Source: an optimization exercise on an open RTL-to-GDS flow (aim: small area and a short achievable clock period). Production flows keep margins and buffers that such runs may drop. Where RTL was checked, it was by simulation tests only, not by an equivalence proof against the original. Not every run is shown, and edits may drop behaviour that the tests do not exercise. For runs 2, 3, 14 and 15, only the layout was checked, not whether the RTL still works.

<file path="design/flow/run.sh">
#!/bin/bash
# synth_recipe.tcl (not shown) runs the flow's synth.tcl, then flattens the netlist and writes it again
# the make line also repeats each setting of config.mk as NAME=value (left out here)
make -C /OpenROAD-flow-scripts/flow DESIGN_CONFIG=/design/flow/config.mk WORK_HOME=/design/flow/orfs CLKGATE_MAP_FILE= SYNTH_SCRIPT=/design/flow/synth_recipe.tcl finish
</file>
<file path="design/flow/constraint.sdc">
create_clock -name core_clock -period 100.0 [get_ports {clk}]
set_input_delay 20.0000 -clock core_clock [delete_from_list [all_inputs] [get_ports {clk}]]
set_output_delay 20.0000 -clock core_clock [all_outputs]
set_load 0.01 [all_outputs]
</file>
<file path="design/flow/config.mk">
export PLATFORM = sky130hd
export DESIGN_NAME = StepperPositionController
export DESIGN_NICKNAME = StepperPositionController
export VERILOG_FILES = /design/flow/design.v
export SDC_FILE = /design/flow/constraint.sdc
export NUM_CORES = 4
export LEC_CHECK = 0
export ABC_AREA = 1
export CAP_MARGIN = 20
export CORE_MARGIN = 2
export CORE_UTILIZATION = 40
export CTS_BUF_LIST = sky130_fd_sc_hd__clkbuf_4
export SLEW_MARGIN = 20
export SYNTH_HIERARCHICAL = 1
</file>
<file path="design/flow/design.v">
module quadrature_decoder (
    input [2:0] a_delayed,
    input [2:0] b_delayed,
    output count_enable,
    output count_up
  );
  assign count_enable = a_delayed[1] ^ a_delayed[2] ^ b_delayed[1] ^ b_delayed[2];
  assign count_up = a_delayed[1] ^ b_delayed[2];
endmodule
module StepperPositionController (
    input clk,
    input reset,
    input write,
    input [4:0] address,
    input signed [31:0] writedata,
    input read,
    output signed [31:0] readdata,
    output step,
    output dir,
    input A,
    input B,
    input I,
    output reg enable,
    output reg [1:0] MS,
    input endswitch
  );
  parameter CLOCK_FREQ_HZ = 50_000_000;    
  localparam [24:0] HALF = CLOCK_FREQ_HZ / 2;
  reg [31:0] setpoint, Kp, Ki, deadband, integralMax, outputMax, pos_offset;
  reg [31:0] ramp_up_limit, ramp_up_threshold;
  reg [31:0] count, E, error, iterm, term_sum;
  reg res_nz;
  reg [31:0] result_freq;
  reg sf_act, sf_big;
  reg [24:0] Dsf;
  reg [31:0] R;
  reg Dr0;              
  reg [24:1] Dr_hi;
  wire [24:0] Dr = {Dr_hi, Dr0};
  reg slow_clk;
  reg [15:0] ms_lfsr;    
  reg [31:0] ticks_per_millisecond, pos_prev_n;    
  wire [31:0] g_s1;
  wire [31:0] g_c2;
  wire [31:0] g_a3;
  wire [0:0] g_k4;
  wire [31:0] E_next;
  wire [31:0] g_a5;
  wire [0:0] g_k6;
  wire [31:0] position;
  wire [31:0] g_a7;
  wire [0:0] g_k8;
  wire [31:0] count_next;
  wire [31:0] ppi0;
  wire [29:0] ppi1;
  wire [27:0] ppi2;
  wire [25:0] ppi3;
  wire [23:0] ppi4;
  wire [21:0] ppi5;
  wire [19:0] ppi6;
  wire [17:0] ppi7;
  wire [15:0] ppi8;
  wire [13:0] ppi9;
  wire [11:0] ppi10;
  wire [9:0] ppi11;
  wire [7:0] ppi12;
  wire [5:0] ppi13;
  wire [3:0] ppi14;
  wire [1:0] ppi15;
  wire [19:0] g_s9;
  wire [19:0] g_c10;
  wire [9:0] g_s11;
  wire [9:0] g_c12;
  wire [51:0] g_s13;
  wire [51:0] g_c14;
  wire [7:0] g_s15;
  wire [7:0] g_c16;
  wire [59:0] g_s17;
  wire [59:0] g_c18;
  wire [5:0] g_s19;
  wire [5:0] g_c20;
  wire [49:0] g_s21;
  wire [49:0] g_c22;
  wire [3:0] g_s23;
  wire [3:0] g_c24;
  wire [27:0] g_s25;
  wire [27:0] g_c26;
  wire [1:0] g_s27;
  wire [1:0] g_c28;
  wire [29:0] g_s29;
  wire [29:0] g_c30;
  wire [1:0] g_s31;
  wire [1:0] g_c32;
  wire [31:0] g_a33;
  wire [0:0] g_k34;
  wire [31:0] i_raw;
  wire [0:0] g_g35;
  wire [0:0] g_g36;
  wire [0:0] g_g37;
  wire [0:0] g_g38;
  wire [0:0] g_g39;
  wire [0:0] g_g40;
  wire [0:0] g_g41;
  wire [0:0] g_g42;
  wire [0:0] g_g43;
  wire [0:0] g_g44;
  wire [0:0] g_g45;
  wire [0:0] g_g46;
  wire [0:0] g_g47;
  wire [0:0] g_g48;
  wire [0:0] g_g49;
  wire [0:0] g_g50;
  wire [0:0] g_g51;
  wire [0:0] g_g52;
  wire [0:0] g_g53;
  wire [0:0] g_g54;
  wire [0:0] g_g55;
  wire [0:0] g_g56;
  wire [0:0] g_g57;
  wire [0:0] g_g58;
  wire [0:0] g_g59;
  wire [0:0] g_g60;
  wire [0:0] g_g61;
  wire [0:0] g_g62;
  wire [0:0] g_g63;
  wire [0:0] g_g64;
  wire [0:0] g_g65;
  wire [0:0] g_g66;
  wire [0:0] g_g67;
  wire [0:0] g_g68;
  wire [0:0] g_g69;
  wire [0:0] g_g70;
  wire [0:0] g_g71;
  wire [0:0] g_g72;
  wire [0:0] g_g73;
  wire [0:0] g_g74;
  wire [0:0] g_g75;
  wire [0:0] g_g76;
  wire [0:0] g_g77;
  wire [0:0] g_g78;
  wire [0:0] g_g79;
  wire [0:0] g_g80;
  wire [0:0] g_g81;
  wire [0:0] g_g82;
  wire [0:0] g_g83;
  wire [0:0] g_g84;
  wire [0:0] g_g85;
  wire [0:0] g_g86;
  wire [0:0] g_g87;
  wire [0:0] g_g88;
  wire [0:0] g_g89;
  wire [0:0] g_g90;
  wire [0:0] g_g91;
  wire [0:0] g_g92;
  wire [0:0] g_g93;
  wire [0:0] g_g94;
  wire [0:0] g_g95;
  wire [0:0] g_g96;
  wire [0:0] g_g97;
  wire [0:0] g_g98;
  wire [31:0] g_n99;
  wire [0:0] g_ic100;
  wire [0:0] g_ic101;
  wire [0:0] g_ic102;
  wire [0:0] g_ic103;
  wire [0:0] g_ic104;
  wire [0:0] g_ic105;
  wire [0:0] g_ic106;
  wire [0:0] g_ic107;
  wire [0:0] g_ic108;
  wire [0:0] g_ic109;
  wire [0:0] g_ic110;
  wire [0:0] g_ic111;
  wire [0:0] g_ic112;
  wire [0:0] g_ic113;
  wire [0:0] g_ic114;
  wire [0:0] g_ic115;
  wire [0:0] g_ic116;
  wire [0:0] g_ic117;
  wire [0:0] g_ic118;
  wire [0:0] g_ic119;
  wire [0:0] g_ic120;
  wire [0:0] g_ic121;
  wire [0:0] g_ic122;
  wire [0:0] g_ic123;
  wire [0:0] g_ic124;
  wire [0:0] g_ic125;
  wire [0:0] g_ic126;
  wire [0:0] g_ic127;
  wire [0:0] g_ic128;
  wire [0:0] g_ic129;
  wire [0:0] g_ic130;
  wire [31:0] neg_imax;
  wire [31:0] ppp0;
  wire [29:0] ppp1;
  wire [27:0] ppp2;
  wire [25:0] ppp3;
  wire [23:0] ppp4;
  wire [21:0] ppp5;
  wire [19:0] ppp6;
  wire [17:0] ppp7;
  wire [15:0] ppp8;
  wire [13:0] ppp9;
  wire [11:0] ppp10;
  wire [9:0] ppp11;
  wire [7:0] ppp12;
  wire [5:0] ppp13;
  wire [3:0] ppp14;
  wire [1:0] ppp15;
  wire [11:0] g_s131;
  wire [11:0] g_c132;
  wire [7:0] g_s133;
  wire [7:0] g_c134;
  wire [43:0] g_s135;
  wire [43:0] g_c136;
  wire [7:0] g_s137;
  wire [7:0] g_c138;
  wire [53:0] g_s139;
  wire [53:0] g_c140;
  wire [5:0] g_s141;
  wire [5:0] g_c142;
  wire [45:0] g_s143;
  wire [45:0] g_c144;
  wire [3:0] g_s145;
  wire [3:0] g_c146;
  wire [25:0] g_s147;
  wire [25:0] g_c148;
  wire [1:0] g_s149;
  wire [1:0] g_c150;
  wire [27:0] g_s151;
  wire [27:0] g_c152;
  wire [1:0] g_s153;
  wire [1:0] g_c154;
  wire [31:0] g_s155;
  wire [31:0] g_c156;
  wire [31:0] g_a157;
  wire [0:0] g_k158;
  wire [31:0] ts_n;
  wire [0:0] g_g159;
  wire [0:0] g_g160;
  wire [0:0] g_g161;
  wire [0:0] g_g162;
  wire [0:0] g_g163;
  wire [0:0] g_g164;
  wire [0:0] g_g165;
  wire [0:0] g_g166;
  wire [0:0] g_g167;
  wire [0:0] g_g168;
  wire [0:0] g_g169;
  wire [0:0] g_g170;
  wire [0:0] g_g171;
  wire [0:0] g_g172;
  wire [0:0] g_g173;
  wire [0:0] g_g174;
  wire [0:0] g_g175;
  wire [0:0] g_g176;
  wire [0:0] g_g177;
  wire [0:0] g_g178;
  wire [0:0] g_g179;
  wire [0:0] g_g180;
  wire [0:0] g_g181;
  wire [0:0] g_g182;
  wire [0:0] g_g183;
  wire [0:0] g_g184;
  wire [0:0] g_g185;
  wire [0:0] g_g186;
  wire [0:0] g_g187;
  wire [0:0] g_g188;
  wire [0:0] g_g189;
  wire [0:0] g_g190;
  wire [0:0] g_g191;
  wire [0:0] g_g192;
  wire [0:0] g_g193;
  wire [0:0] g_g194;
  wire [0:0] g_g195;
  wire [0:0] g_g196;
  wire [0:0] g_g197;
  wire [0:0] g_g198;
  wire [0:0] g_g199;
  wire [0:0] g_g200;
  wire [0:0] g_g201;
  wire [0:0] g_g202;
  wire [0:0] g_g203;
  wire [0:0] g_g204;
  wire [0:0] g_g205;
  wire [0:0] g_g206;
  wire [0:0] g_g207;
  wire [0:0] g_g208;
  wire [0:0] g_g209;
  wire [0:0] g_g210;
  wire [0:0] g_g211;
  wire [0:0] g_g212;
  wire [0:0] g_g213;
  wire [0:0] g_g214;
  wire [0:0] g_g215;
  wire [0:0] g_g216;
  wire [0:0] g_g217;
  wire [0:0] g_g218;
  wire [0:0] g_g219;
  wire [0:0] g_g220;
  wire [0:0] g_g221;
  wire [0:0] g_g222;
  wire [31:0] g_a223;
  wire [0:0] g_k224;
  wire [31:0] pterm;
  wire [31:0] g_a225;
  wire [0:0] g_k226;
  wire [31:0] ticks_n;
  wire [0:0] g_g227;
  wire [0:0] g_g228;
  wire [0:0] g_g229;
  wire [0:0] g_g230;
  wire [0:0] g_g231;
  wire [0:0] g_g232;
  wire [0:0] g_g233;
  wire [0:0] g_g234;
  wire [0:0] g_g235;
  wire [0:0] g_g236;
  wire [0:0] g_g237;
  wire [0:0] g_g238;
  wire [0:0] g_g239;
  wire [0:0] g_g240;
  wire [0:0] g_g241;
  wire [0:0] g_g242;
  wire [0:0] g_g243;
  wire [0:0] g_g244;
  wire [0:0] g_g245;
  wire [0:0] g_g246;
  wire [0:0] g_g247;
  wire [0:0] g_g248;
  wire [0:0] g_g249;
  wire [0:0] g_g250;
  wire [0:0] g_g251;
  wire [0:0] g_g252;
  wire [0:0] g_g253;
  wire [0:0] g_g254;
  wire [0:0] g_g255;
  wire [0:0] g_g256;
  wire [0:0] g_g257;
  wire [0:0] g_g258;
  wire [0:0] g_g259;
  wire [0:0] g_g260;
  wire [0:0] g_g261;
  wire [0:0] g_g262;
  wire [0:0] g_g263;
  wire [0:0] g_g264;
  wire [0:0] g_g265;
  wire [0:0] g_g266;
  wire [0:0] g_g267;
  wire [0:0] g_g268;
  wire [0:0] g_g269;
  wire [0:0] g_g270;
  wire [0:0] g_g271;
  wire [0:0] g_g272;
  wire [0:0] g_g273;
  wire [0:0] g_g274;
  wire [0:0] g_g275;
  wire [0:0] g_g276;
  wire [0:0] g_g277;
  wire [0:0] g_g278;
  wire [0:0] g_g279;
  wire [0:0] g_g280;
  wire [0:0] g_g281;
  wire [0:0] g_g282;
  wire [0:0] g_g283;
  wire [0:0] g_g284;
  wire [0:0] g_g285;
  wire [0:0] g_g286;
  wire [0:0] g_g287;
  wire [0:0] g_g288;
  wire [0:0] g_g289;
  wire [0:0] g_g290;
  wire [0:0] g_g291;
  wire [0:0] g_g292;
  wire [0:0] g_g293;
  wire [0:0] g_g294;
  wire [0:0] g_g295;
  wire [0:0] g_g296;
  wire [0:0] g_g297;
  wire [0:0] g_g298;
  wire [0:0] g_g299;
  wire [0:0] g_g300;
  wire [0:0] g_g301;
  wire [0:0] g_g302;
  wire [0:0] g_g303;
  wire [0:0] g_g304;
  wire [0:0] g_g305;
  wire [0:0] g_g306;
  wire [0:0] g_g307;
  wire [0:0] g_g308;
  wire [0:0] g_g309;
  wire [0:0] g_g310;
  wire [0:0] g_g311;
  wire [0:0] g_g312;
  wire [0:0] g_g313;
  wire [0:0] g_g314;
  wire [0:0] g_g315;
  wire [0:0] g_g316;
  wire [0:0] g_g317;
  wire [0:0] g_g318;
  wire [0:0] g_g319;
  wire [0:0] g_g320;
  wire [0:0] g_g321;
  wire [0:0] g_g322;
  wire [0:0] g_g323;
  wire [0:0] g_g324;
  wire [0:0] g_g325;
  wire [0:0] g_g326;
  wire [0:0] g_g327;
  wire [0:0] g_g328;
  wire [0:0] g_g329;
  wire [0:0] g_g330;
  wire [0:0] g_g331;
  wire [0:0] g_g332;
  wire [0:0] g_g333;
  wire [0:0] g_g334;
  wire [0:0] g_g335;
  wire [0:0] g_g336;
  wire [0:0] g_g337;
  wire [0:0] g_g338;
  wire [0:0] g_g339;
  wire [0:0] g_g340;
  wire [0:0] g_g341;
  wire [0:0] g_g342;
  wire [0:0] g_g343;
  wire [0:0] g_g344;
  wire [0:0] g_g345;
  wire [0:0] g_g346;
  wire [0:0] g_g347;
  wire [0:0] g_g348;
  wire [0:0] g_g349;
  wire [0:0] g_g350;
  wire [0:0] g_g351;
  wire [0:0] g_g352;
  wire [0:0] g_g353;
  wire [0:0] g_g354;
  wire [31:0] g_n355;
  wire [0:0] g_ic356;
  wire [0:0] g_ic357;
  wire [0:0] g_ic358;
  wire [0:0] g_ic359;
  wire [0:0] g_ic360;
  wire [0:0] g_ic361;
  wire [0:0] g_ic362;
  wire [0:0] g_ic363;
  wire [0:0] g_ic364;
  wire [0:0] g_ic365;
  wire [0:0] g_ic366;
  wire [0:0] g_ic367;
  wire [0:0] g_ic368;
  wire [0:0] g_ic369;
  wire [0:0] g_ic370;
  wire [0:0] g_ic371;
  wire [0:0] g_ic372;
  wire [0:0] g_ic373;
  wire [0:0] g_ic374;
  wire [0:0] g_ic375;
  wire [0:0] g_ic376;
  wire [0:0] g_ic377;
  wire [0:0] g_ic378;
  wire [0:0] g_ic379;
  wire [0:0] g_ic380;
  wire [0:0] g_ic381;
  wire [0:0] g_ic382;
  wire [0:0] g_ic383;
  wire [0:0] g_ic384;
  wire [0:0] g_ic385;
  wire [0:0] g_ic386;
  wire [31:0] rf_n;
  wire [31:0] g_n387;
  wire [0:0] g_ic388;
  wire [0:0] g_ic389;
  wire [0:0] g_ic390;
  wire [0:0] g_ic391;
  wire [0:0] g_ic392;
  wire [0:0] g_ic393;
  wire [0:0] g_ic394;
  wire [0:0] g_ic395;
  wire [0:0] g_ic396;
  wire [0:0] g_ic397;
  wire [0:0] g_ic398;
  wire [0:0] g_ic399;
  wire [0:0] g_ic400;
  wire [0:0] g_ic401;
  wire [0:0] g_ic402;
  wire [0:0] g_ic403;
  wire [0:0] g_ic404;
  wire [0:0] g_ic405;
  wire [0:0] g_ic406;
  wire [0:0] g_ic407;
  wire [0:0] g_ic408;
  wire [0:0] g_ic409;
  wire [0:0] g_ic410;
  wire [0:0] g_ic411;
  wire [0:0] g_ic412;
  wire [0:0] g_ic413;
  wire [0:0] g_ic414;
  wire [0:0] g_ic415;
  wire [0:0] g_ic416;
  wire [0:0] g_ic417;
  wire [0:0] g_ic418;
  wire [31:0] rf_abs;
  wire [24:0] g_a419;
  wire [0:0] g_k420;
  wire rl_s0, rl_c0;
  wire rl_s1, rl_c1;
  wire rl_s2, rl_c2;
  wire rl_s3, rl_c3;
  wire rl_s4, rl_c4;
  wire rl_s5, rl_c5;
  wire rl_s6, rl_c6;
  wire rl_s7, rl_c7;
  wire rl_s8, rl_c8;
  wire rl_s9, rl_c9;
  wire rl_s10, rl_c10;
  wire rl_s11, rl_c11;
  wire rl_s12, rl_c12;
  wire rl_s13, rl_c13;
  wire rl_s14, rl_c14;
  wire rl_s15, rl_c15;
  wire rl_s16, rl_c16;
  wire rl_s17, rl_c17;
  wire rl_s18, rl_c18;
  wire rl_s19, rl_c19;
  wire rl_s20, rl_c20;
  wire rl_s21, rl_c21;
  wire rl_s22, rl_c22;
  wire rl_s23, rl_c23;
  wire rl_s24, rl_c24;
  wire bg_0;
  wire bg_1;
  wire bg_2;
  wire bg_3;
  wire bg_4;
  wire bg_5;
  wire bg_6;
  wire bg_7;
  wire bg_8;
  wire bg_9;
  wire bg_10;
  wire bg_11;
  wire bg_12;
  wire bg_13;
  wire bg_14;
  wire bg_15;
  wire bg_16;
  wire bg_17;
  wire bg_18;
  wire bg_19;
  wire bg_20;
  wire bg_21;
  wire bg_22;
  wire bg_23;
  wire bg_24;
  wire [24:0] R_load;
  wire [31:0] R_dec;
  wire [15:0] bone, btwo, bneg;
  wire cen, up;
  wire cen_dn = cen & ~up;
  reg [2:0] a_delayed, b_delayed;
  quadrature_decoder quad_counter (
    .a_delayed(a_delayed), .b_delayed(b_delayed), .count_enable(cen), .count_up(up));
  wire [31:0] sp_next = (write && address == 5'h0) ? writedata : setpoint;
  wire [31:0] position_n = ~position;
  wire int_min_imax = integralMax == 32'h80000000;
  wire int_min_db = deadband == 32'h80000000;
  wire int_min_lim = ramp_up_limit == 32'h80000000;
  wire int_min_thr = ramp_up_threshold == 32'h80000000;
  wire i_gt, i_lt, db_gt, db_lt, r_gt, r_lt, t_gt, t_lt, R_lt, big_lo;
  wire [31:0] iterm_n = i_gt ? integralMax : i_lt ? neg_imax : i_raw;
  wire [31:0] result = res_nz ? term_sum : 32'd0;
  wire c1 = r_gt & t_gt;
  wire c2 = ~c1 & r_lt & t_lt;
  wire c3 = ~c1 & ~c2 & r_gt;
  wire c4 = ~c1 & ~c2 & ~r_gt & r_lt;
  wire rf_neg = c2 | c4;
  wire [31:0] rf_x = ((c1 | c2) ? outputMax : (c3 | c4) ? ramp_up_limit : result) ^ {32{rf_neg}};
  wire rf_s = result_freq[31];
  wire [31:0] rf_abs_x = result_freq ^ {32{rf_s}};
  wire sf_act_n = (result_freq != 32'd0) && (result_freq != 32'h80000000) && (endswitch || rf_s);
  wire sf_big_n = (|rf_abs[30:25]) | big_lo;
  sp_csa #(.N(32)) ug_s1 (.a({sp_next[31], sp_next[30], sp_next[29], sp_next[28], sp_next[27], sp_next[26], sp_next[25], sp_next[24], sp_next[23], sp_next[22], sp_next[21], sp_next[20], sp_next[19], sp_next[18], sp_next[17], sp_next[16], sp_next[15], sp_next[14], sp_next[13], sp_next[12], sp_next[11], sp_next[10], sp_next[9], sp_next[8], sp_next[7], sp_next[6], sp_next[5], sp_next[4], sp_next[3], sp_next[2], sp_next[1], sp_next[0]}), .b({pos_offset[31], pos_offset[30], pos_offset[29], pos_offset[28], pos_offset[27], pos_offset[26], pos_offset[25], pos_offset[24], pos_offset[23], pos_offset[22], pos_offset[21], pos_offset[20], pos_offset[19], pos_offset[18], pos_offset[17], pos_offset[16], pos_offset[15], pos_offset[14], pos_offset[13], pos_offset[12], pos_offset[11], pos_offset[10], pos_offset[9], pos_offset[8], pos_offset[7], pos_offset[6], pos_offset[5], pos_offset[4], pos_offset[3], pos_offset[2], pos_offset[1], pos_offset[0]}), .c({~count[31], ~count[30], ~count[29], ~count[28], ~count[27], ~count[26], ~count[25], ~count[24], ~count[23], ~count[22], ~count[21], ~count[20], ~count[19], ~count[18], ~count[17], ~count[16], ~count[15], ~count[14], ~count[13], ~count[12], ~count[11], ~count[10], ~count[9], ~count[8], ~count[7], ~count[6], ~count[5], ~count[4], ~count[3], ~count[2], ~count[1], ~count[0]}), .s(g_s1), .co(g_c2));
  sp_rca #(.N(32)) ug_a3 (.a({g_s1[31], g_s1[30], g_s1[29], g_s1[28], g_s1[27], g_s1[26], g_s1[25], g_s1[24], g_s1[23], g_s1[22], g_s1[21], g_s1[20], g_s1[19], g_s1[18], g_s1[17], g_s1[16], g_s1[15], g_s1[14], g_s1[13], g_s1[12], g_s1[11], g_s1[10], g_s1[9], g_s1[8], g_s1[7], g_s1[6], g_s1[5], g_s1[4], g_s1[3], g_s1[2], g_s1[1], g_s1[0]}), .b({g_c2[30], g_c2[29], g_c2[28], g_c2[27], g_c2[26], g_c2[25], g_c2[24], g_c2[23], g_c2[22], g_c2[21], g_c2[20], g_c2[19], g_c2[18], g_c2[17], g_c2[16], g_c2[15], g_c2[14], g_c2[13], g_c2[12], g_c2[11], g_c2[10], g_c2[9], g_c2[8], g_c2[7], g_c2[6], g_c2[5], g_c2[4], g_c2[3], g_c2[2], g_c2[1], g_c2[0], 1'b1}), .ci(1'b0), .s(g_a3), .co(g_k4));
  assign E_next = {g_a3[31], g_a3[30], g_a3[29], g_a3[28], g_a3[27], g_a3[26], g_a3[25], g_a3[24], g_a3[23], g_a3[22], g_a3[21], g_a3[20], g_a3[19], g_a3[18], g_a3[17], g_a3[16], g_a3[15], g_a3[14], g_a3[13], g_a3[12], g_a3[11], g_a3[10], g_a3[9], g_a3[8], g_a3[7], g_a3[6], g_a3[5], g_a3[4], g_a3[3], g_a3[2], g_a3[1], g_a3[0]};
  sp_rca #(.N(32)) ug_a5 (.a({setpoint[31], setpoint[30], setpoint[29], setpoint[28], setpoint[27], setpoint[26], setpoint[25], setpoint[24], setpoint[23], setpoint[22], setpoint[21], setpoint[20], setpoint[19], setpoint[18], setpoint[17], setpoint[16], setpoint[15], setpoint[14], setpoint[13], setpoint[12], setpoint[11], setpoint[10], setpoint[9], setpoint[8], setpoint[7], setpoint[6], setpoint[5], setpoint[4], setpoint[3], setpoint[2], setpoint[1], setpoint[0]}), .b({~E[31], ~E[30], ~E[29], ~E[28], ~E[27], ~E[26], ~E[25], ~E[24], ~E[23], ~E[22], ~E[21], ~E[20], ~E[19], ~E[18], ~E[17], ~E[16], ~E[15], ~E[14], ~E[13], ~E[12], ~E[11], ~E[10], ~E[9], ~E[8], ~E[7], ~E[6], ~E[5], ~E[4], ~E[3], ~E[2], ~E[1], ~E[0]}), .ci(1'b1), .s(g_a5), .co(g_k6));
  assign position = {g_a5[31], g_a5[30], g_a5[29], g_a5[28], g_a5[27], g_a5[26], g_a5[25], g_a5[24], g_a5[23], g_a5[22], g_a5[21], g_a5[20], g_a5[19], g_a5[18], g_a5[17], g_a5[16], g_a5[15], g_a5[14], g_a5[13], g_a5[12], g_a5[11], g_a5[10], g_a5[9], g_a5[8], g_a5[7], g_a5[6], g_a5[5], g_a5[4], g_a5[3], g_a5[2], g_a5[1], g_a5[0]};
  sp_rca #(.N(32)) ug_a7 (.a({count[31], count[30], count[29], count[28], count[27], count[26], count[25], count[24], count[23], count[22], count[21], count[20], count[19], count[18], count[17], count[16], count[15], count[14], count[13], count[12], count[11], count[10], count[9], count[8], count[7], count[6], count[5], count[4], count[3], count[2], count[1], count[0]}), .b({cen_dn, cen_dn, cen_dn, cen_dn, cen_dn, cen_dn, cen_dn, cen_dn, cen_dn, cen_dn, cen_dn, cen_dn, cen_dn, cen_dn, cen_dn, cen_dn, cen_dn, cen_dn, cen_dn, cen_dn, cen_dn, cen_dn, cen_dn, cen_dn, cen_dn, cen_dn, cen_dn, cen_dn, cen_dn, cen_dn, cen_dn, cen}), .ci(1'b0), .s(g_a7), .co(g_k8));
  assign count_next = {g_a7[31], g_a7[30], g_a7[29], g_a7[28], g_a7[27], g_a7[26], g_a7[25], g_a7[24], g_a7[23], g_a7[22], g_a7[21], g_a7[20], g_a7[19], g_a7[18], g_a7[17], g_a7[16], g_a7[15], g_a7[14], g_a7[13], g_a7[12], g_a7[11], g_a7[10], g_a7[9], g_a7[8], g_a7[7], g_a7[6], g_a7[5], g_a7[4], g_a7[3], g_a7[2], g_a7[1], g_a7[0]};
  assign bone = {E[30], E[28], E[26], E[24], E[22], E[20], E[18], E[16], E[14], E[12], E[10], E[8], E[6], E[4], E[2], E[0]} ^ {E[29], E[27], E[25], E[23], E[21], E[19], E[17], E[15], E[13], E[11], E[9], E[7], E[5], E[3], E[1], 1'b0};
  assign btwo = ({E[31], E[29], E[27], E[25], E[23], E[21], E[19], E[17], E[15], E[13], E[11], E[9], E[7], E[5], E[3], E[1]} & ~{E[30], E[28], E[26], E[24], E[22], E[20], E[18], E[16], E[14], E[12], E[10], E[8], E[6], E[4], E[2], E[0]} & ~{E[29], E[27], E[25], E[23], E[21], E[19], E[17], E[15], E[13], E[11], E[9], E[7], E[5], E[3], E[1], 1'b0}) | (~{E[31], E[29], E[27], E[25], E[23], E[21], E[19], E[17], E[15], E[13], E[11], E[9], E[7], E[5], E[3], E[1]} & {E[30], E[28], E[26], E[24], E[22], E[20], E[18], E[16], E[14], E[12], E[10], E[8], E[6], E[4], E[2], E[0]} & {E[29], E[27], E[25], E[23], E[21], E[19], E[17], E[15], E[13], E[11], E[9], E[7], E[5], E[3], E[1], 1'b0});
  assign bneg = {E[31], E[29], E[27], E[25], E[23], E[21], E[19], E[17], E[15], E[13], E[11], E[9], E[7], E[5], E[3], E[1]};
  assign ppi0 = (({32{bone[0]}} & Ki[31:0]) | ({32{btwo[0]}} & {Ki[30:0], 1'b0})) ^ {32{bneg[0]}};
  assign ppi1 = (({30{bone[1]}} & Ki[29:0]) | ({30{btwo[1]}} & {Ki[28:0], 1'b0})) ^ {30{bneg[1]}};
  assign ppi2 = (({28{bone[2]}} & Ki[27:0]) | ({28{btwo[2]}} & {Ki[26:0], 1'b0})) ^ {28{bneg[2]}};
  assign ppi3 = (({26{bone[3]}} & Ki[25:0]) | ({26{btwo[3]}} & {Ki[24:0], 1'b0})) ^ {26{bneg[3]}};
  assign ppi4 = (({24{bone[4]}} & Ki[23:0]) | ({24{btwo[4]}} & {Ki[22:0], 1'b0})) ^ {24{bneg[4]}};
  assign ppi5 = (({22{bone[5]}} & Ki[21:0]) | ({22{btwo[5]}} & {Ki[20:0], 1'b0})) ^ {22{bneg[5]}};
  assign ppi6 = (({20{bone[6]}} & Ki[19:0]) | ({20{btwo[6]}} & {Ki[18:0], 1'b0})) ^ {20{bneg[6]}};
  assign ppi7 = (({18{bone[7]}} & Ki[17:0]) | ({18{btwo[7]}} & {Ki[16:0], 1'b0})) ^ {18{bneg[7]}};
  assign ppi8 = (({16{bone[8]}} & Ki[15:0]) | ({16{btwo[8]}} & {Ki[14:0], 1'b0})) ^ {16{bneg[8]}};
  assign ppi9 = (({14{bone[9]}} & Ki[13:0]) | ({14{btwo[9]}} & {Ki[12:0], 1'b0})) ^ {14{bneg[9]}};
  assign ppi10 = (({12{bone[10]}} & Ki[11:0]) | ({12{btwo[10]}} & {Ki[10:0], 1'b0})) ^ {12{bneg[10]}};
  assign ppi11 = (({10{bone[11]}} & Ki[9:0]) | ({10{btwo[11]}} & {Ki[8:0], 1'b0})) ^ {10{bneg[11]}};
  assign ppi12 = (({8{bone[12]}} & Ki[7:0]) | ({8{btwo[12]}} & {Ki[6:0], 1'b0})) ^ {8{bneg[12]}};
  assign ppi13 = (({6{bone[13]}} & Ki[5:0]) | ({6{btwo[13]}} & {Ki[4:0], 1'b0})) ^ {6{bneg[13]}};
  assign ppi14 = (({4{bone[14]}} & Ki[3:0]) | ({4{btwo[14]}} & {Ki[2:0], 1'b0})) ^ {4{bneg[14]}};
  assign ppi15 = (({2{bone[15]}} & Ki[1:0]) | ({2{btwo[15]}} & {Ki[0:0], 1'b0})) ^ {2{bneg[15]}};
  sp_csa #(.N(20)) ug_s9 (.a({ppi9[13], ppi6[19], ppi3[25], ppi0[31], ppi9[12], ppi6[18], ppi3[24], ppi0[30], ppi6[17], ppi3[23], ppi0[29], ppi6[16], ppi3[22], ppi0[28], ppi3[21], ppi0[27], ppi3[20], ppi0[26], ppi0[25], ppi0[24]}), .b({ppi10[11], ppi7[17], ppi4[23], ppi1[29], ppi10[10], ppi7[16], ppi4[22], ppi1[28], ppi7[15], ppi4[21], ppi1[27], ppi7[14], ppi4[20], ppi1[26], ppi4[19], ppi1[25], ppi4[18], ppi1[24], ppi1[23], ppi1[22]}), .c({ppi11[9], ppi8[15], ppi5[21], ppi2[27], ppi11[8], ppi8[14], ppi5[20], ppi2[26], ppi8[13], ppi5[19], ppi2[25], ppi8[12], ppi5[18], ppi2[24], ppi5[17], ppi2[23], ppi5[16], ppi2[22], ppi2[21], ppi2[20]}), .s(g_s9), .co(g_c10));
  sp_hsa #(.N(10)) ug_s11 (.a({ppi12[7], ppi12[6], ppi9[11], ppi9[10], ppi6[15], ppi6[14], ppi3[19], ppi3[18], ppi0[23], ppi0[22]}), .b({ppi13[5], ppi13[4], ppi10[9], ppi10[8], ppi7[13], ppi7[12], ppi4[17], ppi4[16], ppi1[21], ppi1[20]}), .s(g_s11), .co(g_c12));
  sp_csa #(.N(52)) ug_s13 (.a({g_s9[18], g_c10[15], g_c10[12], ppi14[3], g_s9[14], g_c10[11], iterm[30], ppi14[2], g_s9[10], g_c10[7], ppi14[1], ppi11[7], g_s9[7], g_c10[4], ppi14[0], ppi11[6], g_s9[4], iterm[27], ppi11[5], ppi8[11], g_s9[2], bneg[13], ppi11[4], ppi8[10], g_c10[0], ppi11[3], ppi8[9], ppi5[15], iterm[24], ppi11[2], ppi8[8], ppi5[14], ppi11[1], ppi8[7], ppi5[13], ppi2[19], ppi11[0], ppi8[6], ppi5[12], ppi2[18], ppi6[9], ppi3[15], ppi0[21], ppi6[8], ppi3[14], ppi0[20], ppi3[13], ppi0[19], ppi3[12], ppi0[18], ppi0[17], ppi0[16]}), .b({g_s9[19], g_s9[16], g_c10[13], ppi15[1], g_s9[15], g_s9[12], g_c10[9], ppi15[0], g_s9[11], g_c10[8], iterm[29], ppi12[5], g_s9[8], g_c10[5], bneg[14], ppi12[4], g_s9[5], g_c10[2], ppi12[3], ppi9[9], g_s9[3], iterm[26], ppi12[2], ppi9[8], g_s9[1], ppi12[1], ppi9[7], ppi6[13], g_s9[0], ppi12[0], ppi9[6], ppi6[12], iterm[23], ppi9[5], ppi6[11], ppi3[17], bneg[11], ppi9[4], ppi6[10], ppi3[16], ppi7[7], ppi4[13], ppi1[19], ppi7[6], ppi4[12], ppi1[18], ppi4[11], ppi1[17], ppi4[10], ppi1[16], ppi1[15], ppi1[14]}), .c({g_c12[8], g_s9[17], g_c10[14], iterm[31], g_c12[7], g_s9[13], g_c10[10], bneg[15], g_c12[6], g_s9[9], g_c10[6], ppi13[3], g_c12[5], g_s9[6], iterm[28], ppi13[2], g_c12[4], g_c10[3], ppi13[1], ppi10[7], g_c12[3], g_c10[1], ppi13[0], ppi10[6], g_c12[2], iterm[25], ppi10[5], ppi7[11], g_c12[1], bneg[12], ppi10[4], ppi7[10], g_c12[0], ppi10[3], ppi7[9], ppi4[15], iterm[22], ppi10[2], ppi7[8], ppi4[14], ppi8[5], ppi5[11], ppi2[17], ppi8[4], ppi5[10], ppi2[16], ppi5[9], ppi2[15], ppi5[8], ppi2[14], ppi2[13], ppi2[12]}), .s(g_s13), .co(g_c14));
  sp_hsa #(.N(8)) ug_s15 (.a({ppi9[3], ppi9[2], ppi6[7], ppi6[6], ppi3[11], ppi3[10], ppi0[15], ppi0[14]}), .b({ppi10[1], ppi10[0], ppi7[5], ppi7[4], ppi4[9], ppi4[8], ppi1[13], ppi1[12]}), .s(g_s15), .co(g_c16));
  sp_csa #(.N(60)) ug_s17 (.a({g_s13[49], g_c14[46], g_s11[9], g_s13[45], g_c14[42], g_s11[8], g_s13[41], g_c14[38], g_s11[7], g_s13[37], g_c14[34], g_s11[6], g_s13[33], g_c14[30], g_s11[5], g_s13[29], g_c14[26], g_s11[4], g_s13[25], g_c14[22], g_s11[3], g_s13[21], g_c14[18], g_s11[2], g_s13[17], g_c14[14], g_s11[1], g_s13[14], g_c14[11], g_s11[0], g_s13[11], g_c14[8], iterm[21], g_s13[8], g_c14[5], bneg[10], g_s13[5], g_c14[2], ppi8[3], g_s13[3], iterm[18], ppi8[2], g_s13[1], ppi8[1], ppi5[7], g_s13[0], ppi8[0], ppi5[6], iterm[15], ppi5[5], ppi2[11], bneg[7], ppi5[4], ppi2[10], ppi3[7], ppi0[13], ppi3[6], ppi0[12], ppi0[11], ppi0[10]}), .b({g_s13[50], g_c14[47], g_c14[44], g_s13[46], g_c14[43], g_c14[40], g_s13[42], g_c14[39], g_c14[36], g_s13[38], g_c14[35], g_c14[32], g_s13[34], g_c14[31], g_c14[28], g_s13[30], g_c14[27], g_c14[24], g_s13[26], g_c14[23], g_c14[20], g_s13[22], g_c14[19], g_c14[16], g_s13[18], g_c14[15], g_c14[12], g_s13[15], g_s13[12], g_c14[9], g_c16[6], g_s13[9], g_c14[6], g_c16[5], g_s13[6], iterm[20], g_c16[4], g_c14[3], ppi9[1], g_c16[3], g_c14[1], ppi9[0], g_c16[2], iterm[17], ppi6[5], g_c16[1], bneg[8], ppi6[4], g_c16[0], ppi6[3], ppi3[9], iterm[14], ppi6[2], ppi3[8], ppi4[5], ppi1[11], ppi4[4], ppi1[10], ppi1[9], ppi1[8]}), .c({g_s13[51], g_s13[48], g_c14[45], g_s13[47], g_s13[44], g_c14[41], g_s13[43], g_s13[40], g_c14[37], g_s13[39], g_s13[36], g_c14[33], g_s13[35], g_s13[32], g_c14[29], g_s13[31], g_s13[28], g_c14[25], g_s13[27], g_s13[24], g_c14[21], g_s13[23], g_s13[20], g_c14[17], g_s13[19], g_s13[16], g_c14[13], g_c16[7], g_s13[13], g_c14[10], g_s15[7], g_s13[10], g_c14[7], g_s15[6], g_s13[7], g_c14[4], g_s15[5], g_s13[4], iterm[19], g_s15[4], g_s13[2], bneg[9], g_s15[3], g_c14[0], ppi7[3], g_s15[2], iterm[16], ppi7[2], g_s15[1], ppi7[1], ppi4[7], g_s15[0], ppi7[0], ppi4[6], ppi5[3], ppi2[9], ppi5[2], ppi2[8], ppi2[7], ppi2[6]}), .s(g_s17), .co(g_c18));
  sp_hsa #(.N(6)) ug_s19 (.a({ppi6[1], ppi6[0], ppi3[5], ppi3[4], ppi0[9], ppi0[8]}), .b({iterm[13], bneg[6], ppi4[3], ppi4[2], ppi1[7], ppi1[6]}), .s(g_s19), .co(g_c20));
  sp_csa #(.N(50)) ug_s21 (.a({g_s17[57], g_c18[54], g_s17[54], g_c18[51], g_s17[51], g_c18[48], g_s17[48], g_c18[45], g_s17[45], g_c18[42], g_s17[42], g_c18[39], g_s17[39], g_c18[36], g_s17[36], g_c18[33], g_s17[33], g_c18[30], g_s17[30], g_c18[27], g_s17[27], g_c18[24], g_s17[24], g_c18[21], g_s17[21], g_c18[18], g_s17[18], g_c18[15], g_s17[15], g_c18[12], g_s17[12], g_c18[9], g_s17[9], g_c18[6], g_s17[7], g_c18[4], g_s17[5], g_c18[2], g_s17[3], iterm[12], g_s17[1], ppi5[1], g_s17[0], ppi5[0], iterm[9], ppi2[5], bneg[4], ppi2[4], ppi0[7], ppi0[6]}), .b({g_s17[58], g_c18[55], g_s17[55], g_c18[52], g_s17[52], g_c18[49], g_s17[49], g_c18[46], g_s17[46], g_c18[43], g_s17[43], g_c18[40], g_s17[40], g_c18[37], g_s17[37], g_c18[34], g_s17[34], g_c18[31], g_s17[31], g_c18[28], g_s17[28], g_c18[25], g_s17[25], g_c18[22], g_s17[22], g_c18[19], g_s17[19], g_c18[16], g_s17[16], g_c18[13], g_s17[13], g_c18[10], g_s17[10], g_c18[7], g_s17[8], g_c18[5], g_c20[4], g_c18[3], g_c20[3], g_c18[1], g_c20[2], iterm[11], g_c20[1], bneg[5], g_c20[0], ppi3[3], iterm[8], ppi3[2], ppi1[5], ppi1[4]}), .c({g_s17[59], g_c18[56], g_s17[56], g_c18[53], g_s17[53], g_c18[50], g_s17[50], g_c18[47], g_s17[47], g_c18[44], g_s17[44], g_c18[41], g_s17[41], g_c18[38], g_s17[38], g_c18[35], g_s17[35], g_c18[32], g_s17[32], g_c18[29], g_s17[29], g_c18[26], g_s17[26], g_c18[23], g_s17[23], g_c18[20], g_s17[20], g_c18[17], g_s17[17], g_c18[14], g_s17[14], g_c18[11], g_s17[11], g_c18[8], g_c20[5], g_s17[6], g_s19[5], g_s17[4], g_s19[4], g_s17[2], g_s19[3], g_c18[0], g_s19[2], iterm[10], g_s19[1], ppi4[1], g_s19[0], ppi4[0], ppi2[3], ppi2[2]}), .s(g_s21), .co(g_c22));
  sp_hsa #(.N(4)) ug_s23 (.a({ppi3[1], ppi3[0], ppi0[5], ppi0[4]}), .b({iterm[7], bneg[3], ppi1[3], ppi1[2]}), .s(g_s23), .co(g_c24));
  sp_csa #(.N(28)) ug_s25 (.a({g_c22[46], g_c22[44], g_c22[42], g_c22[40], g_c22[38], g_c22[36], g_c22[34], g_c22[32], g_c22[30], g_c22[28], g_c22[26], g_c22[24], g_c22[22], g_c22[20], g_c22[18], g_c22[16], g_c22[14], g_c22[12], g_c22[10], g_c22[8], g_c22[6], g_c22[4], g_c22[2], g_c22[1], g_c22[0], iterm[6], ppi2[1], ppi2[0]}), .b({g_c22[47], g_c22[45], g_c22[43], g_c22[41], g_c22[39], g_c22[37], g_c22[35], g_c22[33], g_c22[31], g_c22[29], g_c22[27], g_c22[25], g_c22[23], g_c22[21], g_c22[19], g_c22[17], g_c22[15], g_c22[13], g_c22[11], g_c22[9], g_c22[7], g_c22[5], g_c22[3], g_s21[2], g_s21[1], g_s21[0], iterm[5], bneg[2]}), .c({g_s21[48], g_s21[46], g_s21[44], g_s21[42], g_s21[40], g_s21[38], g_s21[36], g_s21[34], g_s21[32], g_s21[30], g_s21[28], g_s21[26], g_s21[24], g_s21[22], g_s21[20], g_s21[18], g_s21[16], g_s21[14], g_s21[12], g_s21[10], g_s21[8], g_s21[6], g_s21[4], g_s21[3], g_c24[2], g_c24[1], g_c24[0], iterm[4]}), .s(g_s25), .co(g_c26));
  sp_hsa #(.N(2)) ug_s27 (.a({ppi0[3], ppi0[2]}), .b({ppi1[1], ppi1[0]}), .s(g_s27), .co(g_c28));
  sp_csa #(.N(30)) ug_s29 (.a({g_s21[49], g_s21[47], g_s21[45], g_s21[43], g_s21[41], g_s21[39], g_s21[37], g_s21[35], g_s21[33], g_s21[31], g_s21[29], g_s21[27], g_s21[25], g_s21[23], g_s21[21], g_s21[19], g_s21[17], g_s21[15], g_s21[13], g_s21[11], g_s21[9], g_s21[7], g_s21[5], g_c24[3], g_s23[3], g_s23[2], g_s23[1], g_s23[0], iterm[3], bneg[1]}), .b({g_c26[26], g_c26[25], g_c26[24], g_c26[23], g_c26[22], g_c26[21], g_c26[20], g_c26[19], g_c26[18], g_c26[17], g_c26[16], g_c26[15], g_c26[14], g_c26[13], g_c26[12], g_c26[11], g_c26[10], g_c26[9], g_c26[8], g_c26[7], g_c26[6], g_c26[5], g_c26[4], g_c26[3], g_c26[2], g_c26[1], g_c26[0], g_s25[0], g_c28[0], iterm[2]}), .c({g_s25[27], g_s25[26], g_s25[25], g_s25[24], g_s25[23], g_s25[22], g_s25[21], g_s25[20], g_s25[19], g_s25[18], g_s25[17], g_s25[16], g_s25[15], g_s25[14], g_s25[13], g_s25[12], g_s25[11], g_s25[10], g_s25[9], g_s25[8], g_s25[7], g_s25[6], g_s25[5], g_s25[4], g_s25[3], g_s25[2], g_s25[1], g_c28[1], g_s27[1], g_s27[0]}), .s(g_s29), .co(g_c30));
  sp_hsa #(.N(2)) ug_s31 (.a({ppi0[1], ppi0[0]}), .b({iterm[1], bneg[0]}), .s(g_s31), .co(g_c32));
  sp_rca #(.N(32)) ug_a33 (.a({g_c30[28], g_c30[27], g_c30[26], g_c30[25], g_c30[24], g_c30[23], g_c30[22], g_c30[21], g_c30[20], g_c30[19], g_c30[18], g_c30[17], g_c30[16], g_c30[15], g_c30[14], g_c30[13], g_c30[12], g_c30[11], g_c30[10], g_c30[9], g_c30[8], g_c30[7], g_c30[6], g_c30[5], g_c30[4], g_c30[3], g_c30[2], g_c30[1], g_c30[0], g_s29[0], g_c32[0], iterm[0]}), .b({g_s29[29], g_s29[28], g_s29[27], g_s29[26], g_s29[25], g_s29[24], g_s29[23], g_s29[22], g_s29[21], g_s29[20], g_s29[19], g_s29[18], g_s29[17], g_s29[16], g_s29[15], g_s29[14], g_s29[13], g_s29[12], g_s29[11], g_s29[10], g_s29[9], g_s29[8], g_s29[7], g_s29[6], g_s29[5], g_s29[4], g_s29[3], g_s29[2], g_s29[1], g_c32[1], g_s31[1], g_s31[0]}), .ci(1'b0), .s(g_a33), .co(g_k34));
  assign i_raw = {g_a33[31], g_a33[30], g_a33[29], g_a33[28], g_a33[27], g_a33[26], g_a33[25], g_a33[24], g_a33[23], g_a33[22], g_a33[21], g_a33[20], g_a33[19], g_a33[18], g_a33[17], g_a33[16], g_a33[15], g_a33[14], g_a33[13], g_a33[12], g_a33[11], g_a33[10], g_a33[9], g_a33[8], g_a33[7], g_a33[6], g_a33[5], g_a33[4], g_a33[3], g_a33[2], g_a33[1], g_a33[0]};
  assign g_g35 = g_a33[0] & ~integralMax[0];
  assign g_g36 = (g_a33[1] ^ integralMax[1]) ? g_a33[1] : g_g35;
  assign g_g37 = (g_a33[2] ^ integralMax[2]) ? g_a33[2] : g_g36;
  assign g_g38 = (g_a33[3] ^ integralMax[3]) ? g_a33[3] : g_g37;
  assign g_g39 = (g_a33[4] ^ integralMax[4]) ? g_a33[4] : g_g38;
  assign g_g40 = (g_a33[5] ^ integralMax[5]) ? g_a33[5] : g_g39;
  assign g_g41 = (g_a33[6] ^ integralMax[6]) ? g_a33[6] : g_g40;
  assign g_g42 = (g_a33[7] ^ integralMax[7]) ? g_a33[7] : g_g41;
  assign g_g43 = (g_a33[8] ^ integralMax[8]) ? g_a33[8] : g_g42;
  assign g_g44 = (g_a33[9] ^ integralMax[9]) ? g_a33[9] : g_g43;
  assign g_g45 = (g_a33[10] ^ integralMax[10]) ? g_a33[10] : g_g44;
  assign g_g46 = (g_a33[11] ^ integralMax[11]) ? g_a33[11] : g_g45;
  assign g_g47 = (g_a33[12] ^ integralMax[12]) ? g_a33[12] : g_g46;
  assign g_g48 = (g_a33[13] ^ integralMax[13]) ? g_a33[13] : g_g47;
  assign g_g49 = (g_a33[14] ^ integralMax[14]) ? g_a33[14] : g_g48;
  assign g_g50 = (g_a33[15] ^ integralMax[15]) ? g_a33[15] : g_g49;
  assign g_g51 = (g_a33[16] ^ integralMax[16]) ? g_a33[16] : g_g50;
  assign g_g52 = (g_a33[17] ^ integralMax[17]) ? g_a33[17] : g_g51;
  assign g_g53 = (g_a33[18] ^ integralMax[18]) ? g_a33[18] : g_g52;
  assign g_g54 = (g_a33[19] ^ integralMax[19]) ? g_a33[19] : g_g53;
  assign g_g55 = (g_a33[20] ^ integralMax[20]) ? g_a33[20] : g_g54;
  assign g_g56 = (g_a33[21] ^ integralMax[21]) ? g_a33[21] : g_g55;
  assign g_g57 = (g_a33[22] ^ integralMax[22]) ? g_a33[22] : g_g56;
  assign g_g58 = (g_a33[23] ^ integralMax[23]) ? g_a33[23] : g_g57;
  assign g_g59 = (g_a33[24] ^ integralMax[24]) ? g_a33[24] : g_g58;
  assign g_g60 = (g_a33[25] ^ integralMax[25]) ? g_a33[25] : g_g59;
  assign g_g61 = (g_a33[26] ^ integralMax[26]) ? g_a33[26] : g_g60;
  assign g_g62 = (g_a33[27] ^ integralMax[27]) ? g_a33[27] : g_g61;
  assign g_g63 = (g_a33[28] ^ integralMax[28]) ? g_a33[28] : g_g62;
  assign g_g64 = (g_a33[29] ^ integralMax[29]) ? g_a33[29] : g_g63;
  assign g_g65 = (g_a33[30] ^ integralMax[30]) ? g_a33[30] : g_g64;
  assign g_g66 = (~g_a33[31] ^ ~integralMax[31]) ? ~g_a33[31] : g_g65;
  assign i_gt = g_g66;
  assign g_g67 = g_a33[0] & integralMax[0];
  assign g_g68 = (g_a33[1] ^ ~integralMax[1]) ? g_a33[1] : g_g67;
  assign g_g69 = (g_a33[2] ^ ~integralMax[2]) ? g_a33[2] : g_g68;
  assign g_g70 = (g_a33[3] ^ ~integralMax[3]) ? g_a33[3] : g_g69;
  assign g_g71 = (g_a33[4] ^ ~integralMax[4]) ? g_a33[4] : g_g70;
  assign g_g72 = (g_a33[5] ^ ~integralMax[5]) ? g_a33[5] : g_g71;
  assign g_g73 = (g_a33[6] ^ ~integralMax[6]) ? g_a33[6] : g_g72;
  assign g_g74 = (g_a33[7] ^ ~integralMax[7]) ? g_a33[7] : g_g73;
  assign g_g75 = (g_a33[8] ^ ~integralMax[8]) ? g_a33[8] : g_g74;
  assign g_g76 = (g_a33[9] ^ ~integralMax[9]) ? g_a33[9] : g_g75;
  assign g_g77 = (g_a33[10] ^ ~integralMax[10]) ? g_a33[10] : g_g76;
  assign g_g78 = (g_a33[11] ^ ~integralMax[11]) ? g_a33[11] : g_g77;
  assign g_g79 = (g_a33[12] ^ ~integralMax[12]) ? g_a33[12] : g_g78;
  assign g_g80 = (g_a33[13] ^ ~integralMax[13]) ? g_a33[13] : g_g79;
  assign g_g81 = (g_a33[14] ^ ~integralMax[14]) ? g_a33[14] : g_g80;
  assign g_g82 = (g_a33[15] ^ ~integralMax[15]) ? g_a33[15] : g_g81;
  assign g_g83 = (g_a33[16] ^ ~integralMax[16]) ? g_a33[16] : g_g82;
  assign g_g84 = (g_a33[17] ^ ~integralMax[17]) ? g_a33[17] : g_g83;
  assign g_g85 = (g_a33[18] ^ ~integralMax[18]) ? g_a33[18] : g_g84;
  assign g_g86 = (g_a33[19] ^ ~integralMax[19]) ? g_a33[19] : g_g85;
  assign g_g87 = (g_a33[20] ^ ~integralMax[20]) ? g_a33[20] : g_g86;
  assign g_g88 = (g_a33[21] ^ ~integralMax[21]) ? g_a33[21] : g_g87;
  assign g_g89 = (g_a33[22] ^ ~integralMax[22]) ? g_a33[22] : g_g88;
  assign g_g90 = (g_a33[23] ^ ~integralMax[23]) ? g_a33[23] : g_g89;
  assign g_g91 = (g_a33[24] ^ ~integralMax[24]) ? g_a33[24] : g_g90;
  assign g_g92 = (g_a33[25] ^ ~integralMax[25]) ? g_a33[25] : g_g91;
  assign g_g93 = (g_a33[26] ^ ~integralMax[26]) ? g_a33[26] : g_g92;
  assign g_g94 = (g_a33[27] ^ ~integralMax[27]) ? g_a33[27] : g_g93;
  assign g_g95 = (g_a33[28] ^ ~integralMax[28]) ? g_a33[28] : g_g94;
  assign g_g96 = (g_a33[29] ^ ~integralMax[29]) ? g_a33[29] : g_g95;
  assign g_g97 = (g_a33[30] ^ ~integralMax[30]) ? g_a33[30] : g_g96;
  assign g_g98 = (~g_a33[31] ^ integralMax[31]) ? ~g_a33[31] : g_g97;
  assign i_lt = ~g_g98 & ~int_min_imax;   
  assign g_n99[0] = ~integralMax[0] ^ 1'b1;
  assign g_ic100 = ~integralMax[0] & 1'b1;
  assign g_n99[1] = ~integralMax[1] ^ g_ic100;
  assign g_ic101 = ~integralMax[1] & g_ic100;
  assign g_n99[2] = ~integralMax[2] ^ g_ic101;
  assign g_ic102 = ~integralMax[2] & g_ic101;
  assign g_n99[3] = ~integralMax[3] ^ g_ic102;
  assign g_ic103 = ~integralMax[3] & g_ic102;
  assign g_n99[4] = ~integralMax[4] ^ g_ic103;
  assign g_ic104 = ~integralMax[4] & g_ic103;
  assign g_n99[5] = ~integralMax[5] ^ g_ic104;
  assign g_ic105 = ~integralMax[5] & g_ic104;
  assign g_n99[6] = ~integralMax[6] ^ g_ic105;
  assign g_ic106 = ~integralMax[6] & g_ic105;
  assign g_n99[7] = ~integralMax[7] ^ g_ic106;
  assign g_ic107 = ~integralMax[7] & g_ic106;
  assign g_n99[8] = ~integralMax[8] ^ g_ic107;
  assign g_ic108 = ~integralMax[8] & g_ic107;
  assign g_n99[9] = ~integralMax[9] ^ g_ic108;
  assign g_ic109 = ~integralMax[9] & g_ic108;
  assign g_n99[10] = ~integralMax[10] ^ g_ic109;
  assign g_ic110 = ~integralMax[10] & g_ic109;
  assign g_n99[11] = ~integralMax[11] ^ g_ic110;
  assign g_ic111 = ~integralMax[11] & g_ic110;
  assign g_n99[12] = ~integralMax[12] ^ g_ic111;
  assign g_ic112 = ~integralMax[12] & g_ic111;
  assign g_n99[13] = ~integralMax[13] ^ g_ic112;
  assign g_ic113 = ~integralMax[13] & g_ic112;
  assign g_n99[14] = ~integralMax[14] ^ g_ic113;
  assign g_ic114 = ~integralMax[14] & g_ic113;
  assign g_n99[15] = ~integralMax[15] ^ g_ic114;
  assign g_ic115 = ~integralMax[15] & g_ic114;
  assign g_n99[16] = ~integralMax[16] ^ g_ic115;
  assign g_ic116 = ~integralMax[16] & g_ic115;
  assign g_n99[17] = ~integralMax[17] ^ g_ic116;
  assign g_ic117 = ~integralMax[17] & g_ic116;
  assign g_n99[18] = ~integralMax[18] ^ g_ic117;
  assign g_ic118 = ~integralMax[18] & g_ic117;
  assign g_n99[19] = ~integralMax[19] ^ g_ic118;
  assign g_ic119 = ~integralMax[19] & g_ic118;
  assign g_n99[20] = ~integralMax[20] ^ g_ic119;
  assign g_ic120 = ~integralMax[20] & g_ic119;
  assign g_n99[21] = ~integralMax[21] ^ g_ic120;
  assign g_ic121 = ~integralMax[21] & g_ic120;
  assign g_n99[22] = ~integralMax[22] ^ g_ic121;
  assign g_ic122 = ~integralMax[22] & g_ic121;
  assign g_n99[23] = ~integralMax[23] ^ g_ic122;
  assign g_ic123 = ~integralMax[23] & g_ic122;
  assign g_n99[24] = ~integralMax[24] ^ g_ic123;
  assign g_ic124 = ~integralMax[24] & g_ic123;
  assign g_n99[25] = ~integralMax[25] ^ g_ic124;
  assign g_ic125 = ~integralMax[25] & g_ic124;
  assign g_n99[26] = ~integralMax[26] ^ g_ic125;
  assign g_ic126 = ~integralMax[26] & g_ic125;
  assign g_n99[27] = ~integralMax[27] ^ g_ic126;
  assign g_ic127 = ~integralMax[27] & g_ic126;
  assign g_n99[28] = ~integralMax[28] ^ g_ic127;
  assign g_ic128 = ~integralMax[28] & g_ic127;
  assign g_n99[29] = ~integralMax[29] ^ g_ic128;
  assign g_ic129 = ~integralMax[29] & g_ic128;
  assign g_n99[30] = ~integralMax[30] ^ g_ic129;
  assign g_ic130 = ~integralMax[30] & g_ic129;
  assign g_n99[31] = ~integralMax[31] ^ g_ic130;
  assign neg_imax = {g_n99[31], g_n99[30], g_n99[29], g_n99[28], g_n99[27], g_n99[26], g_n99[25], g_n99[24], g_n99[23], g_n99[22], g_n99[21], g_n99[20], g_n99[19], g_n99[18], g_n99[17], g_n99[16], g_n99[15], g_n99[14], g_n99[13], g_n99[12], g_n99[11], g_n99[10], g_n99[9], g_n99[8], g_n99[7], g_n99[6], g_n99[5], g_n99[4], g_n99[3], g_n99[2], g_n99[1], g_n99[0]};
  assign ppp0 = (({32{bone[0]}} & Kp[31:0]) | ({32{btwo[0]}} & {Kp[30:0], 1'b0})) ^ {32{bneg[0]}};
  assign ppp1 = (({30{bone[1]}} & Kp[29:0]) | ({30{btwo[1]}} & {Kp[28:0], 1'b0})) ^ {30{bneg[1]}};
  assign ppp2 = (({28{bone[2]}} & Kp[27:0]) | ({28{btwo[2]}} & {Kp[26:0], 1'b0})) ^ {28{bneg[2]}};
  assign ppp3 = (({26{bone[3]}} & Kp[25:0]) | ({26{btwo[3]}} & {Kp[24:0], 1'b0})) ^ {26{bneg[3]}};
  assign ppp4 = (({24{bone[4]}} & Kp[23:0]) | ({24{btwo[4]}} & {Kp[22:0], 1'b0})) ^ {24{bneg[4]}};
  assign ppp5 = (({22{bone[5]}} & Kp[21:0]) | ({22{btwo[5]}} & {Kp[20:0], 1'b0})) ^ {22{bneg[5]}};
  assign ppp6 = (({20{bone[6]}} & Kp[19:0]) | ({20{btwo[6]}} & {Kp[18:0], 1'b0})) ^ {20{bneg[6]}};
  assign ppp7 = (({18{bone[7]}} & Kp[17:0]) | ({18{btwo[7]}} & {Kp[16:0], 1'b0})) ^ {18{bneg[7]}};
  assign ppp8 = (({16{bone[8]}} & Kp[15:0]) | ({16{btwo[8]}} & {Kp[14:0], 1'b0})) ^ {16{bneg[8]}};
  assign ppp9 = (({14{bone[9]}} & Kp[13:0]) | ({14{btwo[9]}} & {Kp[12:0], 1'b0})) ^ {14{bneg[9]}};
  assign ppp10 = (({12{bone[10]}} & Kp[11:0]) | ({12{btwo[10]}} & {Kp[10:0], 1'b0})) ^ {12{bneg[10]}};
  assign ppp11 = (({10{bone[11]}} & Kp[9:0]) | ({10{btwo[11]}} & {Kp[8:0], 1'b0})) ^ {10{bneg[11]}};
  assign ppp12 = (({8{bone[12]}} & Kp[7:0]) | ({8{btwo[12]}} & {Kp[6:0], 1'b0})) ^ {8{bneg[12]}};
  assign ppp13 = (({6{bone[13]}} & Kp[5:0]) | ({6{btwo[13]}} & {Kp[4:0], 1'b0})) ^ {6{bneg[13]}};
  assign ppp14 = (({4{bone[14]}} & Kp[3:0]) | ({4{btwo[14]}} & {Kp[2:0], 1'b0})) ^ {4{bneg[14]}};
  assign ppp15 = (({2{bone[15]}} & Kp[1:0]) | ({2{btwo[15]}} & {Kp[0:0], 1'b0})) ^ {2{bneg[15]}};
  sp_csa #(.N(12)) ug_s131 (.a({ppp6[19], ppp3[25], ppp0[31], ppp6[18], ppp3[24], ppp0[30], ppp3[23], ppp0[29], ppp3[22], ppp0[28], ppp0[27], ppp0[26]}), .b({ppp7[17], ppp4[23], ppp1[29], ppp7[16], ppp4[22], ppp1[28], ppp4[21], ppp1[27], ppp4[20], ppp1[26], ppp1[25], ppp1[24]}), .c({ppp8[15], ppp5[21], ppp2[27], ppp8[14], ppp5[20], ppp2[26], ppp5[19], ppp2[25], ppp5[18], ppp2[24], ppp2[23], ppp2[22]}), .s(g_s131), .co(g_c132));
  sp_hsa #(.N(8)) ug_s133 (.a({ppp9[13], ppp9[12], ppp6[17], ppp6[16], ppp3[21], ppp3[20], ppp0[25], ppp0[24]}), .b({ppp10[11], ppp10[10], ppp7[15], ppp7[14], ppp4[19], ppp4[18], ppp1[23], ppp1[22]}), .s(g_s133), .co(g_c134));
  sp_csa #(.N(44)) ug_s135 (.a({g_s131[10], g_c132[7], ppp14[3], ppp11[9], g_s131[7], g_c132[4], ppp14[2], ppp11[8], g_s131[4], ppp14[1], ppp11[7], ppp8[13], g_s131[2], ppp14[0], ppp11[6], ppp8[12], g_c132[0], ppp11[5], ppp8[11], ppp5[17], bneg[13], ppp11[4], ppp8[10], ppp5[16], ppp11[3], ppp8[9], ppp5[15], ppp2[21], ppp11[2], ppp8[8], ppp5[14], ppp2[20], ppp6[11], ppp3[17], ppp0[23], ppp6[10], ppp3[16], ppp0[22], ppp3[15], ppp0[21], ppp3[14], ppp0[20], ppp0[19], ppp0[18]}), .b({g_s131[11], g_c132[8], ppp15[1], ppp12[7], g_s131[8], g_c132[5], ppp15[0], ppp12[6], g_s131[5], g_c132[2], ppp12[5], ppp9[11], g_s131[3], bneg[14], ppp12[4], ppp9[10], g_s131[1], ppp12[3], ppp9[9], ppp6[15], g_s131[0], ppp12[2], ppp9[8], ppp6[14], ppp12[1], ppp9[7], ppp6[13], ppp3[19], ppp12[0], ppp9[6], ppp6[12], ppp3[18], ppp7[9], ppp4[15], ppp1[21], ppp7[8], ppp4[14], ppp1[20], ppp4[13], ppp1[19], ppp4[12], ppp1[18], ppp1[17], ppp1[16]}), .c({g_c134[6], g_s131[9], g_c132[6], ppp13[5], g_c134[5], g_s131[6], bneg[15], ppp13[4], g_c134[4], g_c132[3], ppp13[3], ppp10[9], g_c134[3], g_c132[1], ppp13[2], ppp10[8], g_c134[2], ppp13[1], ppp10[7], ppp7[13], g_c134[1], ppp13[0], ppp10[6], ppp7[12], g_c134[0], ppp10[5], ppp7[11], ppp4[17], bneg[12], ppp10[4], ppp7[10], ppp4[16], ppp8[7], ppp5[13], ppp2[19], ppp8[6], ppp5[12], ppp2[18], ppp5[11], ppp2[17], ppp5[10], ppp2[16], ppp2[15], ppp2[14]}), .s(g_s135), .co(g_c136));
  sp_hsa #(.N(8)) ug_s137 (.a({ppp9[5], ppp9[4], ppp6[9], ppp6[8], ppp3[13], ppp3[12], ppp0[17], ppp0[16]}), .b({ppp10[3], ppp10[2], ppp7[7], ppp7[6], ppp4[11], ppp4[10], ppp1[15], ppp1[14]}), .s(g_s137), .co(g_c138));
  sp_csa #(.N(54)) ug_s139 (.a({g_s135[41], g_c136[38], g_s133[7], g_s135[37], g_c136[34], g_s133[6], g_s135[33], g_c136[30], g_s133[5], g_s135[29], g_c136[26], g_s133[4], g_s135[25], g_c136[22], g_s133[3], g_s135[21], g_c136[18], g_s133[2], g_s135[17], g_c136[14], g_s133[1], g_s135[14], g_c136[11], g_s133[0], g_s135[11], g_c136[8], ppp11[1], g_s135[8], g_c136[5], ppp11[0], g_s135[5], g_c136[2], ppp8[5], g_s135[3], bneg[10], ppp8[4], g_s135[1], ppp8[3], ppp5[9], g_s135[0], ppp8[2], ppp5[8], ppp8[1], ppp5[7], ppp2[13], ppp8[0], ppp5[6], ppp2[12], ppp3[9], ppp0[15], ppp3[8], ppp0[14], ppp0[13], ppp0[12]}), .b({g_s135[42], g_c136[39], g_c136[36], g_s135[38], g_c136[35], g_c136[32], g_s135[34], g_c136[31], g_c136[28], g_s135[30], g_c136[27], g_c136[24], g_s135[26], g_c136[23], g_c136[20], g_s135[22], g_c136[19], g_c136[16], g_s135[18], g_c136[15], g_c136[12], g_s135[15], g_s135[12], g_c136[9], g_c138[6], g_s135[9], g_c136[6], g_c138[5], g_s135[6], bneg[11], g_c138[4], g_c136[3], ppp9[3], g_c138[3], g_c136[1], ppp9[2], g_c138[2], ppp9[1], ppp6[7], g_c138[1], ppp9[0], ppp6[6], g_c138[0], ppp6[5], ppp3[11], bneg[8], ppp6[4], ppp3[10], ppp4[7], ppp1[13], ppp4[6], ppp1[12], ppp1[11], ppp1[10]}), .c({g_s135[43], g_s135[40], g_c136[37], g_s135[39], g_s135[36], g_c136[33], g_s135[35], g_s135[32], g_c136[29], g_s135[31], g_s135[28], g_c136[25], g_s135[27], g_s135[24], g_c136[21], g_s135[23], g_s135[20], g_c136[17], g_s135[19], g_s135[16], g_c136[13], g_c138[7], g_s135[13], g_c136[10], g_s137[7], g_s135[10], g_c136[7], g_s137[6], g_s135[7], g_c136[4], g_s137[5], g_s135[4], ppp10[1], g_s137[4], g_s135[2], ppp10[0], g_s137[3], g_c136[0], ppp7[5], g_s137[2], bneg[9], ppp7[4], g_s137[1], ppp7[3], ppp4[9], g_s137[0], ppp7[2], ppp4[8], ppp5[5], ppp2[11], ppp5[4], ppp2[10], ppp2[9], ppp2[8]}), .s(g_s139), .co(g_c140));
  sp_hsa #(.N(6)) ug_s141 (.a({ppp6[3], ppp6[2], ppp3[7], ppp3[6], ppp0[11], ppp0[10]}), .b({ppp7[1], ppp7[0], ppp4[5], ppp4[4], ppp1[9], ppp1[8]}), .s(g_s141), .co(g_c142));
  sp_csa #(.N(46)) ug_s143 (.a({g_s139[51], g_c140[48], g_s139[48], g_c140[45], g_s139[45], g_c140[42], g_s139[42], g_c140[39], g_s139[39], g_c140[36], g_s139[36], g_c140[33], g_s139[33], g_c140[30], g_s139[30], g_c140[27], g_s139[27], g_c140[24], g_s139[24], g_c140[21], g_s139[21], g_c140[18], g_s139[18], g_c140[15], g_s139[15], g_c140[12], g_s139[12], g_c140[9], g_s139[9], g_c140[6], g_s139[7], g_c140[4], g_s139[5], g_c140[2], g_s139[3], bneg[7], g_s139[1], ppp5[3], g_s139[0], ppp5[2], ppp5[1], ppp2[7], ppp5[0], ppp2[6], ppp0[9], ppp0[8]}), .b({g_s139[52], g_c140[49], g_s139[49], g_c140[46], g_s139[46], g_c140[43], g_s139[43], g_c140[40], g_s139[40], g_c140[37], g_s139[37], g_c140[34], g_s139[34], g_c140[31], g_s139[31], g_c140[28], g_s139[28], g_c140[25], g_s139[25], g_c140[22], g_s139[22], g_c140[19], g_s139[19], g_c140[16], g_s139[16], g_c140[13], g_s139[13], g_c140[10], g_s139[10], g_c140[7], g_s139[8], g_c140[5], g_c142[4], g_c140[3], g_c142[3], g_c140[1], g_c142[2], ppp6[1], g_c142[1], ppp6[0], g_c142[0], ppp3[5], bneg[5], ppp3[4], ppp1[7], ppp1[6]}), .c({g_s139[53], g_c140[50], g_s139[50], g_c140[47], g_s139[47], g_c140[44], g_s139[44], g_c140[41], g_s139[41], g_c140[38], g_s139[38], g_c140[35], g_s139[35], g_c140[32], g_s139[32], g_c140[29], g_s139[29], g_c140[26], g_s139[26], g_c140[23], g_s139[23], g_c140[20], g_s139[20], g_c140[17], g_s139[17], g_c140[14], g_s139[14], g_c140[11], g_s139[11], g_c140[8], g_c142[5], g_s139[6], g_s141[5], g_s139[4], g_s141[4], g_s139[2], g_s141[3], g_c140[0], g_s141[2], bneg[6], g_s141[1], ppp4[3], g_s141[0], ppp4[2], ppp2[5], ppp2[4]}), .s(g_s143), .co(g_c144));
  sp_hsa #(.N(4)) ug_s145 (.a({ppp3[3], ppp3[2], ppp0[7], ppp0[6]}), .b({ppp4[1], ppp4[0], ppp1[5], ppp1[4]}), .s(g_s145), .co(g_c146));
  sp_csa #(.N(26)) ug_s147 (.a({g_c144[42], g_c144[40], g_c144[38], g_c144[36], g_c144[34], g_c144[32], g_c144[30], g_c144[28], g_c144[26], g_c144[24], g_c144[22], g_c144[20], g_c144[18], g_c144[16], g_c144[14], g_c144[12], g_c144[10], g_c144[8], g_c144[6], g_c144[4], g_c144[2], g_c144[1], g_c144[0], bneg[4], ppp2[3], ppp2[2]}), .b({g_c144[43], g_c144[41], g_c144[39], g_c144[37], g_c144[35], g_c144[33], g_c144[31], g_c144[29], g_c144[27], g_c144[25], g_c144[23], g_c144[21], g_c144[19], g_c144[17], g_c144[15], g_c144[13], g_c144[11], g_c144[9], g_c144[7], g_c144[5], g_c144[3], g_s143[2], g_s143[1], g_s143[0], ppp3[1], ppp3[0]}), .c({g_s143[44], g_s143[42], g_s143[40], g_s143[38], g_s143[36], g_s143[34], g_s143[32], g_s143[30], g_s143[28], g_s143[26], g_s143[24], g_s143[22], g_s143[20], g_s143[18], g_s143[16], g_s143[14], g_s143[12], g_s143[10], g_s143[8], g_s143[6], g_s143[4], g_s143[3], g_c146[2], g_c146[1], g_c146[0], bneg[3]}), .s(g_s147), .co(g_c148));
  sp_hsa #(.N(2)) ug_s149 (.a({ppp0[5], ppp0[4]}), .b({ppp1[3], ppp1[2]}), .s(g_s149), .co(g_c150));
  sp_csa #(.N(28)) ug_s151 (.a({g_s143[45], g_s143[43], g_s143[41], g_s143[39], g_s143[37], g_s143[35], g_s143[33], g_s143[31], g_s143[29], g_s143[27], g_s143[25], g_s143[23], g_s143[21], g_s143[19], g_s143[17], g_s143[15], g_s143[13], g_s143[11], g_s143[9], g_s143[7], g_s143[5], g_c146[3], g_s145[3], g_s145[2], g_s145[1], g_s145[0], ppp2[1], ppp2[0]}), .b({g_c148[24], g_c148[23], g_c148[22], g_c148[21], g_c148[20], g_c148[19], g_c148[18], g_c148[17], g_c148[16], g_c148[15], g_c148[14], g_c148[13], g_c148[12], g_c148[11], g_c148[10], g_c148[9], g_c148[8], g_c148[7], g_c148[6], g_c148[5], g_c148[4], g_c148[3], g_c148[2], g_c148[1], g_c148[0], g_s147[0], g_c150[0], bneg[2]}), .c({g_s147[25], g_s147[24], g_s147[23], g_s147[22], g_s147[21], g_s147[20], g_s147[19], g_s147[18], g_s147[17], g_s147[16], g_s147[15], g_s147[14], g_s147[13], g_s147[12], g_s147[11], g_s147[10], g_s147[9], g_s147[8], g_s147[7], g_s147[6], g_s147[5], g_s147[4], g_s147[3], g_s147[2], g_s147[1], g_c150[1], g_s149[1], g_s149[0]}), .s(g_s151), .co(g_c152));
  sp_hsa #(.N(2)) ug_s153 (.a({ppp0[3], ppp0[2]}), .b({ppp1[1], ppp1[0]}), .s(g_s153), .co(g_c154));
  sp_csa #(.N(32)) ug_s155 (.a({g_c152[26], g_c152[25], g_c152[24], g_c152[23], g_c152[22], g_c152[21], g_c152[20], g_c152[19], g_c152[18], g_c152[17], g_c152[16], g_c152[15], g_c152[14], g_c152[13], g_c152[12], g_c152[11], g_c152[10], g_c152[9], g_c152[8], g_c152[7], g_c152[6], g_c152[5], g_c152[4], g_c152[3], g_c152[2], g_c152[1], g_c152[0], g_s151[0], g_c154[0], bneg[1], ppp0[1], ppp0[0]}), .b({g_s151[27], g_s151[26], g_s151[25], g_s151[24], g_s151[23], g_s151[22], g_s151[21], g_s151[20], g_s151[19], g_s151[18], g_s151[17], g_s151[16], g_s151[15], g_s151[14], g_s151[13], g_s151[12], g_s151[11], g_s151[10], g_s151[9], g_s151[8], g_s151[7], g_s151[6], g_s151[5], g_s151[4], g_s151[3], g_s151[2], g_s151[1], g_c154[1], g_s153[1], g_s153[0], 1'b0, bneg[0]}), .c({iterm_n[31], iterm_n[30], iterm_n[29], iterm_n[28], iterm_n[27], iterm_n[26], iterm_n[25], iterm_n[24], iterm_n[23], iterm_n[22], iterm_n[21], iterm_n[20], iterm_n[19], iterm_n[18], iterm_n[17], iterm_n[16], iterm_n[15], iterm_n[14], iterm_n[13], iterm_n[12], iterm_n[11], iterm_n[10], iterm_n[9], iterm_n[8], iterm_n[7], iterm_n[6], iterm_n[5], iterm_n[4], iterm_n[3], iterm_n[2], iterm_n[1], iterm_n[0]}), .s(g_s155), .co(g_c156));
  sp_rca #(.N(32)) ug_a157 (.a({g_s155[31], g_s155[30], g_s155[29], g_s155[28], g_s155[27], g_s155[26], g_s155[25], g_s155[24], g_s155[23], g_s155[22], g_s155[21], g_s155[20], g_s155[19], g_s155[18], g_s155[17], g_s155[16], g_s155[15], g_s155[14], g_s155[13], g_s155[12], g_s155[11], g_s155[10], g_s155[9], g_s155[8], g_s155[7], g_s155[6], g_s155[5], g_s155[4], g_s155[3], g_s155[2], g_s155[1], g_s155[0]}), .b({g_c156[30], g_c156[29], g_c156[28], g_c156[27], g_c156[26], g_c156[25], g_c156[24], g_c156[23], g_c156[22], g_c156[21], g_c156[20], g_c156[19], g_c156[18], g_c156[17], g_c156[16], g_c156[15], g_c156[14], g_c156[13], g_c156[12], g_c156[11], g_c156[10], g_c156[9], g_c156[8], g_c156[7], g_c156[6], g_c156[5], g_c156[4], g_c156[3], g_c156[2], g_c156[1], g_c156[0], 1'b0}), .ci(1'b0), .s(g_a157), .co(g_k158));
  assign ts_n = {g_a157[31], g_a157[30], g_a157[29], g_a157[28], g_a157[27], g_a157[26], g_a157[25], g_a157[24], g_a157[23], g_a157[22], g_a157[21], g_a157[20], g_a157[19], g_a157[18], g_a157[17], g_a157[16], g_a157[15], g_a157[14], g_a157[13], g_a157[12], g_a157[11], g_a157[10], g_a157[9], g_a157[8], g_a157[7], g_a157[6], g_a157[5], g_a157[4], g_a157[3], g_a157[2], g_a157[1], g_a157[0]};
  assign g_g159 = g_a157[0] & ~deadband[0];
  assign g_g160 = (g_a157[1] ^ deadband[1]) ? g_a157[1] : g_g159;
  assign g_g161 = (g_a157[2] ^ deadband[2]) ? g_a157[2] : g_g160;
  assign g_g162 = (g_a157[3] ^ deadband[3]) ? g_a157[3] : g_g161;
  assign g_g163 = (g_a157[4] ^ deadband[4]) ? g_a157[4] : g_g162;
  assign g_g164 = (g_a157[5] ^ deadband[5]) ? g_a157[5] : g_g163;
  assign g_g165 = (g_a157[6] ^ deadband[6]) ? g_a157[6] : g_g164;
  assign g_g166 = (g_a157[7] ^ deadband[7]) ? g_a157[7] : g_g165;
  assign g_g167 = (g_a157[8] ^ deadband[8]) ? g_a157[8] : g_g166;
  assign g_g168 = (g_a157[9] ^ deadband[9]) ? g_a157[9] : g_g167;
  assign g_g169 = (g_a157[10] ^ deadband[10]) ? g_a157[10] : g_g168;
  assign g_g170 = (g_a157[11] ^ deadband[11]) ? g_a157[11] : g_g169;
  assign g_g171 = (g_a157[12] ^ deadband[12]) ? g_a157[12] : g_g170;
  assign g_g172 = (g_a157[13] ^ deadband[13]) ? g_a157[13] : g_g171;
  assign g_g173 = (g_a157[14] ^ deadband[14]) ? g_a157[14] : g_g172;
  assign g_g174 = (g_a157[15] ^ deadband[15]) ? g_a157[15] : g_g173;
  assign g_g175 = (g_a157[16] ^ deadband[16]) ? g_a157[16] : g_g174;
  assign g_g176 = (g_a157[17] ^ deadband[17]) ? g_a157[17] : g_g175;
  assign g_g177 = (g_a157[18] ^ deadband[18]) ? g_a157[18] : g_g176;
  assign g_g178 = (g_a157[19] ^ deadband[19]) ? g_a157[19] : g_g177;
  assign g_g179 = (g_a157[20] ^ deadband[20]) ? g_a157[20] : g_g178;
  assign g_g180 = (g_a157[21] ^ deadband[21]) ? g_a157[21] : g_g179;
  assign g_g181 = (g_a157[22] ^ deadband[22]) ? g_a157[22] : g_g180;
  assign g_g182 = (g_a157[23] ^ deadband[23]) ? g_a157[23] : g_g181;
  assign g_g183 = (g_a157[24] ^ deadband[24]) ? g_a157[24] : g_g182;
  assign g_g184 = (g_a157[25] ^ deadband[25]) ? g_a157[25] : g_g183;
  assign g_g185 = (g_a157[26] ^ deadband[26]) ? g_a157[26] : g_g184;
  assign g_g186 = (g_a157[27] ^ deadband[27]) ? g_a157[27] : g_g185;
  assign g_g187 = (g_a157[28] ^ deadband[28]) ? g_a157[28] : g_g186;
  assign g_g188 = (g_a157[29] ^ deadband[29]) ? g_a157[29] : g_g187;
  assign g_g189 = (g_a157[30] ^ deadband[30]) ? g_a157[30] : g_g188;
  assign g_g190 = (~g_a157[31] ^ ~deadband[31]) ? ~g_a157[31] : g_g189;
  assign db_gt = g_g190;
  assign g_g191 = g_a157[0] & deadband[0];
  assign g_g192 = (g_a157[1] ^ ~deadband[1]) ? g_a157[1] : g_g191;
  assign g_g193 = (g_a157[2] ^ ~deadband[2]) ? g_a157[2] : g_g192;
  assign g_g194 = (g_a157[3] ^ ~deadband[3]) ? g_a157[3] : g_g193;
  assign g_g195 = (g_a157[4] ^ ~deadband[4]) ? g_a157[4] : g_g194;
  assign g_g196 = (g_a157[5] ^ ~deadband[5]) ? g_a157[5] : g_g195;
  assign g_g197 = (g_a157[6] ^ ~deadband[6]) ? g_a157[6] : g_g196;
  assign g_g198 = (g_a157[7] ^ ~deadband[7]) ? g_a157[7] : g_g197;
  assign g_g199 = (g_a157[8] ^ ~deadband[8]) ? g_a157[8] : g_g198;
  assign g_g200 = (g_a157[9] ^ ~deadband[9]) ? g_a157[9] : g_g199;
  assign g_g201 = (g_a157[10] ^ ~deadband[10]) ? g_a157[10] : g_g200;
  assign g_g202 = (g_a157[11] ^ ~deadband[11]) ? g_a157[11] : g_g201;
  assign g_g203 = (g_a157[12] ^ ~deadband[12]) ? g_a157[12] : g_g202;
  assign g_g204 = (g_a157[13] ^ ~deadband[13]) ? g_a157[13] : g_g203;
  assign g_g205 = (g_a157[14] ^ ~deadband[14]) ? g_a157[14] : g_g204;
  assign g_g206 = (g_a157[15] ^ ~deadband[15]) ? g_a157[15] : g_g205;
  assign g_g207 = (g_a157[16] ^ ~deadband[16]) ? g_a157[16] : g_g206;
  assign g_g208 = (g_a157[17] ^ ~deadband[17]) ? g_a157[17] : g_g207;
  assign g_g209 = (g_a157[18] ^ ~deadband[18]) ? g_a157[18] : g_g208;
  assign g_g210 = (g_a157[19] ^ ~deadband[19]) ? g_a157[19] : g_g209;
  assign g_g211 = (g_a157[20] ^ ~deadband[20]) ? g_a157[20] : g_g210;
  assign g_g212 = (g_a157[21] ^ ~deadband[21]) ? g_a157[21] : g_g211;
  assign g_g213 = (g_a157[22] ^ ~deadband[22]) ? g_a157[22] : g_g212;
  assign g_g214 = (g_a157[23] ^ ~deadband[23]) ? g_a157[23] : g_g213;
  assign g_g215 = (g_a157[24] ^ ~deadband[24]) ? g_a157[24] : g_g214;
  assign g_g216 = (g_a157[25] ^ ~deadband[25]) ? g_a157[25] : g_g215;
  assign g_g217 = (g_a157[26] ^ ~deadband[26]) ? g_a157[26] : g_g216;
  assign g_g218 = (g_a157[27] ^ ~deadband[27]) ? g_a157[27] : g_g217;
  assign g_g219 = (g_a157[28] ^ ~deadband[28]) ? g_a157[28] : g_g218;
  assign g_g220 = (g_a157[29] ^ ~deadband[29]) ? g_a157[29] : g_g219;
  assign g_g221 = (g_a157[30] ^ ~deadband[30]) ? g_a157[30] : g_g220;
  assign g_g222 = (~g_a157[31] ^ deadband[31]) ? ~g_a157[31] : g_g221;
  assign db_lt = ~g_g222 & ~int_min_db;
  sp_rca #(.N(32)) ug_a223 (.a({term_sum[31], term_sum[30], term_sum[29], term_sum[28], term_sum[27], term_sum[26], term_sum[25], term_sum[24], term_sum[23], term_sum[22], term_sum[21], term_sum[20], term_sum[19], term_sum[18], term_sum[17], term_sum[16], term_sum[15], term_sum[14], term_sum[13], term_sum[12], term_sum[11], term_sum[10], term_sum[9], term_sum[8], term_sum[7], term_sum[6], term_sum[5], term_sum[4], term_sum[3], term_sum[2], term_sum[1], term_sum[0]}), .b({~iterm[31], ~iterm[30], ~iterm[29], ~iterm[28], ~iterm[27], ~iterm[26], ~iterm[25], ~iterm[24], ~iterm[23], ~iterm[22], ~iterm[21], ~iterm[20], ~iterm[19], ~iterm[18], ~iterm[17], ~iterm[16], ~iterm[15], ~iterm[14], ~iterm[13], ~iterm[12], ~iterm[11], ~iterm[10], ~iterm[9], ~iterm[8], ~iterm[7], ~iterm[6], ~iterm[5], ~iterm[4], ~iterm[3], ~iterm[2], ~iterm[1], ~iterm[0]}), .ci(1'b1), .s(g_a223), .co(g_k224));
  assign pterm = {g_a223[31], g_a223[30], g_a223[29], g_a223[28], g_a223[27], g_a223[26], g_a223[25], g_a223[24], g_a223[23], g_a223[22], g_a223[21], g_a223[20], g_a223[19], g_a223[18], g_a223[17], g_a223[16], g_a223[15], g_a223[14], g_a223[13], g_a223[12], g_a223[11], g_a223[10], g_a223[9], g_a223[8], g_a223[7], g_a223[6], g_a223[5], g_a223[4], g_a223[3], g_a223[2], g_a223[1], g_a223[0]};
  sp_rca #(.N(32)) ug_a225 (.a({position[31], position[30], position[29], position[28], position[27], position[26], position[25], position[24], position[23], position[22], position[21], position[20], position[19], position[18], position[17], position[16], position[15], position[14], position[13], position[12], position[11], position[10], position[9], position[8], position[7], position[6], position[5], position[4], position[3], position[2], position[1], position[0]}), .b({pos_prev_n[31], pos_prev_n[30], pos_prev_n[29], pos_prev_n[28], pos_prev_n[27], pos_prev_n[26], pos_prev_n[25], pos_prev_n[24], pos_prev_n[23], pos_prev_n[22], pos_prev_n[21], pos_prev_n[20], pos_prev_n[19], pos_prev_n[18], pos_prev_n[17], pos_prev_n[16], pos_prev_n[15], pos_prev_n[14], pos_prev_n[13], pos_prev_n[12], pos_prev_n[11], pos_prev_n[10], pos_prev_n[9], pos_prev_n[8], pos_prev_n[7], pos_prev_n[6], pos_prev_n[5], pos_prev_n[4], pos_prev_n[3], pos_prev_n[2], pos_prev_n[1], pos_prev_n[0]}), .ci(1'b1), .s(g_a225), .co(g_k226));
  assign ticks_n = {g_a225[31], g_a225[30], g_a225[29], g_a225[28], g_a225[27], g_a225[26], g_a225[25], g_a225[24], g_a225[23], g_a225[22], g_a225[21], g_a225[20], g_a225[19], g_a225[18], g_a225[17], g_a225[16], g_a225[15], g_a225[14], g_a225[13], g_a225[12], g_a225[11], g_a225[10], g_a225[9], g_a225[8], g_a225[7], g_a225[6], g_a225[5], g_a225[4], g_a225[3], g_a225[2], g_a225[1], g_a225[0]};
  assign g_g227 = result[0] & ~ramp_up_limit[0];
  assign g_g228 = (result[1] ^ ramp_up_limit[1]) ? result[1] : g_g227;
  assign g_g229 = (result[2] ^ ramp_up_limit[2]) ? result[2] : g_g228;
  assign g_g230 = (result[3] ^ ramp_up_limit[3]) ? result[3] : g_g229;
  assign g_g231 = (result[4] ^ ramp_up_limit[4]) ? result[4] : g_g230;
  assign g_g232 = (result[5] ^ ramp_up_limit[5]) ? result[5] : g_g231;
  assign g_g233 = (result[6] ^ ramp_up_limit[6]) ? result[6] : g_g232;
  assign g_g234 = (result[7] ^ ramp_up_limit[7]) ? result[7] : g_g233;
  assign g_g235 = (result[8] ^ ramp_up_limit[8]) ? result[8] : g_g234;
  assign g_g236 = (result[9] ^ ramp_up_limit[9]) ? result[9] : g_g235;
  assign g_g237 = (result[10] ^ ramp_up_limit[10]) ? result[10] : g_g236;
  assign g_g238 = (result[11] ^ ramp_up_limit[11]) ? result[11] : g_g237;
  assign g_g239 = (result[12] ^ ramp_up_limit[12]) ? result[12] : g_g238;
  assign g_g240 = (result[13] ^ ramp_up_limit[13]) ? result[13] : g_g239;
  assign g_g241 = (result[14] ^ ramp_up_limit[14]) ? result[14] : g_g240;
  assign g_g242 = (result[15] ^ ramp_up_limit[15]) ? result[15] : g_g241;
  assign g_g243 = (result[16] ^ ramp_up_limit[16]) ? result[16] : g_g242;
  assign g_g244 = (result[17] ^ ramp_up_limit[17]) ? result[17] : g_g243;
  assign g_g245 = (result[18] ^ ramp_up_limit[18]) ? result[18] : g_g244;
  assign g_g246 = (result[19] ^ ramp_up_limit[19]) ? result[19] : g_g245;
  assign g_g247 = (result[20] ^ ramp_up_limit[20]) ? result[20] : g_g246;
  assign g_g248 = (result[21] ^ ramp_up_limit[21]) ? result[21] : g_g247;
  assign g_g249 = (result[22] ^ ramp_up_limit[22]) ? result[22] : g_g248;
  assign g_g250 = (result[23] ^ ramp_up_limit[23]) ? result[23] : g_g249;
  assign g_g251 = (result[24] ^ ramp_up_limit[24]) ? result[24] : g_g250;
  assign g_g252 = (result[25] ^ ramp_up_limit[25]) ? result[25] : g_g251;
  assign g_g253 = (result[26] ^ ramp_up_limit[26]) ? result[26] : g_g252;
  assign g_g254 = (result[27] ^ ramp_up_limit[27]) ? result[27] : g_g253;
  assign g_g255 = (result[28] ^ ramp_up_limit[28]) ? result[28] : g_g254;
  assign g_g256 = (result[29] ^ ramp_up_limit[29]) ? result[29] : g_g255;
  assign g_g257 = (result[30] ^ ramp_up_limit[30]) ? result[30] : g_g256;
  assign g_g258 = (~result[31] ^ ~ramp_up_limit[31]) ? ~result[31] : g_g257;
  assign r_gt = g_g258;
  assign g_g259 = result[0] & ramp_up_limit[0];
  assign g_g260 = (result[1] ^ ~ramp_up_limit[1]) ? result[1] : g_g259;
  assign g_g261 = (result[2] ^ ~ramp_up_limit[2]) ? result[2] : g_g260;
  assign g_g262 = (result[3] ^ ~ramp_up_limit[3]) ? result[3] : g_g261;
  assign g_g263 = (result[4] ^ ~ramp_up_limit[4]) ? result[4] : g_g262;
  assign g_g264 = (result[5] ^ ~ramp_up_limit[5]) ? result[5] : g_g263;
  assign g_g265 = (result[6] ^ ~ramp_up_limit[6]) ? result[6] : g_g264;
  assign g_g266 = (result[7] ^ ~ramp_up_limit[7]) ? result[7] : g_g265;
  assign g_g267 = (result[8] ^ ~ramp_up_limit[8]) ? result[8] : g_g266;
  assign g_g268 = (result[9] ^ ~ramp_up_limit[9]) ? result[9] : g_g267;
  assign g_g269 = (result[10] ^ ~ramp_up_limit[10]) ? result[10] : g_g268;
  assign g_g270 = (result[11] ^ ~ramp_up_limit[11]) ? result[11] : g_g269;
  assign g_g271 = (result[12] ^ ~ramp_up_limit[12]) ? result[12] : g_g270;
  assign g_g272 = (result[13] ^ ~ramp_up_limit[13]) ? result[13] : g_g271;
  assign g_g273 = (result[14] ^ ~ramp_up_limit[14]) ? result[14] : g_g272;
  assign g_g274 = (result[15] ^ ~ramp_up_limit[15]) ? result[15] : g_g273;
  assign g_g275 = (result[16] ^ ~ramp_up_limit[16]) ? result[16] : g_g274;
  assign g_g276 = (result[17] ^ ~ramp_up_limit[17]) ? result[17] : g_g275;
  assign g_g277 = (result[18] ^ ~ramp_up_limit[18]) ? result[18] : g_g276;
  assign g_g278 = (result[19] ^ ~ramp_up_limit[19]) ? result[19] : g_g277;
  assign g_g279 = (result[20] ^ ~ramp_up_limit[20]) ? result[20] : g_g278;
  assign g_g280 = (result[21] ^ ~ramp_up_limit[21]) ? result[21] : g_g279;
  assign g_g281 = (result[22] ^ ~ramp_up_limit[22]) ? result[22] : g_g280;
  assign g_g282 = (result[23] ^ ~ramp_up_limit[23]) ? result[23] : g_g281;
  assign g_g283 = (result[24] ^ ~ramp_up_limit[24]) ? result[24] : g_g282;
  assign g_g284 = (result[25] ^ ~ramp_up_limit[25]) ? result[25] : g_g283;
  assign g_g285 = (result[26] ^ ~ramp_up_limit[26]) ? result[26] : g_g284;
  assign g_g286 = (result[27] ^ ~ramp_up_limit[27]) ? result[27] : g_g285;
  assign g_g287 = (result[28] ^ ~ramp_up_limit[28]) ? result[28] : g_g286;
  assign g_g288 = (result[29] ^ ~ramp_up_limit[29]) ? result[29] : g_g287;
  assign g_g289 = (result[30] ^ ~ramp_up_limit[30]) ? result[30] : g_g288;
  assign g_g290 = (~result[31] ^ ramp_up_limit[31]) ? ~result[31] : g_g289;
  assign r_lt = ~g_g290 & ~int_min_lim;
  assign g_g291 = ticks_per_millisecond[0] & ~ramp_up_threshold[0];
  assign g_g292 = (ticks_per_millisecond[1] ^ ramp_up_threshold[1]) ? ticks_per_millisecond[1] : g_g291;
  assign g_g293 = (ticks_per_millisecond[2] ^ ramp_up_threshold[2]) ? ticks_per_millisecond[2] : g_g292;
  assign g_g294 = (ticks_per_millisecond[3] ^ ramp_up_threshold[3]) ? ticks_per_millisecond[3] : g_g293;
  assign g_g295 = (ticks_per_millisecond[4] ^ ramp_up_threshold[4]) ? ticks_per_millisecond[4] : g_g294;
  assign g_g296 = (ticks_per_millisecond[5] ^ ramp_up_threshold[5]) ? ticks_per_millisecond[5] : g_g295;
  assign g_g297 = (ticks_per_millisecond[6] ^ ramp_up_threshold[6]) ? ticks_per_millisecond[6] : g_g296;
  assign g_g298 = (ticks_per_millisecond[7] ^ ramp_up_threshold[7]) ? ticks_per_millisecond[7] : g_g297;
  assign g_g299 = (ticks_per_millisecond[8] ^ ramp_up_threshold[8]) ? ticks_per_millisecond[8] : g_g298;
  assign g_g300 = (ticks_per_millisecond[9] ^ ramp_up_threshold[9]) ? ticks_per_millisecond[9] : g_g299;
  assign g_g301 = (ticks_per_millisecond[10] ^ ramp_up_threshold[10]) ? ticks_per_millisecond[10] : g_g300;
  assign g_g302 = (ticks_per_millisecond[11] ^ ramp_up_threshold[11]) ? ticks_per_millisecond[11] : g_g301;
  assign g_g303 = (ticks_per_millisecond[12] ^ ramp_up_threshold[12]) ? ticks_per_millisecond[12] : g_g302;
  assign g_g304 = (ticks_per_millisecond[13] ^ ramp_up_threshold[13]) ? ticks_per_millisecond[13] : g_g303;
  assign g_g305 = (ticks_per_millisecond[14] ^ ramp_up_threshold[14]) ? ticks_per_millisecond[14] : g_g304;
  assign g_g306 = (ticks_per_millisecond[15] ^ ramp_up_threshold[15]) ? ticks_per_millisecond[15] : g_g305;
  assign g_g307 = (ticks_per_millisecond[16] ^ ramp_up_threshold[16]) ? ticks_per_millisecond[16] : g_g306;
  assign g_g308 = (ticks_per_millisecond[17] ^ ramp_up_threshold[17]) ? ticks_per_millisecond[17] : g_g307;
  assign g_g309 = (ticks_per_millisecond[18] ^ ramp_up_threshold[18]) ? ticks_per_millisecond[18] : g_g308;
  assign g_g310 = (ticks_per_millisecond[19] ^ ramp_up_threshold[19]) ? ticks_per_millisecond[19] : g_g309;
  assign g_g311 = (ticks_per_millisecond[20] ^ ramp_up_threshold[20]) ? ticks_per_millisecond[20] : g_g310;
  assign g_g312 = (ticks_per_millisecond[21] ^ ramp_up_threshold[21]) ? ticks_per_millisecond[21] : g_g311;
  assign g_g313 = (ticks_per_millisecond[22] ^ ramp_up_threshold[22]) ? ticks_per_millisecond[22] : g_g312;
  assign g_g314 = (ticks_per_millisecond[23] ^ ramp_up_threshold[23]) ? ticks_per_millisecond[23] : g_g313;
  assign g_g315 = (ticks_per_millisecond[24] ^ ramp_up_threshold[24]) ? ticks_per_millisecond[24] : g_g314;
  assign g_g316 = (ticks_per_millisecond[25] ^ ramp_up_threshold[25]) ? ticks_per_millisecond[25] : g_g315;
  assign g_g317 = (ticks_per_millisecond[26] ^ ramp_up_threshold[26]) ? ticks_per_millisecond[26] : g_g316;
  assign g_g318 = (ticks_per_millisecond[27] ^ ramp_up_threshold[27]) ? ticks_per_millisecond[27] : g_g317;
  assign g_g319 = (ticks_per_millisecond[28] ^ ramp_up_threshold[28]) ? ticks_per_millisecond[28] : g_g318;
  assign g_g320 = (ticks_per_millisecond[29] ^ ramp_up_threshold[29]) ? ticks_per_millisecond[29] : g_g319;
  assign g_g321 = (ticks_per_millisecond[30] ^ ramp_up_threshold[30]) ? ticks_per_millisecond[30] : g_g320;
  assign g_g322 = (~ticks_per_millisecond[31] ^ ~ramp_up_threshold[31]) ? ~ticks_per_millisecond[31] : g_g321;
  assign t_gt = g_g322;
  assign g_g323 = ticks_per_millisecond[0] & ramp_up_threshold[0];
  assign g_g324 = (ticks_per_millisecond[1] ^ ~ramp_up_threshold[1]) ? ticks_per_millisecond[1] : g_g323;
  assign g_g325 = (ticks_per_millisecond[2] ^ ~ramp_up_threshold[2]) ? ticks_per_millisecond[2] : g_g324;
  assign g_g326 = (ticks_per_millisecond[3] ^ ~ramp_up_threshold[3]) ? ticks_per_millisecond[3] : g_g325;
  assign g_g327 = (ticks_per_millisecond[4] ^ ~ramp_up_threshold[4]) ? ticks_per_millisecond[4] : g_g326;
  assign g_g328 = (ticks_per_millisecond[5] ^ ~ramp_up_threshold[5]) ? ticks_per_millisecond[5] : g_g327;
  assign g_g329 = (ticks_per_millisecond[6] ^ ~ramp_up_threshold[6]) ? ticks_per_millisecond[6] : g_g328;
  assign g_g330 = (ticks_per_millisecond[7] ^ ~ramp_up_threshold[7]) ? ticks_per_millisecond[7] : g_g329;
  assign g_g331 = (ticks_per_millisecond[8] ^ ~ramp_up_threshold[8]) ? ticks_per_millisecond[8] : g_g330;
  assign g_g332 = (ticks_per_millisecond[9] ^ ~ramp_up_threshold[9]) ? ticks_per_millisecond[9] : g_g331;
  assign g_g333 = (ticks_per_millisecond[10] ^ ~ramp_up_threshold[10]) ? ticks_per_millisecond[10] : g_g332;
  assign g_g334 = (ticks_per_millisecond[11] ^ ~ramp_up_threshold[11]) ? ticks_per_millisecond[11] : g_g333;
  assign g_g335 = (ticks_per_millisecond[12] ^ ~ramp_up_threshold[12]) ? ticks_per_millisecond[12] : g_g334;
  assign g_g336 = (ticks_per_millisecond[13] ^ ~ramp_up_threshold[13]) ? ticks_per_millisecond[13] : g_g335;
  assign g_g337 = (ticks_per_millisecond[14] ^ ~ramp_up_threshold[14]) ? ticks_per_millisecond[14] : g_g336;
  assign g_g338 = (ticks_per_millisecond[15] ^ ~ramp_up_threshold[15]) ? ticks_per_millisecond[15] : g_g337;
  assign g_g339 = (ticks_per_millisecond[16] ^ ~ramp_up_threshold[16]) ? ticks_per_millisecond[16] : g_g338;
  assign g_g340 = (ticks_per_millisecond[17] ^ ~ramp_up_threshold[17]) ? ticks_per_millisecond[17] : g_g339;
  assign g_g341 = (ticks_per_millisecond[18] ^ ~ramp_up_threshold[18]) ? ticks_per_millisecond[18] : g_g340;
  assign g_g342 = (ticks_per_millisecond[19] ^ ~ramp_up_threshold[19]) ? ticks_per_millisecond[19] : g_g341;
  assign g_g343 = (ticks_per_millisecond[20] ^ ~ramp_up_threshold[20]) ? ticks_per_millisecond[20] : g_g342;
  assign g_g344 = (ticks_per_millisecond[21] ^ ~ramp_up_threshold[21]) ? ticks_per_millisecond[21] : g_g343;
  assign g_g345 = (ticks_per_millisecond[22] ^ ~ramp_up_threshold[22]) ? ticks_per_millisecond[22] : g_g344;
  assign g_g346 = (ticks_per_millisecond[23] ^ ~ramp_up_threshold[23]) ? ticks_per_millisecond[23] : g_g345;
  assign g_g347 = (ticks_per_millisecond[24] ^ ~ramp_up_threshold[24]) ? ticks_per_millisecond[24] : g_g346;
  assign g_g348 = (ticks_per_millisecond[25] ^ ~ramp_up_threshold[25]) ? ticks_per_millisecond[25] : g_g347;
  assign g_g349 = (ticks_per_millisecond[26] ^ ~ramp_up_threshold[26]) ? ticks_per_millisecond[26] : g_g348;
  assign g_g350 = (ticks_per_millisecond[27] ^ ~ramp_up_threshold[27]) ? ticks_per_millisecond[27] : g_g349;
  assign g_g351 = (ticks_per_millisecond[28] ^ ~ramp_up_threshold[28]) ? ticks_per_millisecond[28] : g_g350;
  assign g_g352 = (ticks_per_millisecond[29] ^ ~ramp_up_threshold[29]) ? ticks_per_millisecond[29] : g_g351;
  assign g_g353 = (ticks_per_millisecond[30] ^ ~ramp_up_threshold[30]) ? ticks_per_millisecond[30] : g_g352;
  assign g_g354 = (~ticks_per_millisecond[31] ^ ramp_up_threshold[31]) ? ~ticks_per_millisecond[31] : g_g353;
  assign t_lt = ~g_g354 & ~int_min_thr;
  assign g_n355[0] = rf_x[0] ^ rf_neg;
  assign g_ic356 = rf_x[0] & rf_neg;
  assign g_n355[1] = rf_x[1] ^ g_ic356;
  assign g_ic357 = rf_x[1] & g_ic356;
  assign g_n355[2] = rf_x[2] ^ g_ic357;
  assign g_ic358 = rf_x[2] & g_ic357;
  assign g_n355[3] = rf_x[3] ^ g_ic358;
  assign g_ic359 = rf_x[3] & g_ic358;
  assign g_n355[4] = rf_x[4] ^ g_ic359;
  assign g_ic360 = rf_x[4] & g_ic359;
  assign g_n355[5] = rf_x[5] ^ g_ic360;
  assign g_ic361 = rf_x[5] & g_ic360;
  assign g_n355[6] = rf_x[6] ^ g_ic361;
  assign g_ic362 = rf_x[6] & g_ic361;
  assign g_n355[7] = rf_x[7] ^ g_ic362;
  assign g_ic363 = rf_x[7] & g_ic362;
  assign g_n355[8] = rf_x[8] ^ g_ic363;
  assign g_ic364 = rf_x[8] & g_ic363;
  assign g_n355[9] = rf_x[9] ^ g_ic364;
  assign g_ic365 = rf_x[9] & g_ic364;
  assign g_n355[10] = rf_x[10] ^ g_ic365;
  assign g_ic366 = rf_x[10] & g_ic365;
  assign g_n355[11] = rf_x[11] ^ g_ic366;
  assign g_ic367 = rf_x[11] & g_ic366;
  assign g_n355[12] = rf_x[12] ^ g_ic367;
  assign g_ic368 = rf_x[12] & g_ic367;
  assign g_n355[13] = rf_x[13] ^ g_ic368;
  assign g_ic369 = rf_x[13] & g_ic368;
  assign g_n355[14] = rf_x[14] ^ g_ic369;
  assign g_ic370 = rf_x[14] & g_ic369;
  assign g_n355[15] = rf_x[15] ^ g_ic370;
  assign g_ic371 = rf_x[15] & g_ic370;
  assign g_n355[16] = rf_x[16] ^ g_ic371;
  assign g_ic372 = rf_x[16] & g_ic371;
  assign g_n355[17] = rf_x[17] ^ g_ic372;
  assign g_ic373 = rf_x[17] & g_ic372;
  assign g_n355[18] = rf_x[18] ^ g_ic373;
  assign g_ic374 = rf_x[18] & g_ic373;
  assign g_n355[19] = rf_x[19] ^ g_ic374;
  assign g_ic375 = rf_x[19] & g_ic374;
  assign g_n355[20] = rf_x[20] ^ g_ic375;
  assign g_ic376 = rf_x[20] & g_ic375;
  assign g_n355[21] = rf_x[21] ^ g_ic376;
  assign g_ic377 = rf_x[21] & g_ic376;
  assign g_n355[22] = rf_x[22] ^ g_ic377;
  assign g_ic378 = rf_x[22] & g_ic377;
  assign g_n355[23] = rf_x[23] ^ g_ic378;
  assign g_ic379 = rf_x[23] & g_ic378;
  assign g_n355[24] = rf_x[24] ^ g_ic379;
  assign g_ic380 = rf_x[24] & g_ic379;
  assign g_n355[25] = rf_x[25] ^ g_ic380;
  assign g_ic381 = rf_x[25] & g_ic380;
  assign g_n355[26] = rf_x[26] ^ g_ic381;
  assign g_ic382 = rf_x[26] & g_ic381;
  assign g_n355[27] = rf_x[27] ^ g_ic382;
  assign g_ic383 = rf_x[27] & g_ic382;
  assign g_n355[28] = rf_x[28] ^ g_ic383;
  assign g_ic384 = rf_x[28] & g_ic383;
  assign g_n355[29] = rf_x[29] ^ g_ic384;
  assign g_ic385 = rf_x[29] & g_ic384;
  assign g_n355[30] = rf_x[30] ^ g_ic385;
  assign g_ic386 = rf_x[30] & g_ic385;
  assign g_n355[31] = rf_x[31] ^ g_ic386;
  assign rf_n = {g_n355[31], g_n355[30], g_n355[29], g_n355[28], g_n355[27], g_n355[26], g_n355[25], g_n355[24], g_n355[23], g_n355[22], g_n355[21], g_n355[20], g_n355[19], g_n355[18], g_n355[17], g_n355[16], g_n355[15], g_n355[14], g_n355[13], g_n355[12], g_n355[11], g_n355[10], g_n355[9], g_n355[8], g_n355[7], g_n355[6], g_n355[5], g_n355[4], g_n355[3], g_n355[2], g_n355[1], g_n355[0]};
  assign g_n387[0] = rf_abs_x[0] ^ rf_s;
  assign g_ic388 = rf_abs_x[0] & rf_s;
  assign g_n387[1] = rf_abs_x[1] ^ g_ic388;
  assign g_ic389 = rf_abs_x[1] & g_ic388;
  assign g_n387[2] = rf_abs_x[2] ^ g_ic389;
  assign g_ic390 = rf_abs_x[2] & g_ic389;
  assign g_n387[3] = rf_abs_x[3] ^ g_ic390;
  assign g_ic391 = rf_abs_x[3] & g_ic390;
  assign g_n387[4] = rf_abs_x[4] ^ g_ic391;
  assign g_ic392 = rf_abs_x[4] & g_ic391;
  assign g_n387[5] = rf_abs_x[5] ^ g_ic392;
  assign g_ic393 = rf_abs_x[5] & g_ic392;
  assign g_n387[6] = rf_abs_x[6] ^ g_ic393;
  assign g_ic394 = rf_abs_x[6] & g_ic393;
  assign g_n387[7] = rf_abs_x[7] ^ g_ic394;
  assign g_ic395 = rf_abs_x[7] & g_ic394;
  assign g_n387[8] = rf_abs_x[8] ^ g_ic395;
  assign g_ic396 = rf_abs_x[8] & g_ic395;
  assign g_n387[9] = rf_abs_x[9] ^ g_ic396;
  assign g_ic397 = rf_abs_x[9] & g_ic396;
  assign g_n387[10] = rf_abs_x[10] ^ g_ic397;
  assign g_ic398 = rf_abs_x[10] & g_ic397;
  assign g_n387[11] = rf_abs_x[11] ^ g_ic398;
  assign g_ic399 = rf_abs_x[11] & g_ic398;
  assign g_n387[12] = rf_abs_x[12] ^ g_ic399;
  assign g_ic400 = rf_abs_x[12] & g_ic399;
  assign g_n387[13] = rf_abs_x[13] ^ g_ic400;
  assign g_ic401 = rf_abs_x[13] & g_ic400;
  assign g_n387[14] = rf_abs_x[14] ^ g_ic401;
  assign g_ic402 = rf_abs_x[14] & g_ic401;
  assign g_n387[15] = rf_abs_x[15] ^ g_ic402;
  assign g_ic403 = rf_abs_x[15] & g_ic402;
  assign g_n387[16] = rf_abs_x[16] ^ g_ic403;
  assign g_ic404 = rf_abs_x[16] & g_ic403;
  assign g_n387[17] = rf_abs_x[17] ^ g_ic404;
  assign g_ic405 = rf_abs_x[17] & g_ic404;
  assign g_n387[18] = rf_abs_x[18] ^ g_ic405;
  assign g_ic406 = rf_abs_x[18] & g_ic405;
  assign g_n387[19] = rf_abs_x[19] ^ g_ic406;
  assign g_ic407 = rf_abs_x[19] & g_ic406;
  assign g_n387[20] = rf_abs_x[20] ^ g_ic407;
  assign g_ic408 = rf_abs_x[20] & g_ic407;
  assign g_n387[21] = rf_abs_x[21] ^ g_ic408;
  assign g_ic409 = rf_abs_x[21] & g_ic408;
  assign g_n387[22] = rf_abs_x[22] ^ g_ic409;
  assign g_ic410 = rf_abs_x[22] & g_ic409;
  assign g_n387[23] = rf_abs_x[23] ^ g_ic410;
  assign g_ic411 = rf_abs_x[23] & g_ic410;
  assign g_n387[24] = rf_abs_x[24] ^ g_ic411;
  assign g_ic412 = rf_abs_x[24] & g_ic411;
  assign g_n387[25] = rf_abs_x[25] ^ g_ic412;
  assign g_ic413 = rf_abs_x[25] & g_ic412;
  assign g_n387[26] = rf_abs_x[26] ^ g_ic413;
  assign g_ic414 = rf_abs_x[26] & g_ic413;
  assign g_n387[27] = rf_abs_x[27] ^ g_ic414;
  assign g_ic415 = rf_abs_x[27] & g_ic414;
  assign g_n387[28] = rf_abs_x[28] ^ g_ic415;
  assign g_ic416 = rf_abs_x[28] & g_ic415;
  assign g_n387[29] = rf_abs_x[29] ^ g_ic416;
  assign g_ic417 = rf_abs_x[29] & g_ic416;
  assign g_n387[30] = rf_abs_x[30] ^ g_ic417;
  assign g_ic418 = rf_abs_x[30] & g_ic417;
  assign g_n387[31] = rf_abs_x[31] ^ g_ic418;
  assign rf_abs = {g_n387[31], g_n387[30], g_n387[29], g_n387[28], g_n387[27], g_n387[26], g_n387[25], g_n387[24], g_n387[23], g_n387[22], g_n387[21], g_n387[20], g_n387[19], g_n387[18], g_n387[17], g_n387[16], g_n387[15], g_n387[14], g_n387[13], g_n387[12], g_n387[11], g_n387[10], g_n387[9], g_n387[8], g_n387[7], g_n387[6], g_n387[5], g_n387[4], g_n387[3], g_n387[2], g_n387[1], g_n387[0]};
  sp_rca #(.N(25)) ug_a419 (.a({R[24], R[23], R[22], R[21], R[20], R[19], R[18], R[17], R[16], R[15], R[14], R[13], R[12], R[11], R[10], R[9], R[8], R[7], R[6], R[5], R[4], R[3], R[2], R[1], R[0]}), .b({~Dr[24], ~Dr[23], ~Dr[22], ~Dr[21], ~Dr[20], ~Dr[19], ~Dr[18], ~Dr[17], ~Dr[16], ~Dr[15], ~Dr[14], ~Dr[13], ~Dr[12], ~Dr[11], ~Dr[10], ~Dr[9], ~Dr[8], ~Dr[7], ~Dr[6], ~Dr[5], ~Dr[4], ~Dr[3], ~Dr[2], ~Dr[1], ~Dr[0]}), .ci(1'b1), .s(g_a419), .co(g_k420));
  assign R_dec = {R[31:25] - {6'd0, ~g_k420[0]}, {g_a419[24], g_a419[23], g_a419[22], g_a419[21], g_a419[20], g_a419[19], g_a419[18], g_a419[17], g_a419[16], g_a419[15], g_a419[14], g_a419[13], g_a419[12], g_a419[11], g_a419[10], g_a419[9], g_a419[8], g_a419[7], g_a419[6], g_a419[5], g_a419[4], g_a419[3], g_a419[2], g_a419[1], g_a419[0]}};
  assign R_lt = ~g_k420[0] & ~|R[31:25];
  assign rl_s0 = ~Dsf[0] ^ 1'b1; assign rl_c0 = ~Dsf[0] & 1'b1;
  assign rl_s1 = ~Dsf[1] ^ rl_c0; assign rl_c1 = ~Dsf[1] & rl_c0;
  assign rl_s2 = ~Dsf[2] ^ rl_c1; assign rl_c2 = ~Dsf[2] & rl_c1;
  assign rl_s3 = ~Dsf[3] ^ rl_c2; assign rl_c3 = ~Dsf[3] & rl_c2;
  assign rl_s4 = ~Dsf[4] ^ rl_c3; assign rl_c4 = ~Dsf[4] & rl_c3;
  assign rl_s5 = ~Dsf[5] ^ rl_c4; assign rl_c5 = ~Dsf[5] & rl_c4;
  assign rl_s6 = ~(~Dsf[6] ^ rl_c5); assign rl_c6 = ~Dsf[6] | rl_c5;
  assign rl_s7 = ~Dsf[7] ^ rl_c6; assign rl_c7 = ~Dsf[7] & rl_c6;
  assign rl_s8 = ~Dsf[8] ^ rl_c7; assign rl_c8 = ~Dsf[8] & rl_c7;
  assign rl_s9 = ~Dsf[9] ^ rl_c8; assign rl_c9 = ~Dsf[9] & rl_c8;
  assign rl_s10 = ~Dsf[10] ^ rl_c9; assign rl_c10 = ~Dsf[10] & rl_c9;
  assign rl_s11 = ~(~Dsf[11] ^ rl_c10); assign rl_c11 = ~Dsf[11] | rl_c10;
  assign rl_s12 = ~(~Dsf[12] ^ rl_c11); assign rl_c12 = ~Dsf[12] | rl_c11;
  assign rl_s13 = ~(~Dsf[13] ^ rl_c12); assign rl_c13 = ~Dsf[13] | rl_c12;
  assign rl_s14 = ~(~Dsf[14] ^ rl_c13); assign rl_c14 = ~Dsf[14] | rl_c13;
  assign rl_s15 = ~Dsf[15] ^ rl_c14; assign rl_c15 = ~Dsf[15] & rl_c14;
  assign rl_s16 = ~(~Dsf[16] ^ rl_c15); assign rl_c16 = ~Dsf[16] | rl_c15;
  assign rl_s17 = ~Dsf[17] ^ rl_c16; assign rl_c17 = ~Dsf[17] & rl_c16;
  assign rl_s18 = ~(~Dsf[18] ^ rl_c17); assign rl_c18 = ~Dsf[18] | rl_c17;
  assign rl_s19 = ~(~Dsf[19] ^ rl_c18); assign rl_c19 = ~Dsf[19] | rl_c18;
  assign rl_s20 = ~(~Dsf[20] ^ rl_c19); assign rl_c20 = ~Dsf[20] | rl_c19;
  assign rl_s21 = ~(~Dsf[21] ^ rl_c20); assign rl_c21 = ~Dsf[21] | rl_c20;
  assign rl_s22 = ~(~Dsf[22] ^ rl_c21); assign rl_c22 = ~Dsf[22] | rl_c21;
  assign rl_s23 = ~Dsf[23] ^ rl_c22; assign rl_c23 = ~Dsf[23] & rl_c22;
  assign rl_s24 = ~(~Dsf[24] ^ rl_c23); assign rl_c24 = ~Dsf[24] | rl_c23;
  assign R_load = {rl_s24, rl_s23, rl_s22, rl_s21, rl_s20, rl_s19, rl_s18, rl_s17, rl_s16, rl_s15, rl_s14, rl_s13, rl_s12, rl_s11, rl_s10, rl_s9, rl_s8, rl_s7, rl_s6, rl_s5, rl_s4, rl_s3, rl_s2, rl_s1, rl_s0};
  assign bg_0 = rf_abs[0] | 1'b0;
  assign bg_1 = rf_abs[1] | bg_0;
  assign bg_2 = rf_abs[2] | bg_1;
  assign bg_3 = rf_abs[3] | bg_2;
  assign bg_4 = rf_abs[4] | bg_3;
  assign bg_5 = rf_abs[5] | bg_4;
  assign bg_6 = rf_abs[6] & bg_5;
  assign bg_7 = rf_abs[7] | bg_6;
  assign bg_8 = rf_abs[8] | bg_7;
  assign bg_9 = rf_abs[9] | bg_8;
  assign bg_10 = rf_abs[10] | bg_9;
  assign bg_11 = rf_abs[11] & bg_10;
  assign bg_12 = rf_abs[12] & bg_11;
  assign bg_13 = rf_abs[13] & bg_12;
  assign bg_14 = rf_abs[14] & bg_13;
  assign bg_15 = rf_abs[15] | bg_14;
  assign bg_16 = rf_abs[16] & bg_15;
  assign bg_17 = rf_abs[17] | bg_16;
  assign bg_18 = rf_abs[18] & bg_17;
  assign bg_19 = rf_abs[19] & bg_18;
  assign bg_20 = rf_abs[20] & bg_19;
  assign bg_21 = rf_abs[21] & bg_20;
  assign bg_22 = rf_abs[22] & bg_21;
  assign bg_23 = rf_abs[23] | bg_22;
  assign bg_24 = rf_abs[24] & bg_23;
  assign big_lo = bg_24;
  assign step = slow_clk;
  assign dir = ~(res_nz & term_sum[31]);
  always @(posedge clk, posedge reset) begin
    if (reset) begin
      setpoint <= 0;
      Kp <= 0;
      Ki <= 0;
      deadband <= 0;
      integralMax <= 0;
      outputMax <= 12000;
      pos_offset <= 0;
      enable <= 1'b1;
      MS <= 2'b00;
      ramp_up_limit <= 6000;
      ramp_up_threshold <= 30;
    end else begin
      setpoint <= sp_next;
      if (write) begin
        case (address)
          5'h1: Kp <= writedata;
          5'h2: Ki <= writedata;
          5'h3: deadband <= writedata;
          5'h4: integralMax <= writedata;
          5'h5: outputMax <= writedata;
          5'hC: pos_offset <= count;
          5'hF: enable <= !writedata[0];
          5'h10: MS <= writedata[1:0];
          5'h12: ramp_up_limit <= writedata;
          5'h13: ramp_up_threshold <= writedata;
          default: ;
        endcase
      end
    end
  end
  always @(posedge clk, posedge reset) begin
    if (reset) begin
      a_delayed <= 3'b000;
      b_delayed <= 3'b000;
      count <= 0;
      E <= 0;
      error <= 0;
      iterm <= 0;
      term_sum <= 0;
      res_nz <= 0;
      result_freq <= 0;
      sf_act <= 0;
      sf_big <= 0;
    end else begin
      a_delayed <= {a_delayed[1:0], A};
      b_delayed <= {b_delayed[1:0], B};
      count <= count_next;
      E <= E_next;
      error <= E;
      iterm <= iterm_n;
      term_sum <= ts_n;
      res_nz <= db_gt | db_lt;
      result_freq <= rf_n;
      sf_act <= sf_act_n;
      sf_big <= sf_big_n;
    end
  end
  always @(posedge clk) begin
    Dsf <= rf_abs[24:0];
  end
  always @(posedge clk, posedge reset) begin
    if (reset) begin
      R <= 0;
      Dr0 <= 1'b1;
      slow_clk <= 0;
    end else if (sf_act) begin
      if (R_lt) begin
        slow_clk <= !slow_clk;
        if (sf_big) begin
          R <= 32'hFFFFFFFF;
          Dr0 <= 1'b1;
        end else begin
          R <= {7'd0, R_load};
          Dr0 <= Dsf[0];
        end
      end else begin
        R <= R_dec;
      end
    end
  end
  always @(posedge clk) begin
    if (sf_act && R_lt) begin
      Dr_hi <= sf_big ? 24'd0 : Dsf[24:1];
    end
  end
  always @(posedge clk, posedge reset) begin
    if (reset) begin
      ms_lfsr <= 16'h0001;
      ticks_per_millisecond <= 0;
      pos_prev_n <= 32'hFFFFFFFF;
    end else if (ms_lfsr == 16'hBD88) begin
      ms_lfsr <= 16'h0001;
      ticks_per_millisecond <= ticks_n;
      pos_prev_n <= position_n;
    end else begin
      ms_lfsr <= {ms_lfsr[14:0], ms_lfsr[15] ^ ms_lfsr[14] ^ ms_lfsr[12] ^ ms_lfsr[3]};
    end
  end
  reg [31:0] rd;
  always @(*) begin
    case (address)
      5'h0: rd = setpoint;
      5'h1: rd = Kp;
      5'h2: rd = Ki;
      5'h3: rd = deadband;
      5'h4: rd = integralMax;
      5'h5: rd = outputMax;
      5'h6: rd = error;
      5'h7: rd = position;
      5'h8: rd = pterm;
      5'h9: rd = iterm;
      5'hA: rd = term_sum;
      5'hB: rd = result;
      5'hC: rd = pos_offset;
      5'hD: rd = {31'd0, endswitch};
      5'hE: rd = ticks_per_millisecond;
      5'hF: rd = {31'd0, enable};
      5'h10: rd = {30'd0, MS};
      5'h11: rd = result_freq;
      5'h12: rd = ramp_up_limit;
      5'h13: rd = ramp_up_threshold;
      default: rd = 32'd0;
    endcase
  end
  assign readdata = rd;
endmodule
module sp_csa #(parameter N = 1) (
    input [N-1:0] a,
    input [N-1:0] b,
    input [N-1:0] c,
    output [N-1:0] s,
    output [N-1:0] co
  );
  assign s = a ^ b ^ c;
  assign co = (a & b) | (a & c) | (b & c);
endmodule
module sp_hsa #(parameter N = 1) (
    input [N-1:0] a,
    input [N-1:0] b,
    output [N-1:0] s,
    output [N-1:0] co
  );
  assign s = a ^ b;
  assign co = a & b;
endmodule
module sp_rca #(parameter N = 32) (
    input [N-1:0] a,
    input [N-1:0] b,
    input ci,
    output [N-1:0] s,
    output co
  );
  genvar i;
  generate
    for (i = 0; i < N; i = i + 1) begin : bit_
      wire cin;
      if (i == 0) begin : first
        assign cin = ci;
      end else begin : next
        assign cin = bit_[i-1].cout;
      end
      wire cout;
      sp_csa #(.N(1)) fa (.a(a[i]), .b(b[i]), .c(cin), .s(s[i]), .co(cout));
    end
  endgenerate
  assign co = bit_[N-1].cout;
endmodule
module sp_inc #(parameter N = 32) (
    input [N-1:0] a,
    input ci,
    output [N-1:0] s
  );
  genvar i;
  generate
    for (i = 0; i < N; i = i + 1) begin : bit_
      wire cin;
      if (i == 0) begin : first
        assign cin = ci;
      end else begin : next
        assign cin = bit_[i-1].cout;
      end
      wire cout = cin & a[i];
      assign s[i] = a[i] ^ cin;
    end
  endgenerate
endmodule
module sp_ugt #(parameter N = 32) (
    input [N-1:0] a,
    input [N-1:0] b,
    output gt
  );
  genvar i;
  generate
    for (i = 0; i < N; i = i + 1) begin : bit_
      wire gin;
      if (i == 0) begin : first
        assign gin = 1'b0;
      end else begin : next
        assign gin = bit_[i-1].gout;
      end
      wire gout = (a[i] ^ b[i]) ? a[i] : gin;
    end
  endgenerate
  assign gt = bit_[N-1].gout;
endmodule
</file>
Figure 1. Close-up of the layout (run 1).
Window x 169 to 219, y 247 to 297 µm. Cells in gray, sequential cells in the stronger gray; small squares are vias.
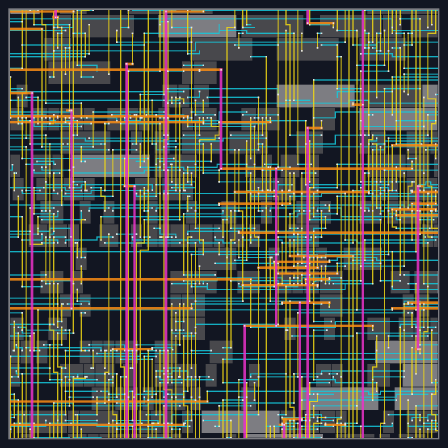
[cyan] M1
[orange] M3
[magenta] M4
[yellow] M2
netlist names of flops here include: iterm (4), Ki (2)
cells with their middle in the window: 187
sequential cells in the window: 8
most frequent: nand2_1 (48), inv_1 (39), o22ai_1 (18)

Figure 2. Wires at chosen ports, followed through buffers (run 1).
Drawn at 1.5 px/µm.
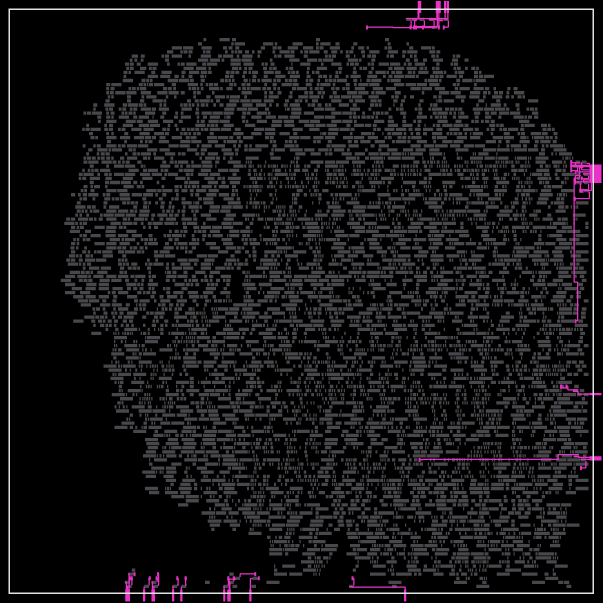
[magenta] writedata | direction: input | end cells: 33 | buffers: 32 | wire: 822 µm

==> impl_metrics.env, run 1 <==
export IMPL_crit_arrival_ns=24.20
export IMPL_buffers=223
export IMPL_yosys_area_share_simple=0.1079
export IMPL_synth_top_cell_by_area="fa_1"
export IMPL_fin_area_um2=64530
export IMPL_grt_total_usage=0.3069
export IMPL_postRouteAntennaNets=0
export IMPL_wl_met3_um=25300
export IMPL_grt_pass1_vias=51859
export IMPL_min_path_type="register to register"
export IMPL_routed_wl_met2_um=104500
export IMPL_synth_cell_types=53
export IMPL_taps=1930
export IMPL_cts_clk_slew_worst_paths_ns=0.07
export IMPL_drc=0
export IMPL_postLayoutCoreUtil=0.4386
export IMPL_largestClassByArea="multi-input combinational cells"
export IMPL_synth_area_um2=59090
export IMPL_multi_input_area_share=0.5959
export IMPL_clk_share=0.03820
export IMPL_post_cts_resized=0
export IMPL_grt_pass1_wl_um=343300
export IMPL_worstHoldStart="a_delayed[0]"
export IMPL_vias=51139
export IMPL_synth_top_family_by_area="adder cells"
export IMPL_crit_buf_inv=6
export IMPL_worst_slack_ns=55.80
export IMPL_ios=82
export IMPL_path_class="input port to primary output"
export IMPL_postRouteWirelength_um=232700
export IMPL_rsz0062_at_grt="false"
export IMPL_gp_congestion=0.9904
export IMPL_ys_seq_area_frac=0.2784
export IMPL_synth_flop_cell="dfrtp_1"
export IMPL_cp_depth=11
export IMPL_ff2ff_path_depth=80
export IMPL_cts_tree="yes"
export IMPL_ys_ff_latch=655
export IMPL_initialDrtViolationCount=6113
export IMPL_netlist_instances=6395
export IMPL_dp_cells=8130
export IMPL_layout_common_cells="nand2_1, fa_1, o22ai_1, inv_1, xor2_1"
export IMPL_dr_pass1_iters=8
export IMPL_synth_adder_area_share=0.2968
export IMPL_synth_async_sr_flop_share=0.9252
export IMPL_comb_multi_input_count=4584
export IMPL_worst_r2r_setup_slack_ns=69.30
export IMPL_grt_max_degree=165
export IMPL_place_ws_ns=56.27
export IMPL_status="no timing/DRC/antenna violations"
export IMPL_critical_path_slowest_cell="nor2_1"
export IMPL_hold_buffers=0
export IMPL_relSlewSlack=0.1712
export IMPL_dieArea_um2=150800
export IMPL_avgRoutedWirePerCell_um=27.47
export IMPL_clock_path_buffers=3
export IMPL_coreArea_um2=147100
Figure 3. Clock nets (run 1).
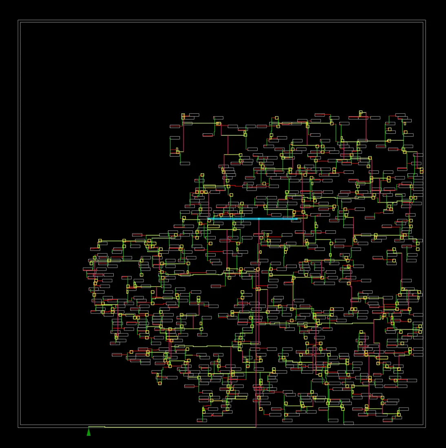
Sink Count: 655
Skew-Pair Late Insertion Delay: 1.15 ns
skew final: 0.08713 ns
sequential cell count: 655

Figure 4. Ports around the boundary (run 1).
Drawn at 1 px/µm. Pins as bars across the die edge, other pins in gray.
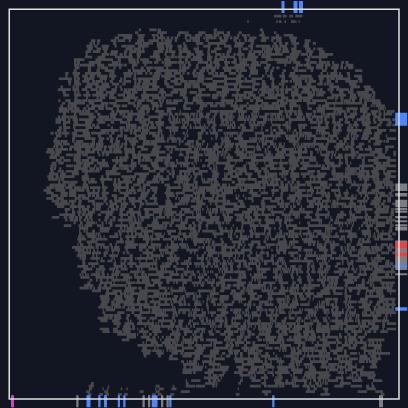
[magenta] read | pins: 1 | direction: input | edge: south
[blue] writedata | pins: 32 | direction: input | edge: 13 south, 12 east, 7 north
[red] address | pins: 5 | direction: input | edge: east
all pins by edge: 52 east, 23 south, 7 north
die height: 388.4 µm
Chip Width: 388.4 µm

[run 1: modules after synthesis (local to each module, per instance), excerpt]
module,cells,flip-flops and latches,times used,cell area (µm²)
StepperPositionController,5554,655,1,42970
quadrature_decoder,16,0,1,70.07
[run 1: metal layers]
| layer | global-route usage | up-vias |
|---|---|---|
| met5 | 0 | - |
| met4 | 0.1784 | 9 |
| met3 | 0.07052 | 824 |
| met2 | 0.4754 | 3534 |
| met1 | 0.3944 | 25347 |
| li1 | - | 21425 |
[run 1: synth_stat cells, types with 25 or more instances]
cell	count
nor2_1	145
a22oi_1	55
dfstp_2	53
inv_1	714
a221oi_1	89
a31oi_1	29
nand2_1	1114
a21oi_1	43
xor2_1	582
nor4_1	32
buf_1	37
o22ai_1	720
nand4_1	44
clkbuf_1	362
dfxtp_1	25
o21ai_0	467
nand3b_1	30
ha_1	181
fa_1	763
dfrtp_1	553
nand3_1	152
## Run 2: files that changed since run 1, shown whole
==> design/flow/design.v <==
module quadrature_decoder (
    input clk,
    input reset,
    input a,
    input b,
    output reg direction,
    output reg signed [31:0] position
  );
  parameter INVERT = 0;
  reg [2:0] a_delayed, b_delayed;
  wire count_enable = a_delayed[1] ^ a_delayed[2] ^ b_delayed[1] ^ b_delayed[2];
  wire count_direction = a_delayed[1] ^ b_delayed[2] ^ (INVERT != 0);
  always @ ( posedge clk, posedge reset ) begin
    if(reset)begin
      a_delayed <= 3'b000;
      b_delayed <= 3'b000;
      direction <= 1'b0;
      position <= 0;
    end else begin
      a_delayed <= {a_delayed[1:0], a};
      b_delayed <= {b_delayed[1:0], b};
      if(count_enable)begin
        direction <= count_direction;
        if(count_direction)begin
          position <= position + 1;
        end else begin
          position <= position - 1;
        end
      end
    end
  end
endmodule
module StepperPositionController (
    input clk,
    input reset,
    input write,
    input [4:0] address,
    input signed [31:0] writedata,
    input read,
    output signed [31:0] readdata,
    output step,
    output dir,
    input A,
    input B,
    input I,
    output reg enable,
    output reg [1:0] MS,
    input endswitch
  );
  parameter CLOCK_FREQ_HZ = 50_000_000;
  reg slow_clk;
  integer clk_counter;
  integer step_freq_hz;
  assign step = slow_clk;
  always @ ( posedge reset, posedge clk ) begin
    if(reset)begin
      clk_counter <= 0;
      slow_clk <= 0;
    end else begin
      if(step_freq_hz>0)begin
        if(clk_counter==0)begin
          clk_counter <= CLOCK_FREQ_HZ/step_freq_hz/2-1;
          slow_clk <= !slow_clk;
        end else begin
          clk_counter <= clk_counter - 1;
        end
      end
    end
  end
  integer setpoint, Kp, Ki, deadband, integralMax, outputMax, error, position,
      pterm, iterm, term_sum, result, pos, pos_offset, ramp_up_limit, ramp_up_threshold;
  integer result_freq;
  integer pos_prev, clk_counter_millisecond, ticks_per_millisecond;
  assign dir = result>=0;
  assign readdata = (
        (address==5'h0)?setpoint:
        (address==5'h1)?Kp:
        (address==5'h2)?Ki:
        (address==5'h3)?deadband:
        (address==5'h4)?integralMax:
        (address==5'h5)?outputMax:
        (address==5'h6)?error:
        (address==5'h7)?position:
        (address==5'h8)?pterm:
        (address==5'h9)?iterm:
        (address==5'hA)?term_sum:
        (address==5'hB)?result:
        (address==5'hC)?pos_offset:
        (address==5'hD)?endswitch:  
        (address==5'hE)?ticks_per_millisecond:
        (address==5'hF)?enable:
        (address==5'h10)?MS:
        (address==5'h11)?result_freq:
        (address==5'h12)?ramp_up_limit:
        (address==5'h13)?ramp_up_threshold:
        0
        );
  always @ ( posedge clk, posedge reset ) begin: AVALON_INTERFACE
  if(reset)begin
    setpoint<=0;
    Kp<=0;
    Ki<=0;
    deadband<=0;
    integralMax<=0;
    outputMax<=12000;
    pos_offset<=0;
    enable<=1'b1;
    MS<=2'b00;
    ramp_up_limit<=6000;
    ramp_up_threshold<=30;
  end else begin
    if(write)begin
      case (address)
        5'h0: setpoint <= writedata;
        5'h1: Kp <= writedata;
        5'h2: Ki <= writedata;
        5'h3: deadband <= writedata;
        5'h4: integralMax <= writedata;
        5'h5: outputMax <= writedata;
        5'hC: pos_offset <= pos;
        5'hF: enable <= !writedata[0];  
        5'h10: MS <= writedata[1:0];  
        5'h12: ramp_up_limit <= writedata;
        5'h13: ramp_up_threshold <= writedata;
      endcase
      end
    end
  end
  integer error_n, pterm_n, iterm_n, term_sum_n, result_n;
  always @(*) begin: PI_CONTROLLER_NEXT
      error_n = (setpoint-position);
      pterm_n = (Kp * error_n);
      iterm_n = iterm + (Ki * error_n);  
      if (iterm_n > integralMax) begin
        iterm_n = integralMax;
      end else if (iterm_n < -integralMax) begin
        iterm_n = -integralMax;
      end
      term_sum_n = pterm_n + iterm_n;
      if(term_sum_n>deadband || term_sum_n<-deadband)begin
          result_n = term_sum_n;
      end else begin
        result_n = 0;
      end
  end
  always @ ( posedge clk, posedge reset ) begin: PI_CONTROLLER
    if(reset)begin
      position <= 0;
      error <= 0;
      pterm <= 0;
      iterm <= 0;
      term_sum <= 0;
      result <= 0;
    end else begin
      position <= pos-pos_offset;
      error <= error_n;
      pterm <= pterm_n;
      iterm <= iterm_n;
      term_sum <= term_sum_n;
      result <= result_n;
    end
  end
  always @ ( posedge reset, posedge clk ) begin: RAMP_UP_CONTROL
  if( reset )begin
    step_freq_hz <= 0;
    result_freq <= 0;
  end else begin
    if(result>ramp_up_limit && ticks_per_millisecond>ramp_up_threshold)begin
      result_freq <= outputMax;
    end else if(result<-ramp_up_limit && ticks_per_millisecond<-ramp_up_threshold)begin
      result_freq <= -outputMax;
    end else begin
      if(result>ramp_up_limit)begin
        result_freq <= ramp_up_limit;
      end else if(result<-ramp_up_limit)begin
        result_freq <= -ramp_up_limit;
      end else begin
        result_freq <= result;
      end
    end
    if(endswitch)begin  
      step_freq_hz <= result_freq>=0?result_freq:-result_freq;
    end else begin
      step_freq_hz <= result_freq>=0?0:-result_freq;  
    end
  end
  end
  always @ ( posedge clk, posedge reset ) begin: TICKS_PER_MILLISECOND
    if(reset)begin
      clk_counter_millisecond <= 0;
      ticks_per_millisecond <= 0;
      pos_prev <= 0;
    end else begin
      clk_counter_millisecond <= clk_counter_millisecond+1;
      if(clk_counter_millisecond==(CLOCK_FREQ_HZ/1000-1))begin
        clk_counter_millisecond <= 0;
        ticks_per_millisecond <= (position-pos_prev);
        pos_prev <= position;
      end
    end
  end
  wire encoder_movement_direction;
  quadrature_decoder #(0) quad_counter(
     .clk(clk),
     .reset(reset),
     .a(A),
     .b(B),
     .direction(encoder_movement_direction),
     .position(pos)
   );
endmodule  
==> design/flow/config.mk <==
export PLATFORM = sky130hd
export DESIGN_NAME = StepperPositionController
export DESIGN_NICKNAME = StepperPositionController
export VERILOG_FILES = /design/flow/design.v
export SDC_FILE = /design/flow/constraint.sdc
export NUM_CORES = 4
export LEC_CHECK = 0
export CAP_MARGIN = 20
export CORE_MARGIN = 2
export CORE_UTILIZATION = 40
export SLEW_MARGIN = 20
Figure 5. Clock nets (run 2).
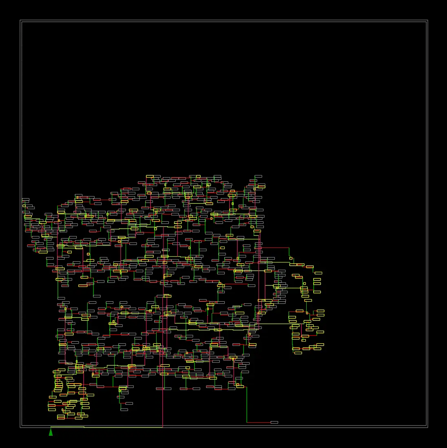
skew final: 0.02668 ns
clock buffers: 114

Figure 6. Wires at chosen ports, followed through buffers (run 2).
Drawn at 1 px/µm.
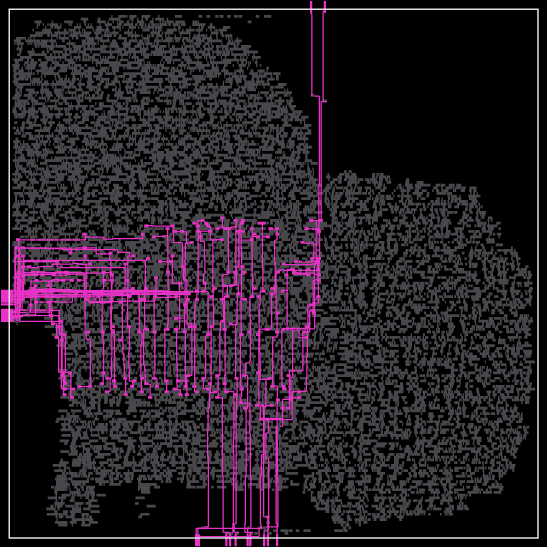
[magenta] writedata | direction: input | end cells: 259 | buffers: 32 | wire: 11,000 µm

Figure 7. Final layout (run 2).
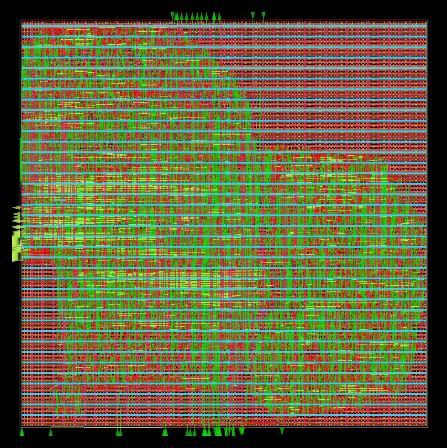
post-layout util: 0.4316
FP Rows: 192
non-filler cells, final: 16,903
Chip Width: 527.4 µm
Routed Wire Length: 359,800 µm

Figure 8. Ports around the boundary (run 2).
Drawn at 1 px/µm. Pins as bars across the die edge, other pins in gray.
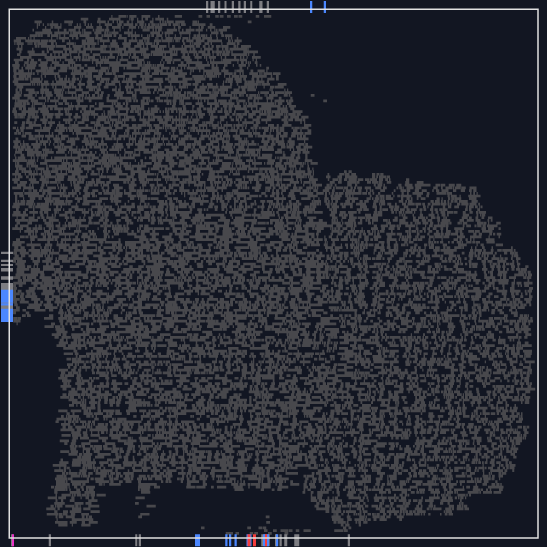
[blue] writedata | pins: 32 | direction: input | edge: 19 west, 11 south, 2 north
[red] address | pins: 5 | direction: input | edge: south
[magenta] read | pins: 1 | direction: input | edge: south
Buffers on Ports: 79
die height: 527.4 µm

==> run 2 against run 1 <==
  * First-iteration DRC count increased by 24%
  * Register-to-register slack worse by 62 ns
  * Utilization decreased by 0.70 points
  * Worst setup slack got worse by 48 ns
  * Worst hold slack improved by 0.022 ns
  * Cell count grew 100%
  * Die area increased by 84%
  * Clock-buffer cell count decreased by 162
  * Final area is 83% higher
  * Still clean
  * Sequential cell count is 59 higher
  * Synthesized area up 85%
==> impl_metrics.env, run 2 <==
export IMPL_start_kind="register"
export IMPL_worst_slack_ns=7.536
export IMPL_synth_adder_area_share=0.2942
export IMPL_m1WireLength_um=152600
export IMPL_use_met3=0.03356
export IMPL_final_common_cell="inv_1"
export IMPL_grt_max_degree=166
export IMPL_crit_arrival_ns=93.07
export IMPL_cap_violations=0
export IMPL_grt_total_usage=0.2570
export IMPL_critical_path_slowest_cell="o41ai_1"
export IMPL_vias=95696
export IMPL_post_cts_resized=0
export IMPL_drc=0
export IMPL_layout_common_cells="inv_1, nand2_1, ha_1, nor2_1, fa_1"
export IMPL_netlist_instances=13422
export IMPL_dpl_hpwl_um=278000
export IMPL_antenna_found_initial=15
export IMPL_grt_pass1_vias=93756
export IMPL_yosys_area_share_simple=0.1793
export IMPL_crit_family="compound AO/OA/AOI/OAI gates"
export IMPL_syn_to_final_growth_pct=7.591
export IMPL_cts_tree="yes"
export IMPL_htree_levels=3
export IMPL_insertion_delay_ns=0.69
export IMPL_routed_wl_met2_um=167300
export IMPL_synth_most_common_cell="inv_1"
export IMPL_fillers=27502
export IMPL_place_ws_ns=8.797
export IMPL_gp_congestion=0.9647
export IMPL_dp_cells=16740
export IMPL_worstMarginPinSlew_ns=1.147
export IMPL_avgRoutedWirePerCell_um=21.29
export IMPL_slew_violations=0
export IMPL_yosys_warnings=2
export IMPL_cts_clk_slew_worst_paths_ns=0.06
export IMPL_worstSetupEndpointType="register"
export IMPL_busiest_layer="met2"
export IMPL_fin_area_um2=117900
export IMPL_yosys_area_share_xor_xnor=0.06316
export IMPL_ctsRootBufferMaster="clkbuf_16"
export IMPL_grt_pass1_wl_um=559400
export IMPL_synth_cell_types=117
export IMPL_status="no timing/DRC/antenna violations"
export IMPL_drive_above_1_share=0.07374
export IMPL_cts_made_buffers=82
export IMPL_initial_core_util=0.4011
export IMPL_crit_buf_inv=23
export IMPL_fin_nets=15347
export IMPL_dieArea_um2=278100
export IMPL_coreArea_um2=273100
export IMPL_clock_path_buffers=3
export IMPL_fmax_mhz=10.82
export IMPL_synth_async_sr_flop_share=1.000
export IMPL_use_met2=0.4291
export IMPL_slowest_delay_ns=0.71
export IMPL_top_layer="met5"
export IMPL_multi_input_area_um2=83640
export IMPL_synth_area_leaders="dfrtp_1, fa_1, ha_1, inv_1, nand2_1"
export IMPL_ys_seq_area_frac=0.1633
export IMPL_netlist_area_leader_share=0.1587
export IMPL_fin_crit_ns=92.46
export IMPL_wl_met3_um=21620
export IMPL_synth_compound_area_frac=0.1787
export IMPL_postRouteAntennaNets=0
export IMPL_overflow=0
export IMPL_rsz0062_at_grt="false"
export IMPL_cp_required_ns=100.61
export IMPL_cts_sinks=714
export IMPL_worst_path_max_fanout=77
export IMPL_synth_flop_cell="dfrtp_1"
export IMPL_path_class="register to register"
export IMPL_synth_edf_count=0
export IMPL_cpMostUsedCell="a21o_1"
export IMPL_syn_area_per_cell_um2=8.163
export IMPL_ys_ff_latch=714
export IMPL_finalCritPeriodShare=0.9246
export IMPL_dr_pass1_iters=9
export IMPL_use_met1=0.3323
export IMPL_hold_buffers=0
export IMPL_final_hold_viol_count=0
export IMPL_synth_area_um2=109600
export IMPL_finalSetupTns_ns=0
export IMPL_relSlewSlack=0.2334
export IMPL_cts_setup_buffers=0
export IMPL_synth_top_cell_by_area="dfrtp_1"
export IMPL_initialDrtViolationCount=7604
export IMPL_synth_mux_area_frac=0.04224
export IMPL_synth_common_cells="inv_1, nand2_1, ha_1, nor2_1, fa_1"
export IMPL_synth_top_family_by_area="adder cells"
export IMPL_hold_ws_ns=0.3526
export IMPL_seq_area_um2=17890
export IMPL_drt_vias_per_instance=5.661
export IMPL_setup_violations=0
export IMPL_min_path_type="register to register"
export IMPL_ios=82
-- run 2: cell types whose count changed after synthesis, sizes merged, moves of 275 or more --
cell   change
inv      +998
xor2     -384
a21o     +275
a21oi    +608
xnor2    +565
nand2    +521
ha      +1034
nor2     +730
mux2     +368
o22ai    -693
-- run 2: worst paths after layout --
check                                          start                         to  slack [ns]  cells past startpoint
hold reg to reg            quad_counter.b_delayed[0]  quad_counter.b_delayed[1]        0.35                      0
min in group asynchronous                      reset                   slow_clk       19.80                      2
setup reg to reg                     step_freq_hz[0]            clk_counter[19]        7.54                    356
hold / removal             quad_counter.b_delayed[0]  quad_counter.b_delayed[1]        0.35                      0
max in group asynchronous                      reset           step_freq_hz[31]       77.95                      4
setup / recovery                     step_freq_hz[0]            clk_counter[19]        7.54                    356
-- run 2: cell type report --
cell class,instances,share of cell area
Inverter,1721,0.05487
Multi-Input combinational cell,10412,0.7096
Timing Repair Buffer,305,0.02139
Antenna cell,10,0.0002123
Sequential cell,714,0.1518
Tap cell,3589,0.03809
Clock buffer,114,0.02007
Clock inverter,38,0.004012
--- run 3: outline of the changes from run 2 ---
design/flow/design.v: 211 -> 1380 lines; modules unchanged: 0
  quadrature_decoder: edited, 32 -> 9 lines
  StepperPositionController: edited, 179 -> 1292 lines
  sp_csa: new, 10 lines
  sp_hsa: new, 9 lines
  sp_rca: new, 22 lines
  sp_inc: new, 19 lines
  sp_ugt: new, 19 lines
==> module sp_hsa as of run 3 <==
module sp_hsa #(parameter N = 1) (
    input [N-1:0] a,
    input [N-1:0] b,
    output [N-1:0] s,
    output [N-1:0] co
  );
  assign s = a ^ b;
  assign co = a & b;
endmodule
==> module sp_inc as of run 3 <==
module sp_inc #(parameter N = 32) (
    input [N-1:0] a,
    input ci,
    output [N-1:0] s
  );
  genvar i;
  generate
    for (i = 0; i < N; i = i + 1) begin : bit_
      wire cin;
      if (i == 0) begin : first
        assign cin = ci;
      end else begin : next
        assign cin = bit_[i-1].cout;
      end
      wire cout = cin & a[i];
      assign s[i] = a[i] ^ cin;
    end
  endgenerate
endmodule
==> module quadrature_decoder as of run 3 <==
module quadrature_decoder (
    input [2:0] a_delayed,
    input [2:0] b_delayed,
    output count_enable,
    output count_up
  );
  assign count_enable = a_delayed[1] ^ a_delayed[2] ^ b_delayed[1] ^ b_delayed[2];
  assign count_up = a_delayed[1] ^ b_delayed[2];
endmodule
==> module sp_ugt as of run 3 <==
module sp_ugt #(parameter N = 32) (
    input [N-1:0] a,
    input [N-1:0] b,
    output gt
  );
  genvar i;
  generate
    for (i = 0; i < N; i = i + 1) begin : bit_
      wire gin;
      if (i == 0) begin : first
        assign gin = 1'b0;
      end else begin : next
        assign gin = bit_[i-1].gout;
      end
      wire gout = (a[i] ^ b[i]) ? a[i] : gin;
    end
  endgenerate
  assign gt = bit_[N-1].gout;
endmodule
==> module sp_rca as of run 3 <==
module sp_rca #(parameter N = 32) (
    input [N-1:0] a,
    input [N-1:0] b,
    input ci,
    output [N-1:0] s,
    output co
  );
  genvar i;
  generate
    for (i = 0; i < N; i = i + 1) begin : bit_
      wire cin;
      if (i == 0) begin : first
        assign cin = ci;
      end else begin : next
        assign cin = bit_[i-1].cout;
      end
      wire cout;
      sp_csa #(.N(1)) fa (.a(a[i]), .b(b[i]), .c(cin), .s(s[i]), .co(cout));
    end
  endgenerate
  assign co = bit_[N-1].cout;
endmodule
==> module sp_csa as of run 3 <==
module sp_csa #(parameter N = 1) (
    input [N-1:0] a,
    input [N-1:0] b,
    input [N-1:0] c,
    output [N-1:0] s,
    output [N-1:0] co
  );
  assign s = a ^ b ^ c;
  assign co = (a & b) | (a & c) | (b & c);
endmodule
==> design/flow/flow/run.sh (new file) <==
#!/bin/bash
# The standard layout (standard.sh), with two changes passed to ORFS:
#  - the clock tree uses sky130_fd_sc_hd__clkbuf_8 cells on sink clusters of at
#    most 14 flip-flops within 70 um, without the dummy loads CTS otherwise adds
#    for balancing;
#  - the port buffers are sky130_fd_sc_hd__buf_2 cells.
# Each tool's output goes to the ORFS logs under orfs/logs; standard.sh's own
# output to standard.log.
set -o pipefail
export CTS_ARGS="-sink_clustering_enable -repair_clock_nets -dont_use_dummy_load -buf_list sky130_fd_sc_hd__clkbuf_8 -sink_clustering_size 14 -sink_clustering_max_diameter 70"
export BUFFER_PORTS_ARGS="-buffer_cell sky130_fd_sc_hd__buf_2"
bash standard.sh > standard.log 2>&1
==> design/flow/standard.sh (new file) <==
#!/bin/bash
# synth_recipe.tcl (not shown) runs the flow's synth.tcl, then flattens the netlist and writes it again
# the make line also repeats each setting of config.mk as NAME=value (left out here)
make -C /OpenROAD-flow-scripts/flow DESIGN_CONFIG=/design/flow/config.mk WORK_HOME=/design/flow/orfs CLKGATE_MAP_FILE= SYNTH_SCRIPT=/design/flow/synth_recipe.tcl "${@:-finish}"
--- a/design/flow/config.mk
+++ b/design/flow/config.mk
@@ -6,6 +6,9 @@
 export NUM_CORES = 4
 export LEC_CHECK = 0
+export ABC_AREA = 1
 export CAP_MARGIN = 20
 export CORE_MARGIN = 2
 export CORE_UTILIZATION = 40
+export CTS_BUF_LIST = sky130_fd_sc_hd__clkbuf_8
 export SLEW_MARGIN = 20
+export SYNTH_HIERARCHICAL = 1
removed: design/flow/run.sh
Figure 9. Clock nets (run 3).
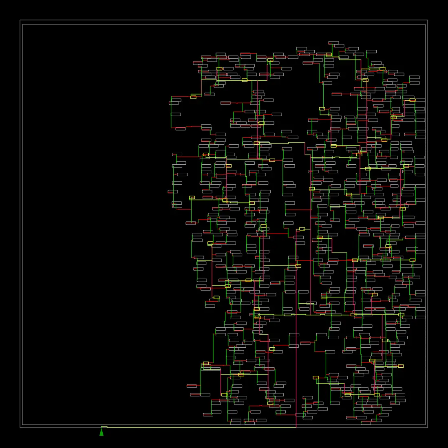
skew final: 0.09303 ns
Skew-Pair Late Insertion Delay: 0.75 ns
CTS Buf Count: 55

Figure 10. Final layout (run 3).
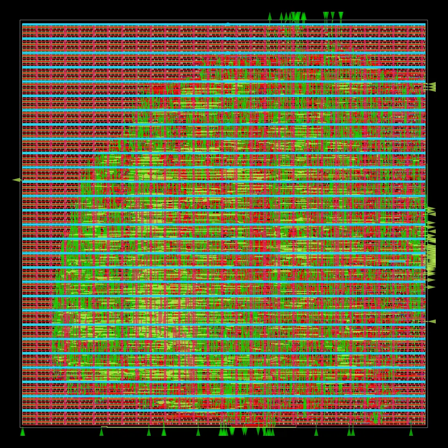
die height: 387.7 µm
Chip Width: 387.7 µm

Figure 11. PDN straps and rails (run 3).
Drawn at 1 px/µm. Pins as bars on the die edge.
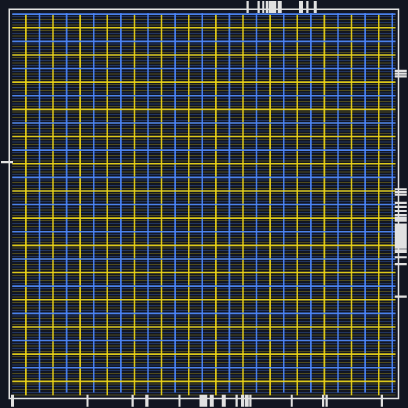
[blue] VDD
[yellow] VSS
met4 straps: 28
met1 rails: 141
core footprint: 145,900 µm²

Figure 12. Close-up of the layout (run 3).
Window x 169 to 219, y 246 to 296 µm. Cells in gray, sequential cells in the stronger gray; small squares are vias.
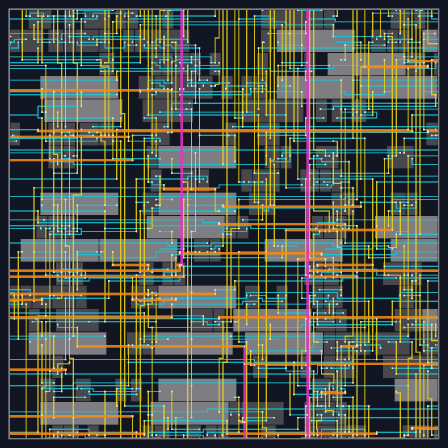
[yellow] M2
[cyan] M1
[magenta] M4
[orange] M3
most frequent: nand2_1 (41), o21ai_0 (30), dfrtp_1 (24)
netlist names of flops here include: Kp (6), Ki (5), integralMax (5)
sequential cells in the window: 24
cells with their middle in the window: 176

==> run 3 against run 2 <==
  * Highest routed layer unchanged
  * Die area is 46% lower
  * Worst hold slack better by 0.0026 ns
  * Via count is 49% lower
  * Sequential cell count is 59 lower
  * Register-to-register slack better by 58 ns
  * Global-route usage is 1.4 points higher
  * Final area is 47% lower
  * Synthesized area is 46% lower
==> impl_metrics.env, run 3 <==
export IMPL_path_class="input port to primary output"
export IMPL_synth_area_um2=58880
export IMPL_crit_buf_inv=4
export IMPL_grt_max_degree=152
export IMPL_worstSetupEndpointType="primary output"
export IMPL_netlist_instances=6485
export IMPL_worst_slack_ns=56.96
export IMPL_synth_top_cell_by_area="fa_1"
export IMPL_synth_common_cells="nand2_1, fa_1, o22ai_1, inv_1, xor2_1"
export IMPL_fin_area_um2=61930
export IMPL_fmax_mhz=23.23
export IMPL_antenna_found_initial=8
export IMPL_grt_total_usage=0.2706
export IMPL_initialDrtViolationCount=5475
export IMPL_synth_cell_types=52
export IMPL_finalSetupTns_ns=0
export IMPL_dpl_hpwl_um=153300
export IMPL_postLayoutCoreUtil=0.4244
export IMPL_fillers=14240
export IMPL_synth_most_common_cell="nand2_1"
export IMPL_fin_nets=7263
export IMPL_cp_required_ns=80.00
export IMPL_clock_path_buffers=3
export IMPL_ios=82
export IMPL_yosys_area_share_xor_xnor=0.08806
export IMPL_status="no timing/DRC/antenna violations"
export IMPL_num_nonclk_inverters=734
export IMPL_relSlewSlack=0.2553
export IMPL_cts_setup_buffers=0
export IMPL_seq_area_um2=16450
export IMPL_ys_seq_area_frac=0.2794
export IMPL_final_hold_viol_count=0
export IMPL_hold_ws_ns=0.3552
export IMPL_drt_vias_per_instance=5.908
run 3: final timing paths:
check / from / endpoint / slack (ns) / cells past startpoint
worst min register to register: b_delayed[0] / b_delayed[1] / 0.36 / 0
max in group asynchronous: reset / outputMax[2] / 77.39 / 5
min in group asynchronous: reset / a_delayed[1] / 19.43 / 2
worst min-delay path: b_delayed[0] / b_delayed[1] / 0.36 / 0
worst max register to register: position[0] / res_nz / 65.46 / 89
worst max-delay path: address[0] / readdata[0] / 56.96 / 11
run 3: metal layers:
layer,global-route usage,share of wire,up-vias
li1,-,-,21141
met1,0.3781,0.42,24420
met2,0.4188,0.45,2595
met3,0.05338,0.095,450
met4,0.09411,0.037,2
met5,0,0.000063,-
run 3: modules after synthesis, one instance, submodules excluded, excerpt:
module	times used	area [µm²]	cells	flip-flops and latches
StepperPositionController	1	43400	5676	655
quadrature_decoder	1	70.07	16	0
run 3: kinds of logic (layout without fill, tap and decap cells):
family / after synthesis / count (layout)
and+or+nand+nor: 1725 / 1725
other: 2 / 16
adders and majority gates: 912 / 912
DFF: 655 / 655
AOI/OAI and AO/OA: 1422 / 1422
xor gates and xnor gates: 592 / 592
buffers and inverters: 1176 / 987
muxes: 1 / 1
## Run 4: large edit since run 3, in outline
design/flow/design.v: 1380 -> 1372 lines; modules unchanged: 6
  StepperPositionController: edited, 1292 -> 1284 lines
Figure 13. Clock nets (run 4).
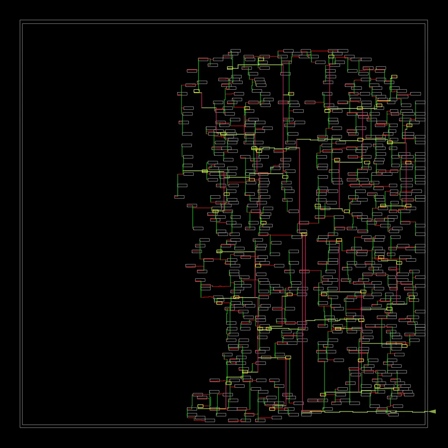
clock buffers: 56
skew final: 0.06920 ns

Figure 14. Wires at chosen ports, followed through buffers (run 4).
Drawn at 1.5 px/µm.
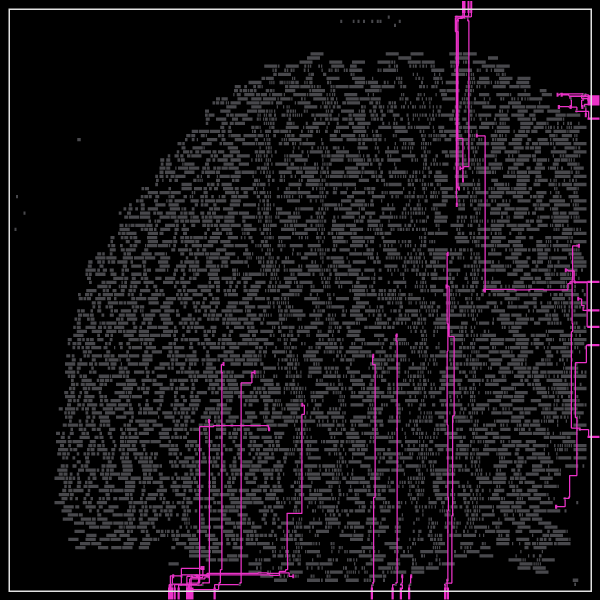
[magenta] writedata | direction: input | end cells: 33 | buffers: 32 | wire: 2,990 µm
Ports: 82

Figure 15. Final layout (run 4).
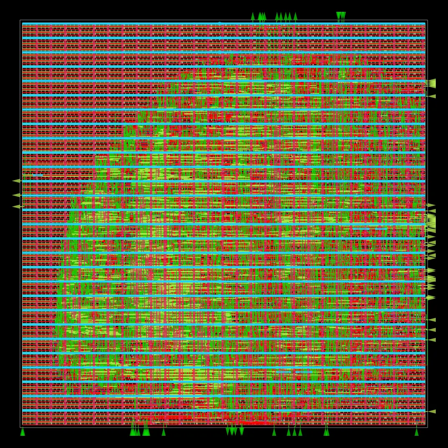
Chip Width: 387.0 µm
post-layout util: 0.4240

Figure 16. PDN straps and rails (run 4).
Drawn at 1 px/µm. Pins as bars on the die edge.
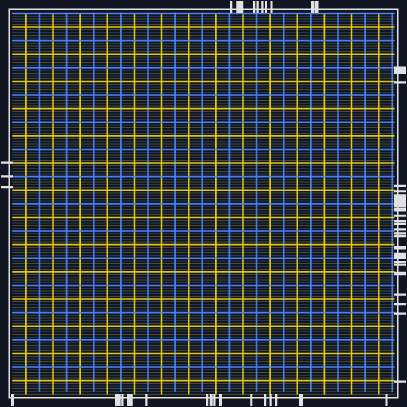
[yellow] VSS
[blue] VDD
signal pins: 82
met4 straps: 28
met1 rails: 141
met5 straps: 28

==> run 4 against run 3 <==
  * Sequential cell count stayed put
  * Worst setup slack better by 0.015 ns
  * Still clean
  * Non-clock buffer count is 8 lower
  * Critical path depth is 2 lower
  * Die area is 0.37% lower
  * Synthesized area is 0.37% lower
  * Routed wire length is 0.91% lower
  * Synthesized cell count is 1.3% lower
  * Highest routed layer unchanged
  * Worst hold slack better by 0.0021 ns
  * Clock-buffer cell count is 1 higher
==> impl_metrics.env, run 4 <==
export IMPL_top_layer="met5"
export IMPL_cap_violations=0
export IMPL_ys_seq_area_frac=0.2804
export IMPL_initialDrtViolationCount=5087
export IMPL_status="no timing/DRC/antenna violations"
export IMPL_dpl_hpwl_um=151700
export IMPL_synth_common_cells="nand2_1, o22ai_1, fa_1, inv_1, xor2_1"
export IMPL_ff2ff_path_depth=87
export IMPL_fillers=14165
export IMPL_cp_required_ns=80.00
export IMPL_path_class="input port to primary output"
export IMPL_insertion_delay_ns=0.76
export IMPL_syn_area_per_cell_um2=9.162
export IMPL_critical_path_endpoint="readdata[22]"
export IMPL_min_path_type="register to register"
export IMPL_grt_max_degree=123
export IMPL_gp_congestion=0.9375
export IMPL_postRouteWirelength_um=204100
export IMPL_synth_area_um2=58670
export IMPL_cp_depth=9
export IMPL_fmax_mhz=23.24
export IMPL_m1WireLength_um=83960
export IMPL_use_met2=0.4097
export IMPL_fin_nets=7183
export IMPL_hold_ws_ns=0.3573
export IMPL_synth_cell_types=56
export IMPL_r2r_start="position[0]"
export IMPL_grt_total_usage=0.2683
export IMPL_worstSetupEndpointType="primary output"
export IMPL_drt_vias_per_instance=5.920
export IMPL_finalSetupTns_ns=0
export IMPL_reg2reg_to="res_nz"
export IMPL_relSlewSlack=0.2321
export IMPL_synth_most_common_cell="nand2_1"
export IMPL_final_hold_viol_count=0
export IMPL_clock_path_buffers=3
export IMPL_cts_setup_buffers=0
export IMPL_crit_buf_inv=4
export IMPL_crit_start="address[1]"
export IMPL_coreArea_um2=145600
export IMPL_routed_wl_met2_um=89760
export IMPL_min_to="a_delayed[1]"
export IMPL_layout_common_cells="nand2_1, o22ai_1, fa_1, inv_1, xor2_1"
export IMPL_use_met1=0.3688
export IMPL_yosys_area_share_xor_xnor=0.08749
export IMPL_synth_top_cell_by_area="fa_1"
export IMPL_hold_buffers=0
export IMPL_busiest_layer="met2"
export IMPL_worstHoldStart="a_delayed[0]"
export IMPL_fin_area_um2=61710
export IMPL_worst_r2r_setup_slack_ns=65.92
export IMPL_slew_violations=0
export IMPL_cts_made_buffers=56
export IMPL_use_met3=0.06602
export IMPL_wl_met3_um=21820
export IMPL_hold_path_depth=0
export IMPL_worst_path_max_fanout=26
export IMPL_worst_slack_ns=56.97
export IMPL_seq_area_um2=16450
export IMPL_antenna_found_initial=12
export IMPL_netlist_instances=6403
export IMPL_dr_pass1_iters=7
## run 4: changes by cell type after synthesis, moves of 9 or more
| cell | before | now |
|---|---|---|
| nand3_1 | 291 | 182 |
| o22ai_1 | 700 | 755 |
| nor2_1 | 242 | 201 |
| o211ai_1 | 5 | 46 |
| a21oi_1 | 108 | 73 |
| nand3b_1 | 1 | 31 |
| nand4_1 | 68 | 41 |
| inv_1 | 699 | 722 |
| o21a_1 | 14 | 2 |
| nand2_1 | 1057 | 1068 |
| o31a_1 | 0 | 11 |
| o21ai_0 | 416 | 406 |
| clkbuf_1 | 360 | 369 |
## run 4: final cells by class
cell class	instances	area share
multi-input cells	4571	0.6158
flip-flops and latches	655	0.2666
inverters	752	0.04586
well taps	1917	0.03887
repair buffers	190	0.02036
clock buffers	56	0.01249
diodes	1	0.00004055
## run 4: modules after synthesis (local to each module, per instance), excerpt
module	area (µm²)	times used	flip-flops and latches
StepperPositionController	43190	1	655
quadrature_decoder	70.07	1	0
==> inputs of run 5 (changes only) <==
--- a/design/flow/config.mk
+++ b/design/flow/config.mk
@@ -10,5 +10,6 @@
 export CORE_MARGIN = 2
 export CORE_UTILIZATION = 40
 export CTS_BUF_LIST = sky130_fd_sc_hd__clkbuf_8
+export PLACE_DENSITY = 0.8
 export SLEW_MARGIN = 20
 export SYNTH_HIERARCHICAL = 1
Figure 17. Ports around the boundary (run 5).
Drawn at 1 px/µm. Pins as bars across the die edge, other pins in gray.
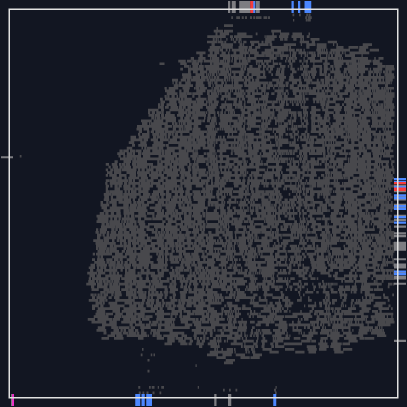
[blue] writedata | pins: 32 | direction: input | edge: 12 south, 11 east, 9 north
[red] address | pins: 5 | direction: input | edge: 3 east, 2 north
[magenta] read | pins: 1 | direction: input | edge: south
all pins by edge: 40 east, 24 north, 17 south, 1 west
die height: 387.0 µm

Figure 18. PDN straps and rails (run 5).
Drawn at 1 px/µm. Pins as bars on the die edge.
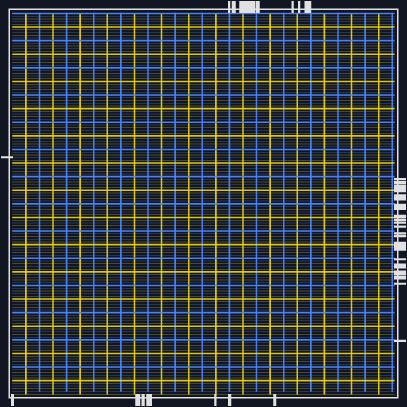
[yellow] VSS
[blue] VDD
met1 rails: 141
met4 straps: 28
core footprint: 145,600 µm²

Figure 19. Close-up of the layout (run 5).
Window x 168 to 218, y 246 to 296 µm. Cells in gray, sequential cells in the stronger gray; small squares are vias.
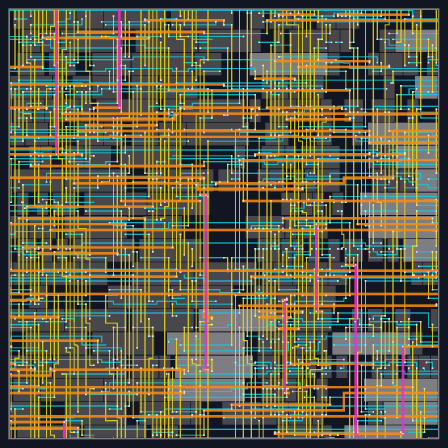
[magenta] M4
[yellow] M2
[cyan] M1
[orange] M3
most frequent: nand2_1 (42), fa_1 (31), inv_1 (24)
cells with their middle in the window: 211
sequential cells in the window: 14
netlist names of flops here include: iterm (5), Ki (3), integralMax (3)

Figure 20. Final layout (run 5).
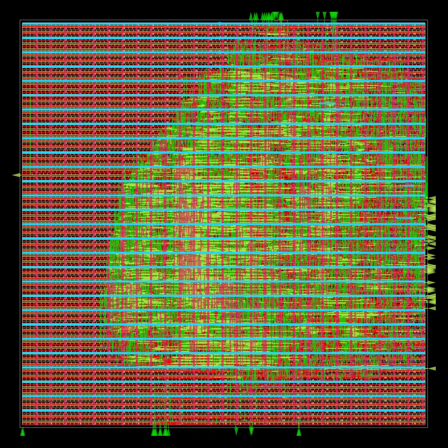
post-layout util: 0.4231
Die ar.: 149,700 µm²
non-filler cells, final: 8,129
Finished Cell Area: 61,590 µm²
Routed Wire Length: 195,100 µm

==> run 5 against run 4 <==
  * Largest cell class unchanged
  * Via count increased by 3.1%
  * Worst setup slack got worse by 0.44 ns
  * Still clean
  * Worst hold slack improved by 0.0053 ns
  * Global-route usage decreased by 1.3 points
  * Non-clock buffer count decreased by 11
  * Register-to-register slack improved by 0.67 ns
  * Final area decreased by 0.19%
  * Synthesized area unchanged
  * Utilization decreased by 0.083 points
==> impl_metrics.env, run 5 <==
export IMPL_fin_nets=7168
export IMPL_drt_vias_per_instance=6.112
export IMPL_gp_congestion=0.9781
export IMPL_final_common_cell="nand2_1"
export IMPL_ff2ff_path_depth=91
export IMPL_hold_ws_ns=0.3626
export IMPL_slew_violations=0
export IMPL_synth_most_common_cell="nand2_1"
export IMPL_netlist_instances=6403
export IMPL_finalSetupTns_ns=0
export IMPL_crit_start="address[0]"
export IMPL_yosys_warnings=7
export IMPL_hold_buffers=0
export IMPL_fmax_mhz=23.00
export IMPL_insertion_delay_ns=0.74
export IMPL_synth_area_um2=58670
export IMPL_dpl_hpwl_um=143300
export IMPL_final_hold_viol_count=0
export IMPL_critical_path_endpoint="readdata[31]"
export IMPL_status="no timing/DRC/antenna violations"
export IMPL_die_w_um=387.0
export IMPL_path_class="input port to primary output"
export IMPL_worst_path_max_fanout=27
export IMPL_synth_top_cell_by_area="fa_1"
export IMPL_layout_common_cells="nand2_1, o22ai_1, fa_1, inv_1, xor2_1"
export IMPL_drive_above_1_share=0.05637
export IMPL_clock_path_buffers=3
export IMPL_grt_total_usage=0.2556
export IMPL_relSlewSlack=0.1517
export IMPL_grt_max_degree=175
export IMPL_worst_r2r_setup_slack_ns=66.59
export IMPL_yosys_area_share_xor_xnor=0.08749
export IMPL_worstHoldStart="a_delayed[0]"
export IMPL_cp_required_ns=80.00
export IMPL_r2r_start="position[0]"
export IMPL_fin_skew_ns=0.07289
export IMPL_crit_arrival_ns=23.47
export IMPL_initialDrtViolationCount=7090
export IMPL_min_to="a_delayed[1]"
export IMPL_worst_slack_ns=56.53
export IMPL_synth_common_cells="nand2_1, o22ai_1, fa_1, inv_1, xor2_1"
export IMPL_cts_setup_buffers=0
export IMPL_cap_violations=0
export IMPL_ys_seq_area_frac=0.2804
export IMPL_reg2reg_to="res_nz"
export IMPL_syn_to_final_growth_pct=4.991
export IMPL_antenna_found_initial=9
export IMPL_synth_cell_types=56
export IMPL_ios=82
export IMPL_dr_pass1_iters=29
export IMPL_seq_area_um2=16450
export IMPL_worstSetupEndpointType="primary output"
export IMPL_min_path_type="register to register"
export IMPL_hold_path_depth=0
export IMPL_syn_area_per_cell_um2=9.162
export IMPL_cts_made_buffers=52
[run 5: cell counts after synthesis]
No cell type changed its count.
[run 5: area by class of cell]
class	instances	area share
antenna	3	0.0001219
clock buffer	52	0.01162
inverter	752	0.04595
multi-input combinational	4571	0.6166
sequential	655	0.2671
tap	1917	0.03894
timing repair buffer	179	0.01970
[run 5: critical path, delay by kind of cell]
family | cells | cell delay, ns
buffers and inverters | 6 | 1.62
AO/OA/AOI/OAI | 2 | 0.61
AND/OR/NAND/NOR | 4 | 1.21
[run 5: kinds of logic (layout without fill, tap and decap cells)]
logic type               Yosys count  count (layout)
adder cells (fa/ha/maj)          912             912
AO/OA/AOI/OAI                   1485            1485
flip-flops                       655             655
buffers and inverters           1185             983
other                              2              13
AND/OR/NAND/NOR                 1577            1577
XOR/XNOR                         586             586
multiplexers                       1               1
[run 5: per-layer routing]
metal | GRT usage | up-vias | wire [µm]
met4 | 0.1197 | 6 | 11200
met2 | 0.3930 | 3717 | 85530
met1 | 0.3274 | 24164 | 71510
met3 | 0.08168 | 901 | 26870
li1 | - | 20894 | -
met5 | 0 | - | 34
==> inputs of run 6 (changes only) <==
--- a/design/flow/config.mk
+++ b/design/flow/config.mk
@@ -10,6 +10,6 @@
 export CORE_MARGIN = 2
 export CORE_UTILIZATION = 40
 export CTS_BUF_LIST = sky130_fd_sc_hd__clkbuf_8
-export PLACE_DENSITY = 0.8
+export GPL_TIMING_DRIVEN = 0
 export SLEW_MARGIN = 20
 export SYNTH_HIERARCHICAL = 1
Figure 21. Final layout (run 6).
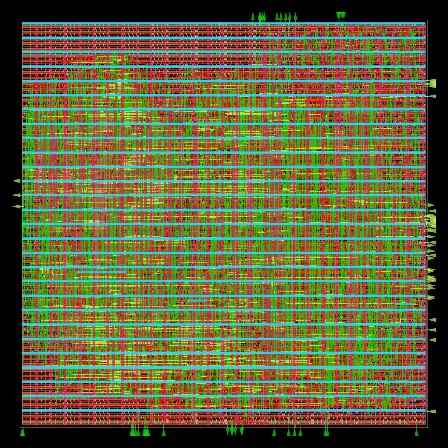
Finished Cell Area: 62,740 µm²
post-layout util: 0.4310
Routed Wire Length: 274,200 µm
non-filler cells, final: 8,493

Figure 22. Ports around the boundary (run 6).
Drawn at 1 px/µm. Pins as bars across the die edge, other pins in gray.
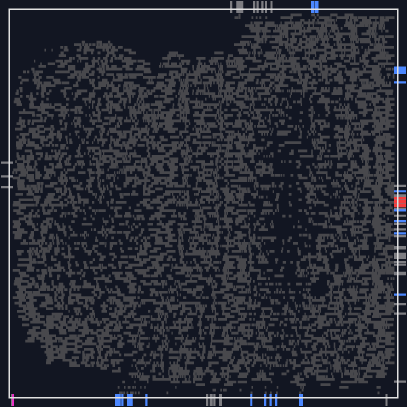
[red] address | pins: 5 | direction: input | edge: east
[magenta] read | pins: 1 | direction: input | edge: south
[blue] writedata | pins: 32 | direction: input | edge: 17 south, 11 east, 4 north
all pins by edge: 39 east, 26 south, 14 north, 3 west

Figure 23. Clock nets (run 6).
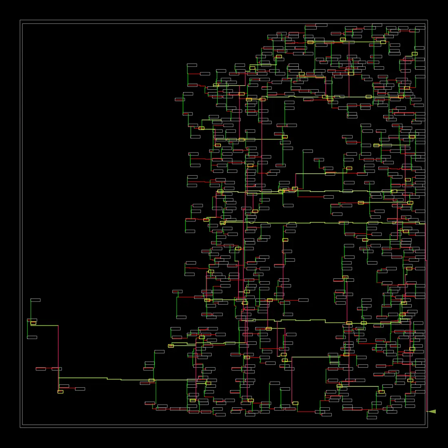
skew final: 0.09575 ns

Figure 24. Close-up of the layout (run 6).
Window x 168 to 218, y 246 to 296 µm. Cells in gray, sequential cells in the stronger gray; small squares are vias.
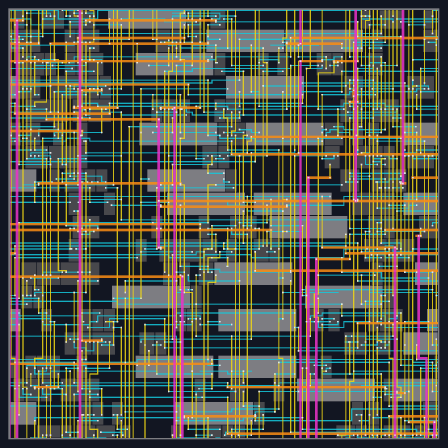
[orange] M3
[magenta] M4
[yellow] M2
[cyan] M1
cells with their middle in the window: 180
netlist names of flops here include: Ki (6), Kp (6), integralMax (4)
most frequent: nand2_1 (55), inv_1 (27), o21ai_0 (22)
sequential cells in the window: 20

==> run 6 against run 5 <==
  * Clock-buffer cell count grew 16
  * Routed wire length up 41%
  * First-iteration DRC count fell by 26%
  * Highest routed layer unchanged
==> impl_metrics.env, run 6 <==
export IMPL_status="no timing/DRC/antenna violations"
export IMPL_initial_core_util=0.4030
export IMPL_path_class="input port to primary output"
export IMPL_clock_path_buffers=3
export IMPL_synth_common_cells="nand2_1, o22ai_1, fa_1, inv_1, xor2_1"
export IMPL_antenna_cells=7
export IMPL_dieArea_um2=149700
export IMPL_clk_share=0.01492
export IMPL_gp_congestion=1.034
export IMPL_final_common_cell="nand2_1"
export IMPL_buffer_area_frac=0.03706
export IMPL_taps=1917
export IMPL_hold_ws_ns=0.3581
export IMPL_netlist_area_leader_share=0.2495
export IMPL_n_clock_buffer=68
export IMPL_finalCritPeriodShare=0.4425
export IMPL_coreArea_um2=145600
export IMPL_comb_multi_input_count=4571
export IMPL_dr_pass1_iters=8
export IMPL_seq_share=0.2622
export IMPL_die_w_um=387.0
export IMPL_cts_made_buffers=68
export IMPL_worstSetupEndpointType="primary output"
export IMPL_routed_wl_met2_um=125600
export IMPL_wl_met3_um=19850
export IMPL_buffers=523
export IMPL_cts_setup_buffers=0
export IMPL_antenna_found_initial=12
export IMPL_io_buffers=79
export IMPL_dp_cells=8418
export IMPL_busiest_layer="met2"
export IMPL_netlist_instances=6403
export IMPL_worst_slack_ns=55.75
export IMPL_drive_above_1_share=0.04049
export IMPL_fin_nets=7528
export IMPL_placed_cell_area_um2=61780
export IMPL_multi_input_area_um2=37780
export IMPL_hold_buffers=0
export IMPL_final_hold_viol_count=0
export IMPL_m1WireLength_um=106300
export IMPL_slew_violations=0
export IMPL_insertion_delay_ns=0.79
export IMPL_syn_to_final_growth_pct=6.938
export IMPL_yosys_area_share_simple=0.1107
export IMPL_grt_max_degree=98
export IMPL_synth_top_cell_by_area="fa_1"
export IMPL_use_met1=0.4518
export IMPL_dieHeight_um=387.0
export IMPL_synth_adder_area_share=0.2881
export IMPL_synth_cell_types=56
export IMPL_top_layer="met5"
export IMPL_use_met3=0.06072
export IMPL_layout_common_cells="nand2_1, o22ai_1, fa_1, inv_1, xor2_1"
export IMPL_syn_area_per_cell_um2=9.162
export IMPL_num_nonclk_inverters=752
export IMPL_use_met2=0.5793
export IMPL_cp_required_ns=80.00
export IMPL_synth_edf_count=24
export IMPL_ios=82
export IMPL_grt_total_usage=0.3630
export IMPL_drt_vias_per_instance=5.962
export IMPL_ys_seq_area_frac=0.2804
export IMPL_cap_violations=0
export IMPL_worst_path_max_fanout=10
export IMPL_multi_input_area_share=0.6022
export IMPL_crit_arrival_ns=24.25
export IMPL_seq_cells=655
export IMPL_num_rows=140
export IMPL_largestClassByArea="multi-input combinational cells"
export IMPL_drc=0
export IMPL_synth_area_um2=58670
export IMPL_min_path_type="register to register"
export IMPL_overflow=0
export IMPL_yosys_area_share_xor_xnor=0.08749
export IMPL_finalSetupTns_ns=0
export IMPL_synth_most_common_cell="nand2_1"
export IMPL_post_cts_resized=0
export IMPL_dpl_hpwl_um=228400
export IMPL_yosys_warnings=7
export IMPL_start_kind="input port"
export IMPL_fmax_mhz=22.60
export IMPL_fin_crit_ns=44.25
export IMPL_initialDrtViolationCount=5280
export IMPL_relSlewSlack=0.1392
export IMPL_seq_area_um2=16450
-- run 6: cell counts after synthesis --
Identical to the previous run, type by type.
-- run 6: final timing paths --
| check | start | to | slack, ns | depth (start not counted) |
|---|---|---|---|---|
| setup / recovery | address[1] | readdata[9] | 55.75 | 10 |
| hold / removal | b_delayed[0] | b_delayed[1] | 0.36 | 0 |
| setup reg to reg | position[0] | res_nz | 64.97 | 88 |
| hold reg to reg | b_delayed[0] | b_delayed[1] | 0.36 | 0 |
| max in group asynchronous | reset | iterm[5] | 78.98 | 5 |
| min in group asynchronous | reset | position[25] | 19.20 | 2 |
-- run 6: worst max-delay path: stages --
cell,delay [ns]
buf_2,0.14
or3_1,0.36
clkbuf_1,0.19
nor2_1,0.89
clkinv_1,0.91
clkbuf_1,0.67
o22ai_1,0.29
a221oi_1,0.09
nand4_1,0.43
buf_2,0.23
==> inputs of run 7 (changes only) <==
--- a/design/flow/config.mk
+++ b/design/flow/config.mk
@@ -8,8 +8,7 @@
 export ABC_AREA = 1
 export CAP_MARGIN = 20
 export CORE_MARGIN = 2
-export CORE_UTILIZATION = 40
+export CORE_UTILIZATION = 50
 export CTS_BUF_LIST = sky130_fd_sc_hd__clkbuf_8
-export GPL_TIMING_DRIVEN = 0
 export SLEW_MARGIN = 20
 export SYNTH_HIERARCHICAL = 1
Figure 25. Clock nets (run 7).
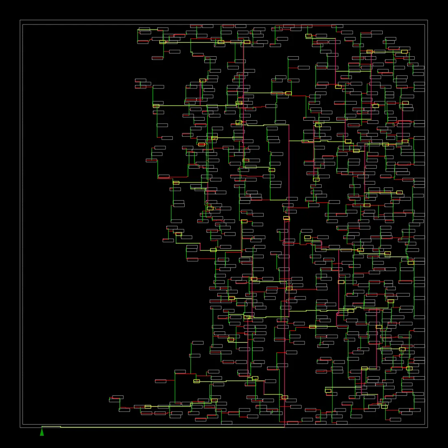
CTS Buf Count: 56
skew final: 0.04954 ns
Skew-Pair Late Insertion Delay: 0.73 ns

Figure 26. Close-up of the layout (run 7).
Window x 148 to 198, y 218 to 268 µm. Cells in gray, sequential cells in the stronger gray; small squares are vias.
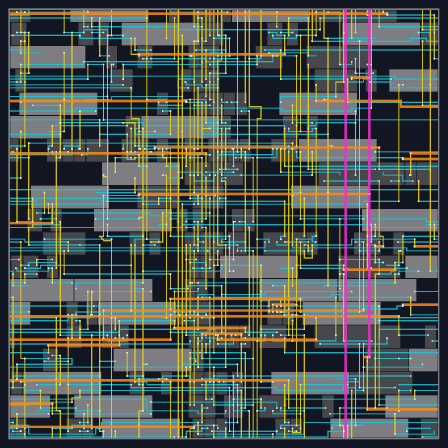
[orange] M3
[cyan] M1
[magenta] M4
[yellow] M2
sequential cells in the window: 31
netlist names of flops here include: deadband (6), term_sum (6), Ki (5)
cells with their middle in the window: 154
most frequent: nand2_1 (41), dfrtp_1 (31)

Figure 27. PDN straps and rails (run 7).
Drawn at 1.5 px/µm. Pins as bars on the die edge.
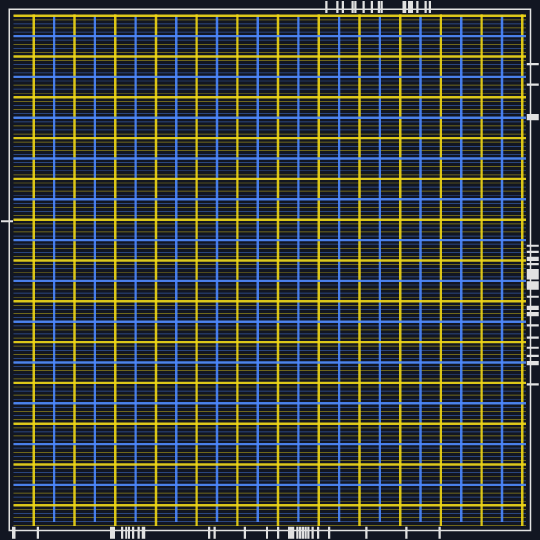
[yellow] VSS
[blue] VDD
rows: 125
met4 straps: 25

Figure 28. Wires at chosen ports, followed through buffers (run 7).
Drawn at 1.5 px/µm.
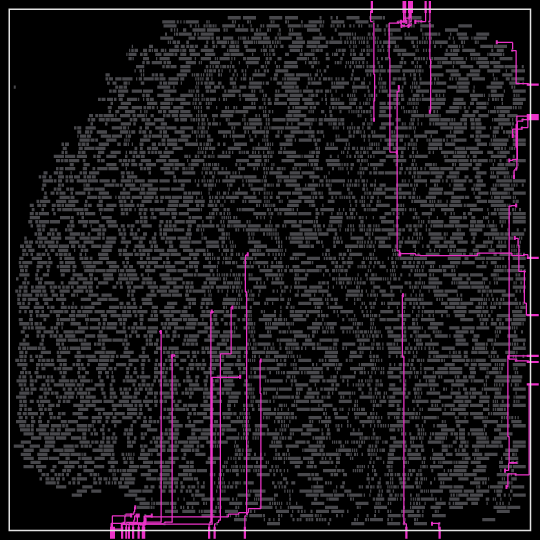
[magenta] writedata | direction: input | end cells: 33 | buffers: 32 | wire: 2,510 µm

==> run 7 against run 6 <==
  * Clock skew is 0.046 ns lower
  * Largest cell class unchanged
  * Clock-buffer cell count decreased by 12
  * Utilization grew 9.6 points
  * Global-route usage down 3.0 points
==> impl_metrics.env, run 7 <==
export IMPL_slew_violations=0
export IMPL_hold_path_depth=0
export IMPL_io_buffers=79
export IMPL_hold_buffers=0
export IMPL_fin_nets=7189
export IMPL_synth_area_um2=58670
export IMPL_dieHeight_um=346.5
export IMPL_fmax_mhz=23.19
export IMPL_crit_arrival_ns=23.12
export IMPL_netlist_area_leader_share=0.2495
export IMPL_r2r_start="position[0]"
export IMPL_m1WireLength_um=84390
export IMPL_drt_vias_per_instance=6.205
export IMPL_worst_r2r_setup_slack_ns=66.33
export IMPL_netlist_instances=6403
export IMPL_use_met2=0.5025
export IMPL_grt_max_degree=110
export IMPL_top_layer="met5"
export IMPL_initialDrtViolationCount=5506
export IMPL_synth_adder_area_share=0.2881
export IMPL_drc=0
export IMPL_synth_cell_types=56
export IMPL_worst_path_max_fanout=26
export IMPL_use_met3=0.07348
export IMPL_cp_required_ns=80.00
export IMPL_clock_path_buffers=3
export IMPL_min_to="a_delayed[1]"
export IMPL_cts_setup_buffers=0
export IMPL_synth_common_cells="nand2_1, o22ai_1, fa_1, inv_1, xor2_1"
export IMPL_final_common_cell="nand2_1"
export IMPL_final_hold_viol_count=0
export IMPL_drive_above_1_share=0.05955
export IMPL_crit_family="buffers and inverters"
export IMPL_yosys_warnings=7
export IMPL_slowest_delay_ns=0.91
export IMPL_grt_total_usage=0.3329
export IMPL_cp_cell_sequence="buf_2 > or3_1 > nor2_1 > buf_4 > clkinv_1 > o21ai_0 > nor4_1 > o211ai_1 > buf_2"
export IMPL_worstSetupEndpointType="primary output"
export IMPL_relSlewSlack=0.2305
export IMPL_reg2reg_to="res_nz"
export IMPL_worstHoldStart="a_delayed[0]"
export IMPL_routed_wl_met2_um=88440
export IMPL_status="no timing/DRC/antenna violations"
export IMPL_dieArea_um2=120100
export IMPL_yosys_area_share_xor_xnor=0.08749
export IMPL_postLayoutCoreUtil=0.5270
export IMPL_die_w_um=346.5
export IMPL_yosys_area_share_simple=0.1107
export IMPL_post_cts_resized=0
export IMPL_critical_path_slowest_cell="clkinv_1"
export IMPL_syn_to_final_growth_pct=4.389
## run 7: cell counts after synthesis
No cell type changed its count.
## run 7: layout make-up
type | count | area, µm²
fill | 10707 | 54970
multi-input combinational | 4571 | 38000
sequential | 655 | 16450
inverter | 752 | 2830
tap | 1524 | 1907
timing repair buffer | 196 | 1274
clock buffer | 56 | 770.7
antenna | 2 | 5.005
## run 7: how the worst max path moves through the flow
| stage | from | endpoint | slack, ns |
|---|---|---|---|
| 2_1_floorplan | address[1] | readdata[25] | 58.39 |
| 3_3_place_gp | address[1] | readdata[0] | 56.97 |
| 3_5_place_dp | address[1] | readdata[0] | 56.87 |
| 4_1_cts | address[1] | readdata[0] | 56.89 |
| 5_1_grt | address[1] | readdata[0] | 56.78 |
| 6_report | address[1] | readdata[0] | 56.88 |
## run 7: stage by stage
step	cells	worst slack (ns)	cell area, µm²	hold WS (ns)
floorplan	6411	58.39	58700	0.3312
global placement	7698	56.97	60430	0.3384
detailed placement	7698	56.87	60430	0.3434
CTS	7754	56.89	61200	0.3715
global route	7755	56.78	61240	0.3827
finish	7756	56.88	61240	0.3670
==> inputs of run 8 (changes only) <==
==> design/flow/flow/run.sh (replaced) <==
#!/bin/bash
# The standard layout (standard.sh), with two changes passed to ORFS:
#  - the clock tree uses sky130_fd_sc_hd__clkbuf_8 cells on sink clusters of at
#    most 14 flip-flops within 70 um, without the dummy loads CTS otherwise adds
#    for balancing;
#  - the port buffers are sky130_fd_sc_hd__buf_4 cells.
# Each tool's output goes to the ORFS logs under orfs/logs; standard.sh's own
# output to standard.log.
set -o pipefail
export CTS_ARGS="-sink_clustering_enable -repair_clock_nets -dont_use_dummy_load -buf_list sky130_fd_sc_hd__clkbuf_8 -sink_clustering_size 14 -sink_clustering_max_diameter 70"
export BUFFER_PORTS_ARGS="-buffer_cell sky130_fd_sc_hd__buf_4"
bash standard.sh > standard.log 2>&1
--- a/design/flow/config.mk
+++ b/design/flow/config.mk
@@ -8,7 +8,7 @@
 export ABC_AREA = 1
 export CAP_MARGIN = 20
 export CORE_MARGIN = 2
-export CORE_UTILIZATION = 50
+export CORE_UTILIZATION = 40
 export CTS_BUF_LIST = sky130_fd_sc_hd__clkbuf_8
 export SLEW_MARGIN = 20
 export SYNTH_HIERARCHICAL = 1
Figure 29. Ports around the boundary (run 8).
Drawn at 1 px/µm. Pins as bars across the die edge, other pins in gray.
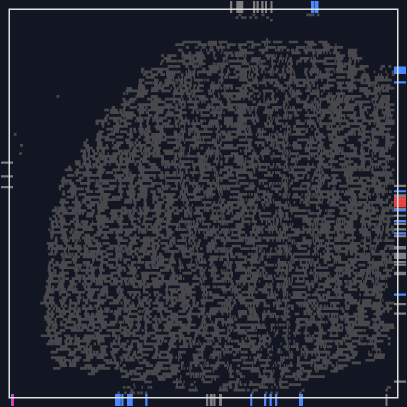
[magenta] read | pins: 1 | direction: input | edge: south
[blue] writedata | pins: 32 | direction: input | edge: 17 south, 11 east, 4 north
[red] address | pins: 5 | direction: input | edge: east

Figure 30. Close-up of the layout (run 8).
Window x 168 to 218, y 246 to 296 µm. Cells in gray, sequential cells in the stronger gray; small squares are vias.
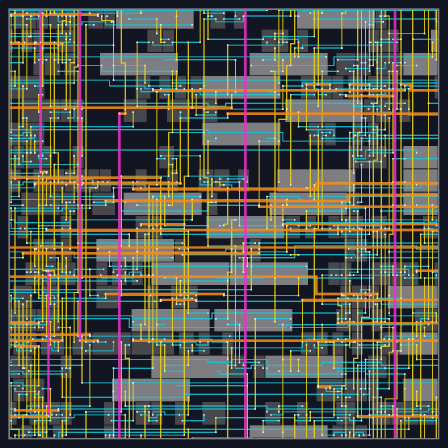
[magenta] M4
[orange] M3
[cyan] M1
[yellow] M2
netlist names of flops here include: Ki (6), deadband (6), Kp (4)
most frequent: nand2_1 (56), inv_1 (34), o21ai_0 (25)
cells with their middle in the window: 185
sequential cells in the window: 21

Figure 31. Clock nets (run 8).
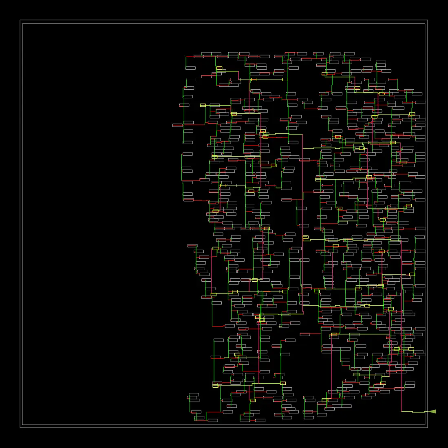
CTS Buf Count: 53
clock buffers: 53
skew final: 0.04993 ns
Skew-Pair Late Insertion Delay: 0.72 ns

Figure 32. Final layout (run 8).
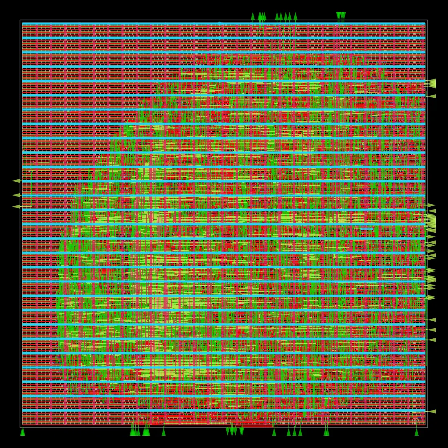
non-filler cells, final: 8,141
post-layout util: 0.4253
FP Rows: 140
Finished Cell Area: 61,900 µm²

==> run 8 against run 7 <==
  * Clock-buffer cell count is 3 lower
  * Clock skew hardly changed
  * Register-to-register slack better by 0.04 ns
  * Worst hold slack worse by 0.015 ns
  * Routed wire length is 0.52% higher
  * Via count is 0.58% lower
  * Sequential share of layout area is 0.29 points lower
  * Critical path type unchanged
  * Highest routed layer unchanged
  * Final area is 1.1% higher
  * Still clean on timing, DRC and antenna
  * First-iteration DRC count is 12% lower
  * Critical path depth is 4 higher
==> impl_metrics.env, run 8 <==
export IMPL_postRouteAntennaNets=0
export IMPL_cts_setup_buffers=0
export IMPL_coreArea_um2=145600
export IMPL_cts_sinks=655
export IMPL_fin_crit_ns=42.90
export IMPL_yosys_warnings=7
export IMPL_drc=0
export IMPL_final_hold_viol_count=0
export IMPL_crit_buf_inv=7
export IMPL_io_buffers=79
export IMPL_worstSetupEndpointType="primary output"
export IMPL_initialDrtViolationCount=4841
export IMPL_synth_area_leaders="fa_1, dfrtp_1, xor2_1, o22ai_1, nand2_1"
export IMPL_synth_mux_area_frac=0.0001920
export IMPL_vias=47850
export IMPL_hold_ws_ns=0.3520
export IMPL_fillers=14079
export IMPL_synth_top_family_by_area="adder cells"
export IMPL_slew_violations=0
export IMPL_syn_to_final_growth_pct=5.520
export IMPL_post_cts_resized=0
export IMPL_grt_pass1_wl_um=306300
export IMPL_dieHeight_um=387.0
export IMPL_ys_seq_area_frac=0.2804
export IMPL_yosys_area_share_simple=0.1107
export IMPL_cts_tree="yes"
export IMPL_ys_ff_latch=655
export IMPL_dr_pass1_iters=6
export IMPL_place_ws_ns=57.28
export IMPL_final_common_cell="nand2_1"
export IMPL_grt_max_degree=162
export IMPL_hold_buffers=0
export IMPL_netlist_area_leader_share=0.2495
export IMPL_synth_async_sr_flop_share=0.9252
export IMPL_status="no timing/DRC/antenna violations"
export IMPL_cpMostUsedCell="buf_4"
export IMPL_syn_area_per_cell_um2=9.162
export IMPL_synth_area_um2=58670
export IMPL_setup_violations=0
export IMPL_synth_adder_area_share=0.2881
export IMPL_fin_nets=7181
export IMPL_layout_common_cells="nand2_1, o22ai_1, inv_1, fa_1, xor2_1"
export IMPL_antenna_found_initial=4
export IMPL_placed_cell_area_um2=61090
export IMPL_worst_r2r_setup_slack_ns=66.37
export IMPL_cp_cell_sequence="buf_4 > inv_1 > nand2_1 > nor2_1 > inv_1 > nor2_1 > buf_4 > clkinv_1 > buf_4 > nor2_1 > a2111oi_0 > nand4_1 > buf_4"
export IMPL_cp_required_ns=80.00
export IMPL_worstMarginPinSlew_ns=1.208
export IMPL_synth_edf_count=24
export IMPL_critical_path_slowest_cell="a2111oi_0"
export IMPL_synth_most_common_cell="nand2_1"
export IMPL_cap_violations=0
export IMPL_synth_top_cell_by_area="fa_1"
export IMPL_yosys_area_share_xor_xnor=0.08749
export IMPL_worst_path_max_fanout=25
export IMPL_htree_levels=2
export IMPL_dpl_hpwl_um=150800
export IMPL_grt_pass1_vias=48950
export IMPL_start_kind="input port"
export IMPL_worst_slack_ns=57.10
export IMPL_synth_cell_types=56
export IMPL_relSlewSlack=0.1938
export IMPL_grt_total_usage=0.2664
export IMPL_rsz0062_at_grt="false"
export IMPL_gp_congestion=0.9616
export IMPL_drt_vias_per_instance=5.878
export IMPL_synth_common_cells="nand2_1, o22ai_1, fa_1, inv_1, xor2_1"
export IMPL_crit_arrival_ns=22.90
export IMPL_netlist_instances=6403
export IMPL_cts_clk_slew_worst_paths_ns=0.08
export IMPL_overflow=0
export IMPL_clock_path_buffers=3
export IMPL_finalCritPeriodShare=0.4290
export IMPL_path_class="input port to primary output"
export IMPL_finalSetupTns_ns=0
export IMPL_avgRoutedWirePerCell_um=24.77
export IMPL_postRouteWirelength_um=201700
export IMPL_fmax_mhz=23.31
export IMPL_min_path_type="register to register"
export IMPL_ctsRootBufferMaster="clkbuf_8"
export IMPL_dp_cells=8084
export IMPL_synth_flop_cell="dfrtp_1"
export IMPL_slowest_delay_ns=0.88
export IMPL_dieArea_um2=149700
export IMPL_crit_family="buffers and inverters"
export IMPL_drive_above_1_share=0.05818
export IMPL_ios=82
export IMPL_die_w_um=387.0
export IMPL_initial_core_util=0.4030
export IMPL_synth_compound_area_frac=0.1564
==> run 8: cell type report <==
type	count	area [µm²]	area share
multi-input combinational	4571	38000	0.6138
sequential	655	16450	0.2658
inverter	752	2830	0.04572
tap	1917	2399	0.03875
clock buffer	53	729.5	0.01178
antenna	2	5.005	0.00008085
timing repair buffer	191	1491	0.02409
==> run 8: cell families after synthesis <==
kind of cell,Yosys count
fa+ha+maj,912
flops,655
xor+xnor,586
simple gates,1577
buf+inv,1185
mux,1
other cells,2
compound gates,1485
==> run 8: metal layers <==
metal  share of wire  GRT usage
met1            0.42     0.3697
met5        0.000050          0
met4           0.042     0.1015
met3            0.10    0.06564
met2            0.44     0.4016
==> run 8: worst paths after layout <==
| check | from | to | cells past startpoint |
|---|---|---|---|
| max in group asynchronous | reset | error[0] | 5 |
| setup / recovery | address[0] | readdata[16] | 13 |
| setup reg to reg | position[0] | res_nz | 87 |
| hold reg to reg | a_delayed[0] | a_delayed[1] | 0 |
| min in group asynchronous | reset | ms_lfsr[15] | 2 |
| hold / removal | a_delayed[0] | a_delayed[1] | 0 |
==> inputs of run 9 (changes only) <==
==> design/flow/flow/run.sh (replaced) <==
#!/bin/bash
# The standard layout (standard.sh), with two changes passed to ORFS:
#  - the clock tree uses sky130_fd_sc_hd__clkbuf_8 cells on sink clusters of at
#    most 16 flip-flops within 80 um, without the dummy loads CTS otherwise adds
#    for balancing;
#  - the port buffers are sky130_fd_sc_hd__buf_2 cells.
# Each tool's output goes to the ORFS logs under orfs/logs; standard.sh's own
# output to standard.log.
set -o pipefail
export CTS_ARGS="-sink_clustering_enable -repair_clock_nets -dont_use_dummy_load -buf_list sky130_fd_sc_hd__clkbuf_8 -sink_clustering_size 16 -sink_clustering_max_diameter 80"
export BUFFER_PORTS_ARGS="-buffer_cell sky130_fd_sc_hd__buf_2"
bash standard.sh > standard.log 2>&1
Figure 33. Wires at chosen ports, followed through buffers (run 9).
Drawn at 1.5 px/µm.
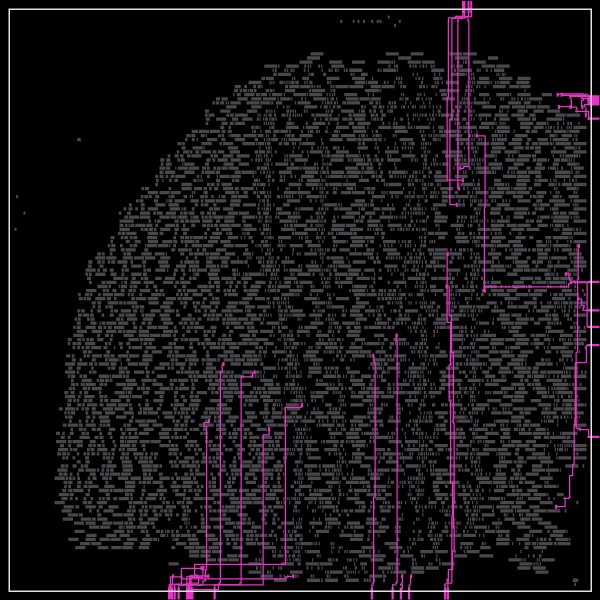
[magenta] writedata | direction: input | end cells: 33 | buffers: 32 | wire: 2,990 µm

Figure 34. Close-up of the layout (run 9).
Window x 168 to 218, y 246 to 296 µm. Cells in gray, sequential cells in the stronger gray; small squares are vias.
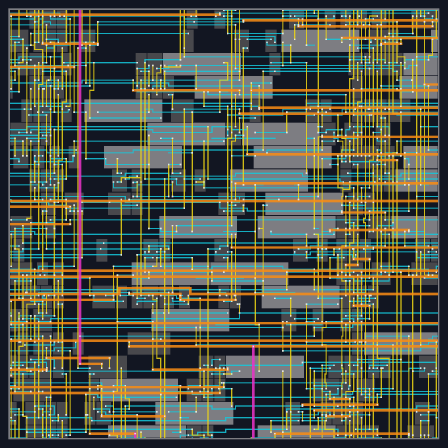
[cyan] M1
[yellow] M2
[orange] M3
[magenta] M4
most frequent: nand2_1 (59), inv_1 (31), o21ai_0 (27)
sequential cells in the window: 24
cells with their middle in the window: 190
netlist names of flops here include: Ki (6), deadband (6), integralMax (5)

Figure 35. Clock nets (run 9).
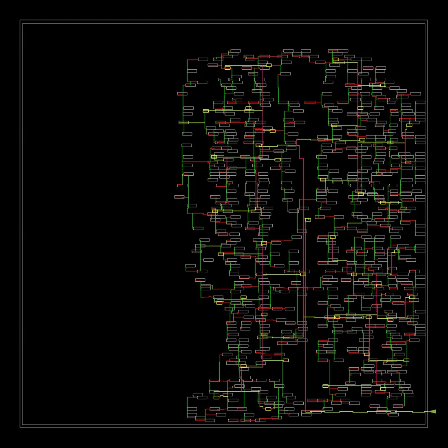
clock buffers: 47
CTS Buf Count: 47
skew final: 0.04267 ns

Figure 36. Ports around the boundary (run 9).
Drawn at 1 px/µm. Pins as bars across the die edge, other pins in gray.
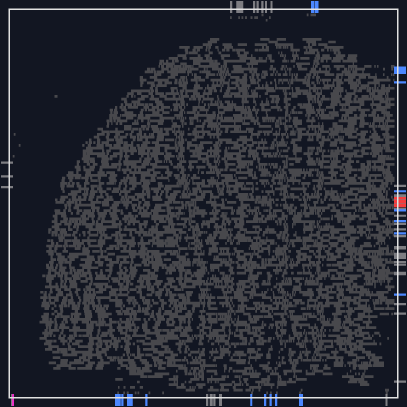
[red] address | pins: 5 | direction: input | edge: east
[blue] writedata | pins: 32 | direction: input | edge: 17 south, 11 east, 4 north
[magenta] read | pins: 1 | direction: input | edge: south

==> run 9 against run 8 <==
  * Via count is 0.94% higher
  * Synthesized area did not move
  * Sequential cell count is the same
  * Clock-buffer cell count is 6 lower
  * Utilization is 0.19 points lower
==> impl_metrics.env, run 9 <==
export IMPL_antenna_found_initial=12
export IMPL_post_cts_resized=0
export IMPL_cts_tree="yes"
export IMPL_yosys_area_share_xor_xnor=0.08749
export IMPL_synth_adder_area_share=0.2881
export IMPL_min_path_type="register to register"
export IMPL_setup_violations=0
export IMPL_ff2ff_path_depth=87
export IMPL_worst_r2r_setup_slack_ns=65.90
export IMPL_synth_flop_cell="dfrtp_1"
export IMPL_io_buffers=79
export IMPL_cpMostUsedCell="buf_2"
export IMPL_finalCritPeriodShare=0.4300
export IMPL_fin_crit_ns=43.00
export IMPL_grt_pass1_wl_um=307300
export IMPL_worstMarginPinSlew_ns=1.163
export IMPL_vias=48299
export IMPL_syn_to_final_growth_pct=5.048
export IMPL_synth_area_um2=58670
export IMPL_finalSetupTns_ns=0
export IMPL_drt_vias_per_instance=5.935
export IMPL_fin_area_um2=61630
export IMPL_yosys_area_share_simple=0.1107
export IMPL_critical_path_slowest_cell="clkinv_1"
export IMPL_crit_arrival_ns=23.00
export IMPL_r2r_start="position[0]"
export IMPL_synth_common_cells="nand2_1, o22ai_1, fa_1, inv_1, xor2_1"
export IMPL_clock_path_buffers=3
export IMPL_insertion_delay_ns=0.72
export IMPL_cts_clk_slew_worst_paths_ns=0.10
export IMPL_yosys_warnings=7
export IMPL_placed_cell_area_um2=60870
export IMPL_coreArea_um2=145600
export IMPL_relSlewSlack=0.2236
export IMPL_drive_above_1_share=0.05743
export IMPL_die_w_um=387.0
export IMPL_worstHoldStart="b_delayed[0]"
export IMPL_place_ws_ns=57.02
export IMPL_multi_input_area_um2=38000
export IMPL_cp_cell_sequence="buf_2 > or3_1 > nor2_1 > buf_4 > clkinv_1 > o221ai_1 > a211oi_1 > nand4_1 > buf_2"
export IMPL_status="no timing/DRC/antenna violations"
export IMPL_synth_top_family_by_area="adder cells"
export IMPL_dpl_hpwl_um=151700
export IMPL_worstSetupEndpointType="primary output"
export IMPL_initialDrtViolationCount=5286
export IMPL_final_common_cell="nand2_1"
export IMPL_critical_path_endpoint="readdata[22]"
export IMPL_ctsRootBufferMaster="clkbuf_8"
export IMPL_cp_depth=9
export IMPL_synth_top_cell_by_area="fa_1"
export IMPL_initial_core_util=0.4030
export IMPL_path_class="input port to primary output"
export IMPL_crit_buf_inv=4
export IMPL_dr_pass1_iters=6
export IMPL_overflow=0
export IMPL_reg2reg_to="res_nz"
export IMPL_rsz0062_at_grt="false"
export IMPL_slowest_delay_ns=0.86
export IMPL_postRouteWirelength_um=203900
export IMPL_netlist_instances=6403
export IMPL_gp_congestion=0.9375
export IMPL_synth_most_common_cell="nand2_1"
export IMPL_postLayoutCoreUtil=0.4234
export IMPL_ys_seq_area_frac=0.2804
export IMPL_dp_cells=8083
export IMPL_synth_compound_area_frac=0.1564
export IMPL_dieHeight_um=387.0
export IMPL_grt_max_degree=123
run 9: cell counts after synthesis:
No cell type changed its count.
run 9: Yosys stat by module, one instance, submodules excluded, excerpt:
module	flip-flops and latches	cells inside
StepperPositionController	655	5594
quadrature_decoder	0	16
run 9: final cells by class:
cell class	instances	share of cell area
Timing Repair Buffer	191	0.02083
Sequential cell	655	0.2670
Clock buffer	47	0.01050
Inverter	752	0.04593
Multi-Input combinational cell	4571	0.6166
Tap cell	1917	0.03892
Antenna cell	5	0.0002030
run 9: kinds of logic (layout without fill, tap and decap cells):
| group | Yosys count | after routing |
|---|---|---|
| other | 2 | 15 |
| and+or+nand+nor | 1577 | 1577 |
| muxes | 1 | 1 |
| xor gates and xnor gates | 586 | 586 |
| AOI/OAI and AO/OA | 1485 | 1485 |
| buffers and inverters | 1185 | 990 |
| adders and majority gates | 912 | 912 |
| DFF | 655 | 655 |
run 9: per-layer routing:
layer | wire length [µm] | GRT usage
met5 | 42 | 0
met4 | 8147 | 0.09362
met3 | 22070 | 0.06256
met2 | 89620 | 0.4110
met1 | 84050 | 0.3720
==> inputs of run 10 (changes only) <==
==> design/flow/flow/run.sh (replaced) <==
#!/bin/bash
# The standard layout (standard.sh), with two changes passed to ORFS:
#  - the clock tree is built without the dummy loads CTS otherwise adds for balancing;
#  - the port buffers are sky130_fd_sc_hd__buf_2 cells.
# Each tool's output goes to the ORFS logs under orfs/logs; standard.sh's own
# output to standard.log.
set -o pipefail
export CTS_ARGS="-sink_clustering_enable -repair_clock_nets -dont_use_dummy_load -buf_list sky130_fd_sc_hd__clkbuf_4"
export BUFFER_PORTS_ARGS="-buffer_cell sky130_fd_sc_hd__buf_2"
bash standard.sh > standard.log 2>&1
--- a/design/flow/config.mk
+++ b/design/flow/config.mk
@@ -9,6 +9,6 @@
 export CAP_MARGIN = 20
 export CORE_MARGIN = 2
 export CORE_UTILIZATION = 40
-export CTS_BUF_LIST = sky130_fd_sc_hd__clkbuf_8
+export CTS_BUF_LIST = sky130_fd_sc_hd__clkbuf_4
 export SLEW_MARGIN = 20
 export SYNTH_HIERARCHICAL = 1
Figure 37. Wires at chosen ports, followed through buffers (run 10).
Drawn at 1.5 px/µm.
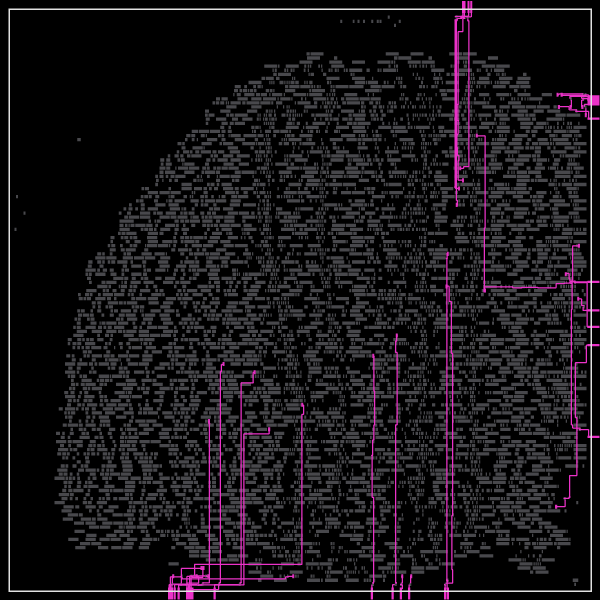
[magenta] writedata | direction: input | end cells: 33 | buffers: 32 | wire: 2,980 µm

Figure 38. Close-up of the layout (run 10).
Window x 168 to 218, y 246 to 296 µm. Cells in gray, sequential cells in the stronger gray; small squares are vias.
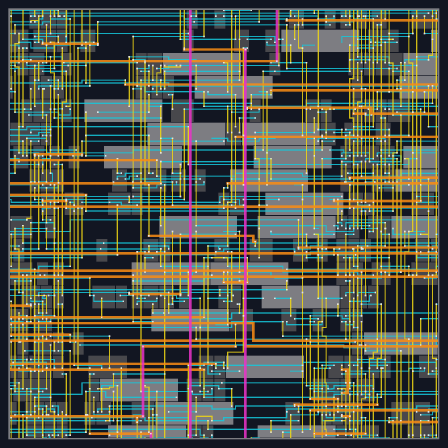
[orange] M3
[cyan] M1
[yellow] M2
[magenta] M4
most frequent: nand2_1 (59), inv_1 (31), o21ai_0 (27)
netlist names of flops here include: Ki (6), deadband (6), integralMax (5)
sequential cells in the window: 24
cells with their middle in the window: 195

Figure 39. Final layout (run 10).
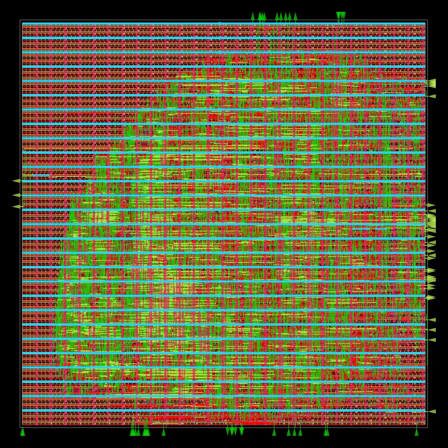
non-filler cells, final: 8,260
post-layout util: 0.4276
Routed Wire Length: 205,200 µm
Finished Cell Area: 62,240 µm²

Figure 40. Ports around the boundary (run 10).
Drawn at 1 px/µm. Pins as bars across the die edge, other pins in gray.
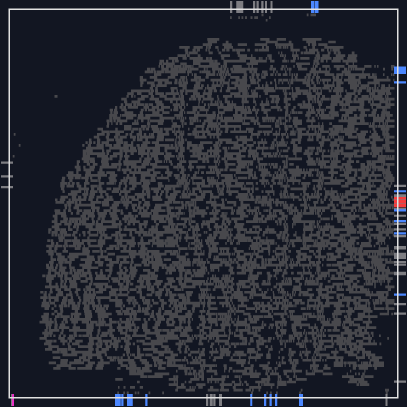
[red] address | pins: 5 | direction: input | edge: east
[magenta] read | pins: 1 | direction: input | edge: south
[blue] writedata | pins: 32 | direction: input | edge: 17 south, 11 east, 4 north
all pins by edge: 39 east, 26 south, 14 north, 3 west

==> run 10 against run 9 <==
  * Highest routed layer unchanged
  * Worst hold slack got worse by 0.011 ns
  * Clock skew rose by 0.031 ns
  * Final area rose by 1.0%
  * Still clean on timing, DRC and antenna
  * Critical endpoint unchanged
  * Non-clock buffer count did not move
==> impl_metrics.env, run 10 <==
export IMPL_status="no timing/DRC/antenna violations"
export IMPL_avgRoutedWirePerCell_um=24.85
export IMPL_relSlewSlack=0.2303
export IMPL_synth_area_um2=58670
export IMPL_antenna_found_initial=12
export IMPL_crit_arrival_ns=23.05
export IMPL_largestClassByArea="multi-input combinational cells"
export IMPL_insertion_delay_ns=1.09
export IMPL_buffer_area_frac=0.02062
export IMPL_crit_buf_inv=4
export IMPL_synth_flop_cell="dfrtp_1"
export IMPL_setup_violations=0
export IMPL_syn_to_final_growth_pct=6.100
export IMPL_placed_cell_area_um2=60870
export IMPL_multi_input_area_share=0.6105
export IMPL_slowest_delay_ns=0.89
export IMPL_dpl_hpwl_um=151700
export IMPL_synth_most_common_cell="nand2_1"
export IMPL_path_class="input port to primary output"
export IMPL_netlist_instances=6403
export IMPL_n_clock_buffer=168
export IMPL_ys_ff_latch=655
export IMPL_synth_top_cell_by_area="fa_1"
export IMPL_initialDrtViolationCount=5095
export IMPL_critical_path_slowest_cell="clkinv_1"
export IMPL_min_path_type="register to register"
export IMPL_use_met3=0.07103
export IMPL_place_ws_ns=57.02
export IMPL_cts_sinks=655
export IMPL_use_met2=0.4077
export IMPL_num_nonclk_inverters=752
export IMPL_antenna_cells=6
export IMPL_ctsRootBufferMaster="clkbuf_4"
export IMPL_overflow=0
export IMPL_coreArea_um2=145600
export IMPL_dr_pass1_iters=8
export IMPL_taps=1917
export IMPL_synth_common_cells="nand2_1, o22ai_1, fa_1, inv_1, xor2_1"
export IMPL_die_w_um=387.0
export IMPL_seq_area_um2=16450
export IMPL_cp_cell_sequence="buf_2 > or3_1 > nor2_1 > buf_4 > clkinv_1 > o221ai_1 > a211oi_1 > nand4_1 > buf_2"
export IMPL_use_met1=0.3682
export IMPL_cts_setup_buffers=0
export IMPL_finalCritPeriodShare=0.4305
export IMPL_dieArea_um2=149700
export IMPL_drt_vias_per_instance=5.913
export IMPL_ys_seq_area_frac=0.2804
export IMPL_drive_above_1_share=0.07543
export IMPL_final_common_cell="nand2_1"
export IMPL_worst_r2r_setup_slack_ns=65.88
export IMPL_seq_share=0.2643
export IMPL_yosys_warnings=7
export IMPL_cts_made_buffers=168
export IMPL_seq_cells=655
export IMPL_initial_core_util=0.4030
export IMPL_grt_pass1_wl_um=309300
export IMPL_io_buffers=79
export IMPL_finalSetupTns_ns=0
export IMPL_post_cts_resized=0
export IMPL_cp_required_ns=80.00
export IMPL_comb_multi_input_count=4571
export IMPL_grt_max_degree=123
export IMPL_cts_tree="yes"
export IMPL_clk_share=0.02026
export IMPL_buffers=191
export IMPL_worstMarginPinSlew_ns=1.153
export IMPL_worstSetupEndpointType="primary output"
export IMPL_multi_input_area_um2=38000
export IMPL_fin_skew_ns=0.07319
export IMPL_vias=48844
export IMPL_cts_clk_slew_worst_paths_ns=0.05
export IMPL_dieHeight_um=387.0
export IMPL_layout_common_cells="nand2_1, o22ai_1, fa_1, inv_1, xor2_1"
export IMPL_cpMostUsedCell="buf_2"
export IMPL_clock_path_buffers=3
export IMPL_gp_congestion=0.9375
export IMPL_rsz0062_at_grt="false"
-- run 10: cell counts after synthesis --
Identical to the previous run, type by type.
-- run 10: per-layer routing --
metal  vias up  wire length [µm]
li1      21211                 -
met1     24326             84190
met2      2719             89790
met3       582             22120
met4         6              9096
met5         -                36
-- run 10: kinds of logic after synthesis --
kind of cell,Yosys count,share of synthesized area
AOI/OAI and AO/OA,1485,0.1564
xor gates and xnor gates,586,0.08749
adders and majority gates,912,0.2881
buffers and inverters,1185,0.07659
DFF,655,0.2804
muxes,1,0.0001919
other,2,0.0001280
and+or+nand+nor,1577,0.1107
-- run 10: final timing paths --
kind | depth (start not counted) | start | end
worst max-delay path | 9 | address[1] | readdata[22]
min in group asynchronous | 2 | reset | ms_lfsr[14]
worst max register to register | 87 | position[0] | res_nz
max in group asynchronous | 6 | reset | position[0]
worst min-delay path | 0 | b_delayed[0] | b_delayed[1]
worst min register to register | 0 | b_delayed[0] | b_delayed[1]
-- run 10: through the flow --
| stage | utilization | instances |
|---|---|---|
| CTS | 0.4268 | 8251 |
| detailed placement | 0.4181 | 8083 |
| global route | 0.4275 | 8257 |
| floorplan | - | 6411 |
| finish | 0.4276 | 8260 |
| global placement | 0.4181 | 8083 |
==> inputs of run 11 (changes only) <==
==> design/flow/run.sh (new file) <==
#!/bin/bash
# synth_recipe.tcl (not shown) runs the flow's synth.tcl, then flattens the netlist and writes it again
# the make line also repeats each setting of config.mk as NAME=value (left out here)
make -C /OpenROAD-flow-scripts/flow DESIGN_CONFIG=/design/flow/config.mk WORK_HOME=/design/flow/orfs CLKGATE_MAP_FILE= SYNTH_SCRIPT=/design/flow/synth_recipe.tcl finish
removed: design/flow/flow/run.sh
removed: design/flow/standard.sh
Figure 41. Close-up of the layout (run 11).
Window x 168 to 218, y 246 to 296 µm. Cells in gray, sequential cells in the stronger gray; small squares are vias.
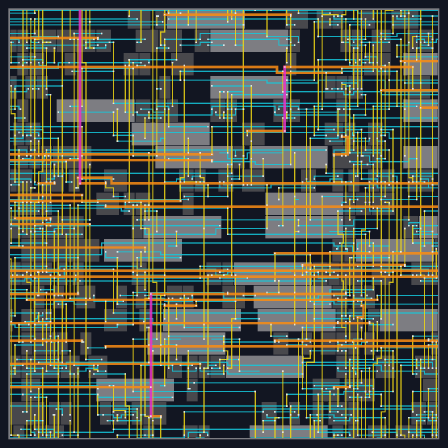
[yellow] M2
[cyan] M1
[orange] M3
[magenta] M4
sequential cells in the window: 21
cells with their middle in the window: 197
most frequent: nand2_1 (53), inv_1 (33), o21ai_0 (27)
netlist names of flops here include: Ki (5), deadband (5), integralMax (5)

Figure 42. Wires at chosen ports, followed through buffers (run 11).
Drawn at 1.5 px/µm.
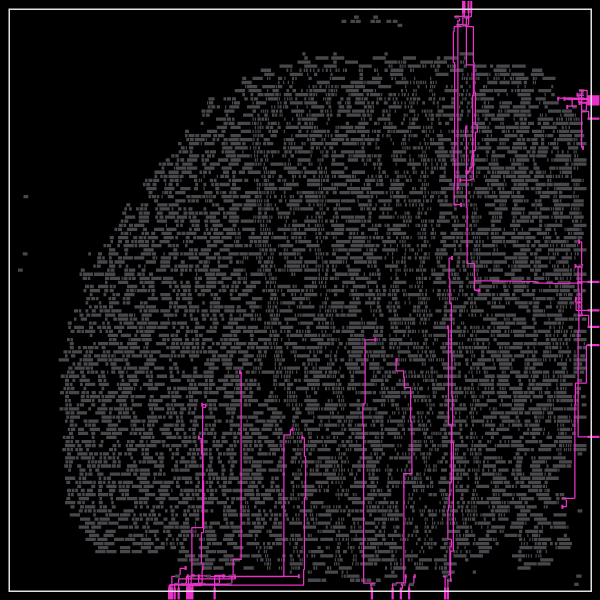
[magenta] writedata | direction: input | end cells: 33 | buffers: 32 | wire: 3,000 µm

Figure 43. Ports around the boundary (run 11).
Drawn at 1 px/µm. Pins as bars across the die edge, other pins in gray.
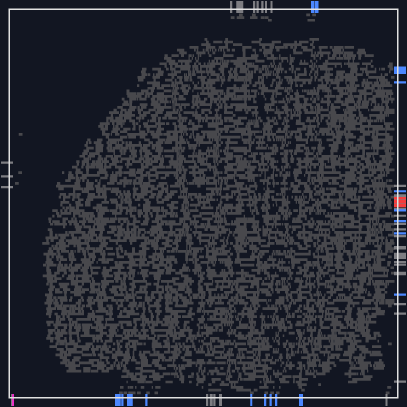
[blue] writedata | pins: 32 | direction: input | edge: 17 south, 11 east, 4 north
[magenta] read | pins: 1 | direction: input | edge: south
[red] address | pins: 5 | direction: input | edge: east

Figure 44. Clock nets (run 11).
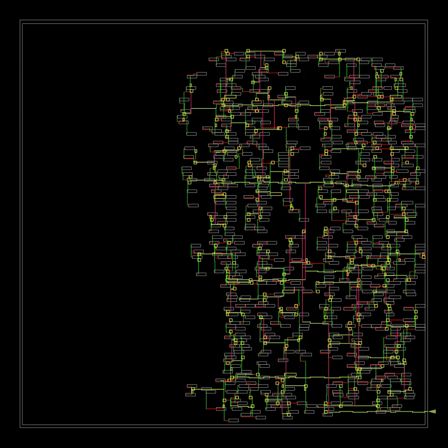
skew final: 0.06207 ns
CTS Buf Count: 169

==> run 11 against run 10 <==
  * Cell count rose by 1.7%
  * Fmax is 2.1% lower
  * First-iteration DRC count rose by 5.3%
  * Critical endpoint is now readdata[16]
  * Worst hold slack gained 0.0028 ns
  * Synthesized cell count is the same
  * Routed wire length increased by 0.32%
  * Critical path depth up 3
  * Sequential share of layout area down 0.62 points
  * Final area increased by 2.4%
  * Register-to-register slack improved by 0.82 ns
  * Clock skew is 0.011 ns lower
==> impl_metrics.env, run 11 <==
export IMPL_yosys_warnings=7
export IMPL_synth_top_cell_by_area="fa_1"
export IMPL_seq_share=0.2581
export IMPL_drt_vias_per_instance=5.843
export IMPL_antenna_found_initial=8
export IMPL_placed_cell_area_um2=61290
export IMPL_worstMarginPinSlew_ns=1.165
export IMPL_initialDrtViolationCount=5364
export IMPL_use_met3=0.07817
export IMPL_cpMostUsedCell="nor2_1"
export IMPL_grt_max_degree=153
export IMPL_die_w_um=387.0
export IMPL_clock_path_buffers=3
export IMPL_synth_adder_area_share=0.2881
export IMPL_worstSetupEndpointType="primary output"
export IMPL_crit_start="address[0]"
export IMPL_routed_wl_met2_um=90600
export IMPL_synth_most_common_cell="nand2_1"
export IMPL_dpl_hpwl_um=151400
export IMPL_worst_r2r_setup_slack_ns=66.70
export IMPL_cts_tree="yes"
export IMPL_fin_area_um2=63740
export IMPL_seq_area_um2=16450
export IMPL_initial_core_util=0.4030
export IMPL_slowest_delay_ns=0.92
export IMPL_num_nonclk_inverters=752
export IMPL_cp_required_ns=80.00
export IMPL_ctsRootBufferMaster="clkbuf_4"
export IMPL_io_buffers=79
export IMPL_vias=49098
export IMPL_cts_setup_buffers=0
export IMPL_synth_common_cells="nand2_1, o22ai_1, fa_1, inv_1, xor2_1"
export IMPL_overflow=0
export IMPL_wl_met3_um=22740
export IMPL_synth_top_family_by_area="adder cells"
export IMPL_min_path_type="register to register"
export IMPL_finalSetupTns_ns=0
export IMPL_netlist_instances=6403
export IMPL_cts_sinks=655
export IMPL_coreArea_um2=145600
export IMPL_place_ws_ns=56.13
export IMPL_finalCritPeriodShare=0.4398
export IMPL_setup_violations=0
export IMPL_use_met1=0.3683
export IMPL_synth_flop_cell="dfrtp_1"
export IMPL_taps=1917
export IMPL_crit_arrival_ns=23.98
export IMPL_syn_to_final_growth_pct=8.644
export IMPL_relSlewSlack=0.2217
export IMPL_top_layer="met5"
export IMPL_yosys_area_share_simple=0.1107
export IMPL_avgRoutedWirePerCell_um=24.50
export IMPL_grt_pass1_wl_um=310500
export IMPL_dp_cells=8085
export IMPL_comb_multi_input_count=4571
export IMPL_gp_congestion=0.9512
export IMPL_dieArea_um2=149700
export IMPL_status="no timing/DRC/antenna violations"
export IMPL_rsz0062_at_grt="false"
export IMPL_multi_input_area_um2=37990
run 11: cell counts after synthesis:
Identical to the previous run, type by type.
run 11: cells by family after synthesis:
logic type      Yosys count
other cells               2
xor+xnor                586
buf+inv                1185
compound gates         1485
mux                       1
flops                   655
simple gates           1577
fa+ha+maj               912
run 11: final timing paths:
| kind | cells after the start | end |
|---|---|---|
| setup / recovery | 12 | readdata[16] |
| hold / removal | 0 | b_delayed[1] |
| setup reg to reg | 88 | res_nz |
| hold reg to reg | 0 | b_delayed[1] |
| max in group asynchronous | 5 | count[1] |
| min in group asynchronous | 2 | ms_lfsr[11] |
run 11: Yosys stat by module (local to each module, per instance), excerpt:
module,copies in the design,flops+latches,area (µm²)
StepperPositionController,1,655,43190
quadrature_decoder,1,0,70.07
==> inputs of run 12 (changes only) <==
==> design/flow/flow/run.sh (new file) <==
#!/bin/bash
# The standard layout (standard.sh), with the clock tree built without the
# dummy loads that CTS otherwise adds for balancing. Each tool's output goes to
# the ORFS logs under orfs/logs; standard.sh's own output to standard.log.
set -o pipefail
export CTS_ARGS="-sink_clustering_enable -repair_clock_nets -dont_use_dummy_load -buf_list sky130_fd_sc_hd__clkbuf_4"
bash standard.sh > standard.log 2>&1
==> design/flow/standard.sh (new file) <==
#!/bin/bash
# synth_recipe.tcl (not shown) runs the flow's synth.tcl, then flattens the netlist and writes it again
# the make line also repeats each setting of config.mk as NAME=value (left out here)
make -C /OpenROAD-flow-scripts/flow DESIGN_CONFIG=/design/flow/config.mk WORK_HOME=/design/flow/orfs CLKGATE_MAP_FILE= SYNTH_SCRIPT=/design/flow/synth_recipe.tcl "${@:-finish}"
removed: design/flow/run.sh
Figure 45. Ports around the boundary (run 12).
Drawn at 1 px/µm. Pins as bars across the die edge, other pins in gray.
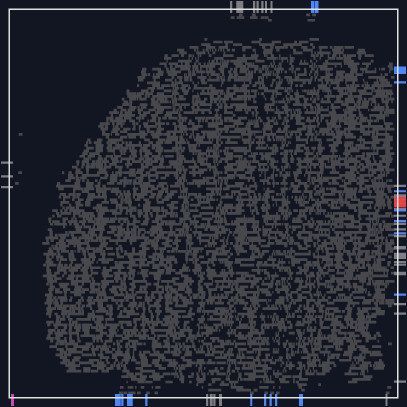
[blue] writedata | pins: 32 | direction: input | edge: 17 south, 11 east, 4 north
[magenta] read | pins: 1 | direction: input | edge: south
[red] address | pins: 5 | direction: input | edge: east

Figure 46. Clock nets (run 12).
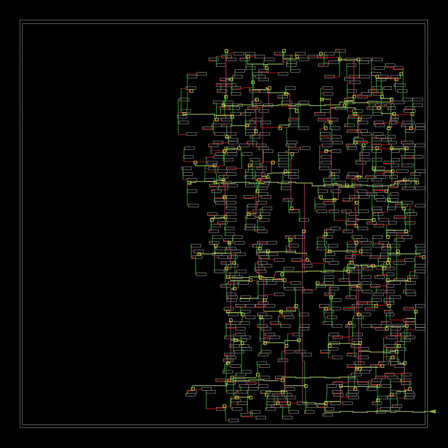
Skew-Pair Late Insertion Delay: 1.11 ns
skew final: 0.07604 ns
clock buffers: 169

Figure 47. Final layout (run 12).
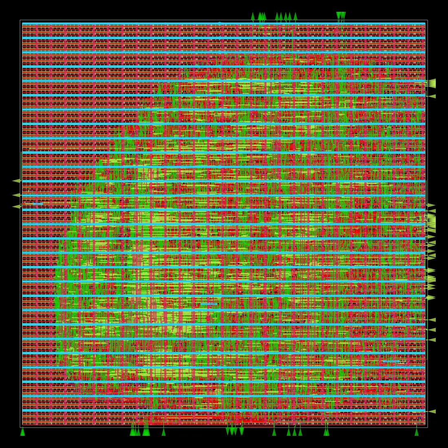
Finished Cell Area: 62,700 µm²
Routed Wire Length: 205,400 µm
post-layout util: 0.4307
non-filler cells, final: 8,267

Figure 48. Close-up of the layout (run 12).
Window x 168 to 218, y 246 to 296 µm. Cells in gray, sequential cells in the stronger gray; small squares are vias.
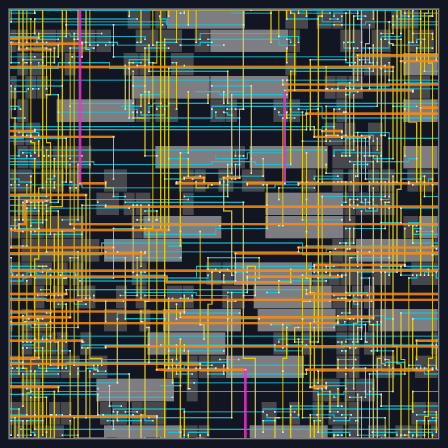
[magenta] M4
[cyan] M1
[yellow] M2
[orange] M3
cells with their middle in the window: 193
netlist names of flops here include: Ki (6), deadband (5), integralMax (5)
sequential cells in the window: 22
most frequent: nand2_1 (53), inv_1 (33), o21ai_0 (27)

==> run 12 against run 11 <==
  * Clock-buffer cell count shrank 81
  * Fmax is essentially flat
  * Sequential share of layout area grew 0.43 points
  * Highest routed layer unchanged
  * Critical endpoint unchanged
  * Cell count shrank 1.6%
  * Global-route usage shrank 0.060 points
==> impl_metrics.env, run 12 <==
export IMPL_vias=48843
export IMPL_cts_clk_slew_worst_paths_ns=0.06
export IMPL_antenna_found_initial=7
export IMPL_finalSetupTns_ns=0
export IMPL_syn_to_final_growth_pct=6.870
export IMPL_largestClassByArea="multi-input combinational cells"
export IMPL_hold_path_depth=0
export IMPL_fin_nets=7299
export IMPL_relSlewSlack=0.2005
export IMPL_cpMostUsedCell="nor2_1"
export IMPL_initialDrtViolationCount=5205
export IMPL_cts_made_buffers=169
export IMPL_synth_area_leaders="fa_1, dfrtp_1, xor2_1, o22ai_1, nand2_1"
export IMPL_min_path_type="register to register"
export IMPL_synth_top_family_by_area="adder cells"
export IMPL_slowest_delay_ns=0.92
export IMPL_crit_arrival_ns=24.00
export IMPL_die_w_um=387.0
export IMPL_grt_max_degree=153
export IMPL_initial_core_util=0.4030
export IMPL_setup_violations=0
export IMPL_worstSetupEndpointType="primary output"
export IMPL_cts_setup_buffers=0
export IMPL_status="no timing/DRC/antenna violations"
export IMPL_taps=1917
export IMPL_io_buffers=79
export IMPL_min_to="b_delayed[1]"
export IMPL_num_nonclk_inverters=752
export IMPL_ff2ff_path_depth=88
export IMPL_synth_most_common_cell="nand2_1"
export IMPL_synth_common_cells="nand2_1, o22ai_1, fa_1, inv_1, xor2_1"
export IMPL_yosys_warnings=7
export IMPL_dieArea_um2=149700
export IMPL_dp_cells=8085
export IMPL_synth_top_cell_by_area="fa_1"
export IMPL_coreArea_um2=145600
export IMPL_cts_sinks=655
export IMPL_multi_input_area_um2=37990
export IMPL_rsz0062_at_grt="false"
export IMPL_grt_pass1_wl_um=309600
export IMPL_finalCritPeriodShare=0.4400
export IMPL_placed_cell_area_um2=61290
export IMPL_comb_multi_input_count=4571
export IMPL_place_ws_ns=56.13
export IMPL_worstMarginPinSlew_ns=1.196
export IMPL_overflow=0
export IMPL_seq_share=0.2624
export IMPL_num_rows=140
export IMPL_clock_path_buffers=3
export IMPL_seq_area_um2=16450
export IMPL_ctsRootBufferMaster="clkbuf_4"
export IMPL_worst_r2r_setup_slack_ns=66.80
## run 12: cell count changes in the layout (fill, tap and decap cells not counted), sizes merged
| cell | previous run | this run |
|---|---|---|
| bufinv | 8 | 0 |
| inv | 738 | 732 |
| clkbuf | 251 | 170 |
| clkinv | 60 | 20 |
| clkinvlp | 1 | 0 |
## run 12: per-layer routing
layer,vias up,global-route usage,routed length [µm]
met5,-,0,34
met4,6,0.1080,8002
met3,522,0.07732,22270
met2,2776,0.4089,90120
met1,24321,0.3682,85000
li1,21218,-,-
## run 12: Yosys stat by module (local to each module, per instance), a selection
module	cells	cell area [µm²]	copies in the design	flops+latches
StepperPositionController	5594	43190	1	655
quadrature_decoder	16	70.07	1	0
## run 12: worst max path at each step
stage	startpoint	endpoint	slack [ns]	depth (start not counted)
final	address[0]	readdata[16]	56.00	12
after detailed placement	address[0]	readdata[9]	56.13	9
after floorplan	address[1]	readdata[25]	58.39	8
after global placement	address[0]	readdata[10]	56.19	9
after CTS	address[0]	readdata[9]	56.12	9
after global routing	address[0]	readdata[10]	55.96	12
==> inputs of run 13 (changes only) <==
==> design/flow/flow/run.sh (replaced) <==
#!/bin/bash
# The standard layout (standard.sh), with the clock tree built without the
# dummy loads that CTS otherwise adds for balancing. Each tool's output goes to
# the ORFS logs under orfs/logs; standard.sh's own output to standard.log.
set -o pipefail
export CTS_ARGS="-sink_clustering_enable -repair_clock_nets -dont_use_dummy_load -buf_list sky130_fd_sc_hd__clkbuf_8 -sink_clustering_size 16 -sink_clustering_max_diameter 80"
bash standard.sh > standard.log 2>&1
Figure 49. Close-up of the layout (run 13).
Window x 168 to 218, y 246 to 296 µm. Cells in gray, sequential cells in the stronger gray; small squares are vias.
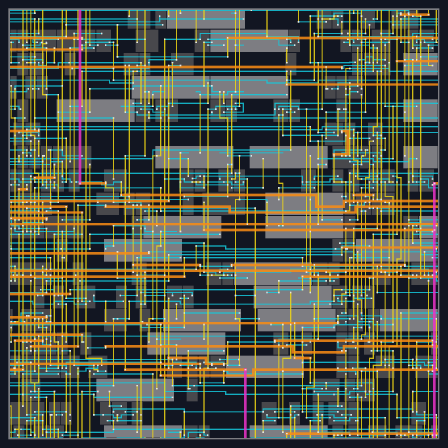
[magenta] M4
[orange] M3
[cyan] M1
[yellow] M2
cells with their middle in the window: 186
netlist names of flops here include: Ki (6), deadband (5), integralMax (5)
most frequent: nand2_1 (53), inv_1 (33), o21ai_0 (27)
sequential cells in the window: 22

Figure 50. Final layout (run 13).
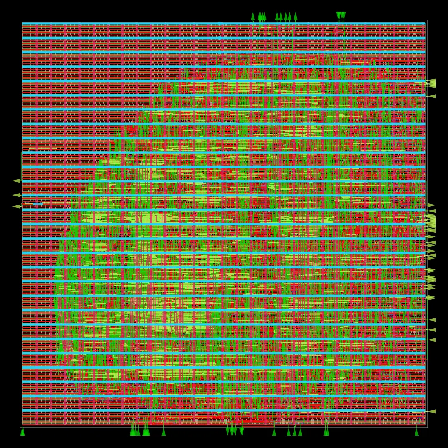
Finished Cell Area: 62,040 µm²
post-layout util: 0.4262

Figure 51. Clock nets (run 13).
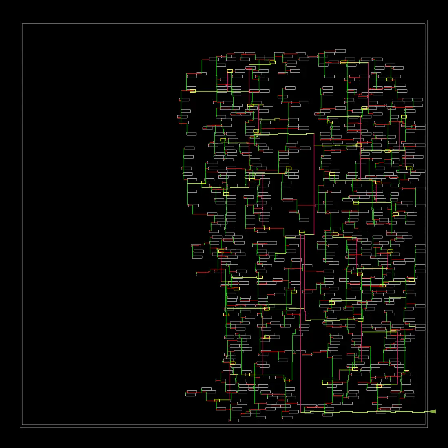
clock buffers: 48
Skew-Pair Late Insertion Delay: 0.72 ns
CTS Buf Count: 48

Figure 52. Ports around the boundary (run 13).
Drawn at 1 px/µm. Pins as bars across the die edge, other pins in gray.
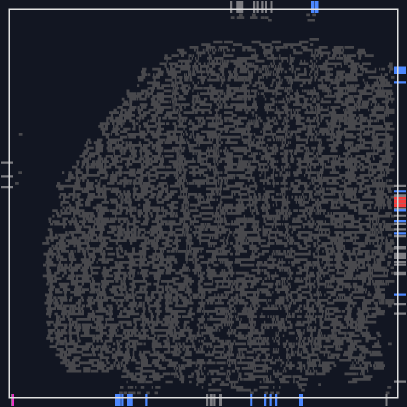
[red] address | pins: 5 | direction: input | edge: east
[blue] writedata | pins: 32 | direction: input | edge: 17 south, 11 east, 4 north
[magenta] read | pins: 1 | direction: input | edge: south
all pins by edge: 39 east, 26 south, 14 north, 3 west

==> run 13 against run 12 <==
  * Synthesized area is the same
  * Register-to-register slack worse by 0.17 ns
  * Global-route usage fell by 0.36 points
  * Worst hold slack better by 0.011 ns
  * Cell count shrank 1.6%
  * First-iteration DRC count increased by 0.92%
  * Sequential cell count stayed put
  * Routed wire length down 0.70%
  * Utilization fell by 0.45 points
  * Clock skew shrank 0.011 ns
==> impl_metrics.env, run 13 <==
export IMPL_worst_r2r_setup_slack_ns=66.63
export IMPL_ys_seq_area_frac=0.2804
export IMPL_htree_levels=2
export IMPL_yosys_area_share_xor_xnor=0.08749
export IMPL_grt_max_degree=153
export IMPL_synth_most_common_cell="nand2_1"
export IMPL_grt_pass1_vias=48971
export IMPL_crit_family="buffers and inverters"
export IMPL_synth_area_leaders="fa_1, dfrtp_1, xor2_1, o22ai_1, nand2_1"
export IMPL_synth_edf_count=24
export IMPL_synth_area_um2=58670
export IMPL_io_buffers=79
export IMPL_cp_cell_sequence="clkdlybuf4s50_1 > inv_1 > nand2_1 > nor2_1 > inv_1 > nor2_1 > buf_4 > clkinv_1 > nor2_1 > a2111oi_0 > nand4_1 > clkdlybuf4s50_1"
export IMPL_postRouteWirelength_um=204000
export IMPL_yosys_warnings=7
export IMPL_taps=1917
export IMPL_ctsRootBufferMaster="clkbuf_8"
export IMPL_buffer_area_frac=0.02747
export IMPL_seq_cells=655
export IMPL_finalSetupTns_ns=0
export IMPL_synth_async_sr_flop_share=0.9252
export IMPL_worstSetupEndpointType="primary output"
export IMPL_postRouteAntennaNets=0
export IMPL_fin_skew_ns=0.06533
export IMPL_crit_buf_inv=6
export IMPL_finalCritPeriodShare=0.4394
export IMPL_syn_area_per_cell_um2=9.162
export IMPL_dr_pass1_iters=6
export IMPL_status="no timing/DRC/antenna violations"
export IMPL_num_nonclk_inverters=752
export IMPL_worstMarginPinSlew_ns=1.188
export IMPL_drive_above_1_share=0.04503
export IMPL_cp_required_ns=80.00
export IMPL_slew_violations=0
export IMPL_multi_input_area_um2=37990
export IMPL_gp_congestion=0.9512
export IMPL_fmax_mhz=22.76
export IMPL_cts_setup_buffers=0
export IMPL_synth_cell_types=56
export IMPL_hold_buffers=0
export IMPL_post_cts_resized=0
export IMPL_path_class="input port to primary output"
export IMPL_final_hold_viol_count=0
export IMPL_final_common_cell="nand2_1"
export IMPL_grt_pass1_wl_um=307300
export IMPL_ios=82
export IMPL_netlist_area_leader_share=0.2495
export IMPL_seq_share=0.2652
export IMPL_start_kind="input port"
export IMPL_clock_path_buffers=3
export IMPL_synth_top_cell_by_area="fa_1"
export IMPL_seq_area_um2=16450
export IMPL_synth_top_family_by_area="adder cells"
export IMPL_hold_path_depth=0
export IMPL_cts_sinks=655
export IMPL_critical_path_slowest_cell="a2111oi_0"
export IMPL_slowest_delay_ns=0.87
export IMPL_cpMostUsedCell="nor2_1"
export IMPL_largestClassByArea="multi-input combinational cells"
export IMPL_die_w_um=387.0
export IMPL_vias=48203
export IMPL_layout_common_cells="nand2_1, o22ai_1, inv_1, fa_1, xor2_1"
export IMPL_ys_ff_latch=655
export IMPL_buffers=192
export IMPL_drc=0
export IMPL_synth_flop_cell="dfrtp_1"
export IMPL_min_path_type="register to register"
export IMPL_clk_share=0.01065
export IMPL_cap_violations=0
export IMPL_placed_cell_area_um2=61290
export IMPL_overflow=0
export IMPL_relSlewSlack=0.2059
export IMPL_ff2ff_path_depth=87
export IMPL_drt_vias_per_instance=5.924
export IMPL_rsz0062_at_grt="false"
export IMPL_fillers=14077
export IMPL_cts_clk_slew_worst_paths_ns=0.11
export IMPL_synth_adder_area_share=0.2881
export IMPL_fin_nets=7177
export IMPL_place_ws_ns=56.13
export IMPL_dieHeight_um=387.0
export IMPL_cp_depth=12
export IMPL_dpl_hpwl_um=151400
export IMPL_comb_multi_input_count=4571
export IMPL_multi_input_area_share=0.6123
export IMPL_cts_tree="yes"
export IMPL_antenna_cells=2
export IMPL_dieArea_um2=149700
export IMPL_netlist_instances=6403
export IMPL_num_rows=140
export IMPL_yosys_area_share_simple=0.1107
export IMPL_synth_mux_area_frac=0.0001920
export IMPL_synth_common_cells="nand2_1, o22ai_1, fa_1, inv_1, xor2_1"
export IMPL_avgRoutedWirePerCell_um=25.07
export IMPL_syn_to_final_growth_pct=5.756
export IMPL_initial_core_util=0.4030
export IMPL_synth_compound_area_frac=0.1564
export IMPL_crit_arrival_ns=23.94
export IMPL_setup_violations=0
export IMPL_antenna_found_initial=4
export IMPL_worst_slack_ns=56.06
export IMPL_initialDrtViolationCount=5253
export IMPL_hold_ws_ns=0.3635
export IMPL_coreArea_um2=145600
[run 13: cell counts after synthesis]
Identical to the previous run, type by type.
[run 13: path summary, 6_finish.rpt]
kind | endpoint | start
setup / recovery | readdata[16] | address[0]
hold reg to reg | b_delayed[1] | b_delayed[0]
setup reg to reg | res_nz | position[0]
hold / removal | b_delayed[1] | b_delayed[0]
min in group asynchronous | ms_lfsr[10] | reset
max in group asynchronous | ramp_up_limit[3] | reset
[run 13: metal layers]
layer	vias to the layer above	global-route usage	wire [µm]
li1	20903	-	-
met1	24173	0.3707	84670
met3	452	0.06363	21560
met2	2673	0.4083	90210
met5	-	0	7
met4	2	0.09840	7545
[run 13: metrics by stage]
step | instances | util
final | 8137 | 0.4262
after global routing | 8136 | 0.4262
after CTS | 8133 | 0.4256
after detailed placement | 8085 | 0.4211
after global placement | 8084 | 0.4209
after floorplan | 6411 | -
[run 13: Yosys stat by module, one instance, submodules excluded, a selection]
| module | area [µm²] | flip-flops and latches |
|---|---|---|
| quadrature_decoder | 70.07 | 0 |
| StepperPositionController | 43190 | 655 |
==> inputs of run 14 (changes only) <==
--- a/design/flow/design.v
+++ b/design/flow/design.v
@@ -1263,31 +1263,42 @@
       ms_lfsr <= {ms_lfsr[14:0], ms_lfsr[15] ^ ms_lfsr[14] ^ ms_lfsr[12] ^ ms_lfsr[3]};
     end
   end
+  wire [19:0] rsel0, rsel1, rsel2, rsel3;
+  sp_rddec rdec0 (.address(address), .sel(rsel0));
+  sp_rddec rdec1 (.address(address), .sel(rsel1));
+  sp_rddec rdec2 (.address(address), .sel(rsel2));
+  sp_rddec rdec3 (.address(address), .sel(rsel3));
+  wire [31:0] rd_src [0:19];
+  assign rd_src[0] = setpoint;
+  assign rd_src[1] = Kp;
+  assign rd_src[2] = Ki;
+  assign rd_src[3] = deadband;
+  assign rd_src[4] = integralMax;
+  assign rd_src[5] = outputMax;
+  assign rd_src[6] = error;
+  assign rd_src[7] = position;
+  assign rd_src[8] = pterm;
+  assign rd_src[9] = iterm;
+  assign rd_src[10] = term_sum;
+  assign rd_src[11] = result;
+  assign rd_src[12] = pos_offset;
+  assign rd_src[13] = {31'd0, endswitch};
+  assign rd_src[14] = ticks_per_millisecond;
+  assign rd_src[15] = {31'd0, enable};
+  assign rd_src[16] = {30'd0, MS};
+  assign rd_src[17] = result_freq;
+  assign rd_src[18] = ramp_up_limit;
+  assign rd_src[19] = ramp_up_threshold;
   reg [31:0] rd;
+  integer rk;
   always @(*) begin
-    case (address)
-      5'h0: rd = setpoint;
-      5'h1: rd = Kp;
-      5'h2: rd = Ki;
-      5'h3: rd = deadband;
-      5'h4: rd = integralMax;
-      5'h5: rd = outputMax;
-      5'h6: rd = error;
-      5'h7: rd = position;
-      5'h8: rd = pterm;
-      5'h9: rd = iterm;
-      5'hA: rd = term_sum;
-      5'hB: rd = result;
-      5'hC: rd = pos_offset;
-      5'hD: rd = {31'd0, endswitch};
-      5'hE: rd = ticks_per_millisecond;
-      5'hF: rd = {31'd0, enable};
-      5'h10: rd = {30'd0, MS};
-      5'h11: rd = result_freq;
-      5'h12: rd = ramp_up_limit;
-      5'h13: rd = ramp_up_threshold;
-      default: rd = 32'd0;
-    endcase
+    rd = 32'd0;
+    for (rk = 0; rk < 20; rk = rk + 1) begin
+      rd[7:0] = rd[7:0] | (rd_src[rk][7:0] & {8{rsel0[rk]}});
+      rd[15:8] = rd[15:8] | (rd_src[rk][15:8] & {8{rsel1[rk]}});
+      rd[23:16] = rd[23:16] | (rd_src[rk][23:16] & {8{rsel2[rk]}});
+      rd[31:24] = rd[31:24] | (rd_src[rk][31:24] & {8{rsel3[rk]}});
+    end
   end
   assign readdata = rd;
 endmodule
@@ -1370,3 +1381,14 @@
   endgenerate
   assign gt = bit_[N-1].gout;
 endmodule
+module sp_rddec (
+    input [4:0] address,
+    output [19:0] sel
+  );
+  genvar k;
+  generate
+    for (k = 0; k < 20; k = k + 1) begin : dec
+      assign sel[k] = address == k;
+    end
+  endgenerate
+endmodule
==> design/flow/flow/run.sh (replaced) <==
#!/bin/bash
# The standard layout (standard.sh), with two changes passed to ORFS:
#  - the clock tree uses sky130_fd_sc_hd__clkbuf_8 cells on sink clusters of at
#    most 14 flip-flops within 70 um, without the dummy loads CTS otherwise adds
#    for balancing;
#  - the port buffers are sky130_fd_sc_hd__buf_2 cells.
# Each tool's output goes to the ORFS logs under orfs/logs; standard.sh's own
# output to standard.log.
set -o pipefail
export CTS_ARGS="-sink_clustering_enable -repair_clock_nets -dont_use_dummy_load -buf_list sky130_fd_sc_hd__clkbuf_8 -sink_clustering_size 14 -sink_clustering_max_diameter 70"
export BUFFER_PORTS_ARGS="-buffer_cell sky130_fd_sc_hd__buf_2"
bash standard.sh > standard.log 2>&1
--- a/design/flow/config.mk
+++ b/design/flow/config.mk
@@ -9,6 +9,6 @@
 export CAP_MARGIN = 20
 export CORE_MARGIN = 2
 export CORE_UTILIZATION = 40
-export CTS_BUF_LIST = sky130_fd_sc_hd__clkbuf_4
+export CTS_BUF_LIST = sky130_fd_sc_hd__clkbuf_8
 export SLEW_MARGIN = 20
 export SYNTH_HIERARCHICAL = 1
Figure 53. Wires at chosen ports, followed through buffers (run 14).
Drawn at 1.5 px/µm.
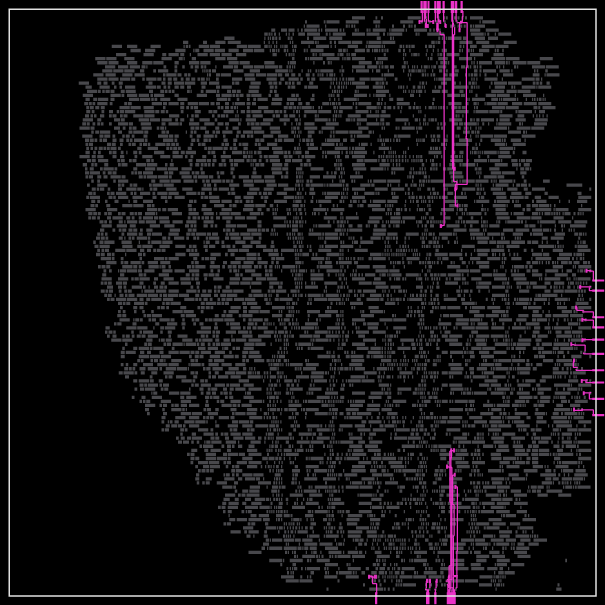
[magenta] writedata | direction: input | end cells: 33 | buffers: 32 | wire: 1,280 µm

Figure 54. Clock nets (run 14).
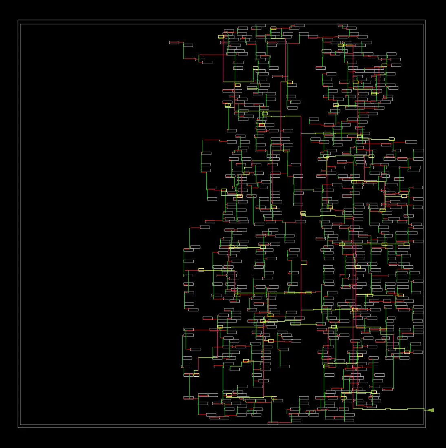
skew final: 0.06939 ns
CTS Buf Count: 54
clock buffers: 54

Figure 55. PDN straps and rails (run 14).
Drawn at 1 px/µm. Pins as bars on the die edge.
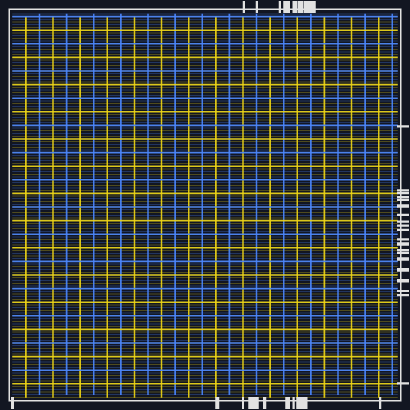
[blue] VDD
[yellow] VSS
met1 rails: 142
rows: 141

Figure 56. Ports around the boundary (run 14).
Drawn at 1 px/µm. Pins as bars across the die edge, other pins in gray.
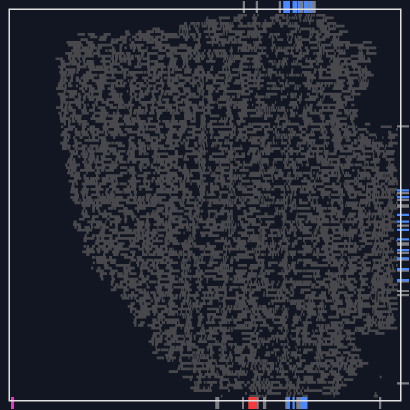
[magenta] read | pins: 1 | direction: input | edge: south
[red] address | pins: 5 | direction: input | edge: south
[blue] writedata | pins: 32 | direction: input | edge: 12 north, 10 south, 10 east
Chip Width: 390.1 µm
die height: 390.1 µm

==> run 14 against run 13 <==
  * Worst setup slack better by 0.79 ns
  * Synthesized cell count up 4.2%
  * First-iteration DRC count shrank 12%
  * Final area up 0.60%
  * Synthesized area is 1.7% higher
  * Global-route usage is 0.88 points lower
  * Worst hold slack worse by 0.0044 ns
  * Sequential cell count is the same
  * Critical path type unchanged
  * Highest routed layer is now met4
==> impl_metrics.env, run 14 <==
export IMPL_ctsRootBufferMaster="clkbuf_8"
export IMPL_num_rows=141
export IMPL_drive_above_1_share=0.05549
export IMPL_grt_pass1_vias=50478
export IMPL_gp_congestion=0.9517
export IMPL_dieArea_um2=152200
export IMPL_wl_met3_um=18420
export IMPL_crit_start="address[1]"
export IMPL_placed_cell_area_um2=61630
export IMPL_m1WireLength_um=80840
export IMPL_io_buffers=79
export IMPL_postLayoutCoreUtil=0.4222
export IMPL_grt_pass1_wl_um=305000
export IMPL_cp_required_ns=80.00
export IMPL_cap_violations=0
export IMPL_relSlewSlack=0.2081
export IMPL_worst_r2r_setup_slack_ns=66.36
export IMPL_cts_tree="yes"
export IMPL_initial_core_util=0.4034
export IMPL_hold_ws_ns=0.3591
export IMPL_cts_sinks=655
export IMPL_dp_cells=8327
export IMPL_syn_to_final_growth_pct=4.658
export IMPL_clock_path_buffers=3
export IMPL_ff2ff_path_depth=90
export IMPL_finalSetupTns_ns=0
export IMPL_slew_violations=0
export IMPL_status="no timing/DRC/antenna violations"
export IMPL_place_ws_ns=56.89
export IMPL_final_common_cell="nand2_1"
export IMPL_post_cts_resized=0
export IMPL_worst_slack_ns=56.85
export IMPL_worstSetupEndpointType="primary output"
export IMPL_critical_path_endpoint="readdata[6]"
export IMPL_routed_wl_met2_um=89420
-- run 14: worst max-delay path: stages --
cell and delay [ns]:
buf_2 0.47, inv_1 0.14, nand3_1 0.20, nor2_1 0.06
inv_1 0.24, o21ai_0 0.14, a221oi_1 0.22, o21ai_0 0.17
a21oi_1 0.15, nand3_1 0.08, a221oi_1 0.30, o211ai_1 0.18
a221oi_1 0.24, o2111ai_1 0.29, buf_2 0.24
-- run 14: worst min-delay path by stage --
stage                             from           end  slack (ns)  cells past startpoint
after detailed placement  a_delayed[0]  a_delayed[1]        0.33                      0
after global routing      b_delayed[0]  b_delayed[1]        0.37                      0
final                     b_delayed[0]  b_delayed[1]        0.36                      0
after global placement    a_delayed[0]  a_delayed[1]        0.33                      0
after floorplan           a_delayed[0]  a_delayed[1]        0.33                      0
after CTS                 b_delayed[0]  b_delayed[1]        0.36                      0
-- run 14: area by class of cell --
type                            count  area [µm²]
Inverter                          776        2920
Timing Repair Buffer              164        1102
Tap cell                         1930        2415
Fill cell                       14302       85430
Multi-Input combinational cell   4803       38770
Sequential cell                   655       16450
Clock buffer                       54       743.2
Antenna cell                        2       5.005
==> inputs of run 15 (changes only) <==
--- a/design/flow/design.v
+++ b/design/flow/design.v
@@ -1289,17 +1289,15 @@
   assign rd_src[17] = result_freq;
   assign rd_src[18] = ramp_up_limit;
   assign rd_src[19] = ramp_up_threshold;
-  reg [31:0] rd;
-  integer rk;
-  always @(*) begin
-    rd = 32'd0;
-    for (rk = 0; rk < 20; rk = rk + 1) begin
-      rd[7:0] = rd[7:0] | (rd_src[rk][7:0] & {8{rsel0[rk]}});
-      rd[15:8] = rd[15:8] | (rd_src[rk][15:8] & {8{rsel1[rk]}});
-      rd[23:16] = rd[23:16] | (rd_src[rk][23:16] & {8{rsel2[rk]}});
-      rd[31:24] = rd[31:24] | (rd_src[rk][31:24] & {8{rsel3[rk]}});
-    end
-  end
+  wire [31:0] rd;
+  assign rd[7:0] =
+    ((((((rd_src[0][7:0] & {8{rsel0[0]}}) | (rd_src[1][7:0] & {8{rsel0[1]}})) | ((rd_src[2][7:0] & {8{rsel0[2]}}) | (rd_src[3][7:0] & {8{rsel0[3]}}))) | (((rd_src[4][7:0] & {8{rsel0[4]}}) | (rd_src[5][7:0] & {8{rsel0[5]}})) | ((rd_src[6][7:0] & {8{rsel0[6]}}) | (rd_src[7][7:0] & {8{rsel0[7]}})))) | ((((rd_src[8][7:0] & {8{rsel0[8]}}) | (rd_src[9][7:0] & {8{rsel0[9]}})) | ((rd_src[10][7:0] & {8{rsel0[10]}}) | (rd_src[11][7:0] & {8{rsel0[11]}}))) | (((rd_src[12][7:0] & {8{rsel0[12]}}) | (rd_src[13][7:0] & {8{rsel0[13]}})) | ((rd_src[14][7:0] & {8{rsel0[14]}}) | (rd_src[15][7:0] & {8{rsel0[15]}}))))) | (((rd_src[16][7:0] & {8{rsel0[16]}}) | (rd_src[17][7:0] & {8{rsel0[17]}})) | ((rd_src[18][7:0] & {8{rsel0[18]}}) | (rd_src[19][7:0] & {8{rsel0[19]}}))));
+  assign rd[15:8] =
+    ((((((rd_src[0][15:8] & {8{rsel1[0]}}) | (rd_src[1][15:8] & {8{rsel1[1]}})) | ((rd_src[2][15:8] & {8{rsel1[2]}}) | (rd_src[3][15:8] & {8{rsel1[3]}}))) | (((rd_src[4][15:8] & {8{rsel1[4]}}) | (rd_src[5][15:8] & {8{rsel1[5]}})) | ((rd_src[6][15:8] & {8{rsel1[6]}}) | (rd_src[7][15:8] & {8{rsel1[7]}})))) | ((((rd_src[8][15:8] & {8{rsel1[8]}}) | (rd_src[9][15:8] & {8{rsel1[9]}})) | ((rd_src[10][15:8] & {8{rsel1[10]}}) | (rd_src[11][15:8] & {8{rsel1[11]}}))) | (((rd_src[12][15:8] & {8{rsel1[12]}}) | (rd_src[13][15:8] & {8{rsel1[13]}})) | ((rd_src[14][15:8] & {8{rsel1[14]}}) | (rd_src[15][15:8] & {8{rsel1[15]}}))))) | (((rd_src[16][15:8] & {8{rsel1[16]}}) | (rd_src[17][15:8] & {8{rsel1[17]}})) | ((rd_src[18][15:8] & {8{rsel1[18]}}) | (rd_src[19][15:8] & {8{rsel1[19]}}))));
+  assign rd[23:16] =
+    ((((((rd_src[0][23:16] & {8{rsel2[0]}}) | (rd_src[1][23:16] & {8{rsel2[1]}})) | ((rd_src[2][23:16] & {8{rsel2[2]}}) | (rd_src[3][23:16] & {8{rsel2[3]}}))) | (((rd_src[4][23:16] & {8{rsel2[4]}}) | (rd_src[5][23:16] & {8{rsel2[5]}})) | ((rd_src[6][23:16] & {8{rsel2[6]}}) | (rd_src[7][23:16] & {8{rsel2[7]}})))) | ((((rd_src[8][23:16] & {8{rsel2[8]}}) | (rd_src[9][23:16] & {8{rsel2[9]}})) | ((rd_src[10][23:16] & {8{rsel2[10]}}) | (rd_src[11][23:16] & {8{rsel2[11]}}))) | (((rd_src[12][23:16] & {8{rsel2[12]}}) | (rd_src[13][23:16] & {8{rsel2[13]}})) | ((rd_src[14][23:16] & {8{rsel2[14]}}) | (rd_src[15][23:16] & {8{rsel2[15]}}))))) | (((rd_src[16][23:16] & {8{rsel2[16]}}) | (rd_src[17][23:16] & {8{rsel2[17]}})) | ((rd_src[18][23:16] & {8{rsel2[18]}}) | (rd_src[19][23:16] & {8{rsel2[19]}}))));
+  assign rd[31:24] =
+    ((((((rd_src[0][31:24] & {8{rsel3[0]}}) | (rd_src[1][31:24] & {8{rsel3[1]}})) | ((rd_src[2][31:24] & {8{rsel3[2]}}) | (rd_src[3][31:24] & {8{rsel3[3]}}))) | (((rd_src[4][31:24] & {8{rsel3[4]}}) | (rd_src[5][31:24] & {8{rsel3[5]}})) | ((rd_src[6][31:24] & {8{rsel3[6]}}) | (rd_src[7][31:24] & {8{rsel3[7]}})))) | ((((rd_src[8][31:24] & {8{rsel3[8]}}) | (rd_src[9][31:24] & {8{rsel3[9]}})) | ((rd_src[10][31:24] & {8{rsel3[10]}}) | (rd_src[11][31:24] & {8{rsel3[11]}}))) | (((rd_src[12][31:24] & {8{rsel3[12]}}) | (rd_src[13][31:24] & {8{rsel3[13]}})) | ((rd_src[14][31:24] & {8{rsel3[14]}}) | (rd_src[15][31:24] & {8{rsel3[15]}}))))) | (((rd_src[16][31:24] & {8{rsel3[16]}}) | (rd_src[17][31:24] & {8{rsel3[17]}})) | ((rd_src[18][31:24] & {8{rsel3[18]}}) | (rd_src[19][31:24] & {8{rsel3[19]}}))));
   assign readdata = rd;
 endmodule
 module sp_csa #(parameter N = 1) (
Figure 57. PDN straps and rails (run 15).
Drawn at 1 px/µm. Pins as bars on the die edge.
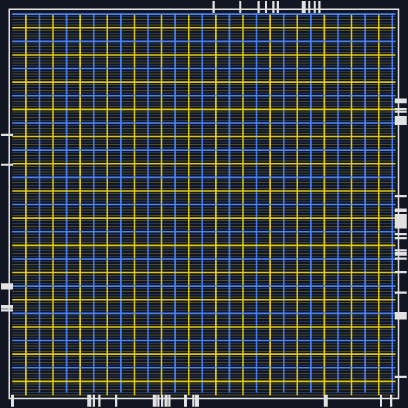
[yellow] VSS
[blue] VDD
signal pins: 82
met5 straps: 28
Chip Width: 387.7 µm
die height: 387.7 µm
core footprint: 145,900 µm²

Figure 58. Close-up of the layout (run 15).
Window x 169 to 219, y 246 to 296 µm. Cells in gray, sequential cells in the stronger gray; small squares are vias.
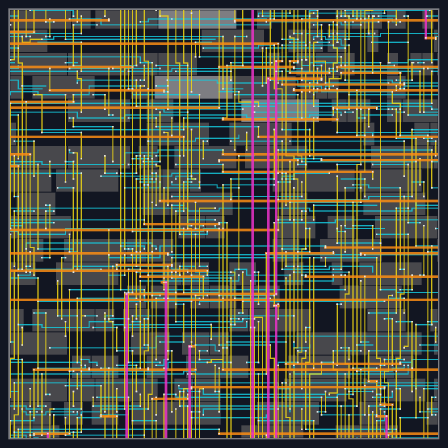
[cyan] M1
[orange] M3
[yellow] M2
[magenta] M4
cells with their middle in the window: 133
most frequent: fa_1 (43), o22ai_1 (25), xor2_1 (25)
netlist names of flops here include: iterm (3)
sequential cells in the window: 3

Figure 59. Wires at chosen ports, followed through buffers (run 15).
Drawn at 1.5 px/µm.
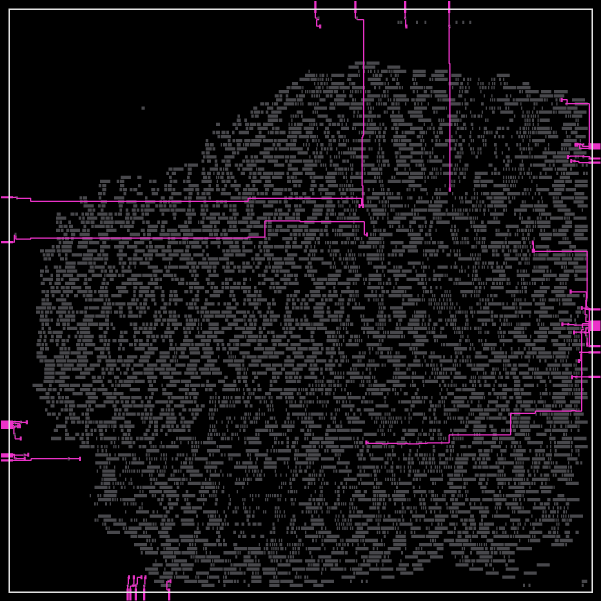
[magenta] writedata | direction: input | end cells: 33 | buffers: 32 | wire: 1,520 µm

Figure 60. Clock nets (run 15).
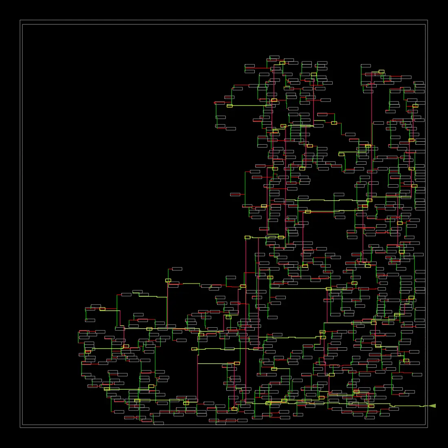
CTS Buf Count: 59
Skew-Pair Late Insertion Delay: 0.80 ns

==> run 15 against run 14 <==
  * Utilization rose by 0.22 points
  * Cell count fell by 1.2%
  * Synthesized cell count fell by 2.1%
  * Synthesized area fell by 1.3%
  * Critical endpoint is now readdata[2]
  * Register-to-register slack improved by 0.46 ns
  * Still clean
==> impl_metrics.env, run 15 <==
export IMPL_ios=82
export IMPL_grt_max_degree=120
export IMPL_cp_cell_sequence="buf_2 > buf_4 > inv_1 > nand3_1 > nor2_1 > inv_1 > o2111ai_1 > a2111oi_0 > o2111ai_1 > buf_2"
export IMPL_cts_tree="yes"
export IMPL_drt_vias_per_instance=5.974
export IMPL_worstMarginPinSlew_ns=1.222
export IMPL_worst_slack_ns=57.01
export IMPL_yosys_warnings=7
export IMPL_grt_total_usage=0.2852
export IMPL_postRouteWirelength_um=215500
export IMPL_gp_congestion=0.9512
export IMPL_vias=49492
export IMPL_cap_violations=0
export IMPL_slowest_delay_ns=0.78
export IMPL_dp_cells=8220
export IMPL_fin_area_um2=61920
export IMPL_hold_path_depth=0
export IMPL_finalCritPeriodShare=0.4299
export IMPL_ctsRootBufferMaster="clkbuf_8"
export IMPL_final_common_cell="nand2_1"
export IMPL_crit_buf_inv=5
export IMPL_crit_family="compound AO/OA/AOI/OAI gates"
export IMPL_worstSetupEndpointType="primary output"
export IMPL_fin_skew_ns=0.1217
export IMPL_final_hold_viol_count=0
export IMPL_drc=0
export IMPL_hold_buffers=0
export IMPL_netlist_instances=6529
export IMPL_initial_core_util=0.4035
export IMPL_rsz0062_at_grt="false"
export IMPL_path_class="input port to primary output"
export IMPL_cts_setup_buffers=0
export IMPL_layout_common_cells="nand2_1, inv_1, o22ai_1, fa_1, xor2_1"
export IMPL_cts_sinks=655
export IMPL_cp_required_ns=80.00
export IMPL_worst_path_max_fanout=28
export IMPL_syn_area_per_cell_um2=9.018
export IMPL_setup_violations=0
export IMPL_crit_arrival_ns=22.99
export IMPL_htree_levels=2
export IMPL_grt_pass1_vias=49233
export IMPL_cp_depth=10
export IMPL_slew_violations=0
export IMPL_reg2reg_to="res_nz"
export IMPL_avgRoutedWirePerCell_um=26.01
export IMPL_drive_above_1_share=0.05846
export IMPL_io_buffers=79
export IMPL_place_ws_ns=57.16
export IMPL_finalSetupTns_ns=0
export IMPL_cts_clk_slew_worst_paths_ns=0.09
export IMPL_critical_path_slowest_cell="a2111oi_0"
export IMPL_layout_cells_non_filler=8284
export IMPL_overflow=0
export IMPL_r2r_start="position[0]"
export IMPL_postRouteAntennaNets=0
export IMPL_critical_path_endpoint="readdata[2]"
export IMPL_dieArea_um2=150300
export IMPL_fin_nets=7322
export IMPL_syn_to_final_growth_pct=5.155
export IMPL_num_rows=140
export IMPL_crit_start="address[1]"
export IMPL_status="no timing/DRC/antenna violations"
export IMPL_fin_crit_ns=42.99
export IMPL_clock_path_buffers=3
export IMPL_antenna_found_initial=9
export IMPL_initialDrtViolationCount=6171
export IMPL_relSlewSlack=0.1842
export IMPL_worst_r2r_setup_slack_ns=66.82
export IMPL_min_to="ms_lfsr[10]"
export IMPL_start_kind="input port"
export IMPL_worstHoldStart="ms_lfsr[9]"
export IMPL_min_path_type="register to register"
export IMPL_ff2ff_path_depth=89
export IMPL_post_cts_resized=0
export IMPL_grt_pass1_wl_um=324700
export IMPL_synth_area_um2=58880
export IMPL_fmax_mhz=23.26
export IMPL_dpl_hpwl_um=161600
export IMPL_dr_pass1_iters=9
export IMPL_placed_cell_area_um2=61080
-- run 15: layout make-up --
type | instances | area (µm²)
inverters | 770 | 2898
clock buffers | 59 | 812.0
repair buffers | 182 | 1172
diodes | 4 | 10.01
multi-input cells | 4697 | 38170
flip-flops and latches | 655 | 16450
fillers | 14286 | 84000
well taps | 1917 | 2399
-- run 15: per-layer routing --
layer / track usage / vias up / routed length, µm
li1: - / 21233 / -
met1: 0.3996 / 24881 / 88590
met2: 0.4256 / 2864 / 93890
met3: 0.05940 / 508 / 22170
met4: 0.1257 / 6 / 10780
met5: 0 / - / 31
-- run 15: through the flow --
step	hold WS [ns]	util
after floorplan	0.3312	-
after global placement	0.3601	0.4186
after detailed placement	0.3694	0.4186
after CTS	0.3859	0.4242
after global routing	0.3969	0.4243
final	0.3849	0.4243

## port drivers added, routing unchanged
How much do the figures lean on ideal ports? The routed layouts below were timed once more, with nothing changed but the port constraints. Step 1: set_driving_cell puts a clkbuf_16 on clk and a buf_2 on each other input, an assumption about the parent block. Step 2 adds t to the input delays and takes it off the output delays; t is the mean of the earliest and latest rising clock arrival at the registers after step 1. Input paths then give back, and output paths get back, about the clock's delay inside the block. Three values: ideal, step 1, step 2; two values: the first two.
| run | shift t [ns] | setup WS [ns] | worst register clock-pin slew, ns |
|---|---|---|---|
| run 1 | 1.167 | 55.804 / 55.770 / 55.770 | 0.08 / 0.08 |
| run 2 | 0.740 | 7.536 / 7.536 / 7.536 | 0.07 / 0.07 |
| run 3 | 0.783 | 56.955 / 56.891 / 56.891 | 0.11 / 0.11 |
| run 4 | 0.791 | 56.971 / 56.906 / 56.906 | 0.11 / 0.11 |
| run 5 | 0.770 | 56.527 / 56.445 / 56.445 | 0.11 / 0.11 |
| run 6 | 0.830 | 55.752 / 55.719 / 55.719 | 0.10 / 0.10 |
| run 7 | 0.782 | 56.881 / 56.807 / 56.807 | 0.10 / 0.10 |
| run 8 | 0.768 | 57.098 / 57.026 / 57.026 | 0.11 / 0.11 |
| run 9 | 0.764 | 57.004 / 56.937 / 56.937 | 0.12 / 0.12 |
| run 10 | 1.119 | 56.947 / 56.879 / 56.879 | 0.08 / 0.08 |
| run 11 | 1.158 | 56.017 / 55.986 / 55.986 | 0.08 / 0.08 |
| run 12 | 1.135 | 55.995 / 55.965 / 55.965 | 0.07 / 0.07 |
| run 13 | 0.760 | 56.058 / 56.028 / 56.028 | 0.12 / 0.12 |
| run 14 | 0.778 | 56.846 / 56.816 / 56.816 | 0.11 / 0.11 |
| run 15 | 0.814 | 57.007 / 56.948 / 56.948 | 0.11 / 0.11 |
After both steps every run listed still meets setup and hold. The setup slack of run 5, which loses most, moves by -0.082 ns with the drivers and by -0.082 ns with both steps.
